What follows belongs to an exercise in optimizing a design on an open flow for small area and a short achievable clock period; a production flow would make more cautious choices.
RTL that was checked went through simulation tests only; none was proved equivalent to the original.
Not every run is shown, and edits may drop behaviour that the tests do not exercise.
For runs 6 to 8 and 11, only the layout was checked, not whether the RTL still works.
Power and IR drop assume default switching activity.

<file path="flow/config.mk">
export PLATFORM = sky130hd
export DESIGN_NAME = PE_Array
export DESIGN_NICKNAME = PE_Array
export VERILOG_FILES = /design/flow/design.v
export SDC_FILE = /design/flow/constraint.sdc
export NUM_CORES = 4
export LEC_CHECK = 0
export CAP_MARGIN = 20
export CORE_MARGIN = 2
export CORE_UTILIZATION = 60
export CTS_BUF_LIST = sky130_fd_sc_hd__clkbuf_4 sky130_fd_sc_hd__clkbuf_8
export SETUP_SLACK_MARGIN = 2.7
export SLEW_MARGIN = 20
</file>
<file path="flow/constraint.sdc">
create_clock -name core_clock -period 7.0 [get_ports {clk}]
set_input_delay 1.4000 -clock core_clock [delete_from_list [all_inputs] [get_ports {clk}]]
set_output_delay 1.4000 -clock core_clock [all_outputs]
set_load 0.01 [all_outputs]
</file>
<file path="flow/design.v">
module PE (
    input  [7:0]  ifm_in,
    input  [7:0]  w_in,
    input         clk,
    input         rst_n,
    input         done,
    output [7:0]  ifm_pass,
    output [7:0]  w_pass,
    output [31:0] psum_out
);
    reg [7:0]  ifm_pass_r;
    reg [7:0]  w_pass_r;
    assign ifm_pass = ifm_pass_r;
    assign w_pass = w_pass_r;
    reg [15:0] lo_a;    
    reg [10:0] lo_b;    
    reg [3:0] g;
    reg [3:0] p;
    reg [15:0] hi;
    wire [15:0] ra = {lo_a[15], lo_a[14], lo_a[13], lo_a[12], lo_a[11], lo_a[10], lo_a[9], lo_a[8], lo_a[7], lo_a[6], lo_a[5], lo_a[4], lo_a[3], lo_a[2], lo_a[1], lo_a[0]};
    wire [15:0] rb = {lo_b[10], lo_b[9], 1'b0, lo_b[8], lo_b[7], lo_b[6], lo_b[5], lo_b[4], lo_b[3], lo_b[2], 1'b0, lo_b[1], lo_b[0], 1'b0, 1'b0, 1'b0};
    wire [4:0] c;
    assign c[0] = 1'b0;
    assign c[1] = g[0] | (p[0] & c[0]);
    assign c[2] = g[1] | (p[1] & c[1]);
    assign c[3] = g[2] | (p[2] & c[2]);
    assign c[4] = g[3] | (p[3] & c[3]);
    wire [3:0] lo0 = ra[3:0] + rb[3:0];
    wire [3:0] lo1 = ra[7:4] + rb[7:4] + {3'd0, c[1]};
    wire [3:0] lo2 = ra[11:8] + rb[11:8] + {3'd0, c[2]};
    wire [3:0] lo3 = ra[15:12] + rb[15:12] + {3'd0, c[3]};
    wire [15:0] lo = {lo3, lo2, lo1, lo0};
    wire [15:0] hi_inc = hi + 16'd1;
    wire [15:0] p_hi = c[4] ? hi_inc : hi;
    assign psum_out = {p_hi, lo};
    wire [15:0] acc = lo & {16{~done}};
    wire [15:0] acc_hi = p_hi & {16{~done}};
    wire pp0_0 = w_in[0] & ifm_in[0];
    wire pp0_1 = w_in[0] & ifm_in[1];
    wire pp0_2 = w_in[0] & ifm_in[2];
    wire pp0_3 = w_in[0] & ifm_in[3];
    wire pp0_4 = w_in[0] & ifm_in[4];
    wire pp0_5 = w_in[0] & ifm_in[5];
    wire pp0_6 = w_in[0] & ifm_in[6];
    wire pp0_7 = w_in[0] & ifm_in[7];
    wire pp1_0 = w_in[1] & ifm_in[0];
    wire pp1_1 = w_in[1] & ifm_in[1];
    wire pp1_2 = w_in[1] & ifm_in[2];
    wire pp1_3 = w_in[1] & ifm_in[3];
    wire pp1_4 = w_in[1] & ifm_in[4];
    wire pp1_5 = w_in[1] & ifm_in[5];
    wire pp1_6 = w_in[1] & ifm_in[6];
    wire pp1_7 = w_in[1] & ifm_in[7];
    wire pp2_0 = w_in[2] & ifm_in[0];
    wire pp2_1 = w_in[2] & ifm_in[1];
    wire pp2_2 = w_in[2] & ifm_in[2];
    wire pp2_3 = w_in[2] & ifm_in[3];
    wire pp2_4 = w_in[2] & ifm_in[4];
    wire pp2_5 = w_in[2] & ifm_in[5];
    wire pp2_6 = w_in[2] & ifm_in[6];
    wire pp2_7 = w_in[2] & ifm_in[7];
    wire pp3_0 = w_in[3] & ifm_in[0];
    wire pp3_1 = w_in[3] & ifm_in[1];
    wire pp3_2 = w_in[3] & ifm_in[2];
    wire pp3_3 = w_in[3] & ifm_in[3];
    wire pp3_4 = w_in[3] & ifm_in[4];
    wire pp3_5 = w_in[3] & ifm_in[5];
    wire pp3_6 = w_in[3] & ifm_in[6];
    wire pp3_7 = w_in[3] & ifm_in[7];
    wire pp4_0 = w_in[4] & ifm_in[0];
    wire pp4_1 = w_in[4] & ifm_in[1];
    wire pp4_2 = w_in[4] & ifm_in[2];
    wire pp4_3 = w_in[4] & ifm_in[3];
    wire pp4_4 = w_in[4] & ifm_in[4];
    wire pp4_5 = w_in[4] & ifm_in[5];
    wire pp4_6 = w_in[4] & ifm_in[6];
    wire pp4_7 = w_in[4] & ifm_in[7];
    wire pp5_0 = w_in[5] & ifm_in[0];
    wire pp5_1 = w_in[5] & ifm_in[1];
    wire pp5_2 = w_in[5] & ifm_in[2];
    wire pp5_3 = w_in[5] & ifm_in[3];
    wire pp5_4 = w_in[5] & ifm_in[4];
    wire pp5_5 = w_in[5] & ifm_in[5];
    wire pp5_6 = w_in[5] & ifm_in[6];
    wire pp5_7 = w_in[5] & ifm_in[7];
    wire pp6_0 = w_in[6] & ifm_in[0];
    wire pp6_1 = w_in[6] & ifm_in[1];
    wire pp6_2 = w_in[6] & ifm_in[2];
    wire pp6_3 = w_in[6] & ifm_in[3];
    wire pp6_4 = w_in[6] & ifm_in[4];
    wire pp6_5 = w_in[6] & ifm_in[5];
    wire pp6_6 = w_in[6] & ifm_in[6];
    wire pp6_7 = w_in[6] & ifm_in[7];
    wire pp7_0 = w_in[7] & ifm_in[0];
    wire pp7_1 = w_in[7] & ifm_in[1];
    wire pp7_2 = w_in[7] & ifm_in[2];
    wire pp7_3 = w_in[7] & ifm_in[3];
    wire pp7_4 = w_in[7] & ifm_in[4];
    wire pp7_5 = w_in[7] & ifm_in[5];
    wire pp7_6 = w_in[7] & ifm_in[6];
    wire pp7_7 = w_in[7] & ifm_in[7];
    wire hs0 = pp0_0 ^ acc[0];
    wire hc0 = pp0_0 & acc[0];
    wire ts0 = pp0_1 ^ pp1_0 ^ acc[1];
    wire tc0 = (pp0_1 & pp1_0) | (pp0_1 & acc[1]) | (pp1_0 & acc[1]);
    wire hs1 = hc0 ^ ts0;
    wire hc1 = hc0 & ts0;
    wire ts1 = pp0_2 ^ pp1_1 ^ pp2_0;
    wire tc1 = (pp0_2 & pp1_1) | (pp0_2 & pp2_0) | (pp1_1 & pp2_0);
    wire ts2 = ts1 ^ acc[2] ^ tc0;
    wire tc2 = (ts1 & acc[2]) | (ts1 & tc0) | (acc[2] & tc0);
    wire hs2 = hc1 ^ ts2;
    wire hc2 = hc1 & ts2;
    wire ts3 = pp0_3 ^ pp1_2 ^ pp2_1;
    wire tc3 = (pp0_3 & pp1_2) | (pp0_3 & pp2_1) | (pp1_2 & pp2_1);
    wire ts4 = pp3_0 ^ tc1 ^ ts3;
    wire tc4 = (pp3_0 & tc1) | (pp3_0 & ts3) | (tc1 & ts3);
    wire ts5 = acc[3] ^ ts4 ^ tc2;
    wire tc5 = (acc[3] & ts4) | (acc[3] & tc2) | (ts4 & tc2);
    wire ts6 = pp0_4 ^ pp1_3 ^ pp2_2;
    wire tc6 = (pp0_4 & pp1_3) | (pp0_4 & pp2_2) | (pp1_3 & pp2_2);
    wire ts7 = pp3_1 ^ pp4_0 ^ tc3;
    wire tc7 = (pp3_1 & pp4_0) | (pp3_1 & tc3) | (pp4_0 & tc3);
    wire ts8 = ts6 ^ tc4 ^ ts7;
    wire tc8 = (ts6 & tc4) | (ts6 & ts7) | (tc4 & ts7);
    wire hs3 = acc[4] ^ ts8;
    wire hc3 = acc[4] & ts8;
    wire ts9 = pp0_5 ^ pp1_4 ^ pp2_3;
    wire tc9 = (pp0_5 & pp1_4) | (pp0_5 & pp2_3) | (pp1_4 & pp2_3);
    wire ts10 = pp3_2 ^ pp4_1 ^ pp5_0;
    wire tc10 = (pp3_2 & pp4_1) | (pp3_2 & pp5_0) | (pp4_1 & pp5_0);
    wire ts11 = tc6 ^ ts10 ^ ts9;
    wire tc11 = (tc6 & ts10) | (tc6 & ts9) | (ts10 & ts9);
    wire ts12 = tc7 ^ acc[5] ^ ts11;
    wire tc12 = (tc7 & acc[5]) | (tc7 & ts11) | (acc[5] & ts11);
    wire ts13 = tc8 ^ ts12 ^ hc3;
    wire tc13 = (tc8 & ts12) | (tc8 & hc3) | (ts12 & hc3);
    wire ts14 = pp0_6 ^ pp1_5 ^ pp2_4;
    wire tc14 = (pp0_6 & pp1_5) | (pp0_6 & pp2_4) | (pp1_5 & pp2_4);
    wire ts15 = pp3_3 ^ pp4_2 ^ pp5_1;
    wire tc15 = (pp3_3 & pp4_2) | (pp3_3 & pp5_1) | (pp4_2 & pp5_1);
    wire ts16 = pp6_0 ^ tc10 ^ tc9;
    wire tc16 = (pp6_0 & tc10) | (pp6_0 & tc9) | (tc10 & tc9);
    wire ts17 = ts14 ^ ts15 ^ tc11;
    wire tc17 = (ts14 & ts15) | (ts14 & tc11) | (ts15 & tc11);
    wire ts18 = ts16 ^ acc[6] ^ tc12;
    wire tc18 = (ts16 & acc[6]) | (ts16 & tc12) | (acc[6] & tc12);
    wire hs4 = ts17 ^ ts18;
    wire hc4 = ts17 & ts18;
    wire ts19 = pp0_7 ^ pp1_6 ^ pp2_5;
    wire tc19 = (pp0_7 & pp1_6) | (pp0_7 & pp2_5) | (pp1_6 & pp2_5);
    wire ts20 = pp3_4 ^ pp4_3 ^ pp5_2;
    wire tc20 = (pp3_4 & pp4_3) | (pp3_4 & pp5_2) | (pp4_3 & pp5_2);
    wire ts21 = pp6_1 ^ pp7_0 ^ tc14;
    wire tc21 = (pp6_1 & pp7_0) | (pp6_1 & tc14) | (pp7_0 & tc14);
    wire ts22 = tc15 ^ ts19 ^ ts20;
    wire tc22 = (tc15 & ts19) | (tc15 & ts20) | (ts19 & ts20);
    wire ts23 = tc16 ^ ts21 ^ acc[7];
    wire tc23 = (tc16 & ts21) | (tc16 & acc[7]) | (ts21 & acc[7]);
    wire ts24 = ts22 ^ tc17 ^ ts23;
    wire tc24 = (ts22 & tc17) | (ts22 & ts23) | (tc17 & ts23);
    wire hs5 = tc18 ^ ts24;
    wire hc5 = tc18 & ts24;
    wire ts25 = pp1_7 ^ pp2_6 ^ pp3_5;
    wire tc25 = (pp1_7 & pp2_6) | (pp1_7 & pp3_5) | (pp2_6 & pp3_5);
    wire ts26 = pp4_4 ^ pp5_3 ^ pp6_2;
    wire tc26 = (pp4_4 & pp5_3) | (pp4_4 & pp6_2) | (pp5_3 & pp6_2);
    wire ts27 = pp7_1 ^ tc19 ^ tc20;
    wire tc27 = (pp7_1 & tc19) | (pp7_1 & tc20) | (tc19 & tc20);
    wire ts28 = ts25 ^ ts26 ^ tc21;
    wire tc28 = (ts25 & ts26) | (ts25 & tc21) | (ts26 & tc21);
    wire ts29 = tc22 ^ ts27 ^ acc[8];
    wire tc29 = (tc22 & ts27) | (tc22 & acc[8]) | (ts27 & acc[8]);
    wire ts30 = ts28 ^ tc23 ^ ts29;
    wire tc30 = (ts28 & tc23) | (ts28 & ts29) | (tc23 & ts29);
    wire hs6 = tc24 ^ ts30;
    wire hc6 = tc24 & ts30;
    wire ts31 = pp2_7 ^ pp3_6 ^ pp4_5;
    wire tc31 = (pp2_7 & pp3_6) | (pp2_7 & pp4_5) | (pp3_6 & pp4_5);
    wire ts32 = pp5_4 ^ pp6_3 ^ pp7_2;
    wire tc32 = (pp5_4 & pp6_3) | (pp5_4 & pp7_2) | (pp6_3 & pp7_2);
    wire ts33 = tc25 ^ tc26 ^ ts31;
    wire tc33 = (tc25 & tc26) | (tc25 & ts31) | (tc26 & ts31);
    wire ts34 = ts32 ^ tc27 ^ acc[9];
    wire tc34 = (ts32 & tc27) | (ts32 & acc[9]) | (tc27 & acc[9]);
    wire ts35 = ts33 ^ tc28 ^ tc29;
    wire tc35 = (ts33 & tc28) | (ts33 & tc29) | (tc28 & tc29);
    wire ts36 = ts34 ^ tc30 ^ ts35;
    wire tc36 = (ts34 & tc30) | (ts34 & ts35) | (tc30 & ts35);
    wire ts37 = pp3_7 ^ pp4_6 ^ pp5_5;
    wire tc37 = (pp3_7 & pp4_6) | (pp3_7 & pp5_5) | (pp4_6 & pp5_5);
    wire ts38 = pp6_4 ^ pp7_3 ^ tc31;
    wire tc38 = (pp6_4 & pp7_3) | (pp6_4 & tc31) | (pp7_3 & tc31);
    wire ts39 = tc32 ^ ts37 ^ tc33;
    wire tc39 = (tc32 & ts37) | (tc32 & tc33) | (ts37 & tc33);
    wire ts40 = ts38 ^ acc[10] ^ tc34;
    wire tc40 = (ts38 & acc[10]) | (ts38 & tc34) | (acc[10] & tc34);
    wire ts41 = ts39 ^ tc35 ^ ts40;
    wire tc41 = (ts39 & tc35) | (ts39 & ts40) | (tc35 & ts40);
    wire ts42 = pp4_7 ^ pp5_6 ^ pp6_5;
    wire tc42 = (pp4_7 & pp5_6) | (pp4_7 & pp6_5) | (pp5_6 & pp6_5);
    wire ts43 = pp7_4 ^ tc37 ^ ts42;
    wire tc43 = (pp7_4 & tc37) | (pp7_4 & ts42) | (tc37 & ts42);
    wire ts44 = tc38 ^ acc[11] ^ ts43;
    wire tc44 = (tc38 & acc[11]) | (tc38 & ts43) | (acc[11] & ts43);
    wire ts45 = tc39 ^ ts44 ^ tc40;
    wire tc45 = (tc39 & ts44) | (tc39 & tc40) | (ts44 & tc40);
    wire ts46 = pp5_7 ^ pp6_6 ^ pp7_5;
    wire tc46 = (pp5_7 & pp6_6) | (pp5_7 & pp7_5) | (pp6_6 & pp7_5);
    wire ts47 = tc42 ^ ts46 ^ tc43;
    wire tc47 = (tc42 & ts46) | (tc42 & tc43) | (ts46 & tc43);
    wire ts48 = acc[12] ^ tc44 ^ ts47;
    wire tc48 = (acc[12] & tc44) | (acc[12] & ts47) | (tc44 & ts47);
    wire ts49 = pp6_7 ^ pp7_6 ^ tc46;
    wire tc49 = (pp6_7 & pp7_6) | (pp6_7 & tc46) | (pp7_6 & tc46);
    wire ts50 = ts49 ^ acc[13] ^ tc47;
    wire tc50 = (ts49 & acc[13]) | (ts49 & tc47) | (acc[13] & tc47);
    wire hs7 = tc48 ^ ts50;
    wire hc7 = tc48 & ts50;
    wire ts51 = pp7_7 ^ tc49 ^ acc[14];
    wire tc51 = (pp7_7 & tc49) | (pp7_7 & acc[14]) | (tc49 & acc[14]);
    wire hs8 = ts51 ^ tc50;
    wire hc8 = ts51 & tc50;
    wire hs9 = acc[15] ^ tc51;
    wire hc9 = acc[15] & tc51;
    wire [15:0] ta = {hs9, hs8, hs7, ts48, ts45, tc36, hc6, hc5, hc4, tc13, ts13, hs3, hc2, hs2, hs1, hs0};
    wire [15:0] tb = {hc8, hc7, 1'b0, tc45, tc41, ts41, ts36, hs6, hs5, hs4, 1'b0, tc5, ts5, 1'b0, 1'b0, 1'b0};
    wire [4:0] gsum0 = {1'b0, ta[3:0]} + {1'b0, tb[3:0]};
    wire [4:0] gsum1 = {1'b0, ta[7:4]} + {1'b0, tb[7:4]};
    wire [4:0] gsum2 = {1'b0, ta[11:8]} + {1'b0, tb[11:8]};
    wire [4:0] gsum3 = {1'b0, ta[15:12]} + {1'b0, tb[15:12]};
    always @(posedge clk or negedge rst_n) begin
        if (!rst_n) begin
            ifm_pass_r <= 8'd0;
            w_pass_r <= 8'd0;
            lo_a <= 0;
            lo_b <= 0;
            g <= 0;
            p <= 0;
            hi <= 16'd0;
        end else begin
            ifm_pass_r <= ifm_in;
            w_pass_r <= w_in;
            lo_a <= {hs9, hs8, hs7, ts48, ts45, tc36, hc6, hc5, hc4, tc13, ts13, hs3, hc2, hs2, hs1, hs0};
            lo_b <= {hc8, hc7, tc45, tc41, ts41, ts36, hs6, hs5, hs4, tc5, ts5};
            g <= {(gsum3[4] | hc9), gsum2[4], gsum1[4], gsum0[4]};
            p <= {(&(ta[15:12] ^ tb[15:12])), (&(ta[11:8] ^ tb[11:8])), (&(ta[7:4] ^ tb[7:4])), (&(ta[3:0] ^ tb[3:0]))};
            hi <= acc_hi;
        end
    end
endmodule
module PE_Array #(
    parameter DATA_WIDTH = 8,
    parameter ARRAY_SIZE = 4,
    parameter DIAG_NUM = 2 * ARRAY_SIZE - 1,
    parameter SUM_WIDTH = 32
)(
    input [ARRAY_SIZE*DATA_WIDTH-1:0] ifm_in,
    input [ARRAY_SIZE*DATA_WIDTH-1:0] w_in,
    input clk,
    input rst_n,
    input [DIAG_NUM-1:0] done,
    output [ARRAY_SIZE*DATA_WIDTH-1:0] ifm_pass,
    output [ARRAY_SIZE*DATA_WIDTH-1:0] w_pass,
    output [ARRAY_SIZE*ARRAY_SIZE*SUM_WIDTH-1:0] psum_out
);
    wire [DATA_WIDTH-1:0] ifm_wire [0:ARRAY_SIZE-1][0:ARRAY_SIZE];
    wire [DATA_WIDTH-1:0] w_wire [0:ARRAY_SIZE][0:ARRAY_SIZE-1];
    generate
        for(genvar i=0; i<ARRAY_SIZE; i=i+1) begin : input_connections
            assign ifm_wire[i][0] = ifm_in[DATA_WIDTH*i +: DATA_WIDTH];
            assign w_wire[0][i] = w_in[DATA_WIDTH*i +: DATA_WIDTH];
        end
    endgenerate
    generate
        for(genvar i=0; i<ARRAY_SIZE; i=i+1) begin : output_connections
            assign ifm_pass[DATA_WIDTH*i +: DATA_WIDTH] = ifm_wire[i][ARRAY_SIZE];
            assign w_pass[DATA_WIDTH*i +: DATA_WIDTH] = w_wire[ARRAY_SIZE][i];
        end
    endgenerate
    generate
        for(genvar i=0;i<ARRAY_SIZE;i=i+1) begin : row_gen
            for(genvar j=0;j<ARRAY_SIZE;j=j+1) begin : col_gen
                PE Processing_Element(
                .ifm_in(ifm_wire[i][j]),
                .w_in(w_wire[i][j]),
                .clk(clk),
                .rst_n(rst_n),
                .done(done[i+j]),
                .ifm_pass(ifm_wire[i][j+1]),
                .w_pass(w_wire[i+1][j]),
                .psum_out(psum_out[SUM_WIDTH*(i*ARRAY_SIZE+j) +: SUM_WIDTH])
                );
            end
        end
    endgenerate
endmodule
</file>
<file path="flow/flow/run.sh">
#!/bin/bash
# Own layout flow:
#  1. the standard synthesis, unchanged;
#  2. flow/polarity.py removes inverters from the synthesised netlist by
#     flipping full adders (self-dual) and swapping gates for their
#     complementary twins; registers and ports are untouched;
#  3. the standard ORFS layout, with the port buffers made from the smallest
#     plain buffer (buffer_ports would otherwise pick the 10 um2
#     clkdlybuf4s50_1 delay cell) and clock tree synthesis with larger sink
#     clusters and no dummy loads.
set -euo pipefail
bash standard.sh synth > synth.log 2>&1
R=orfs/results/sky130hd/PE_Array/base
cp $R/1_2_yosys.v $R/1_2_yosys_standard.v
python3 flow/polarity.py $R/1_2_yosys_standard.v $R/1_2_yosys.v > polarity.log 2>&1
rm -f $R/1_synth.odb $R/1_synth.sdc
bash standard.sh "BUFFER_PORTS_ARGS=-buffer_cell sky130_fd_sc_hd__buf_1" \
  "CTS_ARGS=-sink_clustering_enable -repair_clock_nets -sink_clustering_size 30 -sink_clustering_max_diameter 80 -buf_list {sky130_fd_sc_hd__clkbuf_8 sky130_fd_sc_hd__clkbuf_16} -dont_use_dummy_load" \
  finish > layout.log 2>&1
</file>
<file path="flow/flow/polarity.py">
#!/usr/bin/env python3
"""Remove inverters from a flat Yosys netlist by choosing output polarities.

Usage: polarity.py IN.v OUT.v

A full adder is self-dual: complementing its three inputs complements its sum
and carry.  So each full adder may be "flipped" (same cell, inputs and
outputs read complemented), and each and2/nand2 (or2/nor2, xor2/xnor2) may be
swapped for its complement.  Given the inverters of the netlist, this picks
the flips that need the fewest inverters (by area) with a local search, then
rewrites the netlist: every driver feeds its loads directly or through one
new inverter.  Registers, ports and every other cell are left as they are;
a driver whose inverter chain reaches a port keeps its chain untouched.
"""
import re, sys, os, json, math, collections, random

src = open(sys.argv[1]).read()
mod_start = src.index("module ")
first = re.search(r"^\s*sky130_fd_sc_hd__\w+\s+\S+\s*\(", src, re.M)
header = src[:first.start()]
end = src.rindex("endmodule")
body = src[first.start():end]

inst = []
for m in re.finditer(r"^\s*(sky130_fd_sc_hd__\w+)\s+(\S+)\s*\((.*?)\);", body, re.S | re.M):
    pins = [(p, n.strip()) for p, n in re.findall(r"\.(\w+)\(([^()]*)\)", m.group(3))]
    inst.append([m.group(1), m.group(2), pins])

ports = set()
for m in re.finditer(r"^\s*(input|output)\s+(\[[^\]]*\]\s*)?(\S+);", header, re.M):
    ports.add(m.group(3))
def is_port(net):
    return re.sub(r"\s*\[\d+\]$", "", net) in ports

OUTP = {"X", "Y", "Q", "Q_N", "SUM", "COUT", "HI", "LO"}
drv = {}
loads = collections.defaultdict(list)
for i, (c, nm, pins) in enumerate(inst):
    for p, n in pins:
        if p in OUTP:
            drv[n] = (i, p)
        else:
            loads[n].append((i, p))

def isinv(i):
    return re.match(r"sky130_fd_sc_hd__(inv|clkinv)_\d+$", inst[i][0]) is not None
def isfa(i):
    return re.match(r"sky130_fd_sc_hd__fa_\d+$", inst[i][0]) is not None
# complementary cell pairs (same inputs, complemented output): cell -> [twin, out pin, twin's out pin, area change]
SWAP = json.load(open(os.path.join(os.path.dirname(os.path.abspath(__file__)), "swap.json")))
INV = 3.7536

# roots: nets driven by a non-inverter cell, or input ports feeding cells
roots = {}
for n, (i, p) in drv.items():
    if not isinv(i):
        roots[n] = (i, p)
for n in loads:
    if n not in drv:
        roots[n] = (None, None)      # input port or constant

sinks = {}        # root net -> [(inst, pin, parity)]
chain_to_port = set()
used_inv = set()
def walk(net, par, out, invs):
    if is_port(net) and par is not None and net not in roots:
        out.append(("PORT", net, par))
    for (j, p) in loads.get(net, []):
        if isinv(j):
            invs.append(j)
            ynet = dict(inst[j][2])["Y"]
            walk(ynet, par ^ 1, out, invs)
        else:
            out.append((j, p, par))
for n in roots:
    out, invs = [], []
    walk(n, 0, out, invs)
    if any(s[0] == "PORT" for s in out) or is_port(n):
        chain_to_port.add(n)
        continue
    sinks[n] = out
    used_inv.update(invs)

fixed_cells = set()
for n in chain_to_port:
    i, p = roots[n]
    if i is not None:
        fixed_cells.add(i)
cand = [i for i in range(len(inst))
        if i not in fixed_cells and (isfa(i) or inst[i][0] in SWAP)]
flip = collections.defaultdict(int)

def fin(j):
    """inversion a flipped cell applies to its inputs (full adders only)"""
    return flip[j] if (j != "PORT" and isfa(j)) else 0

def root_cost(n):
    i, p = roots[n]
    fd = flip[i] if i is not None else 0
    return INV if any((par ^ fd ^ fin(j)) for j, q, par in sinks[n]) else 0.0
def cell_cost(i):
    return SWAP[inst[i][0]][3] if (flip[i] and inst[i][0] in SWAP) else 0.0

touch = collections.defaultdict(set)
for n, lst in sinks.items():
    i, p = roots[n]
    if i is not None:
        touch[i].add(n)
    for j, q, par in lst:
        touch[j].add(n)

before = sum(root_cost(n) for n in sinks)
random.seed(1)
for rnd in range(20):
    changed = False
    order = cand[:]
    random.shuffle(order)
    for i in order:
        b = sum(root_cost(n) for n in touch[i]) + cell_cost(i)
        flip[i] ^= 1
        a = sum(root_cost(n) for n in touch[i]) + cell_cost(i)
        if a < b - 1e-9:
            changed = True
        else:
            flip[i] ^= 1
    if not changed:
        break
cur = sum(root_cost(n) for n in sinks) + sum(cell_cost(i) for i in cand)
best, best_flip = cur, dict(flip)
steps = int(os.environ.get("POL_STEPS", "2000000"))
for k in range(steps):
    T = 3.0 * (0.01 / 3.0) ** (k / steps)
    i = cand[random.randrange(len(cand))]
    b = sum(root_cost(n) for n in touch[i]) + cell_cost(i)
    flip[i] ^= 1
    a = sum(root_cost(n) for n in touch[i]) + cell_cost(i)
    d = a - b
    if d <= 0 or random.random() < math.exp(-d / T):
        cur += d
        if cur < best - 1e-9:
            best, best_flip = cur, dict(flip)
    else:
        flip[i] ^= 1
flip = collections.defaultdict(int, best_flip)
after = sum(root_cost(n) for n in sinks) + sum(cell_cost(i) for i in cand)
ninv_before = len(used_inv)

# rewrite
drop = set(used_inv)
newwires = []
conn = {}          # (inst, pin) -> net
ninv_after = 0
newinst = []
for n, lst in sinks.items():
    i, p = roots[n]
    fd = flip[i] if i is not None else 0
    inv_net = None
    for j, q, par in lst:
        need = par ^ fd ^ fin(j)
        if need:
            if inv_net is None:
                inv_net = f"_pol{len(newwires)}_"
                newwires.append(inv_net)
                newinst.append(["sky130_fd_sc_hd__inv_1", f"_polinv{len(newwires)}_",
                                [("A", n), ("Y", inv_net)]])
                ninv_after += 1
            conn[(j, q)] = inv_net
        else:
            conn[(j, q)] = n

def fmt(n):
    return n + " " if n.startswith("\\") else n

out = [header]
for w in newwires:
    out.append(f"  wire {w};\n")
for i, (c, nm, pins) in enumerate(inst):
    if i in drop:
        continue
    if flip[i] and c in SWAP:
        nc, po, pn, _ = SWAP[c]
        pins = [(pn if p == po else p, n) for p, n in pins]
        c = nc
    pins = [(p, conn.get((i, p), n)) for p, n in pins]
    out.append(f"  {c} {nm} (\n" + ",\n".join(f"    .{p}({fmt(n)})" for p, n in pins) + "\n  );\n")
for c, nm, pins in newinst:
    out.append(f"  {c} {nm} (\n" + ",\n".join(f"    .{p}({fmt(n)})" for p, n in pins) + "\n  );\n")
out.append(src[end:])
open(sys.argv[2], "w").write("".join(out))
nfl = sum(1 for i in cand if flip[i])
print(f"polarity: inverters {ninv_before} -> {ninv_after}, flipped {nfl} of {len(cand)} cells, "
      f"model cost {before:.1f} -> {after:.1f} um2")
</file>
<file path="flow/flow/swap.json">
{
"sky130_fd_sc_hd__a2111o_1": [
"sky130_fd_sc_hd__a2111oi_1",
"X",
"Y",
-1.2512
],
"sky130_fd_sc_hd__a2111o_2": [
"sky130_fd_sc_hd__a2111oi_2",
"X",
"Y",
2.5024
],
"sky130_fd_sc_hd__a2111o_4": [
"sky130_fd_sc_hd__a2111oi_4",
"X",
"Y",
6.256
],
"sky130_fd_sc_hd__a2111oi_0": [
"sky130_fd_sc_hd__a2111o_1",
"Y",
"X",
2.5024
],
"sky130_fd_sc_hd__a2111oi_1": [
"sky130_fd_sc_hd__a2111o_1",
"Y",
"X",
1.2512
],
"sky130_fd_sc_hd__a2111oi_2": [
"sky130_fd_sc_hd__a2111o_2",
"Y",
"X",
-2.5024
],
"sky130_fd_sc_hd__a2111oi_4": [
"sky130_fd_sc_hd__a2111o_4",
"Y",
"X",
-6.256
],
"sky130_fd_sc_hd__a211o_1": [
"sky130_fd_sc_hd__a211oi_1",
"X",
"Y",
-1.2512
],
"sky130_fd_sc_hd__a211o_2": [
"sky130_fd_sc_hd__a211oi_2",
"X",
"Y",
2.5024
],
"sky130_fd_sc_hd__a211o_4": [
"sky130_fd_sc_hd__a211oi_4",
"X",
"Y",
2.5024
],
"sky130_fd_sc_hd__a211oi_1": [
"sky130_fd_sc_hd__a211o_1",
"Y",
"X",
1.2512
],
"sky130_fd_sc_hd__a211oi_2": [
"sky130_fd_sc_hd__a211o_2",
"Y",
"X",
-2.5024
],
"sky130_fd_sc_hd__a211oi_4": [
"sky130_fd_sc_hd__a211o_4",
"Y",
"X",
-2.5024
],
"sky130_fd_sc_hd__a21bo_1": [
"sky130_fd_sc_hd__a21boi_1",
"X",
"Y",
-2.5024
],
"sky130_fd_sc_hd__a21bo_2": [
"sky130_fd_sc_hd__a21boi_2",
"X",
"Y",
1.2512
],
"sky130_fd_sc_hd__a21bo_4": [
"sky130_fd_sc_hd__a21boi_4",
"X",
"Y",
2.5024
],
"sky130_fd_sc_hd__a21boi_0": [
"sky130_fd_sc_hd__a21bo_1",
"Y",
"X",
2.5024
],
"sky130_fd_sc_hd__a21boi_1": [
"sky130_fd_sc_hd__a21bo_1",
"Y",
"X",
2.5024
],
"sky130_fd_sc_hd__a21boi_2": [
"sky130_fd_sc_hd__a21bo_2",
"Y",
"X",
-1.2512
],
"sky130_fd_sc_hd__a21boi_4": [
"sky130_fd_sc_hd__a21bo_4",
"Y",
"X",
-2.5024
],
"sky130_fd_sc_hd__a21o_1": [
"sky130_fd_sc_hd__a21oi_1",
"X",
"Y",
-2.5024
],
"sky130_fd_sc_hd__a21o_2": [
"sky130_fd_sc_hd__a21oi_2",
"X",
"Y",
0.0
],
"sky130_fd_sc_hd__a21o_4": [
"sky130_fd_sc_hd__a21oi_4",
"X",
"Y",
1.2512
],
"sky130_fd_sc_hd__a21oi_1": [
"sky130_fd_sc_hd__a21o_1",
"Y",
"X",
2.5024
],
"sky130_fd_sc_hd__a21oi_2": [
"sky130_fd_sc_hd__a21o_2",
"Y",
"X",
0.0
],
"sky130_fd_sc_hd__a21oi_4": [
"sky130_fd_sc_hd__a21o_4",
"Y",
"X",
-1.2512
],
"sky130_fd_sc_hd__a221o_1": [
"sky130_fd_sc_hd__a221oi_1",
"X",
"Y",
-1.2512
],
"sky130_fd_sc_hd__a221o_2": [
"sky130_fd_sc_hd__a221oi_2",
"X",
"Y",
3.7536
],
"sky130_fd_sc_hd__a221o_4": [
"sky130_fd_sc_hd__a221oi_4",
"X",
"Y",
5.0048
],
"sky130_fd_sc_hd__a221oi_1": [
"sky130_fd_sc_hd__a221o_1",
"Y",
"X",
1.2512
],
"sky130_fd_sc_hd__a221oi_2": [
"sky130_fd_sc_hd__a221o_2",
"Y",
"X",
-3.7536
],
"sky130_fd_sc_hd__a221oi_4": [
"sky130_fd_sc_hd__a221o_4",
"Y",
"X",
-5.0048
],
"sky130_fd_sc_hd__a22o_1": [
"sky130_fd_sc_hd__a22oi_1",
"X",
"Y",
-1.2512
],
"sky130_fd_sc_hd__a22o_2": [
"sky130_fd_sc_hd__a22oi_2",
"X",
"Y",
2.5024
],
"sky130_fd_sc_hd__a22o_4": [
"sky130_fd_sc_hd__a22oi_4",
"X",
"Y",
3.7536
],
"sky130_fd_sc_hd__a22oi_1": [
"sky130_fd_sc_hd__a22o_1",
"Y",
"X",
1.2512
],
"sky130_fd_sc_hd__a22oi_2": [
"sky130_fd_sc_hd__a22o_2",
"Y",
"X",
-2.5024
],
"sky130_fd_sc_hd__a22oi_4": [
"sky130_fd_sc_hd__a22o_4",
"Y",
"X",
-3.7536
],
"sky130_fd_sc_hd__a2bb2o_1": [
"sky130_fd_sc_hd__a2bb2oi_1",
"X",
"Y",
-1.2512
],
"sky130_fd_sc_hd__a2bb2o_2": [
"sky130_fd_sc_hd__a2bb2oi_2",
"X",
"Y",
3.7536
],
"sky130_fd_sc_hd__a2bb2o_4": [
"sky130_fd_sc_hd__a2bb2oi_4",
"X",
"Y",
6.256
],
"sky130_fd_sc_hd__a2bb2oi_1": [
"sky130_fd_sc_hd__a2bb2o_1",
"Y",
"X",
1.2512
],
"sky130_fd_sc_hd__a2bb2oi_2": [
"sky130_fd_sc_hd__a2bb2o_2",
"Y",
"X",
-3.7536
],
"sky130_fd_sc_hd__a2bb2oi_4": [
"sky130_fd_sc_hd__a2bb2o_4",
"Y",
"X",
-6.256
],
"sky130_fd_sc_hd__a311o_1": [
"sky130_fd_sc_hd__a311oi_1",
"X",
"Y",
-1.2512
],
"sky130_fd_sc_hd__a311o_2": [
"sky130_fd_sc_hd__a311oi_2",
"X",
"Y",
3.7536
],
"sky130_fd_sc_hd__a311o_4": [
"sky130_fd_sc_hd__a311oi_4",
"X",
"Y",
6.256
],
"sky130_fd_sc_hd__a311oi_1": [
"sky130_fd_sc_hd__a311o_1",
"Y",
"X",
1.2512
],
"sky130_fd_sc_hd__a311oi_2": [
"sky130_fd_sc_hd__a311o_2",
"Y",
"X",
-3.7536
],
"sky130_fd_sc_hd__a311oi_4": [
"sky130_fd_sc_hd__a311o_4",
"Y",
"X",
-6.256
],
"sky130_fd_sc_hd__a31o_1": [
"sky130_fd_sc_hd__a31oi_1",
"X",
"Y",
-2.5024
],
"sky130_fd_sc_hd__a31o_2": [
"sky130_fd_sc_hd__a31oi_2",
"X",
"Y",
3.7536
],
"sky130_fd_sc_hd__a31o_4": [
"sky130_fd_sc_hd__a31oi_4",
"X",
"Y",
3.7536
],
"sky130_fd_sc_hd__a31oi_1": [
"sky130_fd_sc_hd__a31o_1",
"Y",
"X",
2.5024
],
"sky130_fd_sc_hd__a31oi_2": [
"sky130_fd_sc_hd__a31o_2",
"Y",
"X",
-3.7536
],
"sky130_fd_sc_hd__a31oi_4": [
"sky130_fd_sc_hd__a31o_4",
"Y",
"X",
-3.7536
],
"sky130_fd_sc_hd__a32o_1": [
"sky130_fd_sc_hd__a32oi_1",
"X",
"Y",
-1.2512
],
"sky130_fd_sc_hd__a32o_2": [
"sky130_fd_sc_hd__a32oi_2",
"X",
"Y",
5.0048
],
"sky130_fd_sc_hd__a32o_4": [
"sky130_fd_sc_hd__a32oi_4",
"X",
"Y",
6.256
],
"sky130_fd_sc_hd__a32oi_1": [
"sky130_fd_sc_hd__a32o_1",
"Y",
"X",
1.2512
],
"sky130_fd_sc_hd__a32oi_2": [
"sky130_fd_sc_hd__a32o_2",
"Y",
"X",
-5.0048
],
"sky130_fd_sc_hd__a32oi_4": [
"sky130_fd_sc_hd__a32o_4",
"Y",
"X",
-6.256
],
"sky130_fd_sc_hd__a41o_1": [
"sky130_fd_sc_hd__a41oi_1",
"X",
"Y",
-1.2512
],
"sky130_fd_sc_hd__a41o_2": [
"sky130_fd_sc_hd__a41oi_2",
"X",
"Y",
5.0048
],
"sky130_fd_sc_hd__a41o_4": [
"sky130_fd_sc_hd__a41oi_4",
"X",
"Y",
6.256
],
"sky130_fd_sc_hd__a41oi_1": [
"sky130_fd_sc_hd__a41o_1",
"Y",
"X",
1.2512
],
"sky130_fd_sc_hd__a41oi_2": [
"sky130_fd_sc_hd__a41o_2",
"Y",
"X",
-5.0048
],
"sky130_fd_sc_hd__a41oi_4": [
"sky130_fd_sc_hd__a41o_4",
"Y",
"X",
-6.256
],
"sky130_fd_sc_hd__and2_0": [
"sky130_fd_sc_hd__nand2_1",
"X",
"Y",
-2.5024
],
"sky130_fd_sc_hd__and2_1": [
"sky130_fd_sc_hd__nand2_1",
"X",
"Y",
-2.5024
],
"sky130_fd_sc_hd__and2_2": [
"sky130_fd_sc_hd__nand2_2",
"X",
"Y",
-1.2512
],
"sky130_fd_sc_hd__and2_4": [
"sky130_fd_sc_hd__nand2_4",
"X",
"Y",
2.5024
],
"sky130_fd_sc_hd__and2b_1": [
"sky130_fd_sc_hd__nand2b_1",
"X",
"Y",
-1.2512
],
"sky130_fd_sc_hd__and2b_2": [
"sky130_fd_sc_hd__nand2b_2",
"X",
"Y",
0.0
],
"sky130_fd_sc_hd__and2b_4": [
"sky130_fd_sc_hd__nand2b_4",
"X",
"Y",
3.7536
],
"sky130_fd_sc_hd__and3_1": [
"sky130_fd_sc_hd__nand3_1",
"X",
"Y",
-1.2512
],
"sky130_fd_sc_hd__and3_2": [
"sky130_fd_sc_hd__nand3_2",
"X",
"Y",
2.5024
],
"sky130_fd_sc_hd__and3_4": [
"sky130_fd_sc_hd__nand3_4",
"X",
"Y",
6.256
],
"sky130_fd_sc_hd__and3b_1": [
"sky130_fd_sc_hd__nand3b_1",
"X",
"Y",
-1.2512
],
"sky130_fd_sc_hd__and3b_2": [
"sky130_fd_sc_hd__nand3b_2",
"X",
"Y",
1.2512
],
"sky130_fd_sc_hd__and3b_4": [
"sky130_fd_sc_hd__nand3b_4",
"X",
"Y",
7.5072
],
"sky130_fd_sc_hd__and4_1": [
"sky130_fd_sc_hd__nand4_1",
"X",
"Y",
-2.5024
],
"sky130_fd_sc_hd__and4_2": [
"sky130_fd_sc_hd__nand4_2",
"X",
"Y",
2.5024
],
"sky130_fd_sc_hd__and4_4": [
"sky130_fd_sc_hd__nand4_4",
"X",
"Y",
10.0096
],
"sky130_fd_sc_hd__and4b_1": [
"sky130_fd_sc_hd__nand4b_1",
"X",
"Y",
-1.2512
],
"sky130_fd_sc_hd__and4b_2": [
"sky130_fd_sc_hd__nand4b_2",
"X",
"Y",
3.7536
],
"sky130_fd_sc_hd__and4b_4": [
"sky130_fd_sc_hd__nand4b_4",
"X",
"Y",
10.0096
],
"sky130_fd_sc_hd__and4bb_1": [
"sky130_fd_sc_hd__nand4bb_1",
"X",
"Y",
-1.2512
],
"sky130_fd_sc_hd__and4bb_2": [
"sky130_fd_sc_hd__nand4bb_2",
"X",
"Y",
3.7536
],
"sky130_fd_sc_hd__and4bb_4": [
"sky130_fd_sc_hd__nand4bb_4",
"X",
"Y",
11.2608
],
"sky130_fd_sc_hd__ebufn_1": [
"sky130_fd_sc_hd__einvn_1",
"Z",
"Z",
-3.7536
],
"sky130_fd_sc_hd__ebufn_2": [
"sky130_fd_sc_hd__einvn_2",
"Z",
"Z",
-2.5024
],
"sky130_fd_sc_hd__ebufn_4": [
"sky130_fd_sc_hd__einvn_4",
"Z",
"Z",
-2.5024
],
"sky130_fd_sc_hd__ebufn_8": [
"sky130_fd_sc_hd__einvn_8",
"Z",
"Z",
-3.7536
],
"sky130_fd_sc_hd__einvn_0": [
"sky130_fd_sc_hd__ebufn_1",
"Z",
"Z",
5.0048
],
"sky130_fd_sc_hd__einvn_1": [
"sky130_fd_sc_hd__ebufn_1",
"Z",
"Z",
3.7536
],
"sky130_fd_sc_hd__einvn_2": [
"sky130_fd_sc_hd__ebufn_2",
"Z",
"Z",
2.5024
],
"sky130_fd_sc_hd__einvn_4": [
"sky130_fd_sc_hd__ebufn_4",
"Z",
"Z",
2.5024
],
"sky130_fd_sc_hd__einvn_8": [
"sky130_fd_sc_hd__ebufn_8",
"Z",
"Z",
3.7536
],
"sky130_fd_sc_hd__mux2_1": [
"sky130_fd_sc_hd__mux2i_1",
"X",
"Y",
-1.2512
],
"sky130_fd_sc_hd__mux2_2": [
"sky130_fd_sc_hd__mux2i_2",
"X",
"Y",
2.5024
],
"sky130_fd_sc_hd__mux2_4": [
"sky130_fd_sc_hd__mux2i_4",
"X",
"Y",
7.5072
],
"sky130_fd_sc_hd__mux2_8": [
"sky130_fd_sc_hd__mux2i_1",
"X",
"Y",
-16.2656
],
"sky130_fd_sc_hd__mux2i_1": [
"sky130_fd_sc_hd__mux2_1",
"Y",
"X",
1.2512
],
"sky130_fd_sc_hd__mux2i_2": [
"sky130_fd_sc_hd__mux2_2",
"Y",
"X",
-2.5024
],
"sky130_fd_sc_hd__mux2i_4": [
"sky130_fd_sc_hd__mux2_4",
"Y",
"X",
-7.5072
],
"sky130_fd_sc_hd__nand2_1": [
"sky130_fd_sc_hd__and2_1",
"Y",
"X",
2.5024
],
"sky130_fd_sc_hd__nand2_2": [
"sky130_fd_sc_hd__and2_2",
"Y",
"X",
1.2512
],
"sky130_fd_sc_hd__nand2_4": [
"sky130_fd_sc_hd__and2_4",
"Y",
"X",
-2.5024
],
"sky130_fd_sc_hd__nand2_8": [
"sky130_fd_sc_hd__and2_0",
"Y",
"X",
-13.7632
],
"sky130_fd_sc_hd__nand2b_1": [
"sky130_fd_sc_hd__and2b_1",
"Y",
"X",
1.2512
],
"sky130_fd_sc_hd__nand2b_2": [
"sky130_fd_sc_hd__and2b_2",
"Y",
"X",
0.0
],
"sky130_fd_sc_hd__nand2b_4": [
"sky130_fd_sc_hd__and2b_4",
"Y",
"X",
-3.7536
],
"sky130_fd_sc_hd__nand3_1": [
"sky130_fd_sc_hd__and3_1",
"Y",
"X",
1.2512
],
"sky130_fd_sc_hd__nand3_2": [
"sky130_fd_sc_hd__and3_2",
"Y",
"X",
-2.5024
],
"sky130_fd_sc_hd__nand3_4": [
"sky130_fd_sc_hd__and3_4",
"Y",
"X",
-6.256
],
"sky130_fd_sc_hd__nand3b_1": [
"sky130_fd_sc_hd__and3b_1",
"Y",
"X",
1.2512
],
"sky130_fd_sc_hd__nand3b_2": [
"sky130_fd_sc_hd__and3b_2",
"Y",
"X",
-1.2512
],
"sky130_fd_sc_hd__nand3b_4": [
"sky130_fd_sc_hd__and3b_4",
"Y",
"X",
-7.5072
],
"sky130_fd_sc_hd__nand4_1": [
"sky130_fd_sc_hd__and4_1",
"Y",
"X",
2.5024
],
"sky130_fd_sc_hd__nand4_2": [
"sky130_fd_sc_hd__and4_2",
"Y",
"X",
-2.5024
],
"sky130_fd_sc_hd__nand4_4": [
"sky130_fd_sc_hd__and4_4",
"Y",
"X",
-10.0096
],
"sky130_fd_sc_hd__nand4b_1": [
"sky130_fd_sc_hd__and4b_1",
"Y",
"X",
1.2512
],
"sky130_fd_sc_hd__nand4b_2": [
"sky130_fd_sc_hd__and4b_2",
"Y",
"X",
-3.7536
],
"sky130_fd_sc_hd__nand4b_4": [
"sky130_fd_sc_hd__and4b_4",
"Y",
"X",
-10.0096
],
"sky130_fd_sc_hd__nand4bb_1": [
"sky130_fd_sc_hd__and4bb_1",
"Y",
"X",
1.2512
],
"sky130_fd_sc_hd__nand4bb_2": [
"sky130_fd_sc_hd__and4bb_2",
"Y",
"X",
-3.7536
],
"sky130_fd_sc_hd__nand4bb_4": [
"sky130_fd_sc_hd__and4bb_4",
"Y",
"X",
-11.2608
],
"sky130_fd_sc_hd__nor2_1": [
"sky130_fd_sc_hd__or2_1",
"Y",
"X",
2.5024
],
"sky130_fd_sc_hd__nor2_2": [
"sky130_fd_sc_hd__or2_2",
"Y",
"X",
0.0
],
"sky130_fd_sc_hd__nor2_4": [
"sky130_fd_sc_hd__or2_4",
"Y",
"X",
-2.5024
],
"sky130_fd_sc_hd__nor2_8": [
"sky130_fd_sc_hd__or2_0",
"Y",
"X",
-13.7632
],
"sky130_fd_sc_hd__nor2b_1": [
"sky130_fd_sc_hd__or2b_1",
"Y",
"X",
1.2512
],
"sky130_fd_sc_hd__nor2b_2": [
"sky130_fd_sc_hd__or2b_2",
"Y",
"X",
0.0
],
"sky130_fd_sc_hd__nor2b_4": [
"sky130_fd_sc_hd__or2b_4",
"Y",
"X",
-2.5024
],
"sky130_fd_sc_hd__nor3_1": [
"sky130_fd_sc_hd__or3_1",
"Y",
"X",
1.2512
],
"sky130_fd_sc_hd__nor3_2": [
"sky130_fd_sc_hd__or3_2",
"Y",
"X",
-2.5024
],
"sky130_fd_sc_hd__nor3_4": [
"sky130_fd_sc_hd__or3_4",
"Y",
"X",
-5.0048
],
"sky130_fd_sc_hd__nor3b_1": [
"sky130_fd_sc_hd__or3b_1",
"Y",
"X",
1.2512
],
"sky130_fd_sc_hd__nor3b_2": [
"sky130_fd_sc_hd__or3b_2",
"Y",
"X",
-3.7536
],
"sky130_fd_sc_hd__nor3b_4": [
"sky130_fd_sc_hd__or3b_4",
"Y",
"X",
-7.5072
],
"sky130_fd_sc_hd__nor4_1": [
"sky130_fd_sc_hd__or4_1",
"Y",
"X",
1.2512
],
"sky130_fd_sc_hd__nor4_2": [
"sky130_fd_sc_hd__or4_2",
"Y",
"X",
-3.7536
],
"sky130_fd_sc_hd__nor4_4": [
"sky130_fd_sc_hd__or4_4",
"Y",
"X",
-10.0096
],
"sky130_fd_sc_hd__nor4b_1": [
"sky130_fd_sc_hd__or4b_1",
"Y",
"X",
1.2512
],
"sky130_fd_sc_hd__nor4b_2": [
"sky130_fd_sc_hd__or4b_2",
"Y",
"X",
-5.0048
],
"sky130_fd_sc_hd__nor4b_4": [
"sky130_fd_sc_hd__or4b_4",
"Y",
"X",
-10.0096
],
"sky130_fd_sc_hd__nor4bb_1": [
"sky130_fd_sc_hd__or4bb_1",
"Y",
"X",
1.2512
],
"sky130_fd_sc_hd__nor4bb_2": [
"sky130_fd_sc_hd__or4bb_2",
"Y",
"X",
-3.7536
],
"sky130_fd_sc_hd__nor4bb_4": [
"sky130_fd_sc_hd__or4bb_4",
"Y",
"X",
-10.0096
],
"sky130_fd_sc_hd__o2111a_1": [
"sky130_fd_sc_hd__o2111ai_1",
"X",
"Y",
-2.5024
],
"sky130_fd_sc_hd__o2111a_2": [
"sky130_fd_sc_hd__o2111ai_2",
"X",
"Y",
2.5024
],
"sky130_fd_sc_hd__o2111a_4": [
"sky130_fd_sc_hd__o2111ai_4",
"X",
"Y",
6.256
],
"sky130_fd_sc_hd__o2111ai_1": [
"sky130_fd_sc_hd__o2111a_1",
"Y",
"X",
2.5024
],
"sky130_fd_sc_hd__o2111ai_2": [
"sky130_fd_sc_hd__o2111a_2",
"Y",
"X",
-2.5024
],
"sky130_fd_sc_hd__o2111ai_4": [
"sky130_fd_sc_hd__o2111a_4",
"Y",
"X",
-6.256
],
"sky130_fd_sc_hd__o211a_1": [
"sky130_fd_sc_hd__o211ai_1",
"X",
"Y",
-2.5024
],
"sky130_fd_sc_hd__o211a_2": [
"sky130_fd_sc_hd__o211ai_2",
"X",
"Y",
2.5024
],
"sky130_fd_sc_hd__o211a_4": [
"sky130_fd_sc_hd__o211ai_4",
"X",
"Y",
3.7536
],
"sky130_fd_sc_hd__o211ai_1": [
"sky130_fd_sc_hd__o211a_1",
"Y",
"X",
2.5024
],
"sky130_fd_sc_hd__o211ai_2": [
"sky130_fd_sc_hd__o211a_2",
"Y",
"X",
-2.5024
],
"sky130_fd_sc_hd__o211ai_4": [
"sky130_fd_sc_hd__o211a_4",
"Y",
"X",
-3.7536
],
"sky130_fd_sc_hd__o21a_1": [
"sky130_fd_sc_hd__o21ai_1",
"X",
"Y",
-2.5024
],
"sky130_fd_sc_hd__o21a_2": [
"sky130_fd_sc_hd__o21ai_2",
"X",
"Y",
0.0
],
"sky130_fd_sc_hd__o21a_4": [
"sky130_fd_sc_hd__o21ai_4",
"X",
"Y",
1.2512
],
"sky130_fd_sc_hd__o21ai_0": [
"sky130_fd_sc_hd__o21a_1",
"Y",
"X",
2.5024
],
"sky130_fd_sc_hd__o21ai_1": [
"sky130_fd_sc_hd__o21a_1",
"Y",
"X",
2.5024
],
"sky130_fd_sc_hd__o21ai_2": [
"sky130_fd_sc_hd__o21a_2",
"Y",
"X",
0.0
],
"sky130_fd_sc_hd__o21ai_4": [
"sky130_fd_sc_hd__o21a_4",
"Y",
"X",
-1.2512
],
"sky130_fd_sc_hd__o21ba_1": [
"sky130_fd_sc_hd__o21bai_1",
"X",
"Y",
-2.5024
],
"sky130_fd_sc_hd__o21ba_2": [
"sky130_fd_sc_hd__o21bai_2",
"X",
"Y",
1.2512
],
"sky130_fd_sc_hd__o21ba_4": [
"sky130_fd_sc_hd__o21bai_4",
"X",
"Y",
2.5024
],
"sky130_fd_sc_hd__o21bai_1": [
"sky130_fd_sc_hd__o21ba_1",
"Y",
"X",
2.5024
],
"sky130_fd_sc_hd__o21bai_2": [
"sky130_fd_sc_hd__o21ba_2",
"Y",
"X",
-1.2512
],
"sky130_fd_sc_hd__o21bai_4": [
"sky130_fd_sc_hd__o21ba_4",
"Y",
"X",
-2.5024
],
"sky130_fd_sc_hd__o221a_1": [
"sky130_fd_sc_hd__o221ai_1",
"X",
"Y",
-2.5024
],
"sky130_fd_sc_hd__o221a_2": [
"sky130_fd_sc_hd__o221ai_2",
"X",
"Y",
3.7536
],
"sky130_fd_sc_hd__o221a_4": [
"sky130_fd_sc_hd__o221ai_4",
"X",
"Y",
6.256
],
"sky130_fd_sc_hd__o221ai_1": [
"sky130_fd_sc_hd__o221a_1",
"Y",
"X",
2.5024
],
"sky130_fd_sc_hd__o221ai_2": [
"sky130_fd_sc_hd__o221a_2",
"Y",
"X",
-3.7536
],
"sky130_fd_sc_hd__o221ai_4": [
"sky130_fd_sc_hd__o221a_4",
"Y",
"X",
-6.256
],
"sky130_fd_sc_hd__o22a_1": [
"sky130_fd_sc_hd__o22ai_1",
"X",
"Y",
-2.5024
],
"sky130_fd_sc_hd__o22a_2": [
"sky130_fd_sc_hd__o22ai_2",
"X",
"Y",
2.5024
],
"sky130_fd_sc_hd__o22a_4": [
"sky130_fd_sc_hd__o22ai_4",
"X",
"Y",
2.5024
],
"sky130_fd_sc_hd__o22ai_1": [
"sky130_fd_sc_hd__o22a_1",
"Y",
"X",
2.5024
],
"sky130_fd_sc_hd__o22ai_2": [
"sky130_fd_sc_hd__o22a_2",
"Y",
"X",
-2.5024
],
"sky130_fd_sc_hd__o22ai_4": [
"sky130_fd_sc_hd__o22a_4",
"Y",
"X",
-2.5024
],
"sky130_fd_sc_hd__o2bb2a_1": [
"sky130_fd_sc_hd__o2bb2ai_1",
"X",
"Y",
-1.2512
],
"sky130_fd_sc_hd__o2bb2a_2": [
"sky130_fd_sc_hd__o2bb2ai_2",
"X",
"Y",
3.7536
],
"sky130_fd_sc_hd__o2bb2a_4": [
"sky130_fd_sc_hd__o2bb2ai_4",
"X",
"Y",
7.5072
],
"sky130_fd_sc_hd__o2bb2ai_1": [
"sky130_fd_sc_hd__o2bb2a_1",
"Y",
"X",
1.2512
],
"sky130_fd_sc_hd__o2bb2ai_2": [
"sky130_fd_sc_hd__o2bb2a_2",
"Y",
"X",
-3.7536
],
"sky130_fd_sc_hd__o2bb2ai_4": [
"sky130_fd_sc_hd__o2bb2a_4",
"Y",
"X",
-7.5072
],
"sky130_fd_sc_hd__o311a_1": [
"sky130_fd_sc_hd__o311ai_1",
"X",
"Y",
-1.2512
],
"sky130_fd_sc_hd__o311a_2": [
"sky130_fd_sc_hd__o311ai_2",
"X",
"Y",
5.0048
],
"sky130_fd_sc_hd__o311a_4": [
"sky130_fd_sc_hd__o311ai_4",
"X",
"Y",
5.0048
],
"sky130_fd_sc_hd__o311ai_0": [
"sky130_fd_sc_hd__o311a_1",
"Y",
"X",
1.2512
],
"sky130_fd_sc_hd__o311ai_1": [
"sky130_fd_sc_hd__o311a_1",
"Y",
"X",
1.2512
],
"sky130_fd_sc_hd__o311ai_2": [
"sky130_fd_sc_hd__o311a_2",
"Y",
"X",
-5.0048
],
"sky130_fd_sc_hd__o311ai_4": [
"sky130_fd_sc_hd__o311a_4",
"Y",
"X",
-5.0048
],
"sky130_fd_sc_hd__o31a_1": [
"sky130_fd_sc_hd__o31ai_1",
"X",
"Y",
-1.2512
],
"sky130_fd_sc_hd__o31a_2": [
"sky130_fd_sc_hd__o31ai_2",
"X",
"Y",
2.5024
],
"sky130_fd_sc_hd__o31a_4": [
"sky130_fd_sc_hd__o31ai_4",
"X",
"Y",
3.7536
],
"sky130_fd_sc_hd__o31ai_1": [
"sky130_fd_sc_hd__o31a_1",
"Y",
"X",
1.2512
],
"sky130_fd_sc_hd__o31ai_2": [
"sky130_fd_sc_hd__o31a_2",
"Y",
"X",
-2.5024
],
"sky130_fd_sc_hd__o31ai_4": [
"sky130_fd_sc_hd__o31a_4",
"Y",
"X",
-3.7536
],
"sky130_fd_sc_hd__o32a_1": [
"sky130_fd_sc_hd__o32ai_1",
"X",
"Y",
-1.2512
],
"sky130_fd_sc_hd__o32a_2": [
"sky130_fd_sc_hd__o32ai_2",
"X",
"Y",
5.0048
],
"sky130_fd_sc_hd__o32a_4": [
"sky130_fd_sc_hd__o32ai_4",
"X",
"Y",
5.0048
],
"sky130_fd_sc_hd__o32ai_1": [
"sky130_fd_sc_hd__o32a_1",
"Y",
"X",
1.2512
],
"sky130_fd_sc_hd__o32ai_2": [
"sky130_fd_sc_hd__o32a_2",
"Y",
"X",
-5.0048
],
"sky130_fd_sc_hd__o32ai_4": [
"sky130_fd_sc_hd__o32a_4",
"Y",
"X",
-5.0048
],
"sky130_fd_sc_hd__o41a_1": [
"sky130_fd_sc_hd__o41ai_1",
"X",
"Y",
-2.5024
],
"sky130_fd_sc_hd__o41a_2": [
"sky130_fd_sc_hd__o41ai_2",
"X",
"Y",
3.7536
],
"sky130_fd_sc_hd__o41a_4": [
"sky130_fd_sc_hd__o41ai_4",
"X",
"Y",
6.256
],
"sky130_fd_sc_hd__o41ai_1": [
"sky130_fd_sc_hd__o41a_1",
"Y",
"X",
2.5024
],
"sky130_fd_sc_hd__o41ai_2": [
"sky130_fd_sc_hd__o41a_2",
"Y",
"X",
-3.7536
],
"sky130_fd_sc_hd__o41ai_4": [
"sky130_fd_sc_hd__o41a_4",
"Y",
"X",
-6.256
],
"sky130_fd_sc_hd__or2_0": [
"sky130_fd_sc_hd__nor2_1",
"X",
"Y",
-2.5024
],
"sky130_fd_sc_hd__or2_1": [
"sky130_fd_sc_hd__nor2_1",
"X",
"Y",
-2.5024
],
"sky130_fd_sc_hd__or2_2": [
"sky130_fd_sc_hd__nor2_2",
"X",
"Y",
0.0
],
"sky130_fd_sc_hd__or2_4": [
"sky130_fd_sc_hd__nor2_4",
"X",
"Y",
2.5024
],
"sky130_fd_sc_hd__or2b_1": [
"sky130_fd_sc_hd__nor2b_1",
"X",
"Y",
-1.2512
],
"sky130_fd_sc_hd__or2b_2": [
"sky130_fd_sc_hd__nor2b_2",
"X",
"Y",
0.0
],
"sky130_fd_sc_hd__or2b_4": [
"sky130_fd_sc_hd__nor2b_4",
"X",
"Y",
2.5024
],
"sky130_fd_sc_hd__or3_1": [
"sky130_fd_sc_hd__nor3_1",
"X",
"Y",
-1.2512
],
"sky130_fd_sc_hd__or3_2": [
"sky130_fd_sc_hd__nor3_2",
"X",
"Y",
2.5024
],
"sky130_fd_sc_hd__or3_4": [
"sky130_fd_sc_hd__nor3_4",
"X",
"Y",
5.0048
],
"sky130_fd_sc_hd__or3b_1": [
"sky130_fd_sc_hd__nor3b_1",
"X",
"Y",
-1.2512
],
"sky130_fd_sc_hd__or3b_2": [
"sky130_fd_sc_hd__nor3b_2",
"X",
"Y",
3.7536
],
"sky130_fd_sc_hd__or3b_4": [
"sky130_fd_sc_hd__nor3b_4",
"X",
"Y",
7.5072
],
"sky130_fd_sc_hd__or4_1": [
"sky130_fd_sc_hd__nor4_1",
"X",
"Y",
-1.2512
],
"sky130_fd_sc_hd__or4_2": [
"sky130_fd_sc_hd__nor4_2",
"X",
"Y",
3.7536
],
"sky130_fd_sc_hd__or4_4": [
"sky130_fd_sc_hd__nor4_4",
"X",
"Y",
10.0096
],
"sky130_fd_sc_hd__or4b_1": [
"sky130_fd_sc_hd__nor4b_1",
"X",
"Y",
-1.2512
],
"sky130_fd_sc_hd__or4b_2": [
"sky130_fd_sc_hd__nor4b_2",
"X",
"Y",
5.0048
],
"sky130_fd_sc_hd__or4b_4": [
"sky130_fd_sc_hd__nor4b_4",
"X",
"Y",
10.0096
],
"sky130_fd_sc_hd__or4bb_1": [
"sky130_fd_sc_hd__nor4bb_1",
"X",
"Y",
-1.2512
],
"sky130_fd_sc_hd__or4bb_2": [
"sky130_fd_sc_hd__nor4bb_2",
"X",
"Y",
3.7536
],
"sky130_fd_sc_hd__or4bb_4": [
"sky130_fd_sc_hd__nor4bb_4",
"X",
"Y",
10.0096
],
"sky130_fd_sc_hd__xnor2_1": [
"sky130_fd_sc_hd__xor2_1",
"Y",
"X",
0.0
],
"sky130_fd_sc_hd__xnor2_2": [
"sky130_fd_sc_hd__xor2_2",
"Y",
"X",
0.0
],
"sky130_fd_sc_hd__xnor2_4": [
"sky130_fd_sc_hd__xor2_4",
"Y",
"X",
0.0
],
"sky130_fd_sc_hd__xnor3_1": [
"sky130_fd_sc_hd__xor3_1",
"X",
"X",
1.2512
],
"sky130_fd_sc_hd__xnor3_2": [
"sky130_fd_sc_hd__xor3_2",
"X",
"X",
1.2512
],
"sky130_fd_sc_hd__xnor3_4": [
"sky130_fd_sc_hd__xor3_4",
"X",
"X",
1.2512
],
"sky130_fd_sc_hd__xor2_1": [
"sky130_fd_sc_hd__xnor2_1",
"X",
"Y",
0.0
],
"sky130_fd_sc_hd__xor2_2": [
"sky130_fd_sc_hd__xnor2_2",
"X",
"Y",
0.0
],
"sky130_fd_sc_hd__xor2_4": [
"sky130_fd_sc_hd__xnor2_4",
"X",
"Y",
0.0
],
"sky130_fd_sc_hd__xor3_1": [
"sky130_fd_sc_hd__xnor3_1",
"X",
"X",
-1.2512
],
"sky130_fd_sc_hd__xor3_2": [
"sky130_fd_sc_hd__xnor3_2",
"X",
"X",
-1.2512
],
"sky130_fd_sc_hd__xor3_4": [
"sky130_fd_sc_hd__xnor3_4",
"X",
"X",
-1.2512
]
}
</file>
<file path="flow/standard.sh">
#!/bin/bash
# synth_recipe.tcl (not shown) runs the flow's synth.tcl, then flattens the netlist and writes it again
# the make line also repeats each setting of config.mk as NAME=value (left out here)
make -C /OpenROAD-flow-scripts/flow DESIGN_CONFIG=/design/flow/config.mk WORK_HOME=/design/flow/orfs CLKGATE_MAP_FILE= SYNTH_SCRIPT=/design/flow/synth_recipe.tcl "${@:-finish}"
</file>
==> flow_summary.ini, run 1 <==
[status]
status = timing/DRC/antenna clean

[route]
drc_errors = 0
drtIter0Drc = 2223
wl_um = 162000
num_vias = 43507
vias_per_cell = 5.48
drtAntennaViolNets = 0
dr.pass1.iters = 5
wl_per_cell_um = 20.4

[timing]
timing.fmax_ghz = 0.238
finalSetupTns_ns = 0
skew_ns = 0.0585
worst_pin_slew_ns = 0.863
setup_viol = 0
layout_worst_path_cycle_share_pct = 59.9
slew_headroom_pct = 42.5
rsz0062_at_grt = true
finalHoldViolCount = 0
drv_slew = 0

[floorplanning]
core_um2 = 114000
rows = 124
die_width_um = 343
initial_utilization_pct = 60.4
dieArea_um2 = 118000
die_h_um = 343
ios = 649

[finish]
nets = 7827
drive_above_1_share_pct = 6.15
area_delta_synth_final_pct = 8.73
final_cell_mix = 1042 x dfrtp_1, 822 x fa_1, 809 x nand2_1
layout.cells.most_common = dfrtp_1
fin_cells = 7944

[worst_setup_path]
r2r-end = row_gen[3].col_gen[0].Processing_Element.g[2]
ff2ff_path_depth = 13
crit_start = w_in[6]
criticalPathCategory = in2reg
critPathCaptureType = flip-flop
crit_path_start_kind = input pin
r2r_slack_ns = 2.83
crit_path_end = row_gen[0].col_gen[0].Processing_Element.g[3]
worstPathArrival_ns = 4.78
reg2reg_from = row_gen[3].col_gen[0].Processing_Element.g[0]
cp.required_ns = 7.59
cp_max_fo = 9

[grt]
grt-ovfl-total = 0
grt_pass1_vias = 47020
grt_pass1_wl_um = 262000
grt_use_total_pct = 28.7
grt_start_max_net_pins = 147
antenna_found_initial = 17

[pwr]
ir_drop_uv = 338
p_total_mw = 28.7
power.density_nw_per_um2 = 382
leakage_nw = 36.2

[place]
hpwl_um = 129000
portBuffers = 648
gp_congestion = 0.891
dp.cells = 7868

[synth]
ys_warn_count = 2
syn_area_per_cell_um2 = 11.9
synth_cells = 5799
synthesis.nets = 7200
synthesis.area_um2 = 69000

[clock_tree]
worstSkewPairLatency_ns = 0.72
cts_max_level = 2
clockBufferDepth = 3
cts.clk_slew.worst_paths_ns = 0.10
cts_tree = built
cts_buffers = 58

[job]
maxCapViolCount = 0

[hold_path]
hold_class = reg2reg
-- run 1: per-layer routing --
metal | wire (um) | GRT usage, %
met1 | 66200 | 38.7
met2 | 78200 | 46.6
met3 | 11300 | 5.82
met4 | 6640 | 10.5
met5 | 84 | 0
-- run 1: state kept, by name, summed over array words and instances (netlist names) --
name                                           count
row_gen.col_gen.Processing_Element.g              64
row_gen.col_gen.Processing_Element.hi            256
row_gen.col_gen.Processing_Element.ifm_pass_r    128
row_gen.col_gen.Processing_Element.lo_a          256
row_gen.col_gen.Processing_Element.lo_b          176
row_gen.col_gen.Processing_Element.p              48
row_gen.col_gen.Processing_Element.w_pass_r      128
-- run 1: area by class of cell --
type / count / area [um2]
fill: 9272 / 39200
tap: 1512 / 1890
timing repair buffer: 686 / 2890
inverter: 555 / 2090
clock buffer: 58 / 1450
multi-input combinational: 4069 / 40200
antenna: 8 / 20.0
sequential: 1056 / 26400
-- run 1: worst min-delay path by stage --
| stage | slack, ns | start | cells after the start | endpoint |
|---|---|---|---|---|
| after floorplan | 0.44 | flip-flop | 0 | flip-flop |
| after global placement | 0.52 | flip-flop | 0 | flip-flop |
| after detailed placement | 0.52 | flip-flop | 0 | flip-flop |
| after CTS | 0.54 | flip-flop | 0 | flip-flop |
| after global routing | 0.57 | flip-flop | 0 | flip-flop |
| final | 0.54 | flip-flop | 0 | flip-flop |
-- run 1: report_power, final --
group / switching [mW] / internal (mW)
Combinational: 9.79 / 6.94
Clock: 1.98 / 1.46
Sequential: 0.839 / 7.65
-- run 1: through the flow --
stage                     hold WS, ns  area (um2)  worst slack (ns)
after floorplan                 0.442       69300              2.55
after global placement          0.516       73300              1.93
after detailed placement        0.522       73300              1.86
after CTS                       0.536       74800              2.70
after global routing            0.568       75000              2.69
final                           0.537       75000              2.81
-- run 1: critical path, cell delays in order --
cell,delay (ns)
buf_1,0.43
nand2_1,0.14
fa_1,0.48
fa_2,0.36
fa_1,0.50
inv_1,0.05
fa_1,0.36
ha_1,0.22
ha_1,0.30
a31o_2,0.24
a211o_1,0.29
-- run 1: timing repair --
action / 4_1_cts / 5_1_grt
setup endpoints to repair: 28 / 57
setup buffers: 1 / 9
hold buffers: 0 / 0
pin swaps: 1 / 6
resized for setup: 16 / 85
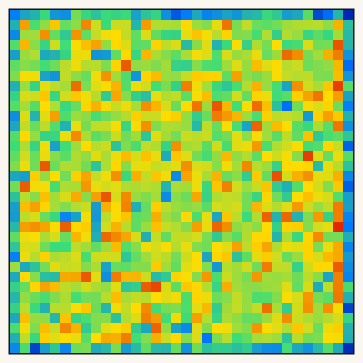
run_1/util_map.png
(1 px per um) 34 x 34 tiles, from dark blue (low) to red (high), 0 to 100% covered.
The fullest tile reaches 96%. The mean over all tiles is 62%. 20% of the tiles are over 75% full.

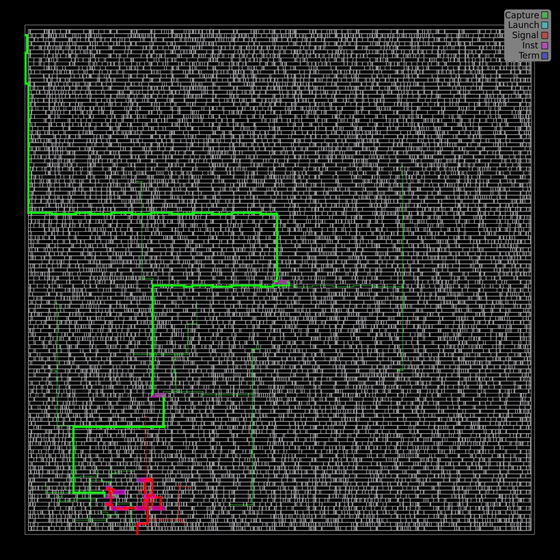
run_1/critical_path.png
Layout Utilization: 65.7%
post-layout minimum cycle time: 4.19 ns

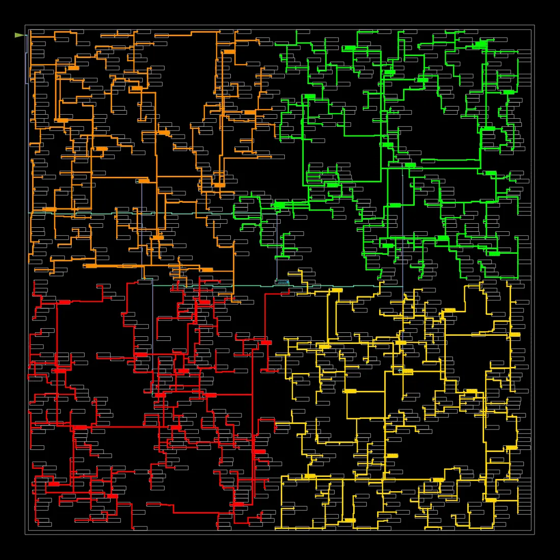
run_1/cts.png
Root Buffer: clkbuf_16
Sinks on Clock Net: 1056

run_1/closeup.png
Window x 76 to 96, y 76 to 96 um. Cells in gray, sequential cells in the stronger gray; small squares are vias.
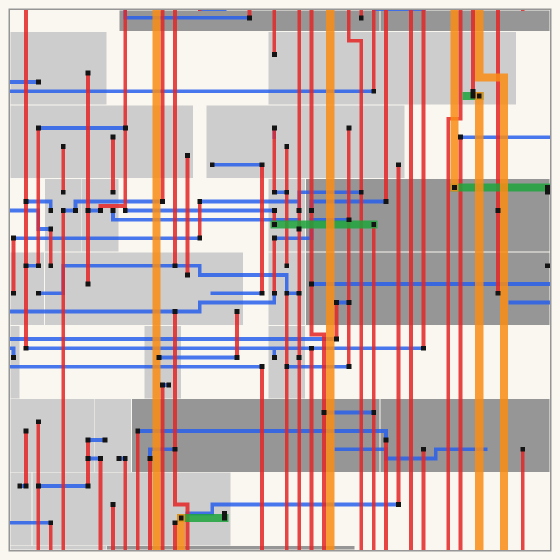

==> run 2, diff against run 1 <==
--- a/flow/config.mk
+++ b/flow/config.mk
@@ -8,6 +8,6 @@
 export CAP_MARGIN = 20
 export CORE_MARGIN = 2
-export CORE_UTILIZATION = 60
+export CORE_UTILIZATION = 50
 export CTS_BUF_LIST = sky130_fd_sc_hd__clkbuf_4 sky130_fd_sc_hd__clkbuf_8
-export SETUP_SLACK_MARGIN = 2.7
+export SETUP_SLACK_MARGIN = 2.9
 export SLEW_MARGIN = 20
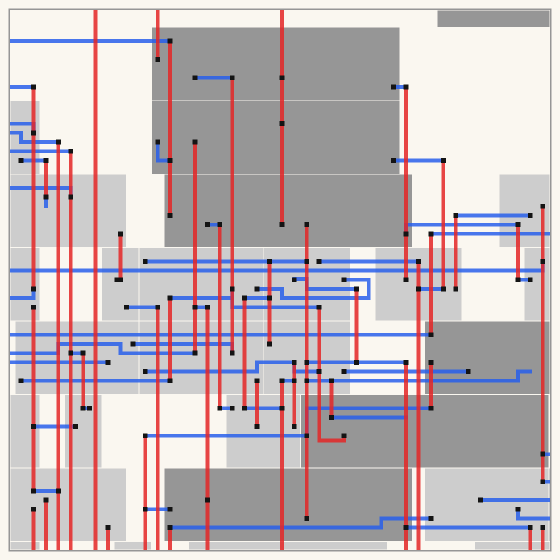
run_2/closeup.png
Window x 84 to 104, y 84 to 104 um. Cells in gray, sequential cells in the stronger gray; small squares are vias.
Key: red = M2; blue = M1
Most frequent: dfrtp_1 (6), ha_1 (4), inv_1 (2). Sequential cells in the window: 6. 20 logic cells have their middle in the window. Netlist names of flops here include row_gen.col_gen.Processing_Element.lo_a (2), row_gen.col_gen.Processing_Element.lo_b (2).

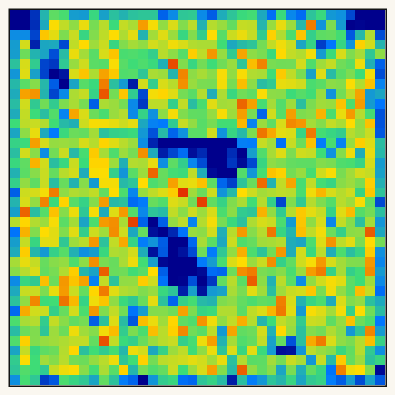
run_2/util_map.png
(1 px per um) 38 x 38 tiles, from dark blue (low) to red (high), 0 to 100% covered.
11% of the tiles are over 75% full. The fullest tile reaches 94%. 3.1% of the tiles are nearly empty. The emptiest ninth of the die: center. The mean over all tiles is 54%.

==> run 2 against run 1 <==
Critical path depth fell by 3. Non-clock buffer count rose by 111. Utilization fell by 8.9 points. Via count rose by 0.32%. Sequential share of layout area fell by 1.2 points. Synthesized cell count did not move. Worst hold slack got worse by 0.057 ns.
==> flow_summary.ini, run 2 <==
[place]
hpwl_um = 132000
dpl_worst_slack_ns = 1.88
gp_congestion = 0.859
dpl_cell_area_um2 = 74100
portBuffers = 648

[clock_tree]
cts_tree = built
cts_buffers = 74
cts_max_level = 3
cts_sinks = 1056
cts_root_buf = clkbuf_16
cts.clk_slew.worst_paths_ns = 0.11
clockBufferDepth = 3
worstSkewPairLatency_ns = 0.70

[synth]
synth_cells = 5799
syn_area_per_cell_um2 = 11.9
synthesis.area_um2 = 69000
ys_warn_count = 2
synthesis.nets = 7200

[finish]
final_cell_mix = 958 x dfrtp_1, 776 x fa_1, 774 x nand2_1
nets = 7955
drive_above_1_share_pct = 12.3
fill_cells = 11715
layout.cells.most_common = dfrtp_1
fin_area_um2 = 77900
reg_top3 = row_gen.col_gen.Processing_Element.hi (256), row_gen.col_gen.Processing_Element.lo_a (256), row_gen.col_gen.Processing_Element.lo_b (176)
area_delta_synth_final_pct = 12.9

[pwr]
switching_share_pct = 43.4
power.density_nw_per_um2 = 386
ir_drop_uv = 293
switchingPower_mw = 13.1
sequentialPowerShare_pct = 28.3
clockPowerShare_pct = 13.2
pwr-share-comb_pct = 58.5
leakage_nw = 37.2
power.internal_mw = 17.0

[floorplanning]
dieArea_um2 = 141000
initial_utilization_pct = 50.3
die_width_um = 375
rows = 136
die_h_um = 375
ios = 649
core_um2 = 137000

[timing]
hold_ws_ns = 0.480
finalHoldViolCount = 0
setup_viol = 0
skew_ns = 0.0661
rsz0062_at_grt = true
layout_worst_path_cycle_share_pct = 58.2
slew_headroom_pct = 38.4
timing.fmax_ghz = 0.245
drv_slew = 0
worst_pin_slew_ns = 0.925

[grt]
antenna_found_initial = 10
grt-ovfl-total = 0
grt_pass1_vias = 47152
grt_use_total_pct = 24.5
grt_pass1_wl_um = 269000
grt_start_max_net_pins = 143

[hold_path]
hold_class = reg2reg

[route]
num_vias = 43646
dr.pass1.iters = 6
wl_per_cell_um = 20.1
wl_um = 168000
drtIter0Drc = 2047
drtAntennaViolNets = 0
drc_errors = 0
vias_per_cell = 5.23

[status]
status = timing/DRC/antenna clean

[worst_setup_path]
crit_buf_inv = 3
reg2reg_from = row_gen[0].col_gen[0].Processing_Element.g[0]
critPathCaptureType = output pin
cp_slowest_cell = dfrtp_1
critPathMaxStageDelay_ns = 0.42
crit_chain = and4_1 -> and4_4 -> inv_1 -> nor3_2 -> nand4_1 -> buf_4 -> xnor2_4 -> buf_1
cp_top_family = simple AND/OR/NAND/NOR gates
cp.required_ns = 5.60
criticalPathCategory = reg2out
crit_start = row_gen[3].col_gen[0].Processing_Element.hi[2]
crit_path_start_kind = flip-flop
worstPathArrival_ns = 2.68
cp_max_fo = 6

[job]
maxCapViolCount = 0
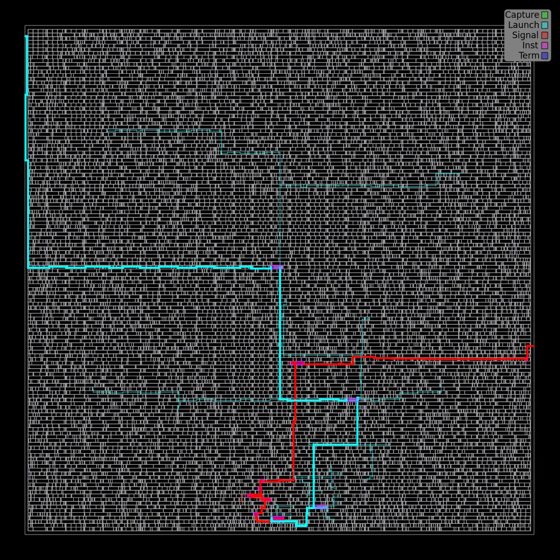
run_2/critical_path.png
post-layout minimum cycle time: 4.08 ns
Post-Layout Cell Count: 8349
post-route setup slack: 2.92 ns
Setup TNS: 0 ns
Layout Utilization: 56.8%

[run 2: changes by cell type in the layout (fill, tap and decap cells not counted), moves of 22 or more]
cell / change
dfrtp_2: +84
nand2_1: -35
buf_1: -45
buf_2: +22
buf_4: +128
clkbuf_2: -27
fa_2: +46
dfrtp_1: -84
fa_1: -46
[run 2: what timing repair did]
item	CTS	global route
hold buffers	0	0
setup buffers	38	77
resized for setup	150	285
setup endpoints to repair	152	111
pin swaps	24	55
gates cloned	0	1
[run 2: power by group through the flow]
stage          Combinational, mW  Clock (mW)  Sequential, mW
2_1_floorplan               11.6           0            8.33
6_report                    17.6        3.97            8.51
4_1_cts                     17.5        4.14            8.51
5_1_grt                     20.2        4.35            8.66
3_5_place_dp                17.2           0            8.61
3_3_place_gp                16.8           0            8.57
[run 2: per-layer routing]
| layer | up-vias | wire (um) | global-route usage (%) |
|---|---|---|---|
| li1 | 19742 | - | - |
| met1 | 22722 | 71700 | 33.0 |
| met2 | 965 | 80400 | 40.1 |
| met3 | 207 | 10800 | 5.67 |
| met4 | 10 | 4850 | 6.59 |
| met5 | - | 55 | 0 |
[run 2: layout make-up]
class,count,area (um2),area share (%)
repair buffers,797,3990,5.13
multi-input cells,4070,41200,52.8
flip-flops and latches,1056,26500,34.1
diodes,3,7.51,0.00964
well taps,1794,2240,2.88
clock buffers,74,1850,2.38
inverters,555,2100,2.69
[run 2: per-stage QoR]
step	instances	power, mW
final	8349	30.1
after detailed placement	8156	25.8
after floorplan	5799	19.9
after CTS	8268	30.2
after global routing	8346	33.2
after global placement	8156	25.4
[run 2: worst paths after layout]
kind                                                             endpoint  slack [ns]  cells after the start
setup / recovery                                            psum_out[415]        2.92                      8
hold / removal                                                  flip-flop        0.48                      0
setup reg to reg            row_gen[0].col_gen[0].Processing_Element.g[2]        3.02                     13
hold reg to reg                                                 flip-flop        0.48                      0
max in group asynchronous  row_gen[2].col_gen[2].Processing_Element.hi[8]        4.62                      3
min in group asynchronous  row_gen[3].col_gen[2].Processing_Element.hi[0]        0.84                      1
[run 2: worst reg2reg max path, cell delays in order (launching register included)]
cell,delay (ns)
dfrtp_1,0.41
a21o_4,0.25
fa_2,0.39
inv_1,0.07
fa_1,0.43
or2_2,0.31
fa_1,0.38
fa_1,0.45
fa_1,0.50
inv_1,0.06
ha_1,0.29
nor2b_1,0.13
o21ai_1,0.12
nand2b_1,0.07
run_2/cts.png
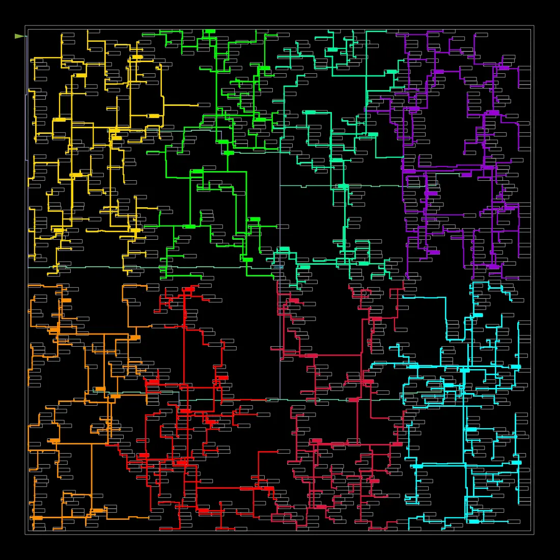

==> run 3, diff against run 2 <==
--- a/flow/config.mk
+++ b/flow/config.mk
@@ -8,6 +8,6 @@
 export CAP_MARGIN = 20
 export CORE_MARGIN = 2
-export CORE_UTILIZATION = 50
+export CORE_UTILIZATION = 40
 export CTS_BUF_LIST = sky130_fd_sc_hd__clkbuf_4 sky130_fd_sc_hd__clkbuf_8
-export SETUP_SLACK_MARGIN = 2.9
+export SETUP_SLACK_MARGIN = 3.05
 export SLEW_MARGIN = 20
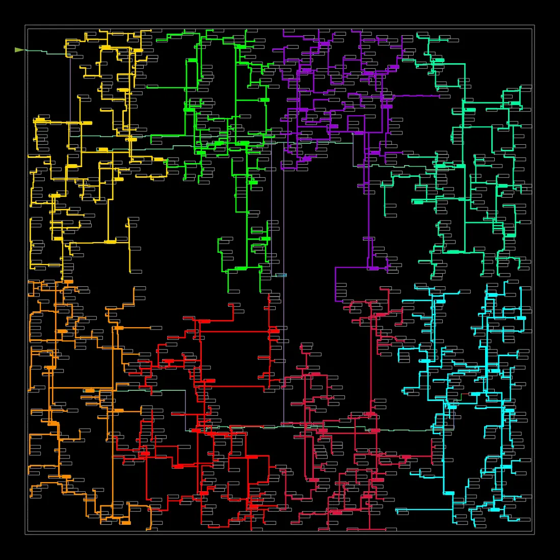
run_3/cts.png
H-tree levels: 3
Seq Cell Count: 1056
CTS Buf Count: 85

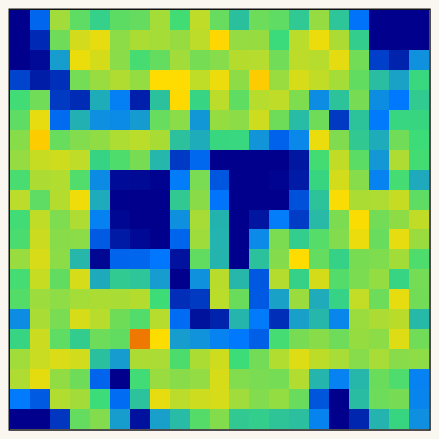
run_3/util_map.png
(1 px per um) 21 x 21 tiles, from dark blue (low) to red (high), 0 to 100% covered.
CORE AREA: 172000 um2
Layout Utilization: 48.3%

==> run 3 against run 2 <==
Still clean on timing, DRC and antenna. Routed wire length increased by 6.4%. Cell count up 8.4%. Power up 7.5%. Sequential cell count is the same. Setup slack improved by 0.042 ns. Non-clock buffer count up 177. Utilization is 8.5 points lower. Synthesized cell count unchanged. Critical path type unchanged. Largest power group unchanged.
==> flow_summary.ini, run 3 <==
[timing]
layout_worst_path_cycle_share_pct = 57.6
drv_slew = 0
skew_ns = 0.0764
rsz0062_at_grt = true
worst_pin_slew_ns = 1.04
setup_viol = 0
timing.fmax_ghz = 0.248
finalSetupTns_ns = 0
finalHoldViolCount = 0
slew_headroom_pct = 30.5

[clock_tree]
cts_tree = built
cts_sinks = 1056
worstSkewPairLatency_ns = 0.75
cts_root_buf = clkbuf_16
cts_hold_buffers = 0
clockBufferDepth = 3
cts.clk_slew.worst_paths_ns = 0.07

[floorplanning]
die_width_um = 419
dieArea_um2 = 176000
rows = 152
initial_utilization_pct = 40.2
ios = 649
die_h_um = 419

[route]
wl_um = 179000
wl_per_cell_um = 19.7
vias_per_cell = 4.95
num_vias = 44784
drtAntennaViolNets = 0
drc_errors = 0
dr.pass1.iters = 5
drtIter0Drc = 2339

[place]
dpl_cell_area_um2 = 74800
gp_congestion = 0.861
portBuffers = 648
dp.cells = 8672
hpwl_um = 137000

[pwr]
leakage_nw = 39.4
pwr-share-comb_pct = 60.2
power.density_nw_per_um2 = 390
sequentialPowerShare_pct = 26.4
p_total_mw = 32.3
power.internal_mw = 18.5
switching_share_pct = 42.7
switchingPower_mw = 13.8
clockPowerShare_pct = 13.4
ir_drop_uv = 325

[worst_setup_path]
cp.required_ns = 5.60
worstPathArrival_ns = 2.63
r2r_slack_ns = 3.03
reg2reg_from = row_gen[0].col_gen[0].Processing_Element.g[0]
cp_slowest_cell = or4_4
ff2ff_path_depth = 14
critPathMaxStageDelay_ns = 0.41
critPathCaptureType = output pin
cp_max_fo = 2
crit_chain = a21o_1 -> buf_12 -> a31o_4 -> clkinvlp_4 -> buf_6 -> or4_4 -> inv_2 -> xor2_1 -> buf_2
criticalPathCategory = reg2out
crit_path_start_kind = flip-flop
r2r-end = row_gen[0].col_gen[0].Processing_Element.g[2]

[grt]
grt-ovfl-total = 0
grt_start_max_net_pins = 157
antenna_found_initial = 7
grt_use_total_pct = 20.4
grt_pass1_vias = 48810
grt_pass1_wl_um = 280000

[finish]
layout.cells.most_common = dfrtp_1
area_delta_synth_final_pct = 20.1
reg_top3 = row_gen.col_gen.Processing_Element.hi (256), row_gen.col_gen.Processing_Element.lo_a (256), row_gen.col_gen.Processing_Element.lo_b (176)
final_cell_mix = 918 x dfrtp_1, 753 x nand2_1, 711 x fa_1
nets = 8142
drive_above_1_share_pct = 21.5
fin_area_um2 = 82900

[synth]
synthesis.nets = 7200
synth_cells = 5799
syn_area_per_cell_um2 = 11.9
synthesis.area_um2 = 69000
ys_warn_count = 2

[job]
maxCapViolCount = 0

[hold_path]
hold_class = reg2reg
hold_depth = 0

[status]
status = timing/DRC/antenna clean
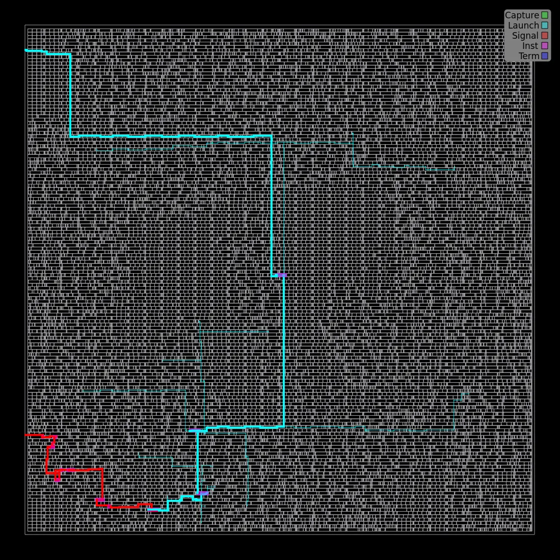
run_3/critical_path.png
post-route setup slack: 2.97 ns
post-layout minimum cycle time: 4.03 ns
Post-Layout Cell Count: 9053

-- run 3: changes by cell type in the layout (fill, tap and decap cells not counted), sizes merged --
cell	change
a31oi	-1
clkbuf	-2
diode	+1
inv	-2
clkinvlp	+2
buf	+190
-- run 3: how the worst max path moves through the flow --
stage	startpoint	to	cells past startpoint
6_report	row_gen[0].col_gen[0].Processing_Element.g[0]	psum_out[31]	9
3_3_place_gp	w_in[29]	row_gen[0].col_gen[3].Processing_Element.g[1]	11
2_1_floorplan	w_in[11]	row_gen[0].col_gen[1].Processing_Element.g[2]	11
3_5_place_dp	w_in[29]	row_gen[0].col_gen[3].Processing_Element.g[2]	13
5_1_grt	row_gen[2].col_gen[0].Processing_Element.hi[3]	psum_out[285]	5
4_1_cts	row_gen[2].col_gen[0].Processing_Element.g[0]	psum_out[266]	5
-- run 3: timing repair --
item	in CTS	in global routing
endpoints found under the setup margin	317	210
pin swaps	147	219
gates cloned	2	1
buffers inserted	131	158
resized for setup	596	550
-- run 3: per-layer routing --
layer / wire length [um] / GRT usage (%)
met1: 71600 / 25.5
met2: 91500 / 35.7
met3: 8610 / 3.52
met4: 6760 / 7.16
met5: 13 / 0
-- run 3: final cells by class --
cell class,instances,area (um2)
Fill cell,15531,88700
Timing Repair Buffer,974,6160
Sequential cell,1056,26600
Multi-Input combinational cell,4069,42900
Inverter,555,2130
Tap cell,2310,2890
Clock buffer,85,2130
Antenna cell,4,10.0
-- run 3: critical path, delay by kind of cell (launching register included) --
family,cells,cell delay (ns)
buffers and inverters,5,0.58
AOI/OAI and AO/OA,2,0.36
and+or+nand+nor,1,0.41
xor gates and xnor gates,1,0.16
DFF,1,0.39
-- run 3: per-stage QoR --
step	utilization, %	hold slack [ns]	setup WS (ns)
3_3_place_gp	43.6	0.556	1.90
3_5_place_dp	43.6	0.553	1.81
4_1_cts	46.4	0.484	2.84
2_1_floorplan	-	0.442	2.58
6_report	48.3	0.476	2.97
5_1_grt	48.3	0.488	2.82
-- run 3: power groups by stage --
stage          combinational (mW)  sequential, mW  clock, mW
4_1_cts                      18.7            8.53       4.54
3_5_place_dp                 17.4            8.61          0
3_3_place_gp                 17.1            8.56          0
5_1_grt                      22.1            8.69       4.76
6_report                     19.5            8.54       4.35
2_1_floorplan                11.6            8.33          0
run_3/closeup.png
Window x 95 to 115, y 95 to 115 um. Cells in gray, sequential cells in the stronger gray; small squares are vias.
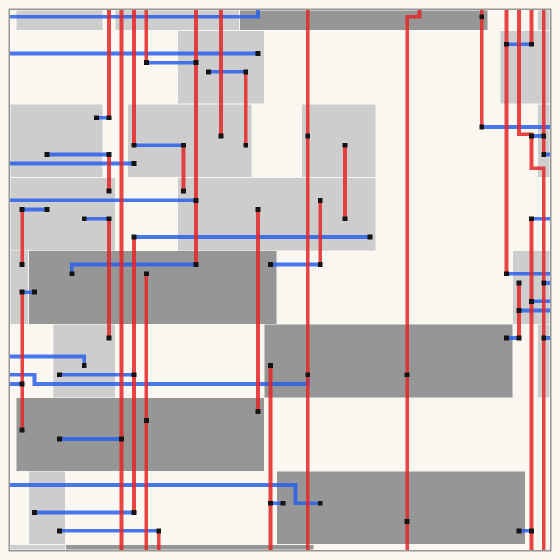

==> run 4, diff against run 3 <==
--- a/flow/config.mk
+++ b/flow/config.mk
@@ -10,4 +10,4 @@
 export CORE_UTILIZATION = 40
 export CTS_BUF_LIST = sky130_fd_sc_hd__clkbuf_4 sky130_fd_sc_hd__clkbuf_8
-export SETUP_SLACK_MARGIN = 3.05
+export SETUP_SLACK_MARGIN = 2.8
 export SLEW_MARGIN = 20
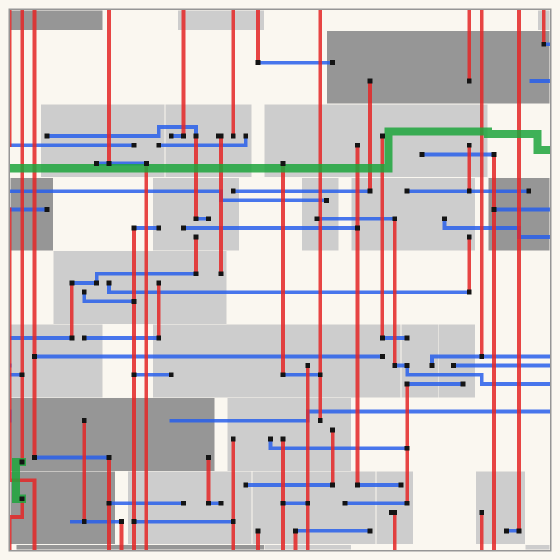
run_4/closeup.png
Window x 95 to 115, y 95 to 115 um. Cells in gray, sequential cells in the stronger gray; small squares are vias.
Key: red = M2; green = M3; blue = M1
Most frequent: ha_1 (4), inv_1 (3), dfrtp_1 (2). Netlist names of flops here include row_gen.col_gen.Processing_Element.lo_b (1), row_gen.col_gen.Processing_Element.p (1). Sequential cells in the window: 2. 17 logic cells have their middle in the window.

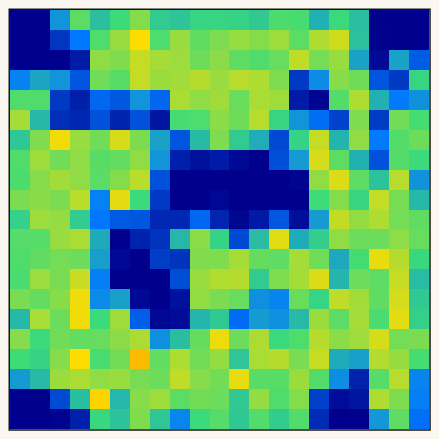
run_4/util_map.png
(1 px per um) 21 x 21 tiles, from dark blue (low) to red (high), 0 to 100% covered.
initial core utilization: 40.2%
Layout Utilization: 45.3%

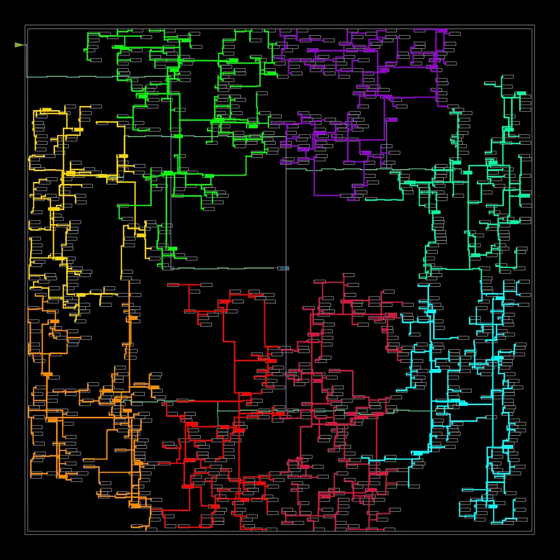
run_4/cts.png
CTS Buf Count: 86

==> run 4 against run 3 <==
Global-route usage shrank 0.33 points. Sequential cell count is the same. Routed wire length shrank 3.7%. Combinational power shrank 12%. Highest routed layer unchanged. Still clean on timing, DRC and antenna. Clock skew grew 0.0077 ns. Largest power group unchanged.
==> flow_summary.ini, run 4 <==
[pwr]
clockPowerShare_pct = 14.4
sequentialPowerShare_pct = 28.3
pwr-share-comb_pct = 57.3
power.density_nw_per_um2 = 386
switchingPower_mw = 13.0
power.internal_mw = 17.0
ir_drop_uv = 326

[finish]
area_delta_synth_final_pct = 12.7
fill_cells = 15997
layout.cells.most_common = dfrtp_1
reg_top3 = row_gen.col_gen.Processing_Element.hi (256), row_gen.col_gen.Processing_Element.lo_a (256), row_gen.col_gen.Processing_Element.lo_b (176)
final_cell_mix = 1006 x dfrtp_1, 795 x fa_1, 789 x nand2_1
seqCellArea_um2 = 26500
multi_input_area_um2 = 40800

[place]
portBuffers = 648
gp_congestion = 0.876
dpl_worst_slack_ns = 1.87
hpwl_um = 137000

[worst_setup_path]
worst_path_most_repeated_cell = fa_1
critPathCaptureType = flip-flop
criticalPathCategory = in2reg
crit_chain = buf_1 -> nand2_1 -> fa_1 -> fa_1 -> fa_2 -> fa_1 -> inv_1 -> ha_1 -> ha_1 -> a31o_2 -> a21o_1
r2r_slack_ns = 2.87
crit_path_start_kind = input pin
critPathMaxStageDelay_ns = 0.52
cp.required_ns = 7.60
cp_slowest_cell = fa_1
cp_max_fo = 9
worstPathArrival_ns = 4.74

[synth]
synthesis.area_um2 = 69000
ys_warn_count = 2
synthesis.nets = 7200
synth_cells = 5799

[clock_tree]
clockBufferDepth = 3
cts_hold_buffers = 0
worstSkewPairLatency_ns = 0.75
cts.clk_slew.worst_paths_ns = 0.07
cts_root_buf = clkbuf_16
cts_tree = built
cts_max_level = 3

[timing]
setup_viol = 0
period_needed_ns = 4.14
skew_ns = 0.0841
layout_setup_ws_ns = 2.86
slew_headroom_pct = 31.9
timing.fmax_ghz = 0.242
layout_worst_path_cycle_share_pct = 59.1
drv_slew = 0
worst_pin_slew_ns = 1.02

[floorplanning]
rows = 152
core_um2 = 172000
ios = 649
die_h_um = 419
die_width_um = 419
dieArea_um2 = 176000

[job]
maxCapViolCount = 0

[grt]
grt_use_total_pct = 20.1
grt-ovfl-total = 0
grt_pass1_vias = 47950

[hold_path]
hold_class = reg2reg

[route]
wl_per_cell_um = 19.5
num_vias = 43653
drtAntennaViolNets = 0
vias_per_cell = 4.95
dr.pass1.iters = 5

[status]
status = timing/DRC/antenna clean
==> run 4: repair_timing <==
action	in CTS	in global routing
pin swaps	10	16
buffers inserted	18	39
endpoints found under the setup margin	94	84
gates resized for setup	79	141
==> run 4: metal layers <==
layer / up-vias / global-route usage [%] / routed length (um)
li1: 19651 / - / -
met1: 22800 / 25.0 / 70000
met2: 899 / 34.4 / 85300
met3: 279 / 4.14 / 9000
met4: 24 / 7.83 / 7520
met5: - / 0 / 144
==> run 4: layout make-up <==
| type | instances | share of cell area (%) |
|---|---|---|
| antenna | 3 | 0.00965 |
| tap | 2310 | 3.72 |
| sequential | 1056 | 34.1 |
| clock buffer | 86 | 2.77 |
| multi-input combinational | 4069 | 52.4 |
| inverter | 555 | 2.68 |
| timing repair buffer | 739 | 4.32 |
==> run 4: final timing paths <==
check,startpoint,endpoint,depth (start not counted)
max,ifm_in[8],row_gen[1].col_gen[0].Processing_Element.g[1],11
min,flip-flop,flip-flop,0
max reg2reg,row_gen[3].col_gen[0].Processing_Element.g[0],row_gen[3].col_gen[0].Processing_Element.g[2],13
min reg2reg,flip-flop,flip-flop,0
max in group asynchronous,rst_n,async pin,3
min in group asynchronous,rst_n,async pin,1
==> run 4: critical path: cells and delay by family <==
family                   cells  cell delay, ns
adder cells (fa/ha/maj)      6            2.44
buffers and inverters        2            0.40
AO/OA/AOI/OAI                2            0.38
AND/OR/NAND/NOR              1            0.13
==> run 4: through the flow <==
stage          area (um2)  utilization, %  cells  total power, mW  hold WS (ns)
6_report            77800            45.3   8818             30.0         0.496
5_1_grt             77800            45.3   8816             33.2         0.514
4_1_cts             77200            45.0   8776             30.7         0.560
3_5_place_dp        74700            43.5   8672             25.9         0.561
3_3_place_gp        74700            43.5   8672             25.5         0.559
2_1_floorplan       69600               -   5799             19.9         0.442
==> run 4: power groups by stage <==
| stage | clock [mW] | combinational, mW | sequential [mW] |
|---|---|---|---|
| 6_report | 4.33 | 17.2 | 8.50 |
| 3_3_place_gp | 0 | 17.0 | 8.55 |
| 2_1_floorplan | 0 | 11.6 | 8.33 |
| 5_1_grt | 4.72 | 19.8 | 8.66 |
| 4_1_cts | 4.52 | 17.6 | 8.50 |
| 3_5_place_dp | 0 | 17.3 | 8.60 |
run_4/critical_path.png
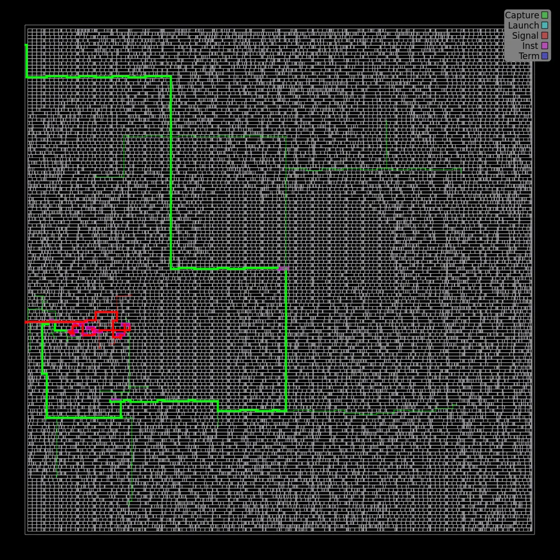

==> run 5, diff against run 4 <==
--- a/flow/config.mk
+++ b/flow/config.mk
@@ -10,4 +10,4 @@
 export CORE_UTILIZATION = 40
 export CTS_BUF_LIST = sky130_fd_sc_hd__clkbuf_4 sky130_fd_sc_hd__clkbuf_8
-export SETUP_SLACK_MARGIN = 2.8
+export SETUP_SLACK_MARGIN = 2.9
 export SLEW_MARGIN = 20
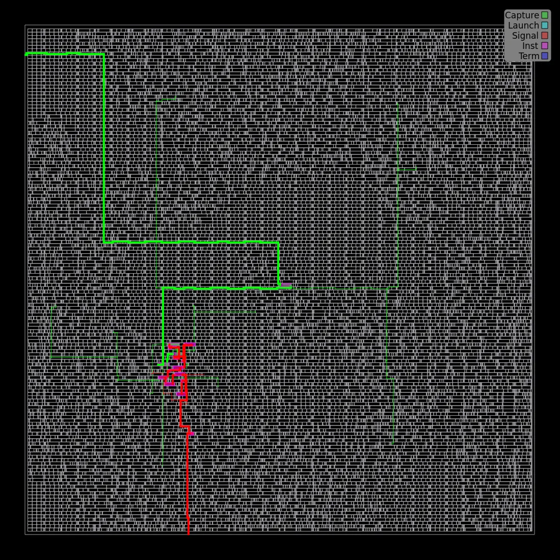
run_5/critical_path.png
Layout Utilization: 45.9%
Post-Layout Cell Count: 8844
post-route setup slack: 2.96 ns
post-layout minimum cycle time: 4.04 ns

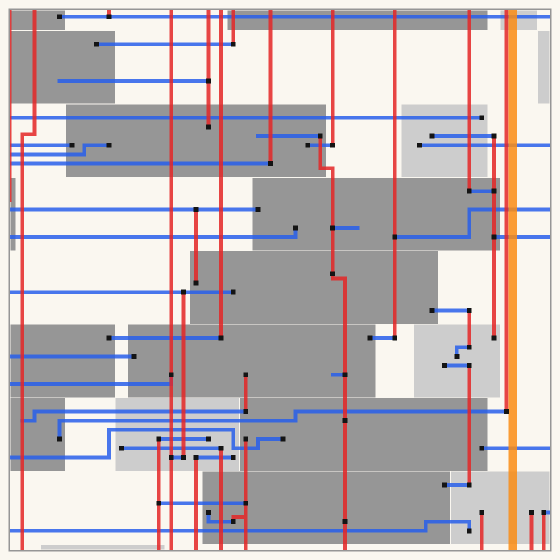
run_5/closeup.png
Window x 95 to 115, y 95 to 115 um. Cells in gray, sequential cells in the stronger gray; small squares are vias.

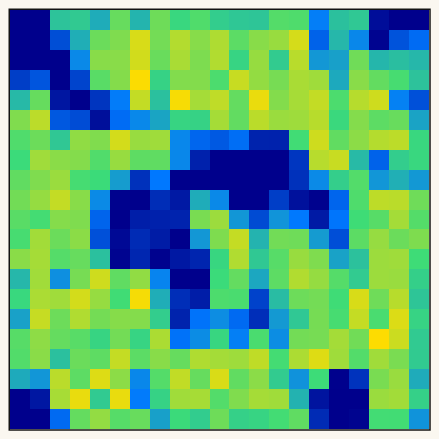
run_5/util_map.png
(1 px per um) 21 x 21 tiles, from dark blue (low) to red (high), 0 to 100% covered.
9.5% of the tiles are nearly empty. The mean over all tiles is 43%. The fullest tile reaches 75%. The emptiest ninth of the die: center.

==> run 5 against run 4 <==
Sequential share of layout area fell by 0.30 points. Via count rose by 0.13%. Largest cell class unchanged. Sequential cell count stayed put. Synthesized cell count did not move. Critical path depth rose by 2. Power grew 1.2%.
==> flow_summary.ini, run 5 <==
[finish]
final_cell_mix = 949 x dfrtp_1, 770 x fa_1, 768 x nand2_1
drive_above_1_share_pct = 12.7
area_delta_synth_final_pct = 14.0
layout.cells.most_common = dfrtp_1
fill_cells = 15866
reg_top3 = row_gen.col_gen.Processing_Element.hi (256), row_gen.col_gen.Processing_Element.lo_a (256), row_gen.col_gen.Processing_Element.lo_b (176)
nets = 7936

[pwr]
p_total_mw = 30.4
ir_drop_uv = 251
power.density_nw_per_um2 = 386
leakage_nw = 37.2

[grt]
grt_pass1_wl_um = 275000
grt_pass1_vias = 48397
grt_use_total_pct = 20.1
grt-ovfl-total = 0
antenna_found_initial = 12
grt_start_max_net_pins = 144

[worst_setup_path]
crit_start = ifm_in[20]
cp.required_ns = 7.54
critPathCaptureType = flip-flop
worstPathArrival_ns = 4.58
r2r-end = row_gen[2].col_gen[3].Processing_Element.g[2]
crit_path_start_kind = input pin
criticalPathCategory = in2reg
cp_max_fo = 9
ff2ff_path_depth = 11
r2r_slack_ns = 3.04

[clock_tree]
clockBufferDepth = 3
cts.clk_slew.worst_paths_ns = 0.10
cts_tree = built
cts_buffers = 84
worstSkewPairLatency_ns = 0.72
cts_sinks = 1056
cts_max_level = 3
cts_root_buf = clkbuf_16

[timing]
hold_ws_ns = 0.471
finalHoldViolCount = 0
worst_pin_slew_ns = 0.932
finalSetupTns_ns = 0
setup_viol = 0
drv_slew = 0
layout_worst_path_cycle_share_pct = 57.7
rsz0062_at_grt = true
skew_ns = 0.0870
timing.fmax_ghz = 0.248
slew_headroom_pct = 37.9

[floorplanning]
rows = 152
dieArea_um2 = 176000
die_h_um = 419
core_um2 = 172000
ios = 649
die_width_um = 419
initial_utilization_pct = 40.2

[synth]
ys_warn_count = 2
synthesis.area_um2 = 69000
synthesis.nets = 7200
syn_area_per_cell_um2 = 11.9
synth_cells = 5799

[place]
hpwl_um = 135000
gp_congestion = 0.845
portBuffers = 648
dp.cells = 8667

[status]
status = timing/DRC/antenna clean

[route]
drc_errors = 0
num_vias = 43709
drtAntennaViolNets = 0
wl_per_cell_um = 19.5
vias_per_cell = 4.94
drtIter0Drc = 1871
dr.pass1.iters = 5
wl_um = 172000

[hold_path]
hold_depth = 0
hold_class = reg2reg

[job]
maxCapViolCount = 0
## run 5: how the worst max path moves through the flow
stage	to	slack [ns]
2_1_floorplan	row_gen[0].col_gen[1].Processing_Element.g[2]	2.58
4_1_cts	psum_out[270]	2.77
6_report	row_gen[2].col_gen[0].Processing_Element.g[2]	2.96
5_1_grt	row_gen[1].col_gen[3].Processing_Element.g[2]	2.78
3_5_place_dp	row_gen[2].col_gen[0].Processing_Element.g[2]	1.77
3_3_place_gp	row_gen[2].col_gen[0].Processing_Element.g[2]	1.81
## run 5: power by group
part | switching, mW | internal, mW | total, mW
Clock | 2.17 | 2.11 | 4.27
Combinational | 10.1 | 7.50 | 17.6
Sequential | 0.855 | 7.67 | 8.52
## run 5: per-stage QoR
stage                     area [um2]  setup slack (ns)
after global routing           78700              2.78
after floorplan                69800              2.58
final                          78700              2.96
after global placement         74700              1.81
after CTS                      77600              2.77
after detailed placement       74700              1.77
## run 5: what timing repair did
| item | in CTS | in global routing |
|---|---|---|
| pin swaps | 26 | 62 |
| hold buffers | 0 | 0 |
| buffers inserted | 47 | 45 |
| gates resized for setup | 180 | 313 |
| endpoints found under the setup margin | 186 | 90 |
## run 5: final cells by class
cell class	count	area (um2)	share of cell area, %
multi-input combinational	4069	41200	52.4
sequential	1056	26600	33.8
timing repair buffer	769	3820	4.86
tap	2310	2890	3.67
clock buffer	84	2100	2.67
inverter	555	2090	2.66
antenna	1	2.50	0.00318
## run 5: layer usage
| metal | global-route usage, % | vias up | part of all wire (%) |
|---|---|---|---|
| li1 | - | 19707 | - |
| met1 | 25.2 | 22919 | 41 |
| met2 | 34.9 | 844 | 51 |
| met3 | 3.57 | 225 | 5.0 |
| met4 | 6.85 | 14 | 3.4 |
| met5 | 0 | - | 0.047 |
## run 5: critical path: stages
cell	delay, ns
buf_6	0.12
nand2_2	0.07
fa_2	0.50
fa_2	0.38
fa_2	0.37
fa_1	0.51
inv_1	0.05
fa_2	0.57
ha_4	0.21
a21oi_2	0.12
nor2b_1	0.05
o21ai_1	0.15
nand2b_1	0.07
run_5/cts.png
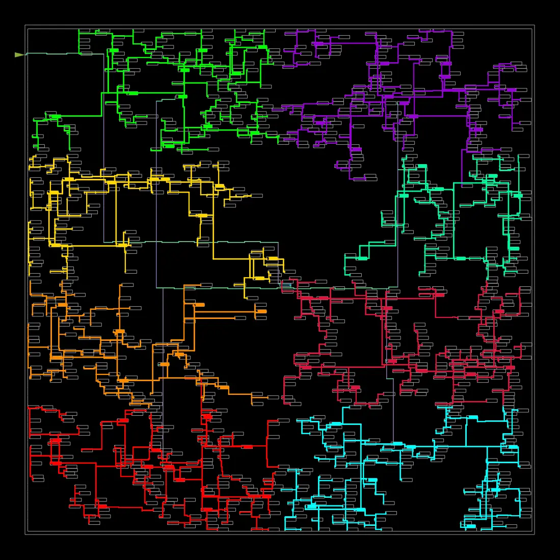

==> run 6, diff against run 5 <==
--- a/flow/design.v
+++ b/flow/design.v
@@ -16,8 +16,12 @@
     reg [10:0] lo_b;    
     reg [3:0] g;
-    reg [3:0] p;
     reg [15:0] hi;
     wire [15:0] ra = {lo_a[15], lo_a[14], lo_a[13], lo_a[12], lo_a[11], lo_a[10], lo_a[9], lo_a[8], lo_a[7], lo_a[6], lo_a[5], lo_a[4], lo_a[3], lo_a[2], lo_a[1], lo_a[0]};
     wire [15:0] rb = {lo_b[10], lo_b[9], 1'b0, lo_b[8], lo_b[7], lo_b[6], lo_b[5], lo_b[4], lo_b[3], lo_b[2], 1'b0, lo_b[1], lo_b[0], 1'b0, 1'b0, 1'b0};
+    wire [3:0] p;    
+    assign p[0] = &(ra[3:0] ^ rb[3:0]);
+    assign p[1] = &(ra[7:4] ^ rb[7:4]);
+    assign p[2] = &(ra[11:8] ^ rb[11:8]);
+    assign p[3] = &(ra[15:12] ^ rb[15:12]);
     wire [4:0] c;
     assign c[0] = 1'b0;
@@ -237,5 +241,4 @@
             lo_b <= 0;
             g <= 0;
-            p <= 0;
             hi <= 16'd0;
         end else begin
@@ -245,5 +248,4 @@
             lo_b <= {hc8, hc7, tc45, tc41, ts41, ts36, hs6, hs5, hs4, tc5, ts5};
             g <= {(gsum3[4] | hc9), gsum2[4], gsum1[4], gsum0[4]};
-            p <= {(&(ta[15:12] ^ tb[15:12])), (&(ta[11:8] ^ tb[11:8])), (&(ta[7:4] ^ tb[7:4])), (&(ta[3:0] ^ tb[3:0]))};
             hi <= acc_hi;
         end
--- a/flow/config.mk
+++ b/flow/config.mk
@@ -8,5 +8,5 @@
 export CAP_MARGIN = 20
 export CORE_MARGIN = 2
-export CORE_UTILIZATION = 40
+export CORE_UTILIZATION = 60
 export CTS_BUF_LIST = sky130_fd_sc_hd__clkbuf_4 sky130_fd_sc_hd__clkbuf_8
 export SETUP_SLACK_MARGIN = 2.9
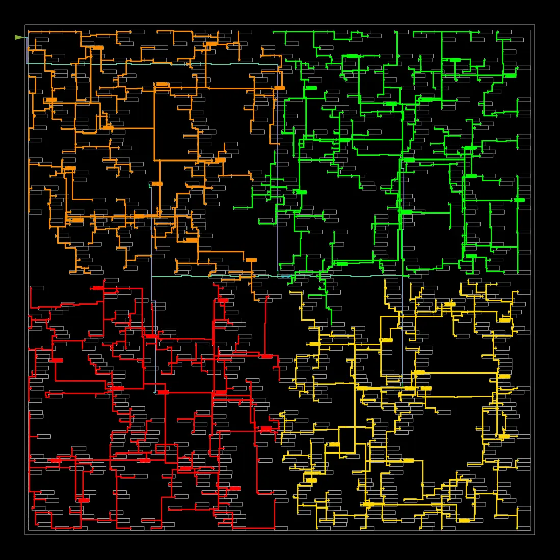
run_6/cts.png
H-tree levels: 2
CTS Buf Count: 58
Seq Cell Count: 1008
Sinks on Clock Net: 1008

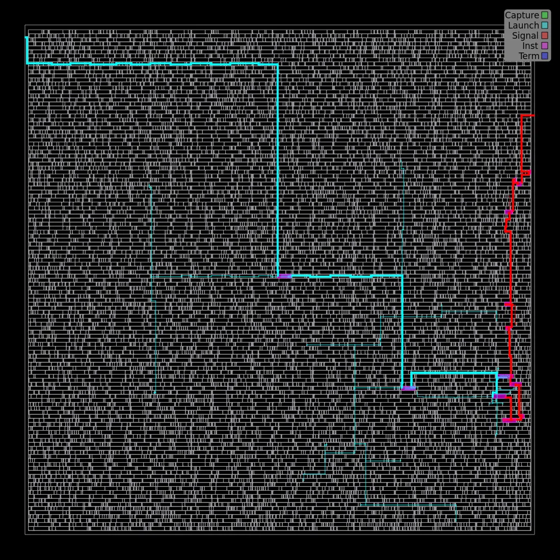
run_6/critical_path.png
post-layout minimum cycle time: 4.51 ns
Layout Utilization: 76.7%
post-route setup slack: 2.49 ns
Post-Layout Cell Count: 8833

==> run 6 against run 5 <==
Sequential cell count fell by 48. Fmax decreased by 10%. Area after synthesis up 1.7%. First-iteration DRC count rose by 63%. Die area decreased by 32%. Via count is 14% higher. Routed wire length grew 11%. Utilization rose by 31 points. Sequential share of layout area down 5.4 points. Critical path type is now reg2out. Highest routed layer unchanged.
==> flow_summary.ini, run 6 <==
[timing]
slew_headroom_pct = 36.3
layout_worst_path_cycle_share_pct = 64.4
timing.fmax_ghz = 0.222
rsz0062_at_grt = true
hold_ws_ns = 0.517
worst_pin_slew_ns = 0.955
finalHoldViolCount = 0
skew_ns = 0.0739
drv_slew = 0
finalSetupTns_ns = 0
setup_viol = 0

[floorplanning]
die_h_um = 346
rows = 125
dieArea_um2 = 120000
ios = 649
die_width_um = 346

[place]
portBuffers = 648
hpwl_um = 132000
dpl_worst_slack_ns = 1.81
dp.cells = 8273
dpl_cell_area_um2 = 74700
gp_congestion = 0.876

[route]
wl_per_cell_um = 21.7
dr.pass1.iters = 6
drtIter0Drc = 3053
num_vias = 49996
drtAntennaViolNets = 0
wl_um = 192000
vias_per_cell = 5.66
drc_errors = 0

[grt]
grt-ovfl-total = 0
grt_use_total_pct = 31.6
antenna_found_initial = 7
grt_pass1_wl_um = 296000
grt_start_max_net_pins = 140
grt_pass1_vias = 53238

[finish]
final_cell_mix = 993 x dfrtp_1, 855 x nand2_1, 715 x fa_1
reg_top3 = row_gen.col_gen.Processing_Element.hi (256), row_gen.col_gen.Processing_Element.lo_a (256), row_gen.col_gen.Processing_Element.lo_b (176)
area_delta_synth_final_pct = 26.8
nets = 8709
fill_cells = 7440
layout.cells.most_common = dfrtp_1
fin_area_um2 = 89000
drive_above_1_share_pct = 31.2

[worst_setup_path]
cp.required_ns = 5.60
criticalPathCategory = reg2out
worstPathArrival_ns = 3.11
critPathCaptureType = output pin
crit_path_start_kind = flip-flop
cp_max_fo = 5

[pwr]
clockPowerShare_pct = 9.6
power.density_nw_per_um2 = 401
ir_drop_uv = 320
power.internal_mw = 20.3
switching_share_pct = 43.2
switchingPower_mw = 15.4
leakage_nw = 43.2
pwr-share-comb_pct = 66.7
p_total_mw = 35.7
sequentialPowerShare_pct = 23.7

[hold_path]
hold_class = reg2reg

[status]
status = timing/DRC/antenna clean

[synth]
synthesis.nets = 7621
synthesis.area_um2 = 70200
synth_cells = 6220
syn_area_per_cell_um2 = 11.3
ys_warn_count = 2

[job]
maxCapViolCount = 0

[clock_tree]
worstSkewPairLatency_ns = 0.73
cts.clk_slew.worst_paths_ns = 0.10
cts_hold_buffers = 0
cts_tree = built
clockBufferDepth = 3
cts_root_buf = clkbuf_16
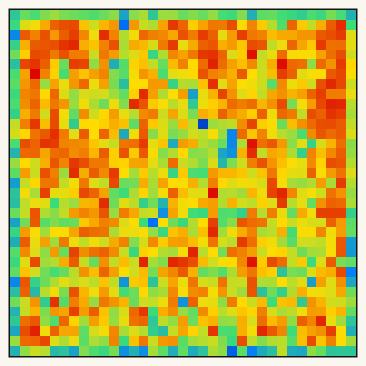
run_6/util_map.png
(1 px per um) 35 x 35 tiles, from dark blue (low) to red (high), 0 to 100% covered.
The mean over all tiles is 73%. The fullest tile reaches 100%. 49% of the tiles are over 75% full.
initial core utilization: 60.5%
CORE AREA: 116000 um2

## run 6: changes by cell type in the layout (fill, tap and decap cells not counted), sizes merged, moves of 84 or more
cell	previous run	this run
nand2	816	964
buf	727	1133
mux2	19	157
nor2b	414	310
xnor2	207	123
nor2	74	227
## run 6: timing repair
item / in CTS / in global routing
cloned: 20 / 4
buffers inserted: 304 / 171
gates resized for setup: 1463 / 667
pin swaps: 433 / 366
setup endpoints to repair: 420 / 402
hold endpoints to repair: 0 / 0
## run 6: area by class of cell
class	count	area [um2]	share of cell area, %
Multi-Input combinational cell	4508	49200	55.3
Sequential cell	1008	25200	28.4
Timing Repair Buffer	1165	8970	10.1
Inverter	565	2170	2.44
Tap cell	1524	1910	2.14
Clock buffer	58	1450	1.63
Timing Repair inverter	2	15.0	0.0169
Antenna cell	3	7.51	0.00844
## run 6: metal layers
layer,track usage [%],up-vias,share of wire [%]
met1,40.1,26185,39
li1,-,22003,-
met5,0,-,0.029
met2,54.2,1408,51
met4,12.2,8,4.5
met3,5.60,392,5.7
## run 6: power by group through the flow
stage | registers [mW] | logic, mW | clock network (mW)
3_3_place_gp | 8.18 | 16.4 | 0
5_1_grt | 8.58 | 26.2 | 3.71
6_report | 8.45 | 23.8 | 3.43
2_1_floorplan | 7.97 | 11.4 | 0
4_1_cts | 8.33 | 21.4 | 3.52
3_5_place_dp | 8.23 | 16.9 | 0
## run 6: worst paths after layout
path | start | to | slack, ns | cells past startpoint
max in group asynchronous | rst_n | row_gen[1].col_gen[0].Processing_Element.hi[10] | 4.59 | 3
worst min-delay path | flip-flop | flip-flop | 0.52 | 0
worst max-delay path | row_gen[2].col_gen[3].Processing_Element.lo_a[6] | psum_out[379] | 2.49 | 10
worst min register to register | flip-flop | flip-flop | 0.52 | 0
min in group asynchronous | rst_n | row_gen[3].col_gen[3].Processing_Element.hi[6] | 0.84 | 1
worst max register to register | row_gen[2].col_gen[3].Processing_Element.lo_a[6] | row_gen[2].col_gen[3].Processing_Element.g[2] | 2.59 | 16
## run 6: critical path: stages (launching register included)
cell     delay (ns)
dfrtp_1        0.41
ha_4           0.28
and2_4         0.14
a41o_4         0.19
inv_4          0.05
o31a_1         0.26
buf_6          0.15
or4b_4         0.52
inv_2          0.08
xor2_1         0.15
buf_2          0.18
run_6/closeup.png
Window x 77 to 97, y 77 to 97 um. Cells in gray, sequential cells in the stronger gray; small squares are vias.
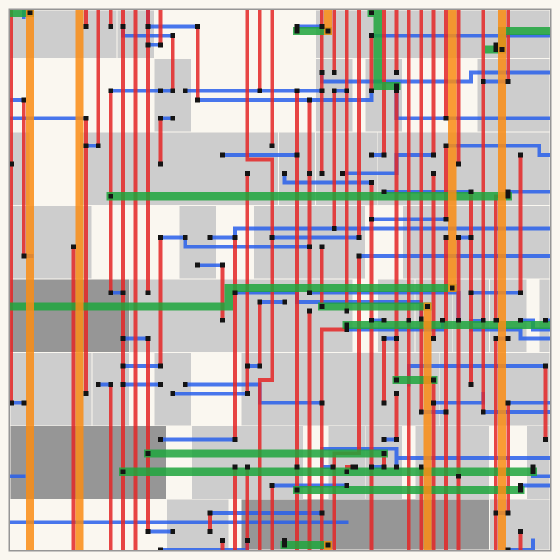

==> run 7, diff against run 6 <==
--- a/flow/design.v
+++ b/flow/design.v
@@ -15,19 +15,8 @@
     reg [15:0] lo_a;    
     reg [10:0] lo_b;    
-    reg [3:0] g;
+    reg [4:1] c;    
     reg [15:0] hi;
     wire [15:0] ra = {lo_a[15], lo_a[14], lo_a[13], lo_a[12], lo_a[11], lo_a[10], lo_a[9], lo_a[8], lo_a[7], lo_a[6], lo_a[5], lo_a[4], lo_a[3], lo_a[2], lo_a[1], lo_a[0]};
     wire [15:0] rb = {lo_b[10], lo_b[9], 1'b0, lo_b[8], lo_b[7], lo_b[6], lo_b[5], lo_b[4], lo_b[3], lo_b[2], 1'b0, lo_b[1], lo_b[0], 1'b0, 1'b0, 1'b0};
-    wire [3:0] p;    
-    assign p[0] = &(ra[3:0] ^ rb[3:0]);
-    assign p[1] = &(ra[7:4] ^ rb[7:4]);
-    assign p[2] = &(ra[11:8] ^ rb[11:8]);
-    assign p[3] = &(ra[15:12] ^ rb[15:12]);
-    wire [4:0] c;
-    assign c[0] = 1'b0;
-    assign c[1] = g[0] | (p[0] & c[0]);
-    assign c[2] = g[1] | (p[1] & c[1]);
-    assign c[3] = g[2] | (p[2] & c[2]);
-    assign c[4] = g[3] | (p[3] & c[3]);
     wire [3:0] lo0 = ra[3:0] + rb[3:0];
     wire [3:0] lo1 = ra[7:4] + rb[7:4] + {3'd0, c[1]};
@@ -234,4 +223,10 @@
     wire [4:0] gsum2 = {1'b0, ta[11:8]} + {1'b0, tb[11:8]};
     wire [4:0] gsum3 = {1'b0, ta[15:12]} + {1'b0, tb[15:12]};
+    wire [4:0] tc;
+    assign tc[0] = 1'b0;
+    assign tc[1] = gsum0[4] | ((&(ta[3:0] ^ tb[3:0])) & tc[0]);
+    assign tc[2] = gsum1[4] | ((&(ta[7:4] ^ tb[7:4])) & tc[1]);
+    assign tc[3] = gsum2[4] | ((&(ta[11:8] ^ tb[11:8])) & tc[2]);
+    assign tc[4] = (gsum3[4] | hc9) | ((&(ta[15:12] ^ tb[15:12])) & tc[3]);
     always @(posedge clk or negedge rst_n) begin
         if (!rst_n) begin
@@ -240,5 +235,5 @@
             lo_a <= 0;
             lo_b <= 0;
-            g <= 0;
+            c <= 0;
             hi <= 16'd0;
         end else begin
@@ -247,5 +242,5 @@
             lo_a <= {hs9, hs8, hs7, ts48, ts45, tc36, hc6, hc5, hc4, tc13, ts13, hs3, hc2, hs2, hs1, hs0};
             lo_b <= {hc8, hc7, tc45, tc41, ts41, ts36, hs6, hs5, hs4, tc5, ts5};
-            g <= {(gsum3[4] | hc9), gsum2[4], gsum1[4], gsum0[4]};
+            c <= tc[4:1];
             hi <= acc_hi;
         end
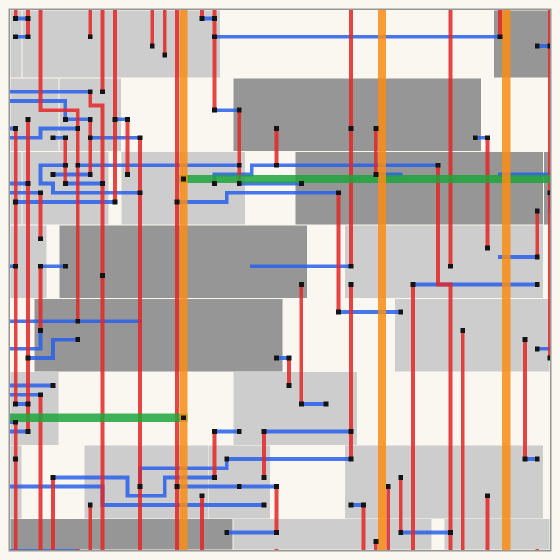
run_7/closeup.png
Window x 75 to 95, y 75 to 95 um. Cells in gray, sequential cells in the stronger gray; small squares are vias.
Key: blue = M1; green = M3; orange = M4; red = M2
Most frequent: fa_1 (4), dfrtp_1 (4), ha_1 (3). Netlist names of flops here include row_gen.col_gen.Processing_Element.lo_a (2), row_gen.col_gen.Processing_Element.lo_b (2). Sequential cells in the window: 4. 14 logic cells have their middle in the window.

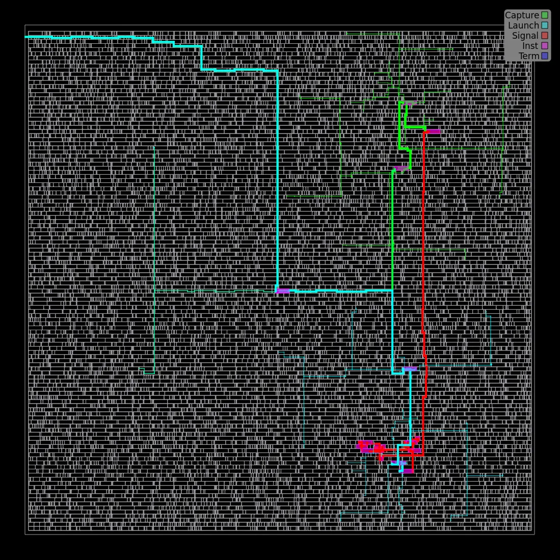
run_7/critical_path.png
post-route setup slack: 2.74 ns
post-layout minimum cycle time: 4.26 ns
Post-Layout Cell Count: 8037

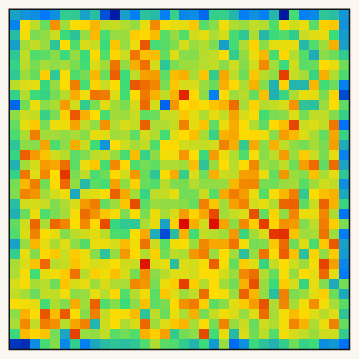
run_7/util_map.png
(1 px per um) 34 x 34 tiles, from dark blue (low) to red (high), 0 to 100% covered.
The fullest tile reaches 99%. 26% of the tiles are over 75% full. The mean over all tiles is 65%.
Layout Utilization: 69.0%
initial core utilization: 60.6%

==> run 7 against run 6 <==
Power is 16% lower. Clock-buffer cell count decreased by 6. Critical endpoint is now row_gen[1].col_gen[3].Processing_Element.c[4]. Design area decreased by 14%. Highest routed layer is now met4. First-iteration DRC count is 20% lower. Utilization is 7.6 points lower. Sequential power shrank 5.8%. Die area shrank 4.2%. Clock skew down 0.00054 ns. Via count down 12%. Sequential cell count unchanged. Register-to-register slack better by 0.15 ns. Combinational power fell by 22%.
==> flow_summary.ini, run 7 <==
[clock_tree]
cts_tree = built
cts.clk_slew.worst_paths_ns = 0.10
cts_hold_buffers = 0
clockBufferDepth = 3
cts_sinks = 1008
cts_root_buf = clkbuf_16
cts_max_level = 2
cts_buffers = 52
worstSkewPairLatency_ns = 0.70

[route]
vias_per_cell = 5.44
drtAntennaViolNets = 0
dr.pass1.iters = 6
num_vias = 43761
wl_per_cell_um = 20.2
drtIter0Drc = 2445
drc_errors = 0
wl_um = 162000

[timing]
drv_slew = 0
worst_pin_slew_ns = 0.919
rsz0062_at_grt = true
skew_ns = 0.0733
setup_viol = 0
timing.fmax_ghz = 0.235
slew_headroom_pct = 38.8
finalSetupTns_ns = 0
finalHoldViolCount = 0
layout_worst_path_cycle_share_pct = 60.8

[synth]
syn_area_per_cell_um2 = 11.8
synth_cells = 5707
synthesis.nets = 7108
synthesis.area_um2 = 67200
ys_warn_count = 2

[pwr]
power.density_nw_per_um2 = 389
sequentialPowerShare_pct = 26.7
switchingPower_mw = 13.3
clockPowerShare_pct = 10.8
ir_drop_uv = 421
p_total_mw = 29.8
power.internal_mw = 16.5
leakage_nw = 36.2
pwr-share-comb_pct = 62.6

[place]
hpwl_um = 124000
dpl_cell_area_um2 = 71800
gp_congestion = 0.867
portBuffers = 648

[worst_setup_path]
cp_slowest_cell = o211ai_1
crit_path_start_kind = flip-flop
crit_chain = fa_2 -> inv_2 -> fa_1 -> or2_4 -> fa_2 -> inv_2 -> fa_1 -> fa_1 -> ha_1 -> nand2_1 -> nor2_2 -> a211oi_2 -> o211ai_1
crit_start = row_gen[1].col_gen[3].Processing_Element.c[2]
criticalPathCategory = reg2reg
critPathMaxStageDelay_ns = 0.67
critPathCaptureType = flip-flop
worst_path_most_repeated_cell = fa_1
worstPathArrival_ns = 4.78
reg2reg_from = row_gen[1].col_gen[3].Processing_Element.c[2]
cp_max_fo = 2

[finish]
seqCellArea_um2 = 25400
final_cell_mix = 880 x nand2_1, 878 x dfrtp_1, 747 x fa_1
fill_cells = 8492
area_delta_synth_final_pct = 14.0
layout.cells.most_common = nand2_1
fin_area_um2 = 76600
nets = 7950
multi_input_area_um2 = 41200
reg_top3 = row_gen.col_gen.Processing_Element.hi (256), row_gen.col_gen.Processing_Element.lo_a (256), row_gen.col_gen.Processing_Element.lo_b (176)
drive_above_1_share_pct = 14.5

[floorplanning]
die_width_um = 339
die_h_um = 339
core_um2 = 111000
dieArea_um2 = 115000
ios = 649
rows = 122

[grt]
busiest_layer = met2
grt_use_total_pct = 28.9
antenna_found_initial = 1
use_met3_pct = 5.10
grt_start_max_net_pins = 157
grt_pass1_vias = 47347
grt_use_met1_pct = 37.5
grt-ovfl-total = 0
use_met2_pct = 48.7

[status]
status = timing/DRC/antenna clean

[job]
maxCapViolCount = 0

[hold_path]
hold_class = reg2reg
[run 7: repair_timing]
action                     4_1_cts  5_1_grt
buffers inserted               116      103
setup endpoints to repair       46       40
resized for setup              323      275
cloned                           0        3
pin swaps                       78      139
[run 7: power by group through the flow]
stage,combinational [mW],sequential [mW],clock (mW)
2_1_floorplan,11.9,7.87,0
3_3_place_gp,16.7,8.06,0
3_5_place_dp,17.1,8.10,0
4_1_cts,17.8,7.96,3.32
5_1_grt,21.1,8.10,3.50
6_report,18.6,7.96,3.21
[run 7: layer usage]
metal  vias to the layer above  wire length, um
met4                         0             6610
met2                      1138            80500
li1                      19724                -
met1                     22636            65200
met3                       263             9810
met5                         -                0
[run 7: critical path: cells and delay by family, from the launching register on]
kind            cells  cell delay (ns)
flops               1             0.41
buf+inv             2             0.12
fa+ha+maj           6             2.41
compound gates      2             0.72
simple gates        3             0.44
[run 7: layout make-up]
class | instances | share of cell area [%]
antenna | 2 | 0.00653
clock buffer | 52 | 1.70
inverter | 483 | 2.37
multi-input combinational | 4107 | 53.7
sequential | 1008 | 33.1
tap | 1488 | 2.43
timing repair buffer | 897 | 6.62
[run 7: worst paths after layout]
| path | slack, ns | depth (start not counted) | to |
|---|---|---|---|
| worst max-delay path | 2.74 | 13 | row_gen[1].col_gen[3].Processing_Element.c[4] |
| worst min-delay path | 0.41 | 0 | flip-flop |
| worst max register to register | 2.74 | 13 | row_gen[1].col_gen[3].Processing_Element.c[4] |
| worst min register to register | 0.41 | 0 | flip-flop |
| max in group asynchronous | 4.40 | 3 | async pin |
| min in group asynchronous | 0.84 | 1 | row_gen[3].col_gen[3].Processing_Element.hi[0] |
[run 7: per-stage QoR]
step / setup slack [ns] / hold slack, ns / instances
after global placement: 1.79 / 0.553 / 7761
after floorplan: 2.42 / 0.434 / 5707
after global routing: 2.64 / 0.428 / 8036
final: 2.74 / 0.410 / 8037
after CTS: 2.65 / 0.411 / 7929
after detailed placement: 1.71 / 0.556 / 7761
run_7/cts.png
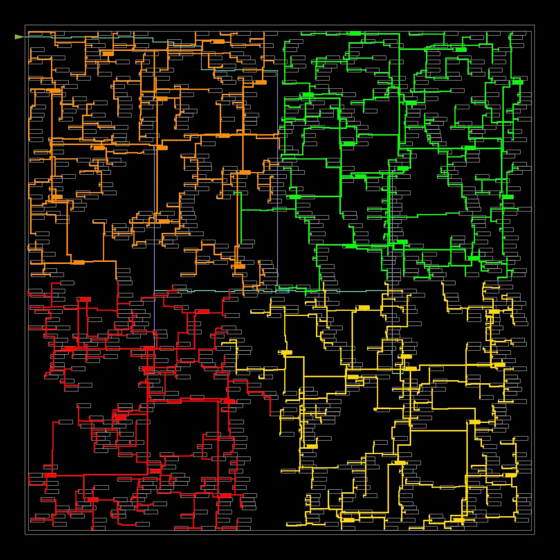

==> run 8, diff against run 7 <==
--- a/flow/config.mk
+++ b/flow/config.mk
@@ -8,6 +8,6 @@
 export CAP_MARGIN = 20
 export CORE_MARGIN = 2
-export CORE_UTILIZATION = 60
+export CORE_UTILIZATION = 40
 export CTS_BUF_LIST = sky130_fd_sc_hd__clkbuf_4 sky130_fd_sc_hd__clkbuf_8
-export SETUP_SLACK_MARGIN = 2.9
+export SETUP_SLACK_MARGIN = 2.8
 export SLEW_MARGIN = 20
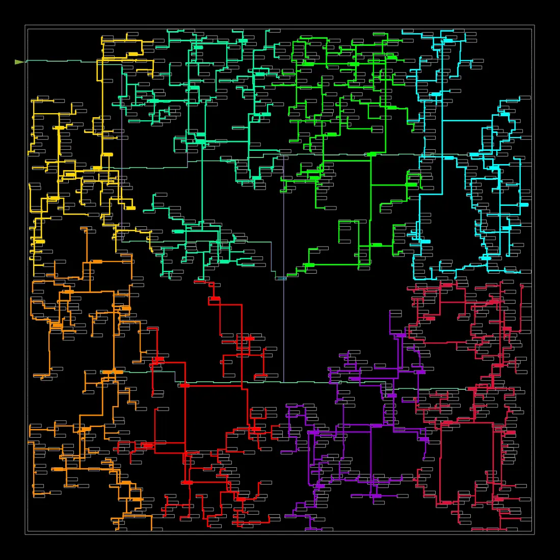
run_8/cts.png
CTS Buf Count: 77
H-tree levels: 3

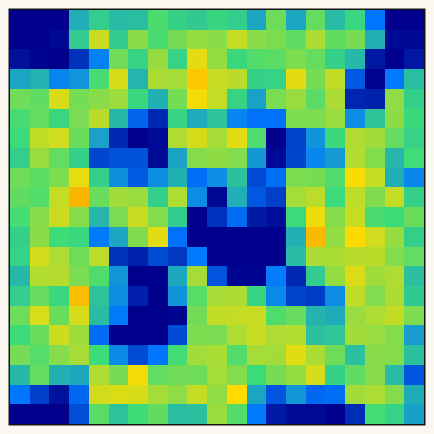
run_8/util_map.png
(1 px per um) 21 x 21 tiles, from dark blue (low) to red (high), 0 to 100% covered.
The emptiest ninth of the die: center. 1.4% of the tiles are over 75% full. The mean over all tiles is 44%. 10% of the tiles are nearly empty. The fullest tile reaches 79%.
CORE AREA: 167000 um2
Layout Utilization: 46.3%
initial core utilization: 40.3%

==> run 8 against run 7 <==
Still clean on timing, DRC and antenna. Global-route usage is 8.6 points lower. Sequential power is essentially flat. Cell count grew 8.6%. Register-to-register slack improved by 0.05 ns. Power is 1.6% higher. Synthesized cell count unchanged. Sequential share of layout area down 0.27 points. Critical path depth is 2 lower. Clock-buffer cell count increased by 25. Via count barely moved. Combinational power barely moved. Critical path type is now in2reg. Critical endpoint is now row_gen[0].col_gen[2].Processing_Element.c[4]. Largest power group unchanged. Highest routed layer is now met5.
==> flow_summary.ini, run 8 <==
[worst_setup_path]
cp.required_ns = 7.54
criticalPathCategory = in2reg
r2r_slack_ns = 2.79
critPathCaptureType = flip-flop
crit_path_start_kind = input pin
cp_max_fo = 9
r2r-end = row_gen[1].col_gen[2].Processing_Element.c[4]
crit_start = w_in[21]
ff2ff_path_depth = 12
worstPathArrival_ns = 4.79

[job]
maxCapViolCount = 0

[pwr]
switchingPower_mw = 13.4
pwr-share-comb_pct = 60.4
leakage_nw = 36.1
p_total_mw = 30.3
ir_drop_uv = 302
power.internal_mw = 16.8
sequentialPowerShare_pct = 26.4
power.density_nw_per_um2 = 392
clockPowerShare_pct = 13.3
switching_share_pct = 44.4

[finish]
area_delta_synth_final_pct = 14.9
final_cell_mix = 901 x nand2_1, 874 x dfrtp_1, 775 x fa_1
reg_top3 = row_gen.col_gen.Processing_Element.hi (256), row_gen.col_gen.Processing_Element.lo_a (256), row_gen.col_gen.Processing_Element.lo_b (176)
drive_above_1_share_pct = 13.2
fin_cells = 8732
n_antenna_cell = 0
fill_cells = 15434
nets = 7931
layout.cells.most_common = nand2_1

[clock_tree]
cts_hold_buffers = 0
worstSkewPairLatency_ns = 0.71
cts.clk_slew.worst_paths_ns = 0.09
clockBufferDepth = 3
cts_sinks = 1008
cts_tree = built
cts_root_buf = clkbuf_16

[timing]
finalSetupTns_ns = 0
worst_pin_slew_ns = 0.803
drv_slew = 0
period_needed_ns = 4.25
rsz0062_at_grt = true
setup_viol = 0
hold_ws_ns = 0.418
finalHoldViolCount = 0
timing.fmax_ghz = 0.235
slew_headroom_pct = 46.5
skew_ns = 0.0757
layout_worst_path_cycle_share_pct = 60.7

[route]
wl_per_cell_um = 19.7
dr.pass1.iters = 5
wl_um = 172000
drtAntennaViolNets = 0
vias_per_cell = 5.01
num_vias = 43723
drc_errors = 0
drtIter0Drc = 2229

[floorplanning]
ios = 649
die_h_um = 414
dieArea_um2 = 171000
rows = 150
die_width_um = 414

[place]
hpwl_um = 134000
dp.cells = 8479
gp_congestion = 0.862
portBuffers = 648

[synth]
syn_area_per_cell_um2 = 11.8
synthesis.area_um2 = 67200
ys_warn_count = 2
synthesis.nets = 7108
synth_cells = 5707

[grt]
grt_start_max_net_pins = 130
grt_use_met1_pct = 25.5
grt_use_total_pct = 20.3
grt_pass1_vias = 47700
busiest_layer = met2
use_met3_pct = 3.36
use_met2_pct = 35.5
antenna_found_initial = 3
grt_pass1_wl_um = 271000
grt-ovfl-total = 0

[hold_path]
hold_depth = 0
hold_class = reg2reg

[status]
status = timing/DRC/antenna clean
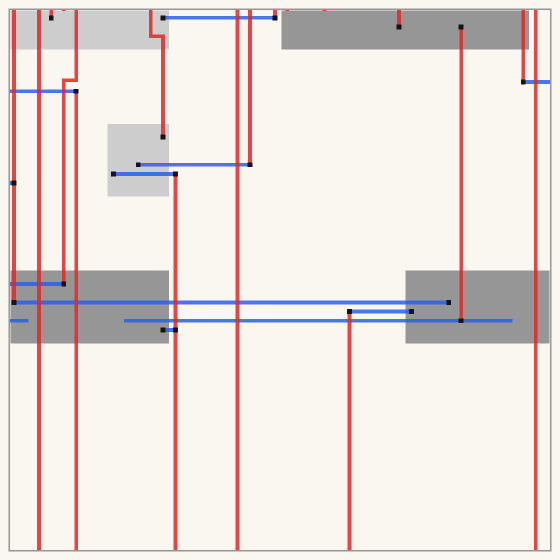
run_8/closeup.png
Window x 93 to 113, y 93 to 113 um. Cells in gray, sequential cells in the stronger gray; small squares are vias.
Key: blue = M1; red = M2
Sequential cells in the window: 3. Netlist names of flops here include row_gen.col_gen.Processing_Element.lo_a (2), row_gen.col_gen.Processing_Element.ifm_pass_r (1). Most frequent: dfrtp_1 (3), nor2b_1 (1), fa_1 (1). 5 logic cells have their middle in the window.

-- run 8: changes by cell type in the layout (fill, tap and decap cells not counted), sizes merged --
| cell | previous run | this run |
|---|---|---|
| clkbuf | 66 | 91 |
| buf | 883 | 839 |
| diode | 2 | 0 |
-- run 8: layout make-up --
cell class | count | area, um2 | area share, %
clock buffers | 77 | 1930 | 2.49
inverters | 483 | 1810 | 2.35
multi-input cells | 4107 | 40900 | 52.9
flip-flops and latches | 1008 | 25400 | 32.9
well taps | 2204 | 2760 | 3.57
repair buffers | 853 | 4510 | 5.84
-- run 8: power by group through the flow --
stage                     Combinational [mW]  Clock [mW]  Sequential, mW
after floorplan                         11.8           0            7.87
after global placement                  16.8           0            8.08
after detailed placement                17.2           0            8.13
after CTS                               17.6        4.20            8.00
after global routing                    20.8        4.39            8.12
final                                   18.3        4.01            7.98
-- run 8: worst max-delay path by stage --
stage                                                    endpoint  slack (ns)  cells after the start
floorplan           row_gen[2].col_gen[0].Processing_Element.c[4]        2.42                     11
global route        row_gen[1].col_gen[2].Processing_Element.c[4]        2.67                     13
global placement    row_gen[1].col_gen[0].Processing_Element.c[4]        1.71                     13
CTS                 row_gen[1].col_gen[2].Processing_Element.c[4]        2.65                     13
finish              row_gen[0].col_gen[2].Processing_Element.c[4]        2.75                     11
detailed placement  row_gen[0].col_gen[0].Processing_Element.c[4]        1.67                     12
-- run 8: what timing repair did --
item                       in CTS  in global routing
gates cloned                    0                  0
pin swaps                      18                128
setup endpoints to repair      46                 38
resized for setup             222                285
setup buffers                  57                119
hold endpoints to repair        0                  0
-- run 8: per-layer routing --
metal  wire length, um  vias up  part of all wire (%)
met5                27        -                 0.016
met4              6590        4                   3.8
met3              8060      245                   4.7
met2             87900     1020                    51
met1             69100    22792                    40
li1                  -    19662                     -
-- run 8: critical path: stages --
cell,delay (ns)
buf_12,0.12
and2_4,0.15
fa_1,0.51
fa_1,0.52
fa_2,0.36
fa_1,0.59
ha_4,0.22
ha_4,0.15
a2111o_1,0.45
a31oi_4,0.22
o21ai_1,0.08
-- run 8: metrics by stage --
stage                     area, um2  worst slack (ns)  util [%]
after detailed placement      72700              1.67      43.5
after global placement        72700              1.71      43.5
after global routing          77300              2.67      46.3
final                         77300              2.75      46.3
after floorplan               67800              2.42         -
after CTS                     75400              2.65      45.2
run_8/critical_path.png
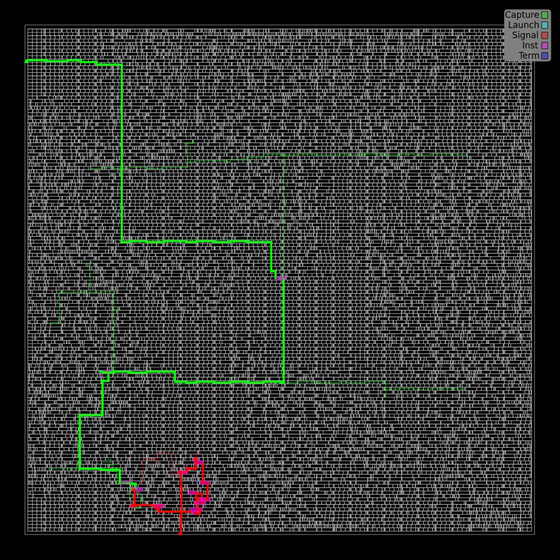

==> run 9, diff against run 8 <==
--- a/flow/design.v
+++ b/flow/design.v
@@ -15,8 +15,15 @@
     reg [15:0] lo_a;    
     reg [10:0] lo_b;    
-    reg [4:1] c;    
+    reg [3:0] g;
+    reg [3:0] p;
     reg [15:0] hi;
     wire [15:0] ra = {lo_a[15], lo_a[14], lo_a[13], lo_a[12], lo_a[11], lo_a[10], lo_a[9], lo_a[8], lo_a[7], lo_a[6], lo_a[5], lo_a[4], lo_a[3], lo_a[2], lo_a[1], lo_a[0]};
     wire [15:0] rb = {lo_b[10], lo_b[9], 1'b0, lo_b[8], lo_b[7], lo_b[6], lo_b[5], lo_b[4], lo_b[3], lo_b[2], 1'b0, lo_b[1], lo_b[0], 1'b0, 1'b0, 1'b0};
+    wire [4:0] c;
+    assign c[0] = 1'b0;
+    assign c[1] = g[0] | (p[0] & c[0]);
+    assign c[2] = g[1] | (p[1] & c[1]);
+    assign c[3] = g[2] | (p[2] & c[2]);
+    assign c[4] = g[3] | (p[3] & c[3]);
     wire [3:0] lo0 = ra[3:0] + rb[3:0];
     wire [3:0] lo1 = ra[7:4] + rb[7:4] + {3'd0, c[1]};
@@ -223,10 +230,4 @@
     wire [4:0] gsum2 = {1'b0, ta[11:8]} + {1'b0, tb[11:8]};
     wire [4:0] gsum3 = {1'b0, ta[15:12]} + {1'b0, tb[15:12]};
-    wire [4:0] tc;
-    assign tc[0] = 1'b0;
-    assign tc[1] = gsum0[4] | ((&(ta[3:0] ^ tb[3:0])) & tc[0]);
-    assign tc[2] = gsum1[4] | ((&(ta[7:4] ^ tb[7:4])) & tc[1]);
-    assign tc[3] = gsum2[4] | ((&(ta[11:8] ^ tb[11:8])) & tc[2]);
-    assign tc[4] = (gsum3[4] | hc9) | ((&(ta[15:12] ^ tb[15:12])) & tc[3]);
     always @(posedge clk or negedge rst_n) begin
         if (!rst_n) begin
@@ -235,5 +236,6 @@
             lo_a <= 0;
             lo_b <= 0;
-            c <= 0;
+            g <= 0;
+            p <= 0;
             hi <= 16'd0;
         end else begin
@@ -242,5 +244,6 @@
             lo_a <= {hs9, hs8, hs7, ts48, ts45, tc36, hc6, hc5, hc4, tc13, ts13, hs3, hc2, hs2, hs1, hs0};
             lo_b <= {hc8, hc7, tc45, tc41, ts41, ts36, hs6, hs5, hs4, tc5, ts5};
-            c <= tc[4:1];
+            g <= {(gsum3[4] | hc9), gsum2[4], gsum1[4], gsum0[4]};
+            p <= {(&(ta[15:12] ^ tb[15:12])), (&(ta[11:8] ^ tb[11:8])), (&(ta[7:4] ^ tb[7:4])), (&(ta[3:0] ^ tb[3:0]))};
             hi <= acc_hi;
         end
--- a/flow/flow/run.sh
+++ b/flow/flow/run.sh
@@ -5,5 +5,7 @@
 #     flipping full adders (self-dual) and swapping gates for their
 #     complementary twins; registers and ports are untouched;
-#  3. the standard ORFS layout, with the port buffers made from the smallest
+#  3. flow/fa_split.py replaces each full-adder cell by two xor2 cells and a
+#     maj3 cell, which are faster;
+#  4. the standard ORFS layout, with the port buffers made from the smallest
 #     plain buffer (buffer_ports would otherwise pick the 10 um2
 #     clkdlybuf4s50_1 delay cell) and clock tree synthesis with larger sink
@@ -13,5 +15,6 @@
 R=orfs/results/sky130hd/PE_Array/base
 cp $R/1_2_yosys.v $R/1_2_yosys_standard.v
-python3 flow/polarity.py $R/1_2_yosys_standard.v $R/1_2_yosys.v > polarity.log 2>&1
+python3 flow/polarity.py $R/1_2_yosys_standard.v $R/1_2_yosys_polarity.v > polarity.log 2>&1
+python3 flow/fa_split.py $R/1_2_yosys_polarity.v $R/1_2_yosys.v > fa_split.log 2>&1
 rm -f $R/1_synth.odb $R/1_synth.sdc
 bash standard.sh "BUFFER_PORTS_ARGS=-buffer_cell sky130_fd_sc_hd__buf_1" \
==> flow/flow/fa_split.py (new file) <==
#!/usr/bin/env python3
"""Replace each full-adder cell of a flat netlist by two xor2 cells (sum) and
a maj3 cell (carry), which are faster than the fa cell.

Usage: fa_split.py IN.v OUT.v
"""
import re, sys
src = open(sys.argv[1]).read()
first = re.search(r"^\s*sky130_fd_sc_hd__\w+\s+\S+\s*\(", src, re.M)
header, end = src[:first.start()], src.rindex("endmodule")
body = src[first.start():end]
out, wires, n = [], [], 0
def fmt(x):
    return x + " " if x.startswith("\\") else x
for m in re.finditer(r"^\s*(sky130_fd_sc_hd__\w+)\s+(\S+)\s*\((.*?)\);", body, re.S | re.M):
    cell, name, conns = m.group(1), m.group(2), m.group(3)
    pins = {p: x.strip() for p, x in re.findall(r"\.(\w+)\(([^()]*)\)", conns)}
    if re.match(r"sky130_fd_sc_hd__fa_\d+$", cell):
        w = f"_fasplit{n}_"; n += 1; wires.append(w)
        a, b, c = fmt(pins["A"]), fmt(pins["B"]), fmt(pins["CIN"])
        if "SUM" in pins:
            out.append(f"  sky130_fd_sc_hd__xor2_1 {name}_x1 (\n    .A({a}),\n    .B({b}),\n    .X({w})\n  );\n")
            out.append(f"  sky130_fd_sc_hd__xor2_1 {name}_x2 (\n    .A({w}),\n    .B({c}),\n    .X({fmt(pins['SUM'])})\n  );\n")
        if "COUT" in pins:
            out.append(f"  sky130_fd_sc_hd__maj3_1 {name}_m (\n    .A({a}),\n    .B({b}),\n    .C({c}),\n    .X({fmt(pins['COUT'])})\n  );\n")
        continue
    out.append(m.group(0).lstrip("\n") + "\n")
open(sys.argv[2], "w").write(header + "".join(f"  wire {w};\n" for w in wires) + "".join(out) + src[end:])
print(f"fa_split: {n} full adders split")
--- a/flow/config.mk
+++ b/flow/config.mk
@@ -8,6 +8,6 @@
 export CAP_MARGIN = 20
 export CORE_MARGIN = 2
-export CORE_UTILIZATION = 40
+export CORE_UTILIZATION = 60
 export CTS_BUF_LIST = sky130_fd_sc_hd__clkbuf_4 sky130_fd_sc_hd__clkbuf_8
-export SETUP_SLACK_MARGIN = 2.8
+export SETUP_SLACK_MARGIN = 3.3
 export SLEW_MARGIN = 20
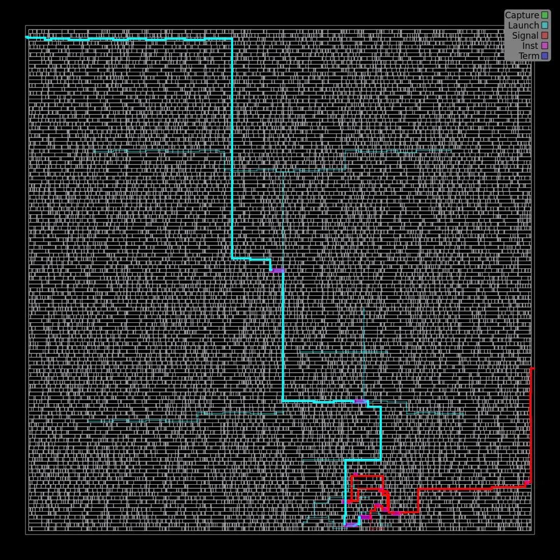
run_9/critical_path.png
post-layout minimum cycle time: 4.00 ns
post-route setup slack: 3.00 ns

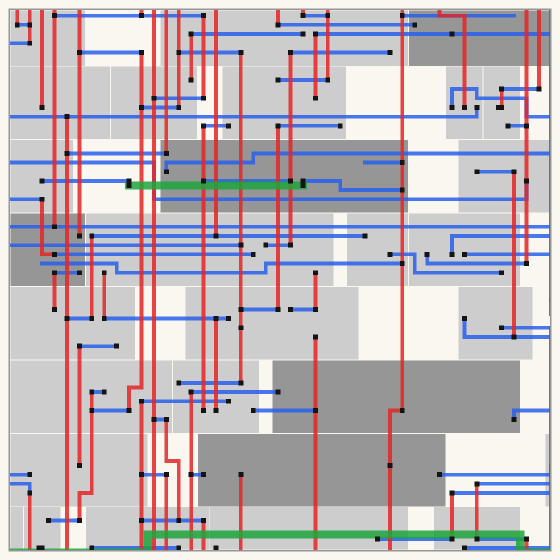
run_9/closeup.png
Window x 80 to 100, y 80 to 100 um. Cells in gray, sequential cells in the stronger gray; small squares are vias.
Key: blue = M1; red = M2; green = M3
Most frequent: ha_4 (4), dfrtp_1 (4), ha_1 (3). 26 logic cells have their middle in the window. Netlist names of flops here include row_gen.col_gen.Processing_Element.lo_b (2). Sequential cells in the window: 4.

==> run 9 against run 8 <==
Still clean. Critical path depth shrank 4. Via count up 28%. Clock-buffer cell count fell by 11. Cell count is 19% higher. Design area up 20%. Clock power is 6.7% lower. Global-route usage is 8.3 points higher. Utilization increased by 28 points. Critical endpoint is now psum_out[415]. Largest power group unchanged. Highest routed layer is now met4.
==> flow_summary.ini, run 9 <==
[worst_setup_path]
crit_path_end = psum_out[415]
cp.required_ns = 5.60
cp_max_fo = 2
worstPathArrival_ns = 2.60
crit_path_start_kind = flip-flop
r2r_slack_ns = 3.03
crit_chain = and4_4 -> and4_4 -> clkinvlp_4 -> nor3_4 -> nand4_1 -> xnor2_2 -> buf_4
worst_path_most_repeated_cell = and4_4
critPathMaxStageDelay_ns = 0.39
ff2ff_path_depth = 24
reg2reg_from = row_gen[0].col_gen[1].Processing_Element.hi[3]

[finish]
final_cell_mix = 1879 x xor2_1, 928 x dfrtp_1, 717 x nand2_1
fill_cells = 8859
reg_top3 = row_gen.col_gen.Processing_Element.hi (256), row_gen.col_gen.Processing_Element.lo_a (256), row_gen.col_gen.Processing_Element.lo_b (176)
nets = 9238

[timing]
worst_pin_slew_ns = 0.904
finalHoldViolCount = 0
rsz0062_at_grt = true
skew_ns = 0.0819
setup_viol = 0
finalSetupTns_ns = 0
drv_slew = 0
slew_headroom_pct = 39.7

[clock_tree]
cts_max_level = 3
cts_tree = built
cts_buffers = 66
cts_hold_buffers = 0
clockBufferDepth = 3
cts.clk_slew.worst_paths_ns = 0.09
cts_root_buf = clkbuf_16

[synth]
synthesis.area_um2 = 75700
synthesis.nets = 8096
ys_warn_count = 2
syn_area_per_cell_um2 = 9.98
synth_cells = 7591

[route]
dr.pass1.iters = 5
wl_per_cell_um = 18.8
drc_errors = 0
num_vias = 56176
wl_um = 195000
drtIter0Drc = 3015
vias_per_cell = 5.41

[floorplanning]
die_h_um = 359
dieArea_um2 = 129000
die_width_um = 359
initial_utilization_pct = 60.4
ios = 649

[pwr]
leakage_nw = 46.2
power.density_nw_per_um2 = 390
ir_drop_uv = 347

[grt]
grt-ovfl-total = 0
grt_pass1_wl_um = 299000
grt_pass1_vias = 56588
grt_start_max_net_pins = 154
grt_use_total_pct = 28.6

[hold_path]
hold_class = reg2reg

[place]
gp_congestion = 0.871
hpwl_um = 140000
portBuffers = 648

[status]
status = timing/DRC/antenna clean

[job]
maxCapViolCount = 0
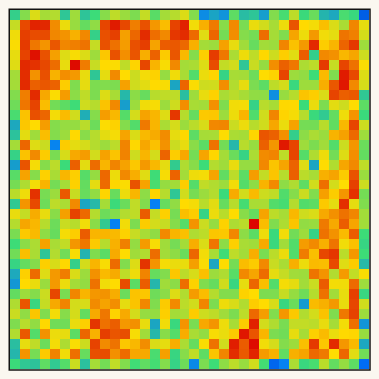
run_9/util_map.png
(1 px per um) 36 x 36 tiles, from dark blue (low) to red (high), 0 to 100% covered.
CORE AREA: 125000 um2
Layout Utilization: 74.2%

==> run 9: cell count changes in the layout (fill, tap and decap cells not counted), moves of 93 or more <==
cell     delta
fa_2      -121
maj3_2    +282
xor2_1   +1648
buf_6     +161
buf_1     -301
fa_1      -775
xor2_2     +93
buf_4     +257
xnor2_2   +107
maj3_1    +614
buf_2     +178
nand2_1   -184
==> run 9: layout make-up <==
class	instances	area (um2)	share of cell area, %
antenna	6	15.0	0.0161
clock buffer	66	1650	1.77
inverter	555	2150	2.31
multi-input combinational	5863	52300	56.2
sequential	1056	26600	28.6
tap	1650	2060	2.22
timing repair buffer	1191	8290	8.91
==> run 9: worst min path at each step <==
stage	end	slack, ns	cells after the start
2_1_floorplan	flip-flop	0.44	0
3_3_place_gp	flip-flop	0.55	0
4_1_cts	flip-flop	0.54	0
5_1_grt	flip-flop	0.51	0
3_5_place_dp	flip-flop	0.56	0
6_report	flip-flop	0.51	0
==> run 9: what timing repair did <==
action                     CTS  global route
gates cloned                 1             3
setup endpoints to repair  406           388
setup buffers              274           237
pin swaps                  312           420
gates resized for setup    857           967
==> run 9: worst max-delay path: cells and delay by family, from the launching register on <==
family / cells / cell delay [ns]
XOR/XNOR: 1 / 0.35
buffers and inverters: 2 / 0.33
flip-flops: 1 / 0.39
AND/OR/NAND/NOR: 4 / 0.87
==> run 9: through the flow <==
step	cell area [um2]	hold slack, ns	instances	worst slack [ns]
2_1_floorplan	76900	0.442	7591	3.09
3_3_place_gp	81000	0.553	9800	2.26
3_5_place_dp	81000	0.556	9800	2.24
4_1_cts	87700	0.538	10141	3.03
5_1_grt	93000	0.511	10384	2.90
6_report	93000	0.507	10387	3.00
==> run 9: layer usage <==
layer / up-vias / routed length [um] / GRT usage [%]
met1: 27839 / 81700 / 35.9
met3: 321 / 9240 / 4.85
met2: 1082 / 97500 / 49.9
met4: 0 / 6730 / 9.34
li1: 26934 / - / -
met5: - / 0 / 0
==> run 9: where the power goes <==
part	switching [mW]	total, mW	internal [mW]
Sequential	1.00	8.67	7.67
Combinational	12.9	23.9	11.0
Clock	2.06	3.74	1.68
run_9/cts.png
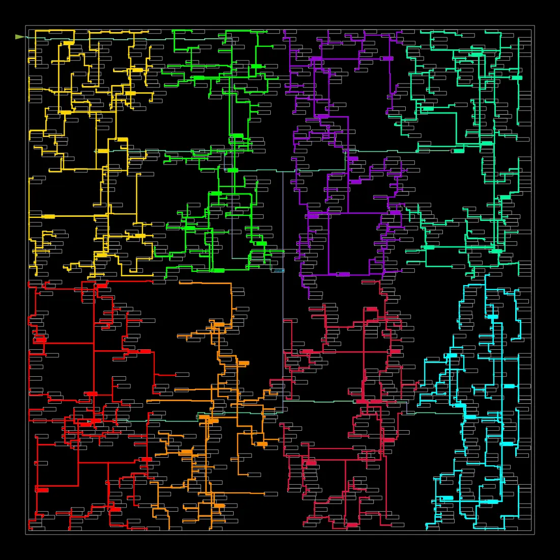

==> run 10, diff against run 9 <==
==> flow/flow/run.sh (replaced) <==
#!/bin/bash
# Own layout flow:
#  1. the standard synthesis, unchanged;
#  2. flow/polarity.py removes inverters from the synthesised netlist by
#     flipping full adders (self-dual) and swapping gates for their
#     complementary twins (not the gates that flow/crit_pick.sh finds on
#     near-critical paths); registers and ports are untouched;
#  3. the standard ORFS layout, with the port buffers made from the smallest
#     plain buffer (buffer_ports would otherwise pick the 10 um2
#     clkdlybuf4s50_1 delay cell) and clock tree synthesis with larger sink
#     clusters and no dummy loads.
set -euo pipefail
bash standard.sh synth > synth.log 2>&1
R=orfs/results/sky130hd/PE_Array/base
cp $R/1_2_yosys.v $R/1_2_yosys_standard.v
bash flow/crit_pick.sh $R/1_2_yosys_standard.v constraint.sdc critical_cells.txt 0.6 > crit_pick.log 2>&1
python3 flow/polarity.py $R/1_2_yosys_standard.v $R/1_2_yosys.v critical_cells.txt > polarity.log 2>&1
rm -f $R/1_synth.odb $R/1_synth.sdc
bash standard.sh "BUFFER_PORTS_ARGS=-buffer_cell sky130_fd_sc_hd__buf_1" \
  "CTS_ARGS=-sink_clustering_enable -repair_clock_nets -sink_clustering_size 30 -sink_clustering_max_diameter 80 -buf_list {sky130_fd_sc_hd__clkbuf_8 sky130_fd_sc_hd__clkbuf_16} -dont_use_dummy_load" \
  finish > layout.log 2>&1
==> flow/flow/crit_pick.sh (new file) <==
#!/bin/bash
# usage: crit_pick.sh NETLIST.v SDC OUT.txt WINDOW
# Lists the cells (other than full adders) whose worst output slack, estimated
# with the clock latency and port buffers of a typical layout, is within
# WINDOW ns of the design's worst slack.
N=$1; SDC=$2; OUT=$3; W=$4
cat > crit_pick.tcl <<EOF
read_liberty $FLOW_HOME/platforms/sky130hd/lib/sky130_fd_sc_hd__tt_025C_1v80.lib
read_verilog $N
link_design PE_Array
read_sdc $SDC
set_clock_latency 0.65 [get_clocks core_clock]
set_input_delay 1.55 -clock core_clock [delete_from_list [all_inputs] [get_ports clk]]
set_output_delay 1.62 -clock core_clock [all_outputs]
set worst [expr {[sta::worst_slack_cmd max] * 1e9}]
set f [open $OUT w]
set n 0
foreach c [get_cells *] {
  set ref [get_property \$c ref_name]
  if {[string match "sky130_fd_sc_hd__fa_*" \$ref] || [string match "sky130_fd_sc_hd__df*" \$ref]} { continue }
  set s 1e9
  foreach pin [get_pins -of_objects \$c -filter "direction == output"] {
    set v [get_property \$pin slack_max]
    if {\$v ne "" && \$v < \$s} { set s \$v }
  }
  if {\$s < \$worst + $W} { puts \$f [get_full_name \$c]; incr n }
}
close \$f
puts "crit_pick: worst slack \$worst, \$n cells within $W ns"
EOF
STA=$(dirname "$(command -v openroad)")/sta
[ -x "$STA" ] || STA=sta
"$STA" -no_splash -exit crit_pick.tcl
--- a/flow/flow/polarity.py
+++ b/flow/flow/polarity.py
@@ -2,5 +2,5 @@
 """Remove inverters from a flat Yosys netlist by choosing output polarities.
 
-Usage: polarity.py IN.v OUT.v
+Usage: polarity.py IN.v OUT.v [KEEP]   (KEEP: names of cells not to swap)
 
 A full adder is self-dual: complementing its three inputs complements its sum
@@ -87,6 +87,7 @@
     if i is not None:
         fixed_cells.add(i)
+keep = set(open(sys.argv[3]).read().split()) if len(sys.argv) > 3 else set()
 cand = [i for i in range(len(inst))
-        if i not in fixed_cells and (isfa(i) or inst[i][0] in SWAP)]
+        if i not in fixed_cells and (isfa(i) or (inst[i][0] in SWAP and inst[i][1] not in keep))]
 flip = collections.defaultdict(int)
 
--- a/flow/config.mk
+++ b/flow/config.mk
@@ -8,6 +8,6 @@
 export CAP_MARGIN = 20
 export CORE_MARGIN = 2
-export CORE_UTILIZATION = 60
+export CORE_UTILIZATION = 40
 export CTS_BUF_LIST = sky130_fd_sc_hd__clkbuf_4 sky130_fd_sc_hd__clkbuf_8
-export SETUP_SLACK_MARGIN = 3.3
+export SETUP_SLACK_MARGIN = 2.9
 export SLEW_MARGIN = 20
removed: flow/flow/fa_split.py
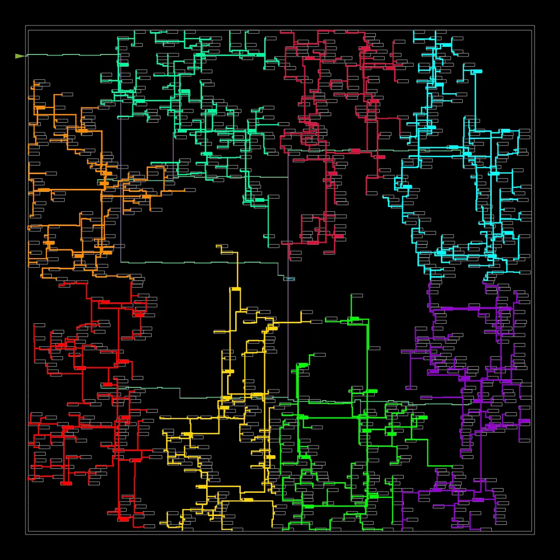
run_10/cts.png
Seq Cell Count: 1056
Sinks on Clock Net: 1056

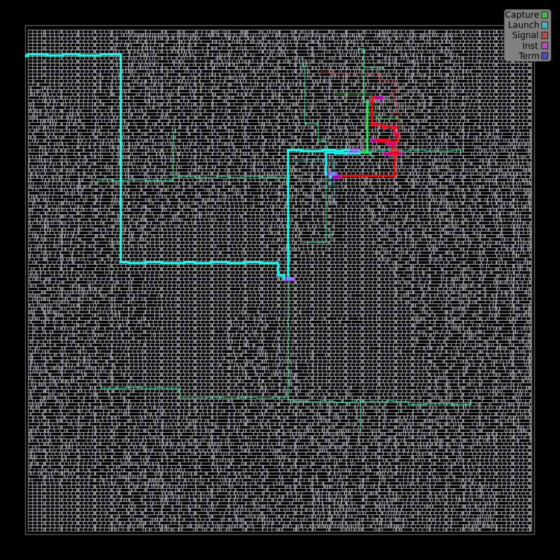
run_10/critical_path.png
Layout Utilization: 46.0%
post-route setup slack: 2.90 ns

==> run 10 against run 9 <==
Sequential share of layout area rose by 5.0 points. Clock skew shrank 0.0026 ns. Cell count down 15%. Global-route usage decreased by 8.3 points. Area after synthesis decreased by 8.6%. Critical path depth increased by 5. Power is 16% lower. Combinational power shrank 26%. Sequential power fell by 2%. Non-clock buffer count fell by 378. Critical path type is now reg2reg.
==> flow_summary.ini, run 10 <==
[floorplanning]
die_width_um = 420
dieArea_um2 = 176000
die_h_um = 420
initial_utilization_pct = 40.3
ios = 649
core_um2 = 172000
rows = 152

[grt]
grt_pass1_vias = 48068
antenna_found_initial = 5
grt_use_total_pct = 20.3
grt_pass1_wl_um = 278000
grt-ovfl-total = 0
grt_start_max_net_pins = 160

[clock_tree]
cts_tree = built
cts_max_level = 3
clockBufferDepth = 3
cts.clk_slew.worst_paths_ns = 0.10
cts_buffers = 83
cts_root_buf = clkbuf_16
cts_hold_buffers = 0
worstSkewPairLatency_ns = 0.74

[synth]
ys_warn_count = 2
synth_cells = 5708
syn_area_per_cell_um2 = 12.1
synthesis.area_um2 = 69200
synthesis.nets = 7109

[worst_setup_path]
critPathMaxStageDelay_ns = 0.64
worst_path_most_repeated_cell = fa_1
cp_max_fo = 9
crit_path_start_kind = flip-flop
crit_chain = nand2_1 -> fa_1 -> fa_1 -> inv_1 -> fa_1 -> fa_1 -> fa_1 -> ha_1 -> a21oi_1 -> nor2b_1 -> o21ai_0 -> nand2b_1
r2r-end = row_gen[3].col_gen[1].Processing_Element.g[2]
worstPathArrival_ns = 4.67
crit_path_end = row_gen[3].col_gen[1].Processing_Element.g[2]
cp.required_ns = 7.56
criticalPathCategory = reg2reg
cp_slowest_cell = dfrtp_1
critPathCaptureType = flip-flop
r2r_slack_ns = 2.90
ff2ff_path_depth = 12

[finish]
seqCellArea_um2 = 26500
multi_input_area_um2 = 41700
nets = 7889
area_delta_synth_final_pct = 14.2
layout.cells.most_common = dfrtp_1
final_cell_mix = 966 x dfrtp_1, 772 x fa_1, 579 x nand2_1
reg_top3 = row_gen.col_gen.Processing_Element.hi (256), row_gen.col_gen.Processing_Element.lo_a (256), row_gen.col_gen.Processing_Element.lo_b (176)
drive_above_1_share_pct = 13.2
fin_cells = 8798
fill_cells = 15762

[timing]
period_needed_ns = 4.10
skew_ns = 0.0793
hold_ws_ns = 0.481
rsz0062_at_grt = true
finalSetupTns_ns = 0
slew_headroom_pct = 34.6
finalHoldViolCount = 0
worst_pin_slew_ns = 0.980
drv_slew = 0
setup_viol = 0
timing.fmax_ghz = 0.244
layout_worst_path_cycle_share_pct = 58.6

[route]
wl_um = 176000
drc_errors = 0
wl_per_cell_um = 20.0
num_vias = 43788
dr.pass1.iters = 5
drtIter0Drc = 2305
drtAntennaViolNets = 0
vias_per_cell = 4.98

[place]
dp.cells = 8581
gp_congestion = 0.855
dpl_worst_slack_ns = 1.91
portBuffers = 648
hpwl_um = 137000

[hold_path]
hold_class = reg2reg

[job]
maxCapViolCount = 0

[pwr]
leakage_nw = 37.4
ir_drop_uv = 338
p_total_mw = 30.5
power.density_nw_per_um2 = 386

[status]
status = timing/DRC/antenna clean
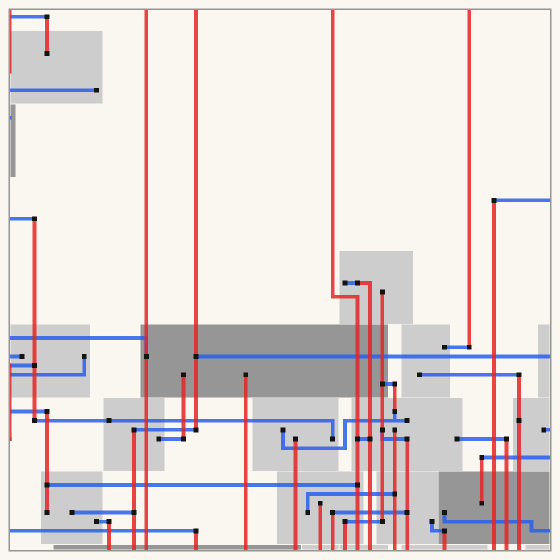
run_10/closeup.png
Window x 95 to 115, y 95 to 115 um. Cells in gray, sequential cells in the stronger gray; small squares are vias.
Key: blue = M1; red = M2
Netlist names of flops here include row_gen.col_gen.Processing_Element.hi (1). 11 logic cells have their middle in the window. Most frequent: nor2b_1 (4), xor2_1 (3). Sequential cells in the window: 1.

[run 10: through the flow]
stage | area [um2] | utilization, %
finish | 79100 | 46.0
global route | 79100 | 46.0
CTS | 78000 | 45.4
detailed placement | 74900 | 43.6
global placement | 74900 | 43.6
floorplan | 69900 | -
[run 10: layout make-up]
| type | instances | share of cell area (%) |
|---|---|---|
| multi-input cells | 4070 | 52.7 |
| diodes | 2 | 0.00633 |
| inverters | 464 | 2.22 |
| flip-flops and latches | 1056 | 33.6 |
| well taps | 2310 | 3.66 |
| clock buffers | 83 | 2.63 |
| repair buffers | 813 | 5.18 |
[run 10: metal layers]
metal	vias up	share of wire (%)	wire, um	track usage [%]
li1	19610	-	-	-
met4	8	3.9	6850	7.14
met2	890	51	89600	35.2
met3	230	4.4	7800	3.18
met5	-	0.026	46	0
met1	23050	41	71900	25.6
[run 10: timing repair]
action | CTS | global route
setup endpoints to repair | 206 | 109
cloned | 1 | 0
buffers inserted | 59 | 72
gates resized for setup | 183 | 246
pin swaps | 19 | 55
endpoints found under the hold margin | 0 | 0
[run 10: worst max-delay path, delay by kind of cell (launching register included)]
kind | cells | cell delay [ns]
AO/OA/AOI/OAI | 2 | 0.31
adder cells (fa/ha/maj) | 6 | 2.66
buffers and inverters | 1 | 0.06
flip-flops | 1 | 0.64
AND/OR/NAND/NOR | 3 | 0.30
[run 10: worst min path at each step]
stage / start / depth (start not counted) / endpoint
CTS: flip-flop / 0 / flip-flop
finish: flip-flop / 0 / flip-flop
floorplan: flip-flop / 0 / flip-flop
detailed placement: flip-flop / 0 / flip-flop
global placement: flip-flop / 0 / flip-flop
global route: flip-flop / 0 / flip-flop
[run 10: report_power, final]
group	total (mW)	internal [mW]	switching [mW]
Sequential	8.52	7.67	0.849
Clock	4.26	2.08	2.18
Combinational	17.7	7.59	10.1
run_10/util_map.png
(1 px per um) 21 x 21 tiles, from dark blue (low) to red (high), 0 to 100% covered.
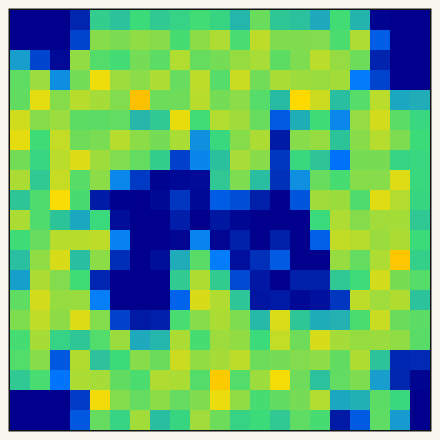

==> run 11, diff against run 10 <==
--- a/flow/design.v
+++ b/flow/design.v
@@ -14,10 +14,10 @@
     assign w_pass = w_pass_r;
     reg [15:0] lo_a;    
-    reg [10:0] lo_b;    
+    reg [11:0] lo_b;    
     reg [3:0] g;
     reg [3:0] p;
     reg [15:0] hi;
     wire [15:0] ra = {lo_a[15], lo_a[14], lo_a[13], lo_a[12], lo_a[11], lo_a[10], lo_a[9], lo_a[8], lo_a[7], lo_a[6], lo_a[5], lo_a[4], lo_a[3], lo_a[2], lo_a[1], lo_a[0]};
-    wire [15:0] rb = {lo_b[10], lo_b[9], 1'b0, lo_b[8], lo_b[7], lo_b[6], lo_b[5], lo_b[4], lo_b[3], lo_b[2], 1'b0, lo_b[1], lo_b[0], 1'b0, 1'b0, 1'b0};
+    wire [15:0] rb = {lo_b[11], 1'b0, lo_b[10], lo_b[9], lo_b[8], lo_b[7], lo_b[6], lo_b[5], lo_b[4], lo_b[3], lo_b[2], lo_b[1], lo_b[0], 1'b0, 1'b0, 1'b0};
     wire [4:0] c;
     assign c[0] = 1'b0;
@@ -122,8 +122,8 @@
     wire ts7 = pp3_1 ^ pp4_0 ^ tc3;
     wire tc7 = (pp3_1 & pp4_0) | (pp3_1 & tc3) | (pp4_0 & tc3);
-    wire ts8 = ts6 ^ tc4 ^ ts7;
-    wire tc8 = (ts6 & tc4) | (ts6 & ts7) | (tc4 & ts7);
-    wire hs3 = acc[4] ^ ts8;
-    wire hc3 = acc[4] & ts8;
+    wire ts8 = ts6 ^ acc[4] ^ tc4;
+    wire tc8 = (ts6 & acc[4]) | (ts6 & tc4) | (acc[4] & tc4);
+    wire hs3 = ts7 ^ ts8;
+    wire hc3 = ts7 & ts8;
     wire ts9 = pp0_5 ^ pp1_4 ^ pp2_3;
     wire tc9 = (pp0_5 & pp1_4) | (pp0_5 & pp2_3) | (pp1_4 & pp2_3);
@@ -134,96 +134,94 @@
     wire ts12 = tc7 ^ acc[5] ^ ts11;
     wire tc12 = (tc7 & acc[5]) | (tc7 & ts11) | (acc[5] & ts11);
-    wire ts13 = tc8 ^ ts12 ^ hc3;
-    wire tc13 = (tc8 & ts12) | (tc8 & hc3) | (ts12 & hc3);
-    wire ts14 = pp0_6 ^ pp1_5 ^ pp2_4;
-    wire tc14 = (pp0_6 & pp1_5) | (pp0_6 & pp2_4) | (pp1_5 & pp2_4);
-    wire ts15 = pp3_3 ^ pp4_2 ^ pp5_1;
-    wire tc15 = (pp3_3 & pp4_2) | (pp3_3 & pp5_1) | (pp4_2 & pp5_1);
-    wire ts16 = pp6_0 ^ tc10 ^ tc9;
-    wire tc16 = (pp6_0 & tc10) | (pp6_0 & tc9) | (tc10 & tc9);
-    wire ts17 = ts14 ^ ts15 ^ tc11;
-    wire tc17 = (ts14 & ts15) | (ts14 & tc11) | (ts15 & tc11);
-    wire ts18 = ts16 ^ acc[6] ^ tc12;
-    wire tc18 = (ts16 & acc[6]) | (ts16 & tc12) | (acc[6] & tc12);
-    wire hs4 = ts17 ^ ts18;
-    wire hc4 = ts17 & ts18;
-    wire ts19 = pp0_7 ^ pp1_6 ^ pp2_5;
-    wire tc19 = (pp0_7 & pp1_6) | (pp0_7 & pp2_5) | (pp1_6 & pp2_5);
-    wire ts20 = pp3_4 ^ pp4_3 ^ pp5_2;
-    wire tc20 = (pp3_4 & pp4_3) | (pp3_4 & pp5_2) | (pp4_3 & pp5_2);
-    wire ts21 = pp6_1 ^ pp7_0 ^ tc14;
-    wire tc21 = (pp6_1 & pp7_0) | (pp6_1 & tc14) | (pp7_0 & tc14);
-    wire ts22 = tc15 ^ ts19 ^ ts20;
-    wire tc22 = (tc15 & ts19) | (tc15 & ts20) | (ts19 & ts20);
-    wire ts23 = tc16 ^ ts21 ^ acc[7];
-    wire tc23 = (tc16 & ts21) | (tc16 & acc[7]) | (ts21 & acc[7]);
-    wire ts24 = ts22 ^ tc17 ^ ts23;
-    wire tc24 = (ts22 & tc17) | (ts22 & ts23) | (tc17 & ts23);
-    wire hs5 = tc18 ^ ts24;
-    wire hc5 = tc18 & ts24;
-    wire ts25 = pp1_7 ^ pp2_6 ^ pp3_5;
-    wire tc25 = (pp1_7 & pp2_6) | (pp1_7 & pp3_5) | (pp2_6 & pp3_5);
-    wire ts26 = pp4_4 ^ pp5_3 ^ pp6_2;
-    wire tc26 = (pp4_4 & pp5_3) | (pp4_4 & pp6_2) | (pp5_3 & pp6_2);
-    wire ts27 = pp7_1 ^ tc19 ^ tc20;
-    wire tc27 = (pp7_1 & tc19) | (pp7_1 & tc20) | (tc19 & tc20);
-    wire ts28 = ts25 ^ ts26 ^ tc21;
-    wire tc28 = (ts25 & ts26) | (ts25 & tc21) | (ts26 & tc21);
-    wire ts29 = tc22 ^ ts27 ^ acc[8];
-    wire tc29 = (tc22 & ts27) | (tc22 & acc[8]) | (ts27 & acc[8]);
-    wire ts30 = ts28 ^ tc23 ^ ts29;
-    wire tc30 = (ts28 & tc23) | (ts28 & ts29) | (tc23 & ts29);
-    wire hs6 = tc24 ^ ts30;
-    wire hc6 = tc24 & ts30;
-    wire ts31 = pp2_7 ^ pp3_6 ^ pp4_5;
-    wire tc31 = (pp2_7 & pp3_6) | (pp2_7 & pp4_5) | (pp3_6 & pp4_5);
-    wire ts32 = pp5_4 ^ pp6_3 ^ pp7_2;
-    wire tc32 = (pp5_4 & pp6_3) | (pp5_4 & pp7_2) | (pp6_3 & pp7_2);
-    wire ts33 = tc25 ^ tc26 ^ ts31;
-    wire tc33 = (tc25 & tc26) | (tc25 & ts31) | (tc26 & ts31);
-    wire ts34 = ts32 ^ tc27 ^ acc[9];
-    wire tc34 = (ts32 & tc27) | (ts32 & acc[9]) | (tc27 & acc[9]);
-    wire ts35 = ts33 ^ tc28 ^ tc29;
-    wire tc35 = (ts33 & tc28) | (ts33 & tc29) | (tc28 & tc29);
-    wire ts36 = ts34 ^ tc30 ^ ts35;
-    wire tc36 = (ts34 & tc30) | (ts34 & ts35) | (tc30 & ts35);
-    wire ts37 = pp3_7 ^ pp4_6 ^ pp5_5;
-    wire tc37 = (pp3_7 & pp4_6) | (pp3_7 & pp5_5) | (pp4_6 & pp5_5);
-    wire ts38 = pp6_4 ^ pp7_3 ^ tc31;
-    wire tc38 = (pp6_4 & pp7_3) | (pp6_4 & tc31) | (pp7_3 & tc31);
+    wire hs4 = tc8 ^ ts12;
+    wire hc4 = tc8 & ts12;
+    wire ts13 = pp0_6 ^ pp1_5 ^ pp2_4;
+    wire tc13 = (pp0_6 & pp1_5) | (pp0_6 & pp2_4) | (pp1_5 & pp2_4);
+    wire ts14 = pp3_3 ^ pp4_2 ^ pp5_1;
+    wire tc14 = (pp3_3 & pp4_2) | (pp3_3 & pp5_1) | (pp4_2 & pp5_1);
+    wire ts15 = pp6_0 ^ tc10 ^ tc9;
+    wire tc15 = (pp6_0 & tc10) | (pp6_0 & tc9) | (tc10 & tc9);
+    wire ts16 = ts13 ^ ts14 ^ acc[6];
+    wire tc16 = (ts13 & ts14) | (ts13 & acc[6]) | (ts14 & acc[6]);
+    wire ts17 = tc11 ^ ts15 ^ ts16;
+    wire tc17 = (tc11 & ts15) | (tc11 & ts16) | (ts15 & ts16);
+    wire hs5 = tc12 ^ hc4;
+    wire hc5 = tc12 & hc4;
+    wire ts18 = pp0_7 ^ pp1_6 ^ pp2_5;
+    wire tc18 = (pp0_7 & pp1_6) | (pp0_7 & pp2_5) | (pp1_6 & pp2_5);
+    wire ts19 = pp3_4 ^ pp4_3 ^ pp5_2;
+    wire tc19 = (pp3_4 & pp4_3) | (pp3_4 & pp5_2) | (pp4_3 & pp5_2);
+    wire ts20 = pp6_1 ^ pp7_0 ^ tc13;
+    wire tc20 = (pp6_1 & pp7_0) | (pp6_1 & tc13) | (pp7_0 & tc13);
+    wire ts21 = tc14 ^ ts18 ^ ts19;
+    wire tc21 = (tc14 & ts18) | (tc14 & ts19) | (ts18 & ts19);
+    wire ts22 = tc15 ^ acc[7] ^ ts20;
+    wire tc22 = (tc15 & acc[7]) | (tc15 & ts20) | (acc[7] & ts20);
+    wire ts23 = ts21 ^ tc16 ^ ts22;
+    wire tc23 = (ts21 & tc16) | (ts21 & ts22) | (tc16 & ts22);
+    wire hs6 = tc17 ^ hc5;
+    wire hc6 = tc17 & hc5;
+    wire ts24 = pp1_7 ^ pp2_6 ^ pp3_5;
+    wire tc24 = (pp1_7 & pp2_6) | (pp1_7 & pp3_5) | (pp2_6 & pp3_5);
+    wire ts25 = pp4_4 ^ pp5_3 ^ pp6_2;
+    wire tc25 = (pp4_4 & pp5_3) | (pp4_4 & pp6_2) | (pp5_3 & pp6_2);
+    wire ts26 = pp7_1 ^ tc18 ^ tc19;
+    wire tc26 = (pp7_1 & tc18) | (pp7_1 & tc19) | (tc18 & tc19);
+    wire ts27 = ts24 ^ ts25 ^ tc20;
+    wire tc27 = (ts24 & ts25) | (ts24 & tc20) | (ts25 & tc20);
+    wire ts28 = acc[8] ^ tc21 ^ ts26;
+    wire tc28 = (acc[8] & tc21) | (acc[8] & ts26) | (tc21 & ts26);
+    wire ts29 = tc22 ^ ts27 ^ ts28;
+    wire tc29 = (tc22 & ts27) | (tc22 & ts28) | (ts27 & ts28);
+    wire hs7 = tc23 ^ ts29;
+    wire hc7 = tc23 & ts29;
+    wire ts30 = pp2_7 ^ pp3_6 ^ pp4_5;
+    wire tc30 = (pp2_7 & pp3_6) | (pp2_7 & pp4_5) | (pp3_6 & pp4_5);
+    wire ts31 = pp5_4 ^ pp6_3 ^ pp7_2;
+    wire tc31 = (pp5_4 & pp6_3) | (pp5_4 & pp7_2) | (pp6_3 & pp7_2);
+    wire ts32 = tc24 ^ tc25 ^ ts30;
+    wire tc32 = (tc24 & tc25) | (tc24 & ts30) | (tc25 & ts30);
+    wire ts33 = ts31 ^ tc26 ^ acc[9];
+    wire tc33 = (ts31 & tc26) | (ts31 & acc[9]) | (tc26 & acc[9]);
+    wire ts34 = ts32 ^ tc27 ^ tc28;
+    wire tc34 = (ts32 & tc27) | (ts32 & tc28) | (tc27 & tc28);
+    wire ts35 = ts33 ^ tc29 ^ ts34;
+    wire tc35 = (ts33 & tc29) | (ts33 & ts34) | (tc29 & ts34);
+    wire ts36 = pp3_7 ^ pp4_6 ^ pp5_5;
+    wire tc36 = (pp3_7 & pp4_6) | (pp3_7 & pp5_5) | (pp4_6 & pp5_5);
+    wire ts37 = pp6_4 ^ pp7_3 ^ tc30;
+    wire tc37 = (pp6_4 & pp7_3) | (pp6_4 & tc30) | (pp7_3 & tc30);
+    wire ts38 = tc31 ^ ts36 ^ acc[10];
+    wire tc38 = (tc31 & ts36) | (tc31 & acc[10]) | (ts36 & acc[10]);
     wire ts39 = tc32 ^ ts37 ^ tc33;
     wire tc39 = (tc32 & ts37) | (tc32 & tc33) | (ts37 & tc33);
-    wire ts40 = ts38 ^ acc[10] ^ tc34;
-    wire tc40 = (ts38 & acc[10]) | (ts38 & tc34) | (acc[10] & tc34);
-    wire ts41 = ts39 ^ tc35 ^ ts40;
-    wire tc41 = (ts39 & tc35) | (ts39 & ts40) | (tc35 & ts40);
-    wire ts42 = pp4_7 ^ pp5_6 ^ pp6_5;
-    wire tc42 = (pp4_7 & pp5_6) | (pp4_7 & pp6_5) | (pp5_6 & pp6_5);
-    wire ts43 = pp7_4 ^ tc37 ^ ts42;
-    wire tc43 = (pp7_4 & tc37) | (pp7_4 & ts42) | (tc37 & ts42);
-    wire ts44 = tc38 ^ acc[11] ^ ts43;
-    wire tc44 = (tc38 & acc[11]) | (tc38 & ts43) | (acc[11] & ts43);
-    wire ts45 = tc39 ^ ts44 ^ tc40;
-    wire tc45 = (tc39 & ts44) | (tc39 & tc40) | (ts44 & tc40);
-    wire ts46 = pp5_7 ^ pp6_6 ^ pp7_5;
-    wire tc46 = (pp5_7 & pp6_6) | (pp5_7 & pp7_5) | (pp6_6 & pp7_5);
+    wire ts40 = ts38 ^ tc34 ^ ts39;
+    wire tc40 = (ts38 & tc34) | (ts38 & ts39) | (tc34 & ts39);
+    wire ts41 = pp4_7 ^ pp5_6 ^ pp6_5;
+    wire tc41 = (pp4_7 & pp5_6) | (pp4_7 & pp6_5) | (pp5_6 & pp6_5);
+    wire ts42 = pp7_4 ^ tc36 ^ ts41;
+    wire tc42 = (pp7_4 & tc36) | (pp7_4 & ts41) | (tc36 & ts41);
+    wire ts43 = tc37 ^ acc[11] ^ ts42;
+    wire tc43 = (tc37 & acc[11]) | (tc37 & ts42) | (acc[11] & ts42);
+    wire ts44 = tc38 ^ ts43 ^ tc39;
+    wire tc44 = (tc38 & ts43) | (tc38 & tc39) | (ts43 & tc39);
+    wire ts45 = pp5_7 ^ pp6_6 ^ pp7_5;
+    wire tc45 = (pp5_7 & pp6_6) | (pp5_7 & pp7_5) | (pp6_6 & pp7_5);
+    wire ts46 = tc41 ^ ts45 ^ acc[12];
+    wire tc46 = (tc41 & ts45) | (tc41 & acc[12]) | (ts45 & acc[12]);
     wire ts47 = tc42 ^ ts46 ^ tc43;
     wire tc47 = (tc42 & ts46) | (tc42 & tc43) | (ts46 & tc43);
-    wire ts48 = acc[12] ^ tc44 ^ ts47;
-    wire tc48 = (acc[12] & tc44) | (acc[12] & ts47) | (tc44 & ts47);
-    wire ts49 = pp6_7 ^ pp7_6 ^ tc46;
-    wire tc49 = (pp6_7 & pp7_6) | (pp6_7 & tc46) | (pp7_6 & tc46);
-    wire ts50 = ts49 ^ acc[13] ^ tc47;
-    wire tc50 = (ts49 & acc[13]) | (ts49 & tc47) | (acc[13] & tc47);
-    wire hs7 = tc48 ^ ts50;
-    wire hc7 = tc48 & ts50;
-    wire ts51 = pp7_7 ^ tc49 ^ acc[14];
-    wire tc51 = (pp7_7 & tc49) | (pp7_7 & acc[14]) | (tc49 & acc[14]);
-    wire hs8 = ts51 ^ tc50;
-    wire hc8 = ts51 & tc50;
-    wire hs9 = acc[15] ^ tc51;
-    wire hc9 = acc[15] & tc51;
-    wire [15:0] ta = {hs9, hs8, hs7, ts48, ts45, tc36, hc6, hc5, hc4, tc13, ts13, hs3, hc2, hs2, hs1, hs0};
-    wire [15:0] tb = {hc8, hc7, 1'b0, tc45, tc41, ts41, ts36, hs6, hs5, hs4, 1'b0, tc5, ts5, 1'b0, 1'b0, 1'b0};
+    wire ts48 = pp6_7 ^ pp7_6 ^ tc45;
+    wire tc48 = (pp6_7 & pp7_6) | (pp6_7 & tc45) | (pp7_6 & tc45);
+    wire ts49 = acc[13] ^ ts48 ^ tc46;
+    wire tc49 = (acc[13] & ts48) | (acc[13] & tc46) | (ts48 & tc46);
+    wire ts50 = pp7_7 ^ tc48 ^ acc[14];
+    wire tc50 = (pp7_7 & tc48) | (pp7_7 & acc[14]) | (tc48 & acc[14]);
+    wire hs8 = ts50 ^ tc49;
+    wire hc8 = ts50 & tc49;
+    wire hs9 = acc[15] ^ tc50;
+    wire hc9 = acc[15] & tc50;
+    wire [15:0] ta = {hs9, hs8, ts49, ts47, tc40, tc35, hc7, hc6, ts23, ts17, hc3, hs3, hc2, hs2, hs1, hs0};
+    wire [15:0] tb = {hc8, 1'b0, tc47, tc44, ts44, ts40, ts35, hs7, hs6, hs5, hs4, tc5, ts5, 1'b0, 1'b0, 1'b0};
     wire [4:0] gsum0 = {1'b0, ta[3:0]} + {1'b0, tb[3:0]};
     wire [4:0] gsum1 = {1'b0, ta[7:4]} + {1'b0, tb[7:4]};
@@ -242,6 +240,6 @@
             ifm_pass_r <= ifm_in;
             w_pass_r <= w_in;
-            lo_a <= {hs9, hs8, hs7, ts48, ts45, tc36, hc6, hc5, hc4, tc13, ts13, hs3, hc2, hs2, hs1, hs0};
-            lo_b <= {hc8, hc7, tc45, tc41, ts41, ts36, hs6, hs5, hs4, tc5, ts5};
+            lo_a <= {hs9, hs8, ts49, ts47, tc40, tc35, hc7, hc6, ts23, ts17, hc3, hs3, hc2, hs2, hs1, hs0};
+            lo_b <= {hc8, tc47, tc44, ts44, ts40, ts35, hs7, hs6, hs5, hs4, tc5, ts5};
             g <= {(gsum3[4] | hc9), gsum2[4], gsum1[4], gsum0[4]};
             p <= {(&(ta[15:12] ^ tb[15:12])), (&(ta[11:8] ^ tb[11:8])), (&(ta[7:4] ^ tb[7:4])), (&(ta[3:0] ^ tb[3:0]))};
--- a/flow/flow/run.sh
+++ b/flow/flow/run.sh
@@ -4,6 +4,5 @@
 #  2. flow/polarity.py removes inverters from the synthesised netlist by
 #     flipping full adders (self-dual) and swapping gates for their
-#     complementary twins (not the gates that flow/crit_pick.sh finds on
-#     near-critical paths); registers and ports are untouched;
+#     complementary twins; registers and ports are untouched;
 #  3. the standard ORFS layout, with the port buffers made from the smallest
 #     plain buffer (buffer_ports would otherwise pick the 10 um2
@@ -14,6 +13,5 @@
 R=orfs/results/sky130hd/PE_Array/base
 cp $R/1_2_yosys.v $R/1_2_yosys_standard.v
-bash flow/crit_pick.sh $R/1_2_yosys_standard.v constraint.sdc critical_cells.txt 0.6 > crit_pick.log 2>&1
-python3 flow/polarity.py $R/1_2_yosys_standard.v $R/1_2_yosys.v critical_cells.txt > polarity.log 2>&1
+python3 flow/polarity.py $R/1_2_yosys_standard.v $R/1_2_yosys.v > polarity.log 2>&1
 rm -f $R/1_synth.odb $R/1_synth.sdc
 bash standard.sh "BUFFER_PORTS_ARGS=-buffer_cell sky130_fd_sc_hd__buf_1" \
--- a/flow/flow/polarity.py
+++ b/flow/flow/polarity.py
@@ -2,5 +2,5 @@
 """Remove inverters from a flat Yosys netlist by choosing output polarities.
 
-Usage: polarity.py IN.v OUT.v [KEEP]   (KEEP: names of cells not to swap)
+Usage: polarity.py IN.v OUT.v
 
 A full adder is self-dual: complementing its three inputs complements its sum
@@ -87,7 +87,6 @@
     if i is not None:
         fixed_cells.add(i)
-keep = set(open(sys.argv[3]).read().split()) if len(sys.argv) > 3 else set()
 cand = [i for i in range(len(inst))
-        if i not in fixed_cells and (isfa(i) or (inst[i][0] in SWAP and inst[i][1] not in keep))]
+        if i not in fixed_cells and (isfa(i) or inst[i][0] in SWAP)]
 flip = collections.defaultdict(int)
 
removed: flow/flow/crit_pick.sh
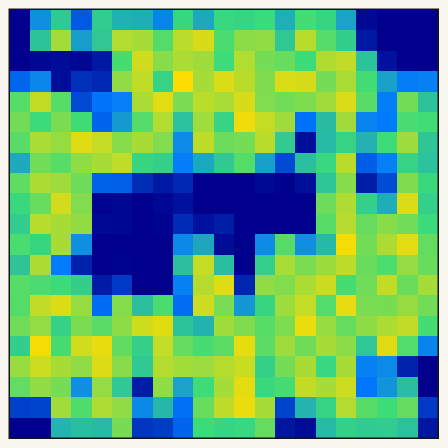
run_11/util_map.png
(1 px per um) 21 x 21 tiles, from dark blue (low) to red (high), 0 to 100% covered.
The emptiest ninth of the die: center. The mean over all tiles is 43%. The densest ninth of the die: top center. 12% of the tiles are nearly empty.
CORE AREA: 178000 um2
initial core utilization: 40.2%
Layout Utilization: 45.8%

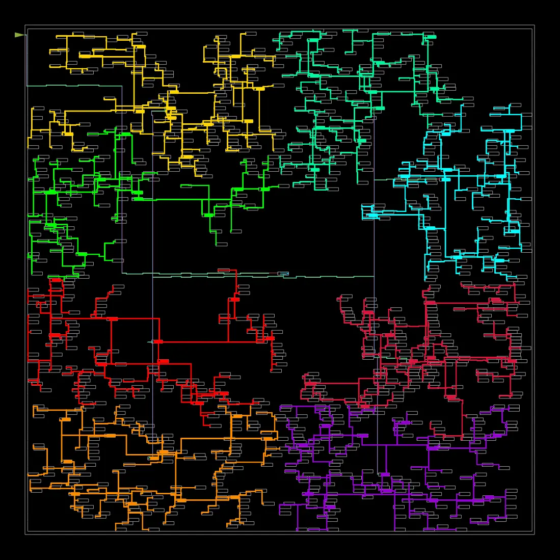
run_11/cts.png
Seq Cell Count: 1072
CTS Buf Count: 87
Sinks on Clock Net: 1072

==> run 11 against run 10 <==
Still clean. Clock-buffer cell count grew 4. Sequential cell count rose by 16. Register-to-register slack improved by 0.09 ns. Via count up 12%. Fmax grew 0.43%. Setup slack better by 0.018 ns. Clock power rose by 4%. Utilization down 0.27 points. Combinational power increased by 5%. Global-route usage up 1.2 points. Design area is 3.3% higher. Highest routed layer unchanged.
==> flow_summary.ini, run 11 <==
[worst_setup_path]
crit_buf_inv = 1
cp_slowest_cell = fa_1
r2r_slack_ns = 2.99
crit_chain = buf_4 -> and2_4 -> fa_2 -> fa_1 -> fa_2 -> fa_2 -> fa_1 -> ha_1 -> a21oi_1 -> nor2b_1 -> o21ai_1 -> nand2b_1
critPathMaxStageDelay_ns = 0.52
cp_max_fo = 9
crit_path_start_kind = input pin
worst_path_most_repeated_cell = fa_2
critPathCaptureType = flip-flop
worstPathArrival_ns = 4.65
cp.required_ns = 7.56

[route]
wl_um = 194000
dr.pass1.iters = 5
top_layer = met5
drtAntennaViolNets = 0
num_vias = 48938
wl_met3_um = 10400
wl_met1_um = 76900
wl_per_cell_um = 20.3
vias_per_cell = 5.14
drc_errors = 0

[timing]
finalHoldViolCount = 0
slew_headroom_pct = 34.3
drv_slew = 0
layout_setup_ws_ns = 2.91
layout_worst_path_cycle_share_pct = 58.4
timing.fmax_ghz = 0.245
setup_viol = 0
worst_pin_slew_ns = 0.986

[clock_tree]
cts_hold_buffers = 0
worstSkewPairLatency_ns = 0.73
cts_root_buf = clkbuf_16
cts_tree = built
cts_max_level = 3
clockBufferDepth = 3

[synth]
syn_area_per_cell_um2 = 11.1
ys_warn_count = 2
synthesis.nets = 7868
synthesis.area_um2 = 71800
synth_cells = 6451

[finish]
drive_above_1_share_pct = 11.9
layout.cells.most_common = nand2_1
reg_top3 = row_gen.col_gen.Processing_Element.hi (256), row_gen.col_gen.Processing_Element.lo_a (256), row_gen.col_gen.Processing_Element.lo_b (192)
nets = 8590
final_cell_mix = 1047 x nand2_1, 971 x dfrtp_1, 814 x fa_1

[floorplanning]
dieArea_um2 = 183000
ios = 649
die_width_um = 428
die_h_um = 428

[job]
maxCapViolCount = 0

[status]
status = timing/DRC/antenna clean

[place]
dpl_worst_slack_ns = 1.95
gp_congestion = 0.870
portBuffers = 648
hpwl_um = 150000

[grt]
antenna_found_initial = 10
grt_pass1_wl_um = 304000
grt_start_max_net_pins = 167

[pwr]
switchingPower_mw = 14.0
p_total_mw = 31.7
pwr-share-comb_pct = 58.7
leakage_nw = 38.4
clockPowerShare_pct = 14.0
power.internal_mw = 17.7
sequentialPowerShare_pct = 27.4
power.density_nw_per_um2 = 388
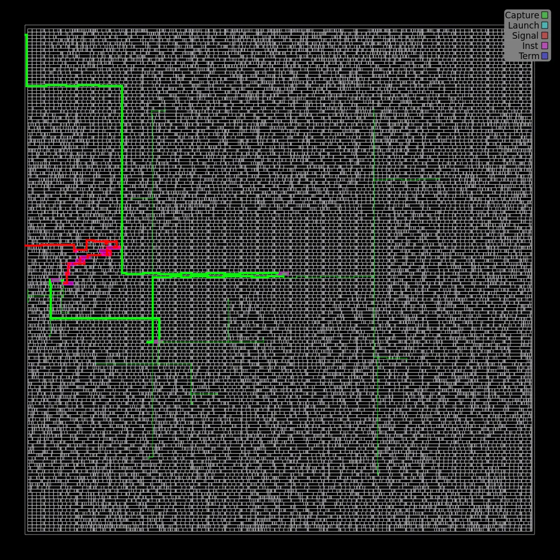
run_11/critical_path.png
post-layout minimum cycle time: 4.09 ns
Post-Layout Cell Count: 9527

[run 11: worst register-to-register path: stages (launching register included)]
cell      delay [ns]
dfrtp_1         0.46
a21oi_4         0.11
fa_1            0.41
fa_1            0.45
inv_1           0.13
nand2_1         0.17
fa_2            0.44
fa_1            0.51
fa_1            0.54
inv_1           0.05
ha_1            0.29
nor2b_1         0.13
o21ai_0         0.14
nand2b_1        0.07
[run 11: repair_timing]
| item | CTS | global route |
|---|---|---|
| resized for setup | 323 | 285 |
| cloned | 3 | 0 |
| endpoints found under the setup margin | 305 | 124 |
| setup buffers | 46 | 47 |
| pin swaps | 49 | 66 |
[run 11: routing by layer]
| layer | vias to the layer above | global-route usage [%] |
|---|---|---|
| li1 | 22059 | - |
| met1 | 25310 | 26.7 |
| met2 | 1234 | 36.7 |
| met3 | 331 | 3.71 |
| met4 | 4 | 9.86 |
| met5 | - | 0 |
[run 11: power by group through the flow]
stage / Sequential [mW] / Clock (mW) / Combinational (mW)
global route: 8.82 / 4.83 / 21.3
finish: 8.67 / 4.43 / 18.6
detailed placement: 8.72 / 0 / 17.7
global placement: 8.66 / 0 / 17.4
CTS: 8.67 / 4.62 / 18.5
floorplan: 8.42 / 0 / 11.6
[run 11: worst paths after layout]
path | start | end | cells after the start
setup / recovery | ifm_in[12] | row_gen[1].col_gen[0].Processing_Element.g[2] | 12
hold / removal | flip-flop | flip-flop | 0
setup reg to reg | row_gen[1].col_gen[3].Processing_Element.g[0] | row_gen[1].col_gen[3].Processing_Element.g[2] | 13
hold reg to reg | flip-flop | flip-flop | 0
max in group asynchronous | rst_n | async pin | 3
min in group asynchronous | rst_n | row_gen[2].col_gen[3].Processing_Element.lo_b[9] | 1
[run 11: through the flow]
stage / std cells / utilization (%) / hold WS, ns / area [um2]
floorplan: 6451 / - / 0.352 / 72200
global placement: 9343 / 43.2 / 0.533 / 77100
detailed placement: 9343 / 43.2 / 0.547 / 77100
CTS: 9479 / 45.2 / 0.538 / 80700
global route: 9527 / 45.8 / 0.491 / 81700
finish: 9527 / 45.8 / 0.484 / 81700
[run 11: area by class of cell]
type / instances / area [um2]
timing repair buffer: 782 / 3990
clock buffer: 87 / 2180
sequential: 1072 / 27000
antenna: 1 / 2.50
fill: 16665 / 96800
tap: 2355 / 2950
inverter: 658 / 2480
multi-input combinational: 4572 / 43100

-- static timing again, ports no longer ideal --
The results above use ideal ports. As a check the final layouts listed here were re-extracted and re-timed, cells and wires unchanged. Step 1 sets driving cells, clkbuf_16 on the clock port and buf_2 on the other inputs (assumed; they add their load-dependent delay and slew). Step 2 also shifts input and output timing later by t, the mid clock arrival at the registers, as if the neighbouring blocks saw the same clock. Slacks: ideal ports / drivers / drivers and shift; pairs: ideal ports / drivers.
run	shift t [ns]	setup WS [ns]	clock arrival spread, ns	slew at the worst register clock pin (ns)
run 1	0.756	2.805 / 2.742 / 2.053	0.090 / 0.089	0.12 / 0.12
run 2	0.745	2.925 / 2.843 / 2.213	0.072 / 0.072	0.11 / 0.11
run 3	0.796	2.966 / 2.885 / 2.183	0.080 / 0.080	0.11 / 0.11
run 4	0.778	2.863 / 2.847 / 2.094	0.092 / 0.092	0.10 / 0.10
run 5	0.754	2.960 / 2.909 / 2.193	0.093 / 0.093	0.11 / 0.11
run 6	0.772	2.491 / 2.408 / 2.042	0.076 / 0.076	0.12 / 0.12
run 7	0.733	2.742 / 2.742 / 2.044	0.097 / 0.097	0.11 / 0.11
run 8	0.752	2.752 / 2.765 / 2.012	0.080 / 0.079	0.11 / 0.11
run 9	0.739	2.998 / 2.916 / 2.546	0.082 / 0.082	0.11 / 0.11
run 10	0.781	2.897 / 2.866 / 2.159	0.084 / 0.084	0.11 / 0.11
run 11	0.772	2.914 / 2.892 / 2.164	0.074 / 0.074	0.11 / 0.11
After both steps setup and hold are still met in every run listed. For run 3, which loses most, drivers alone change the setup slack by -0.081 ns; drivers and shift together by -0.783 ns.
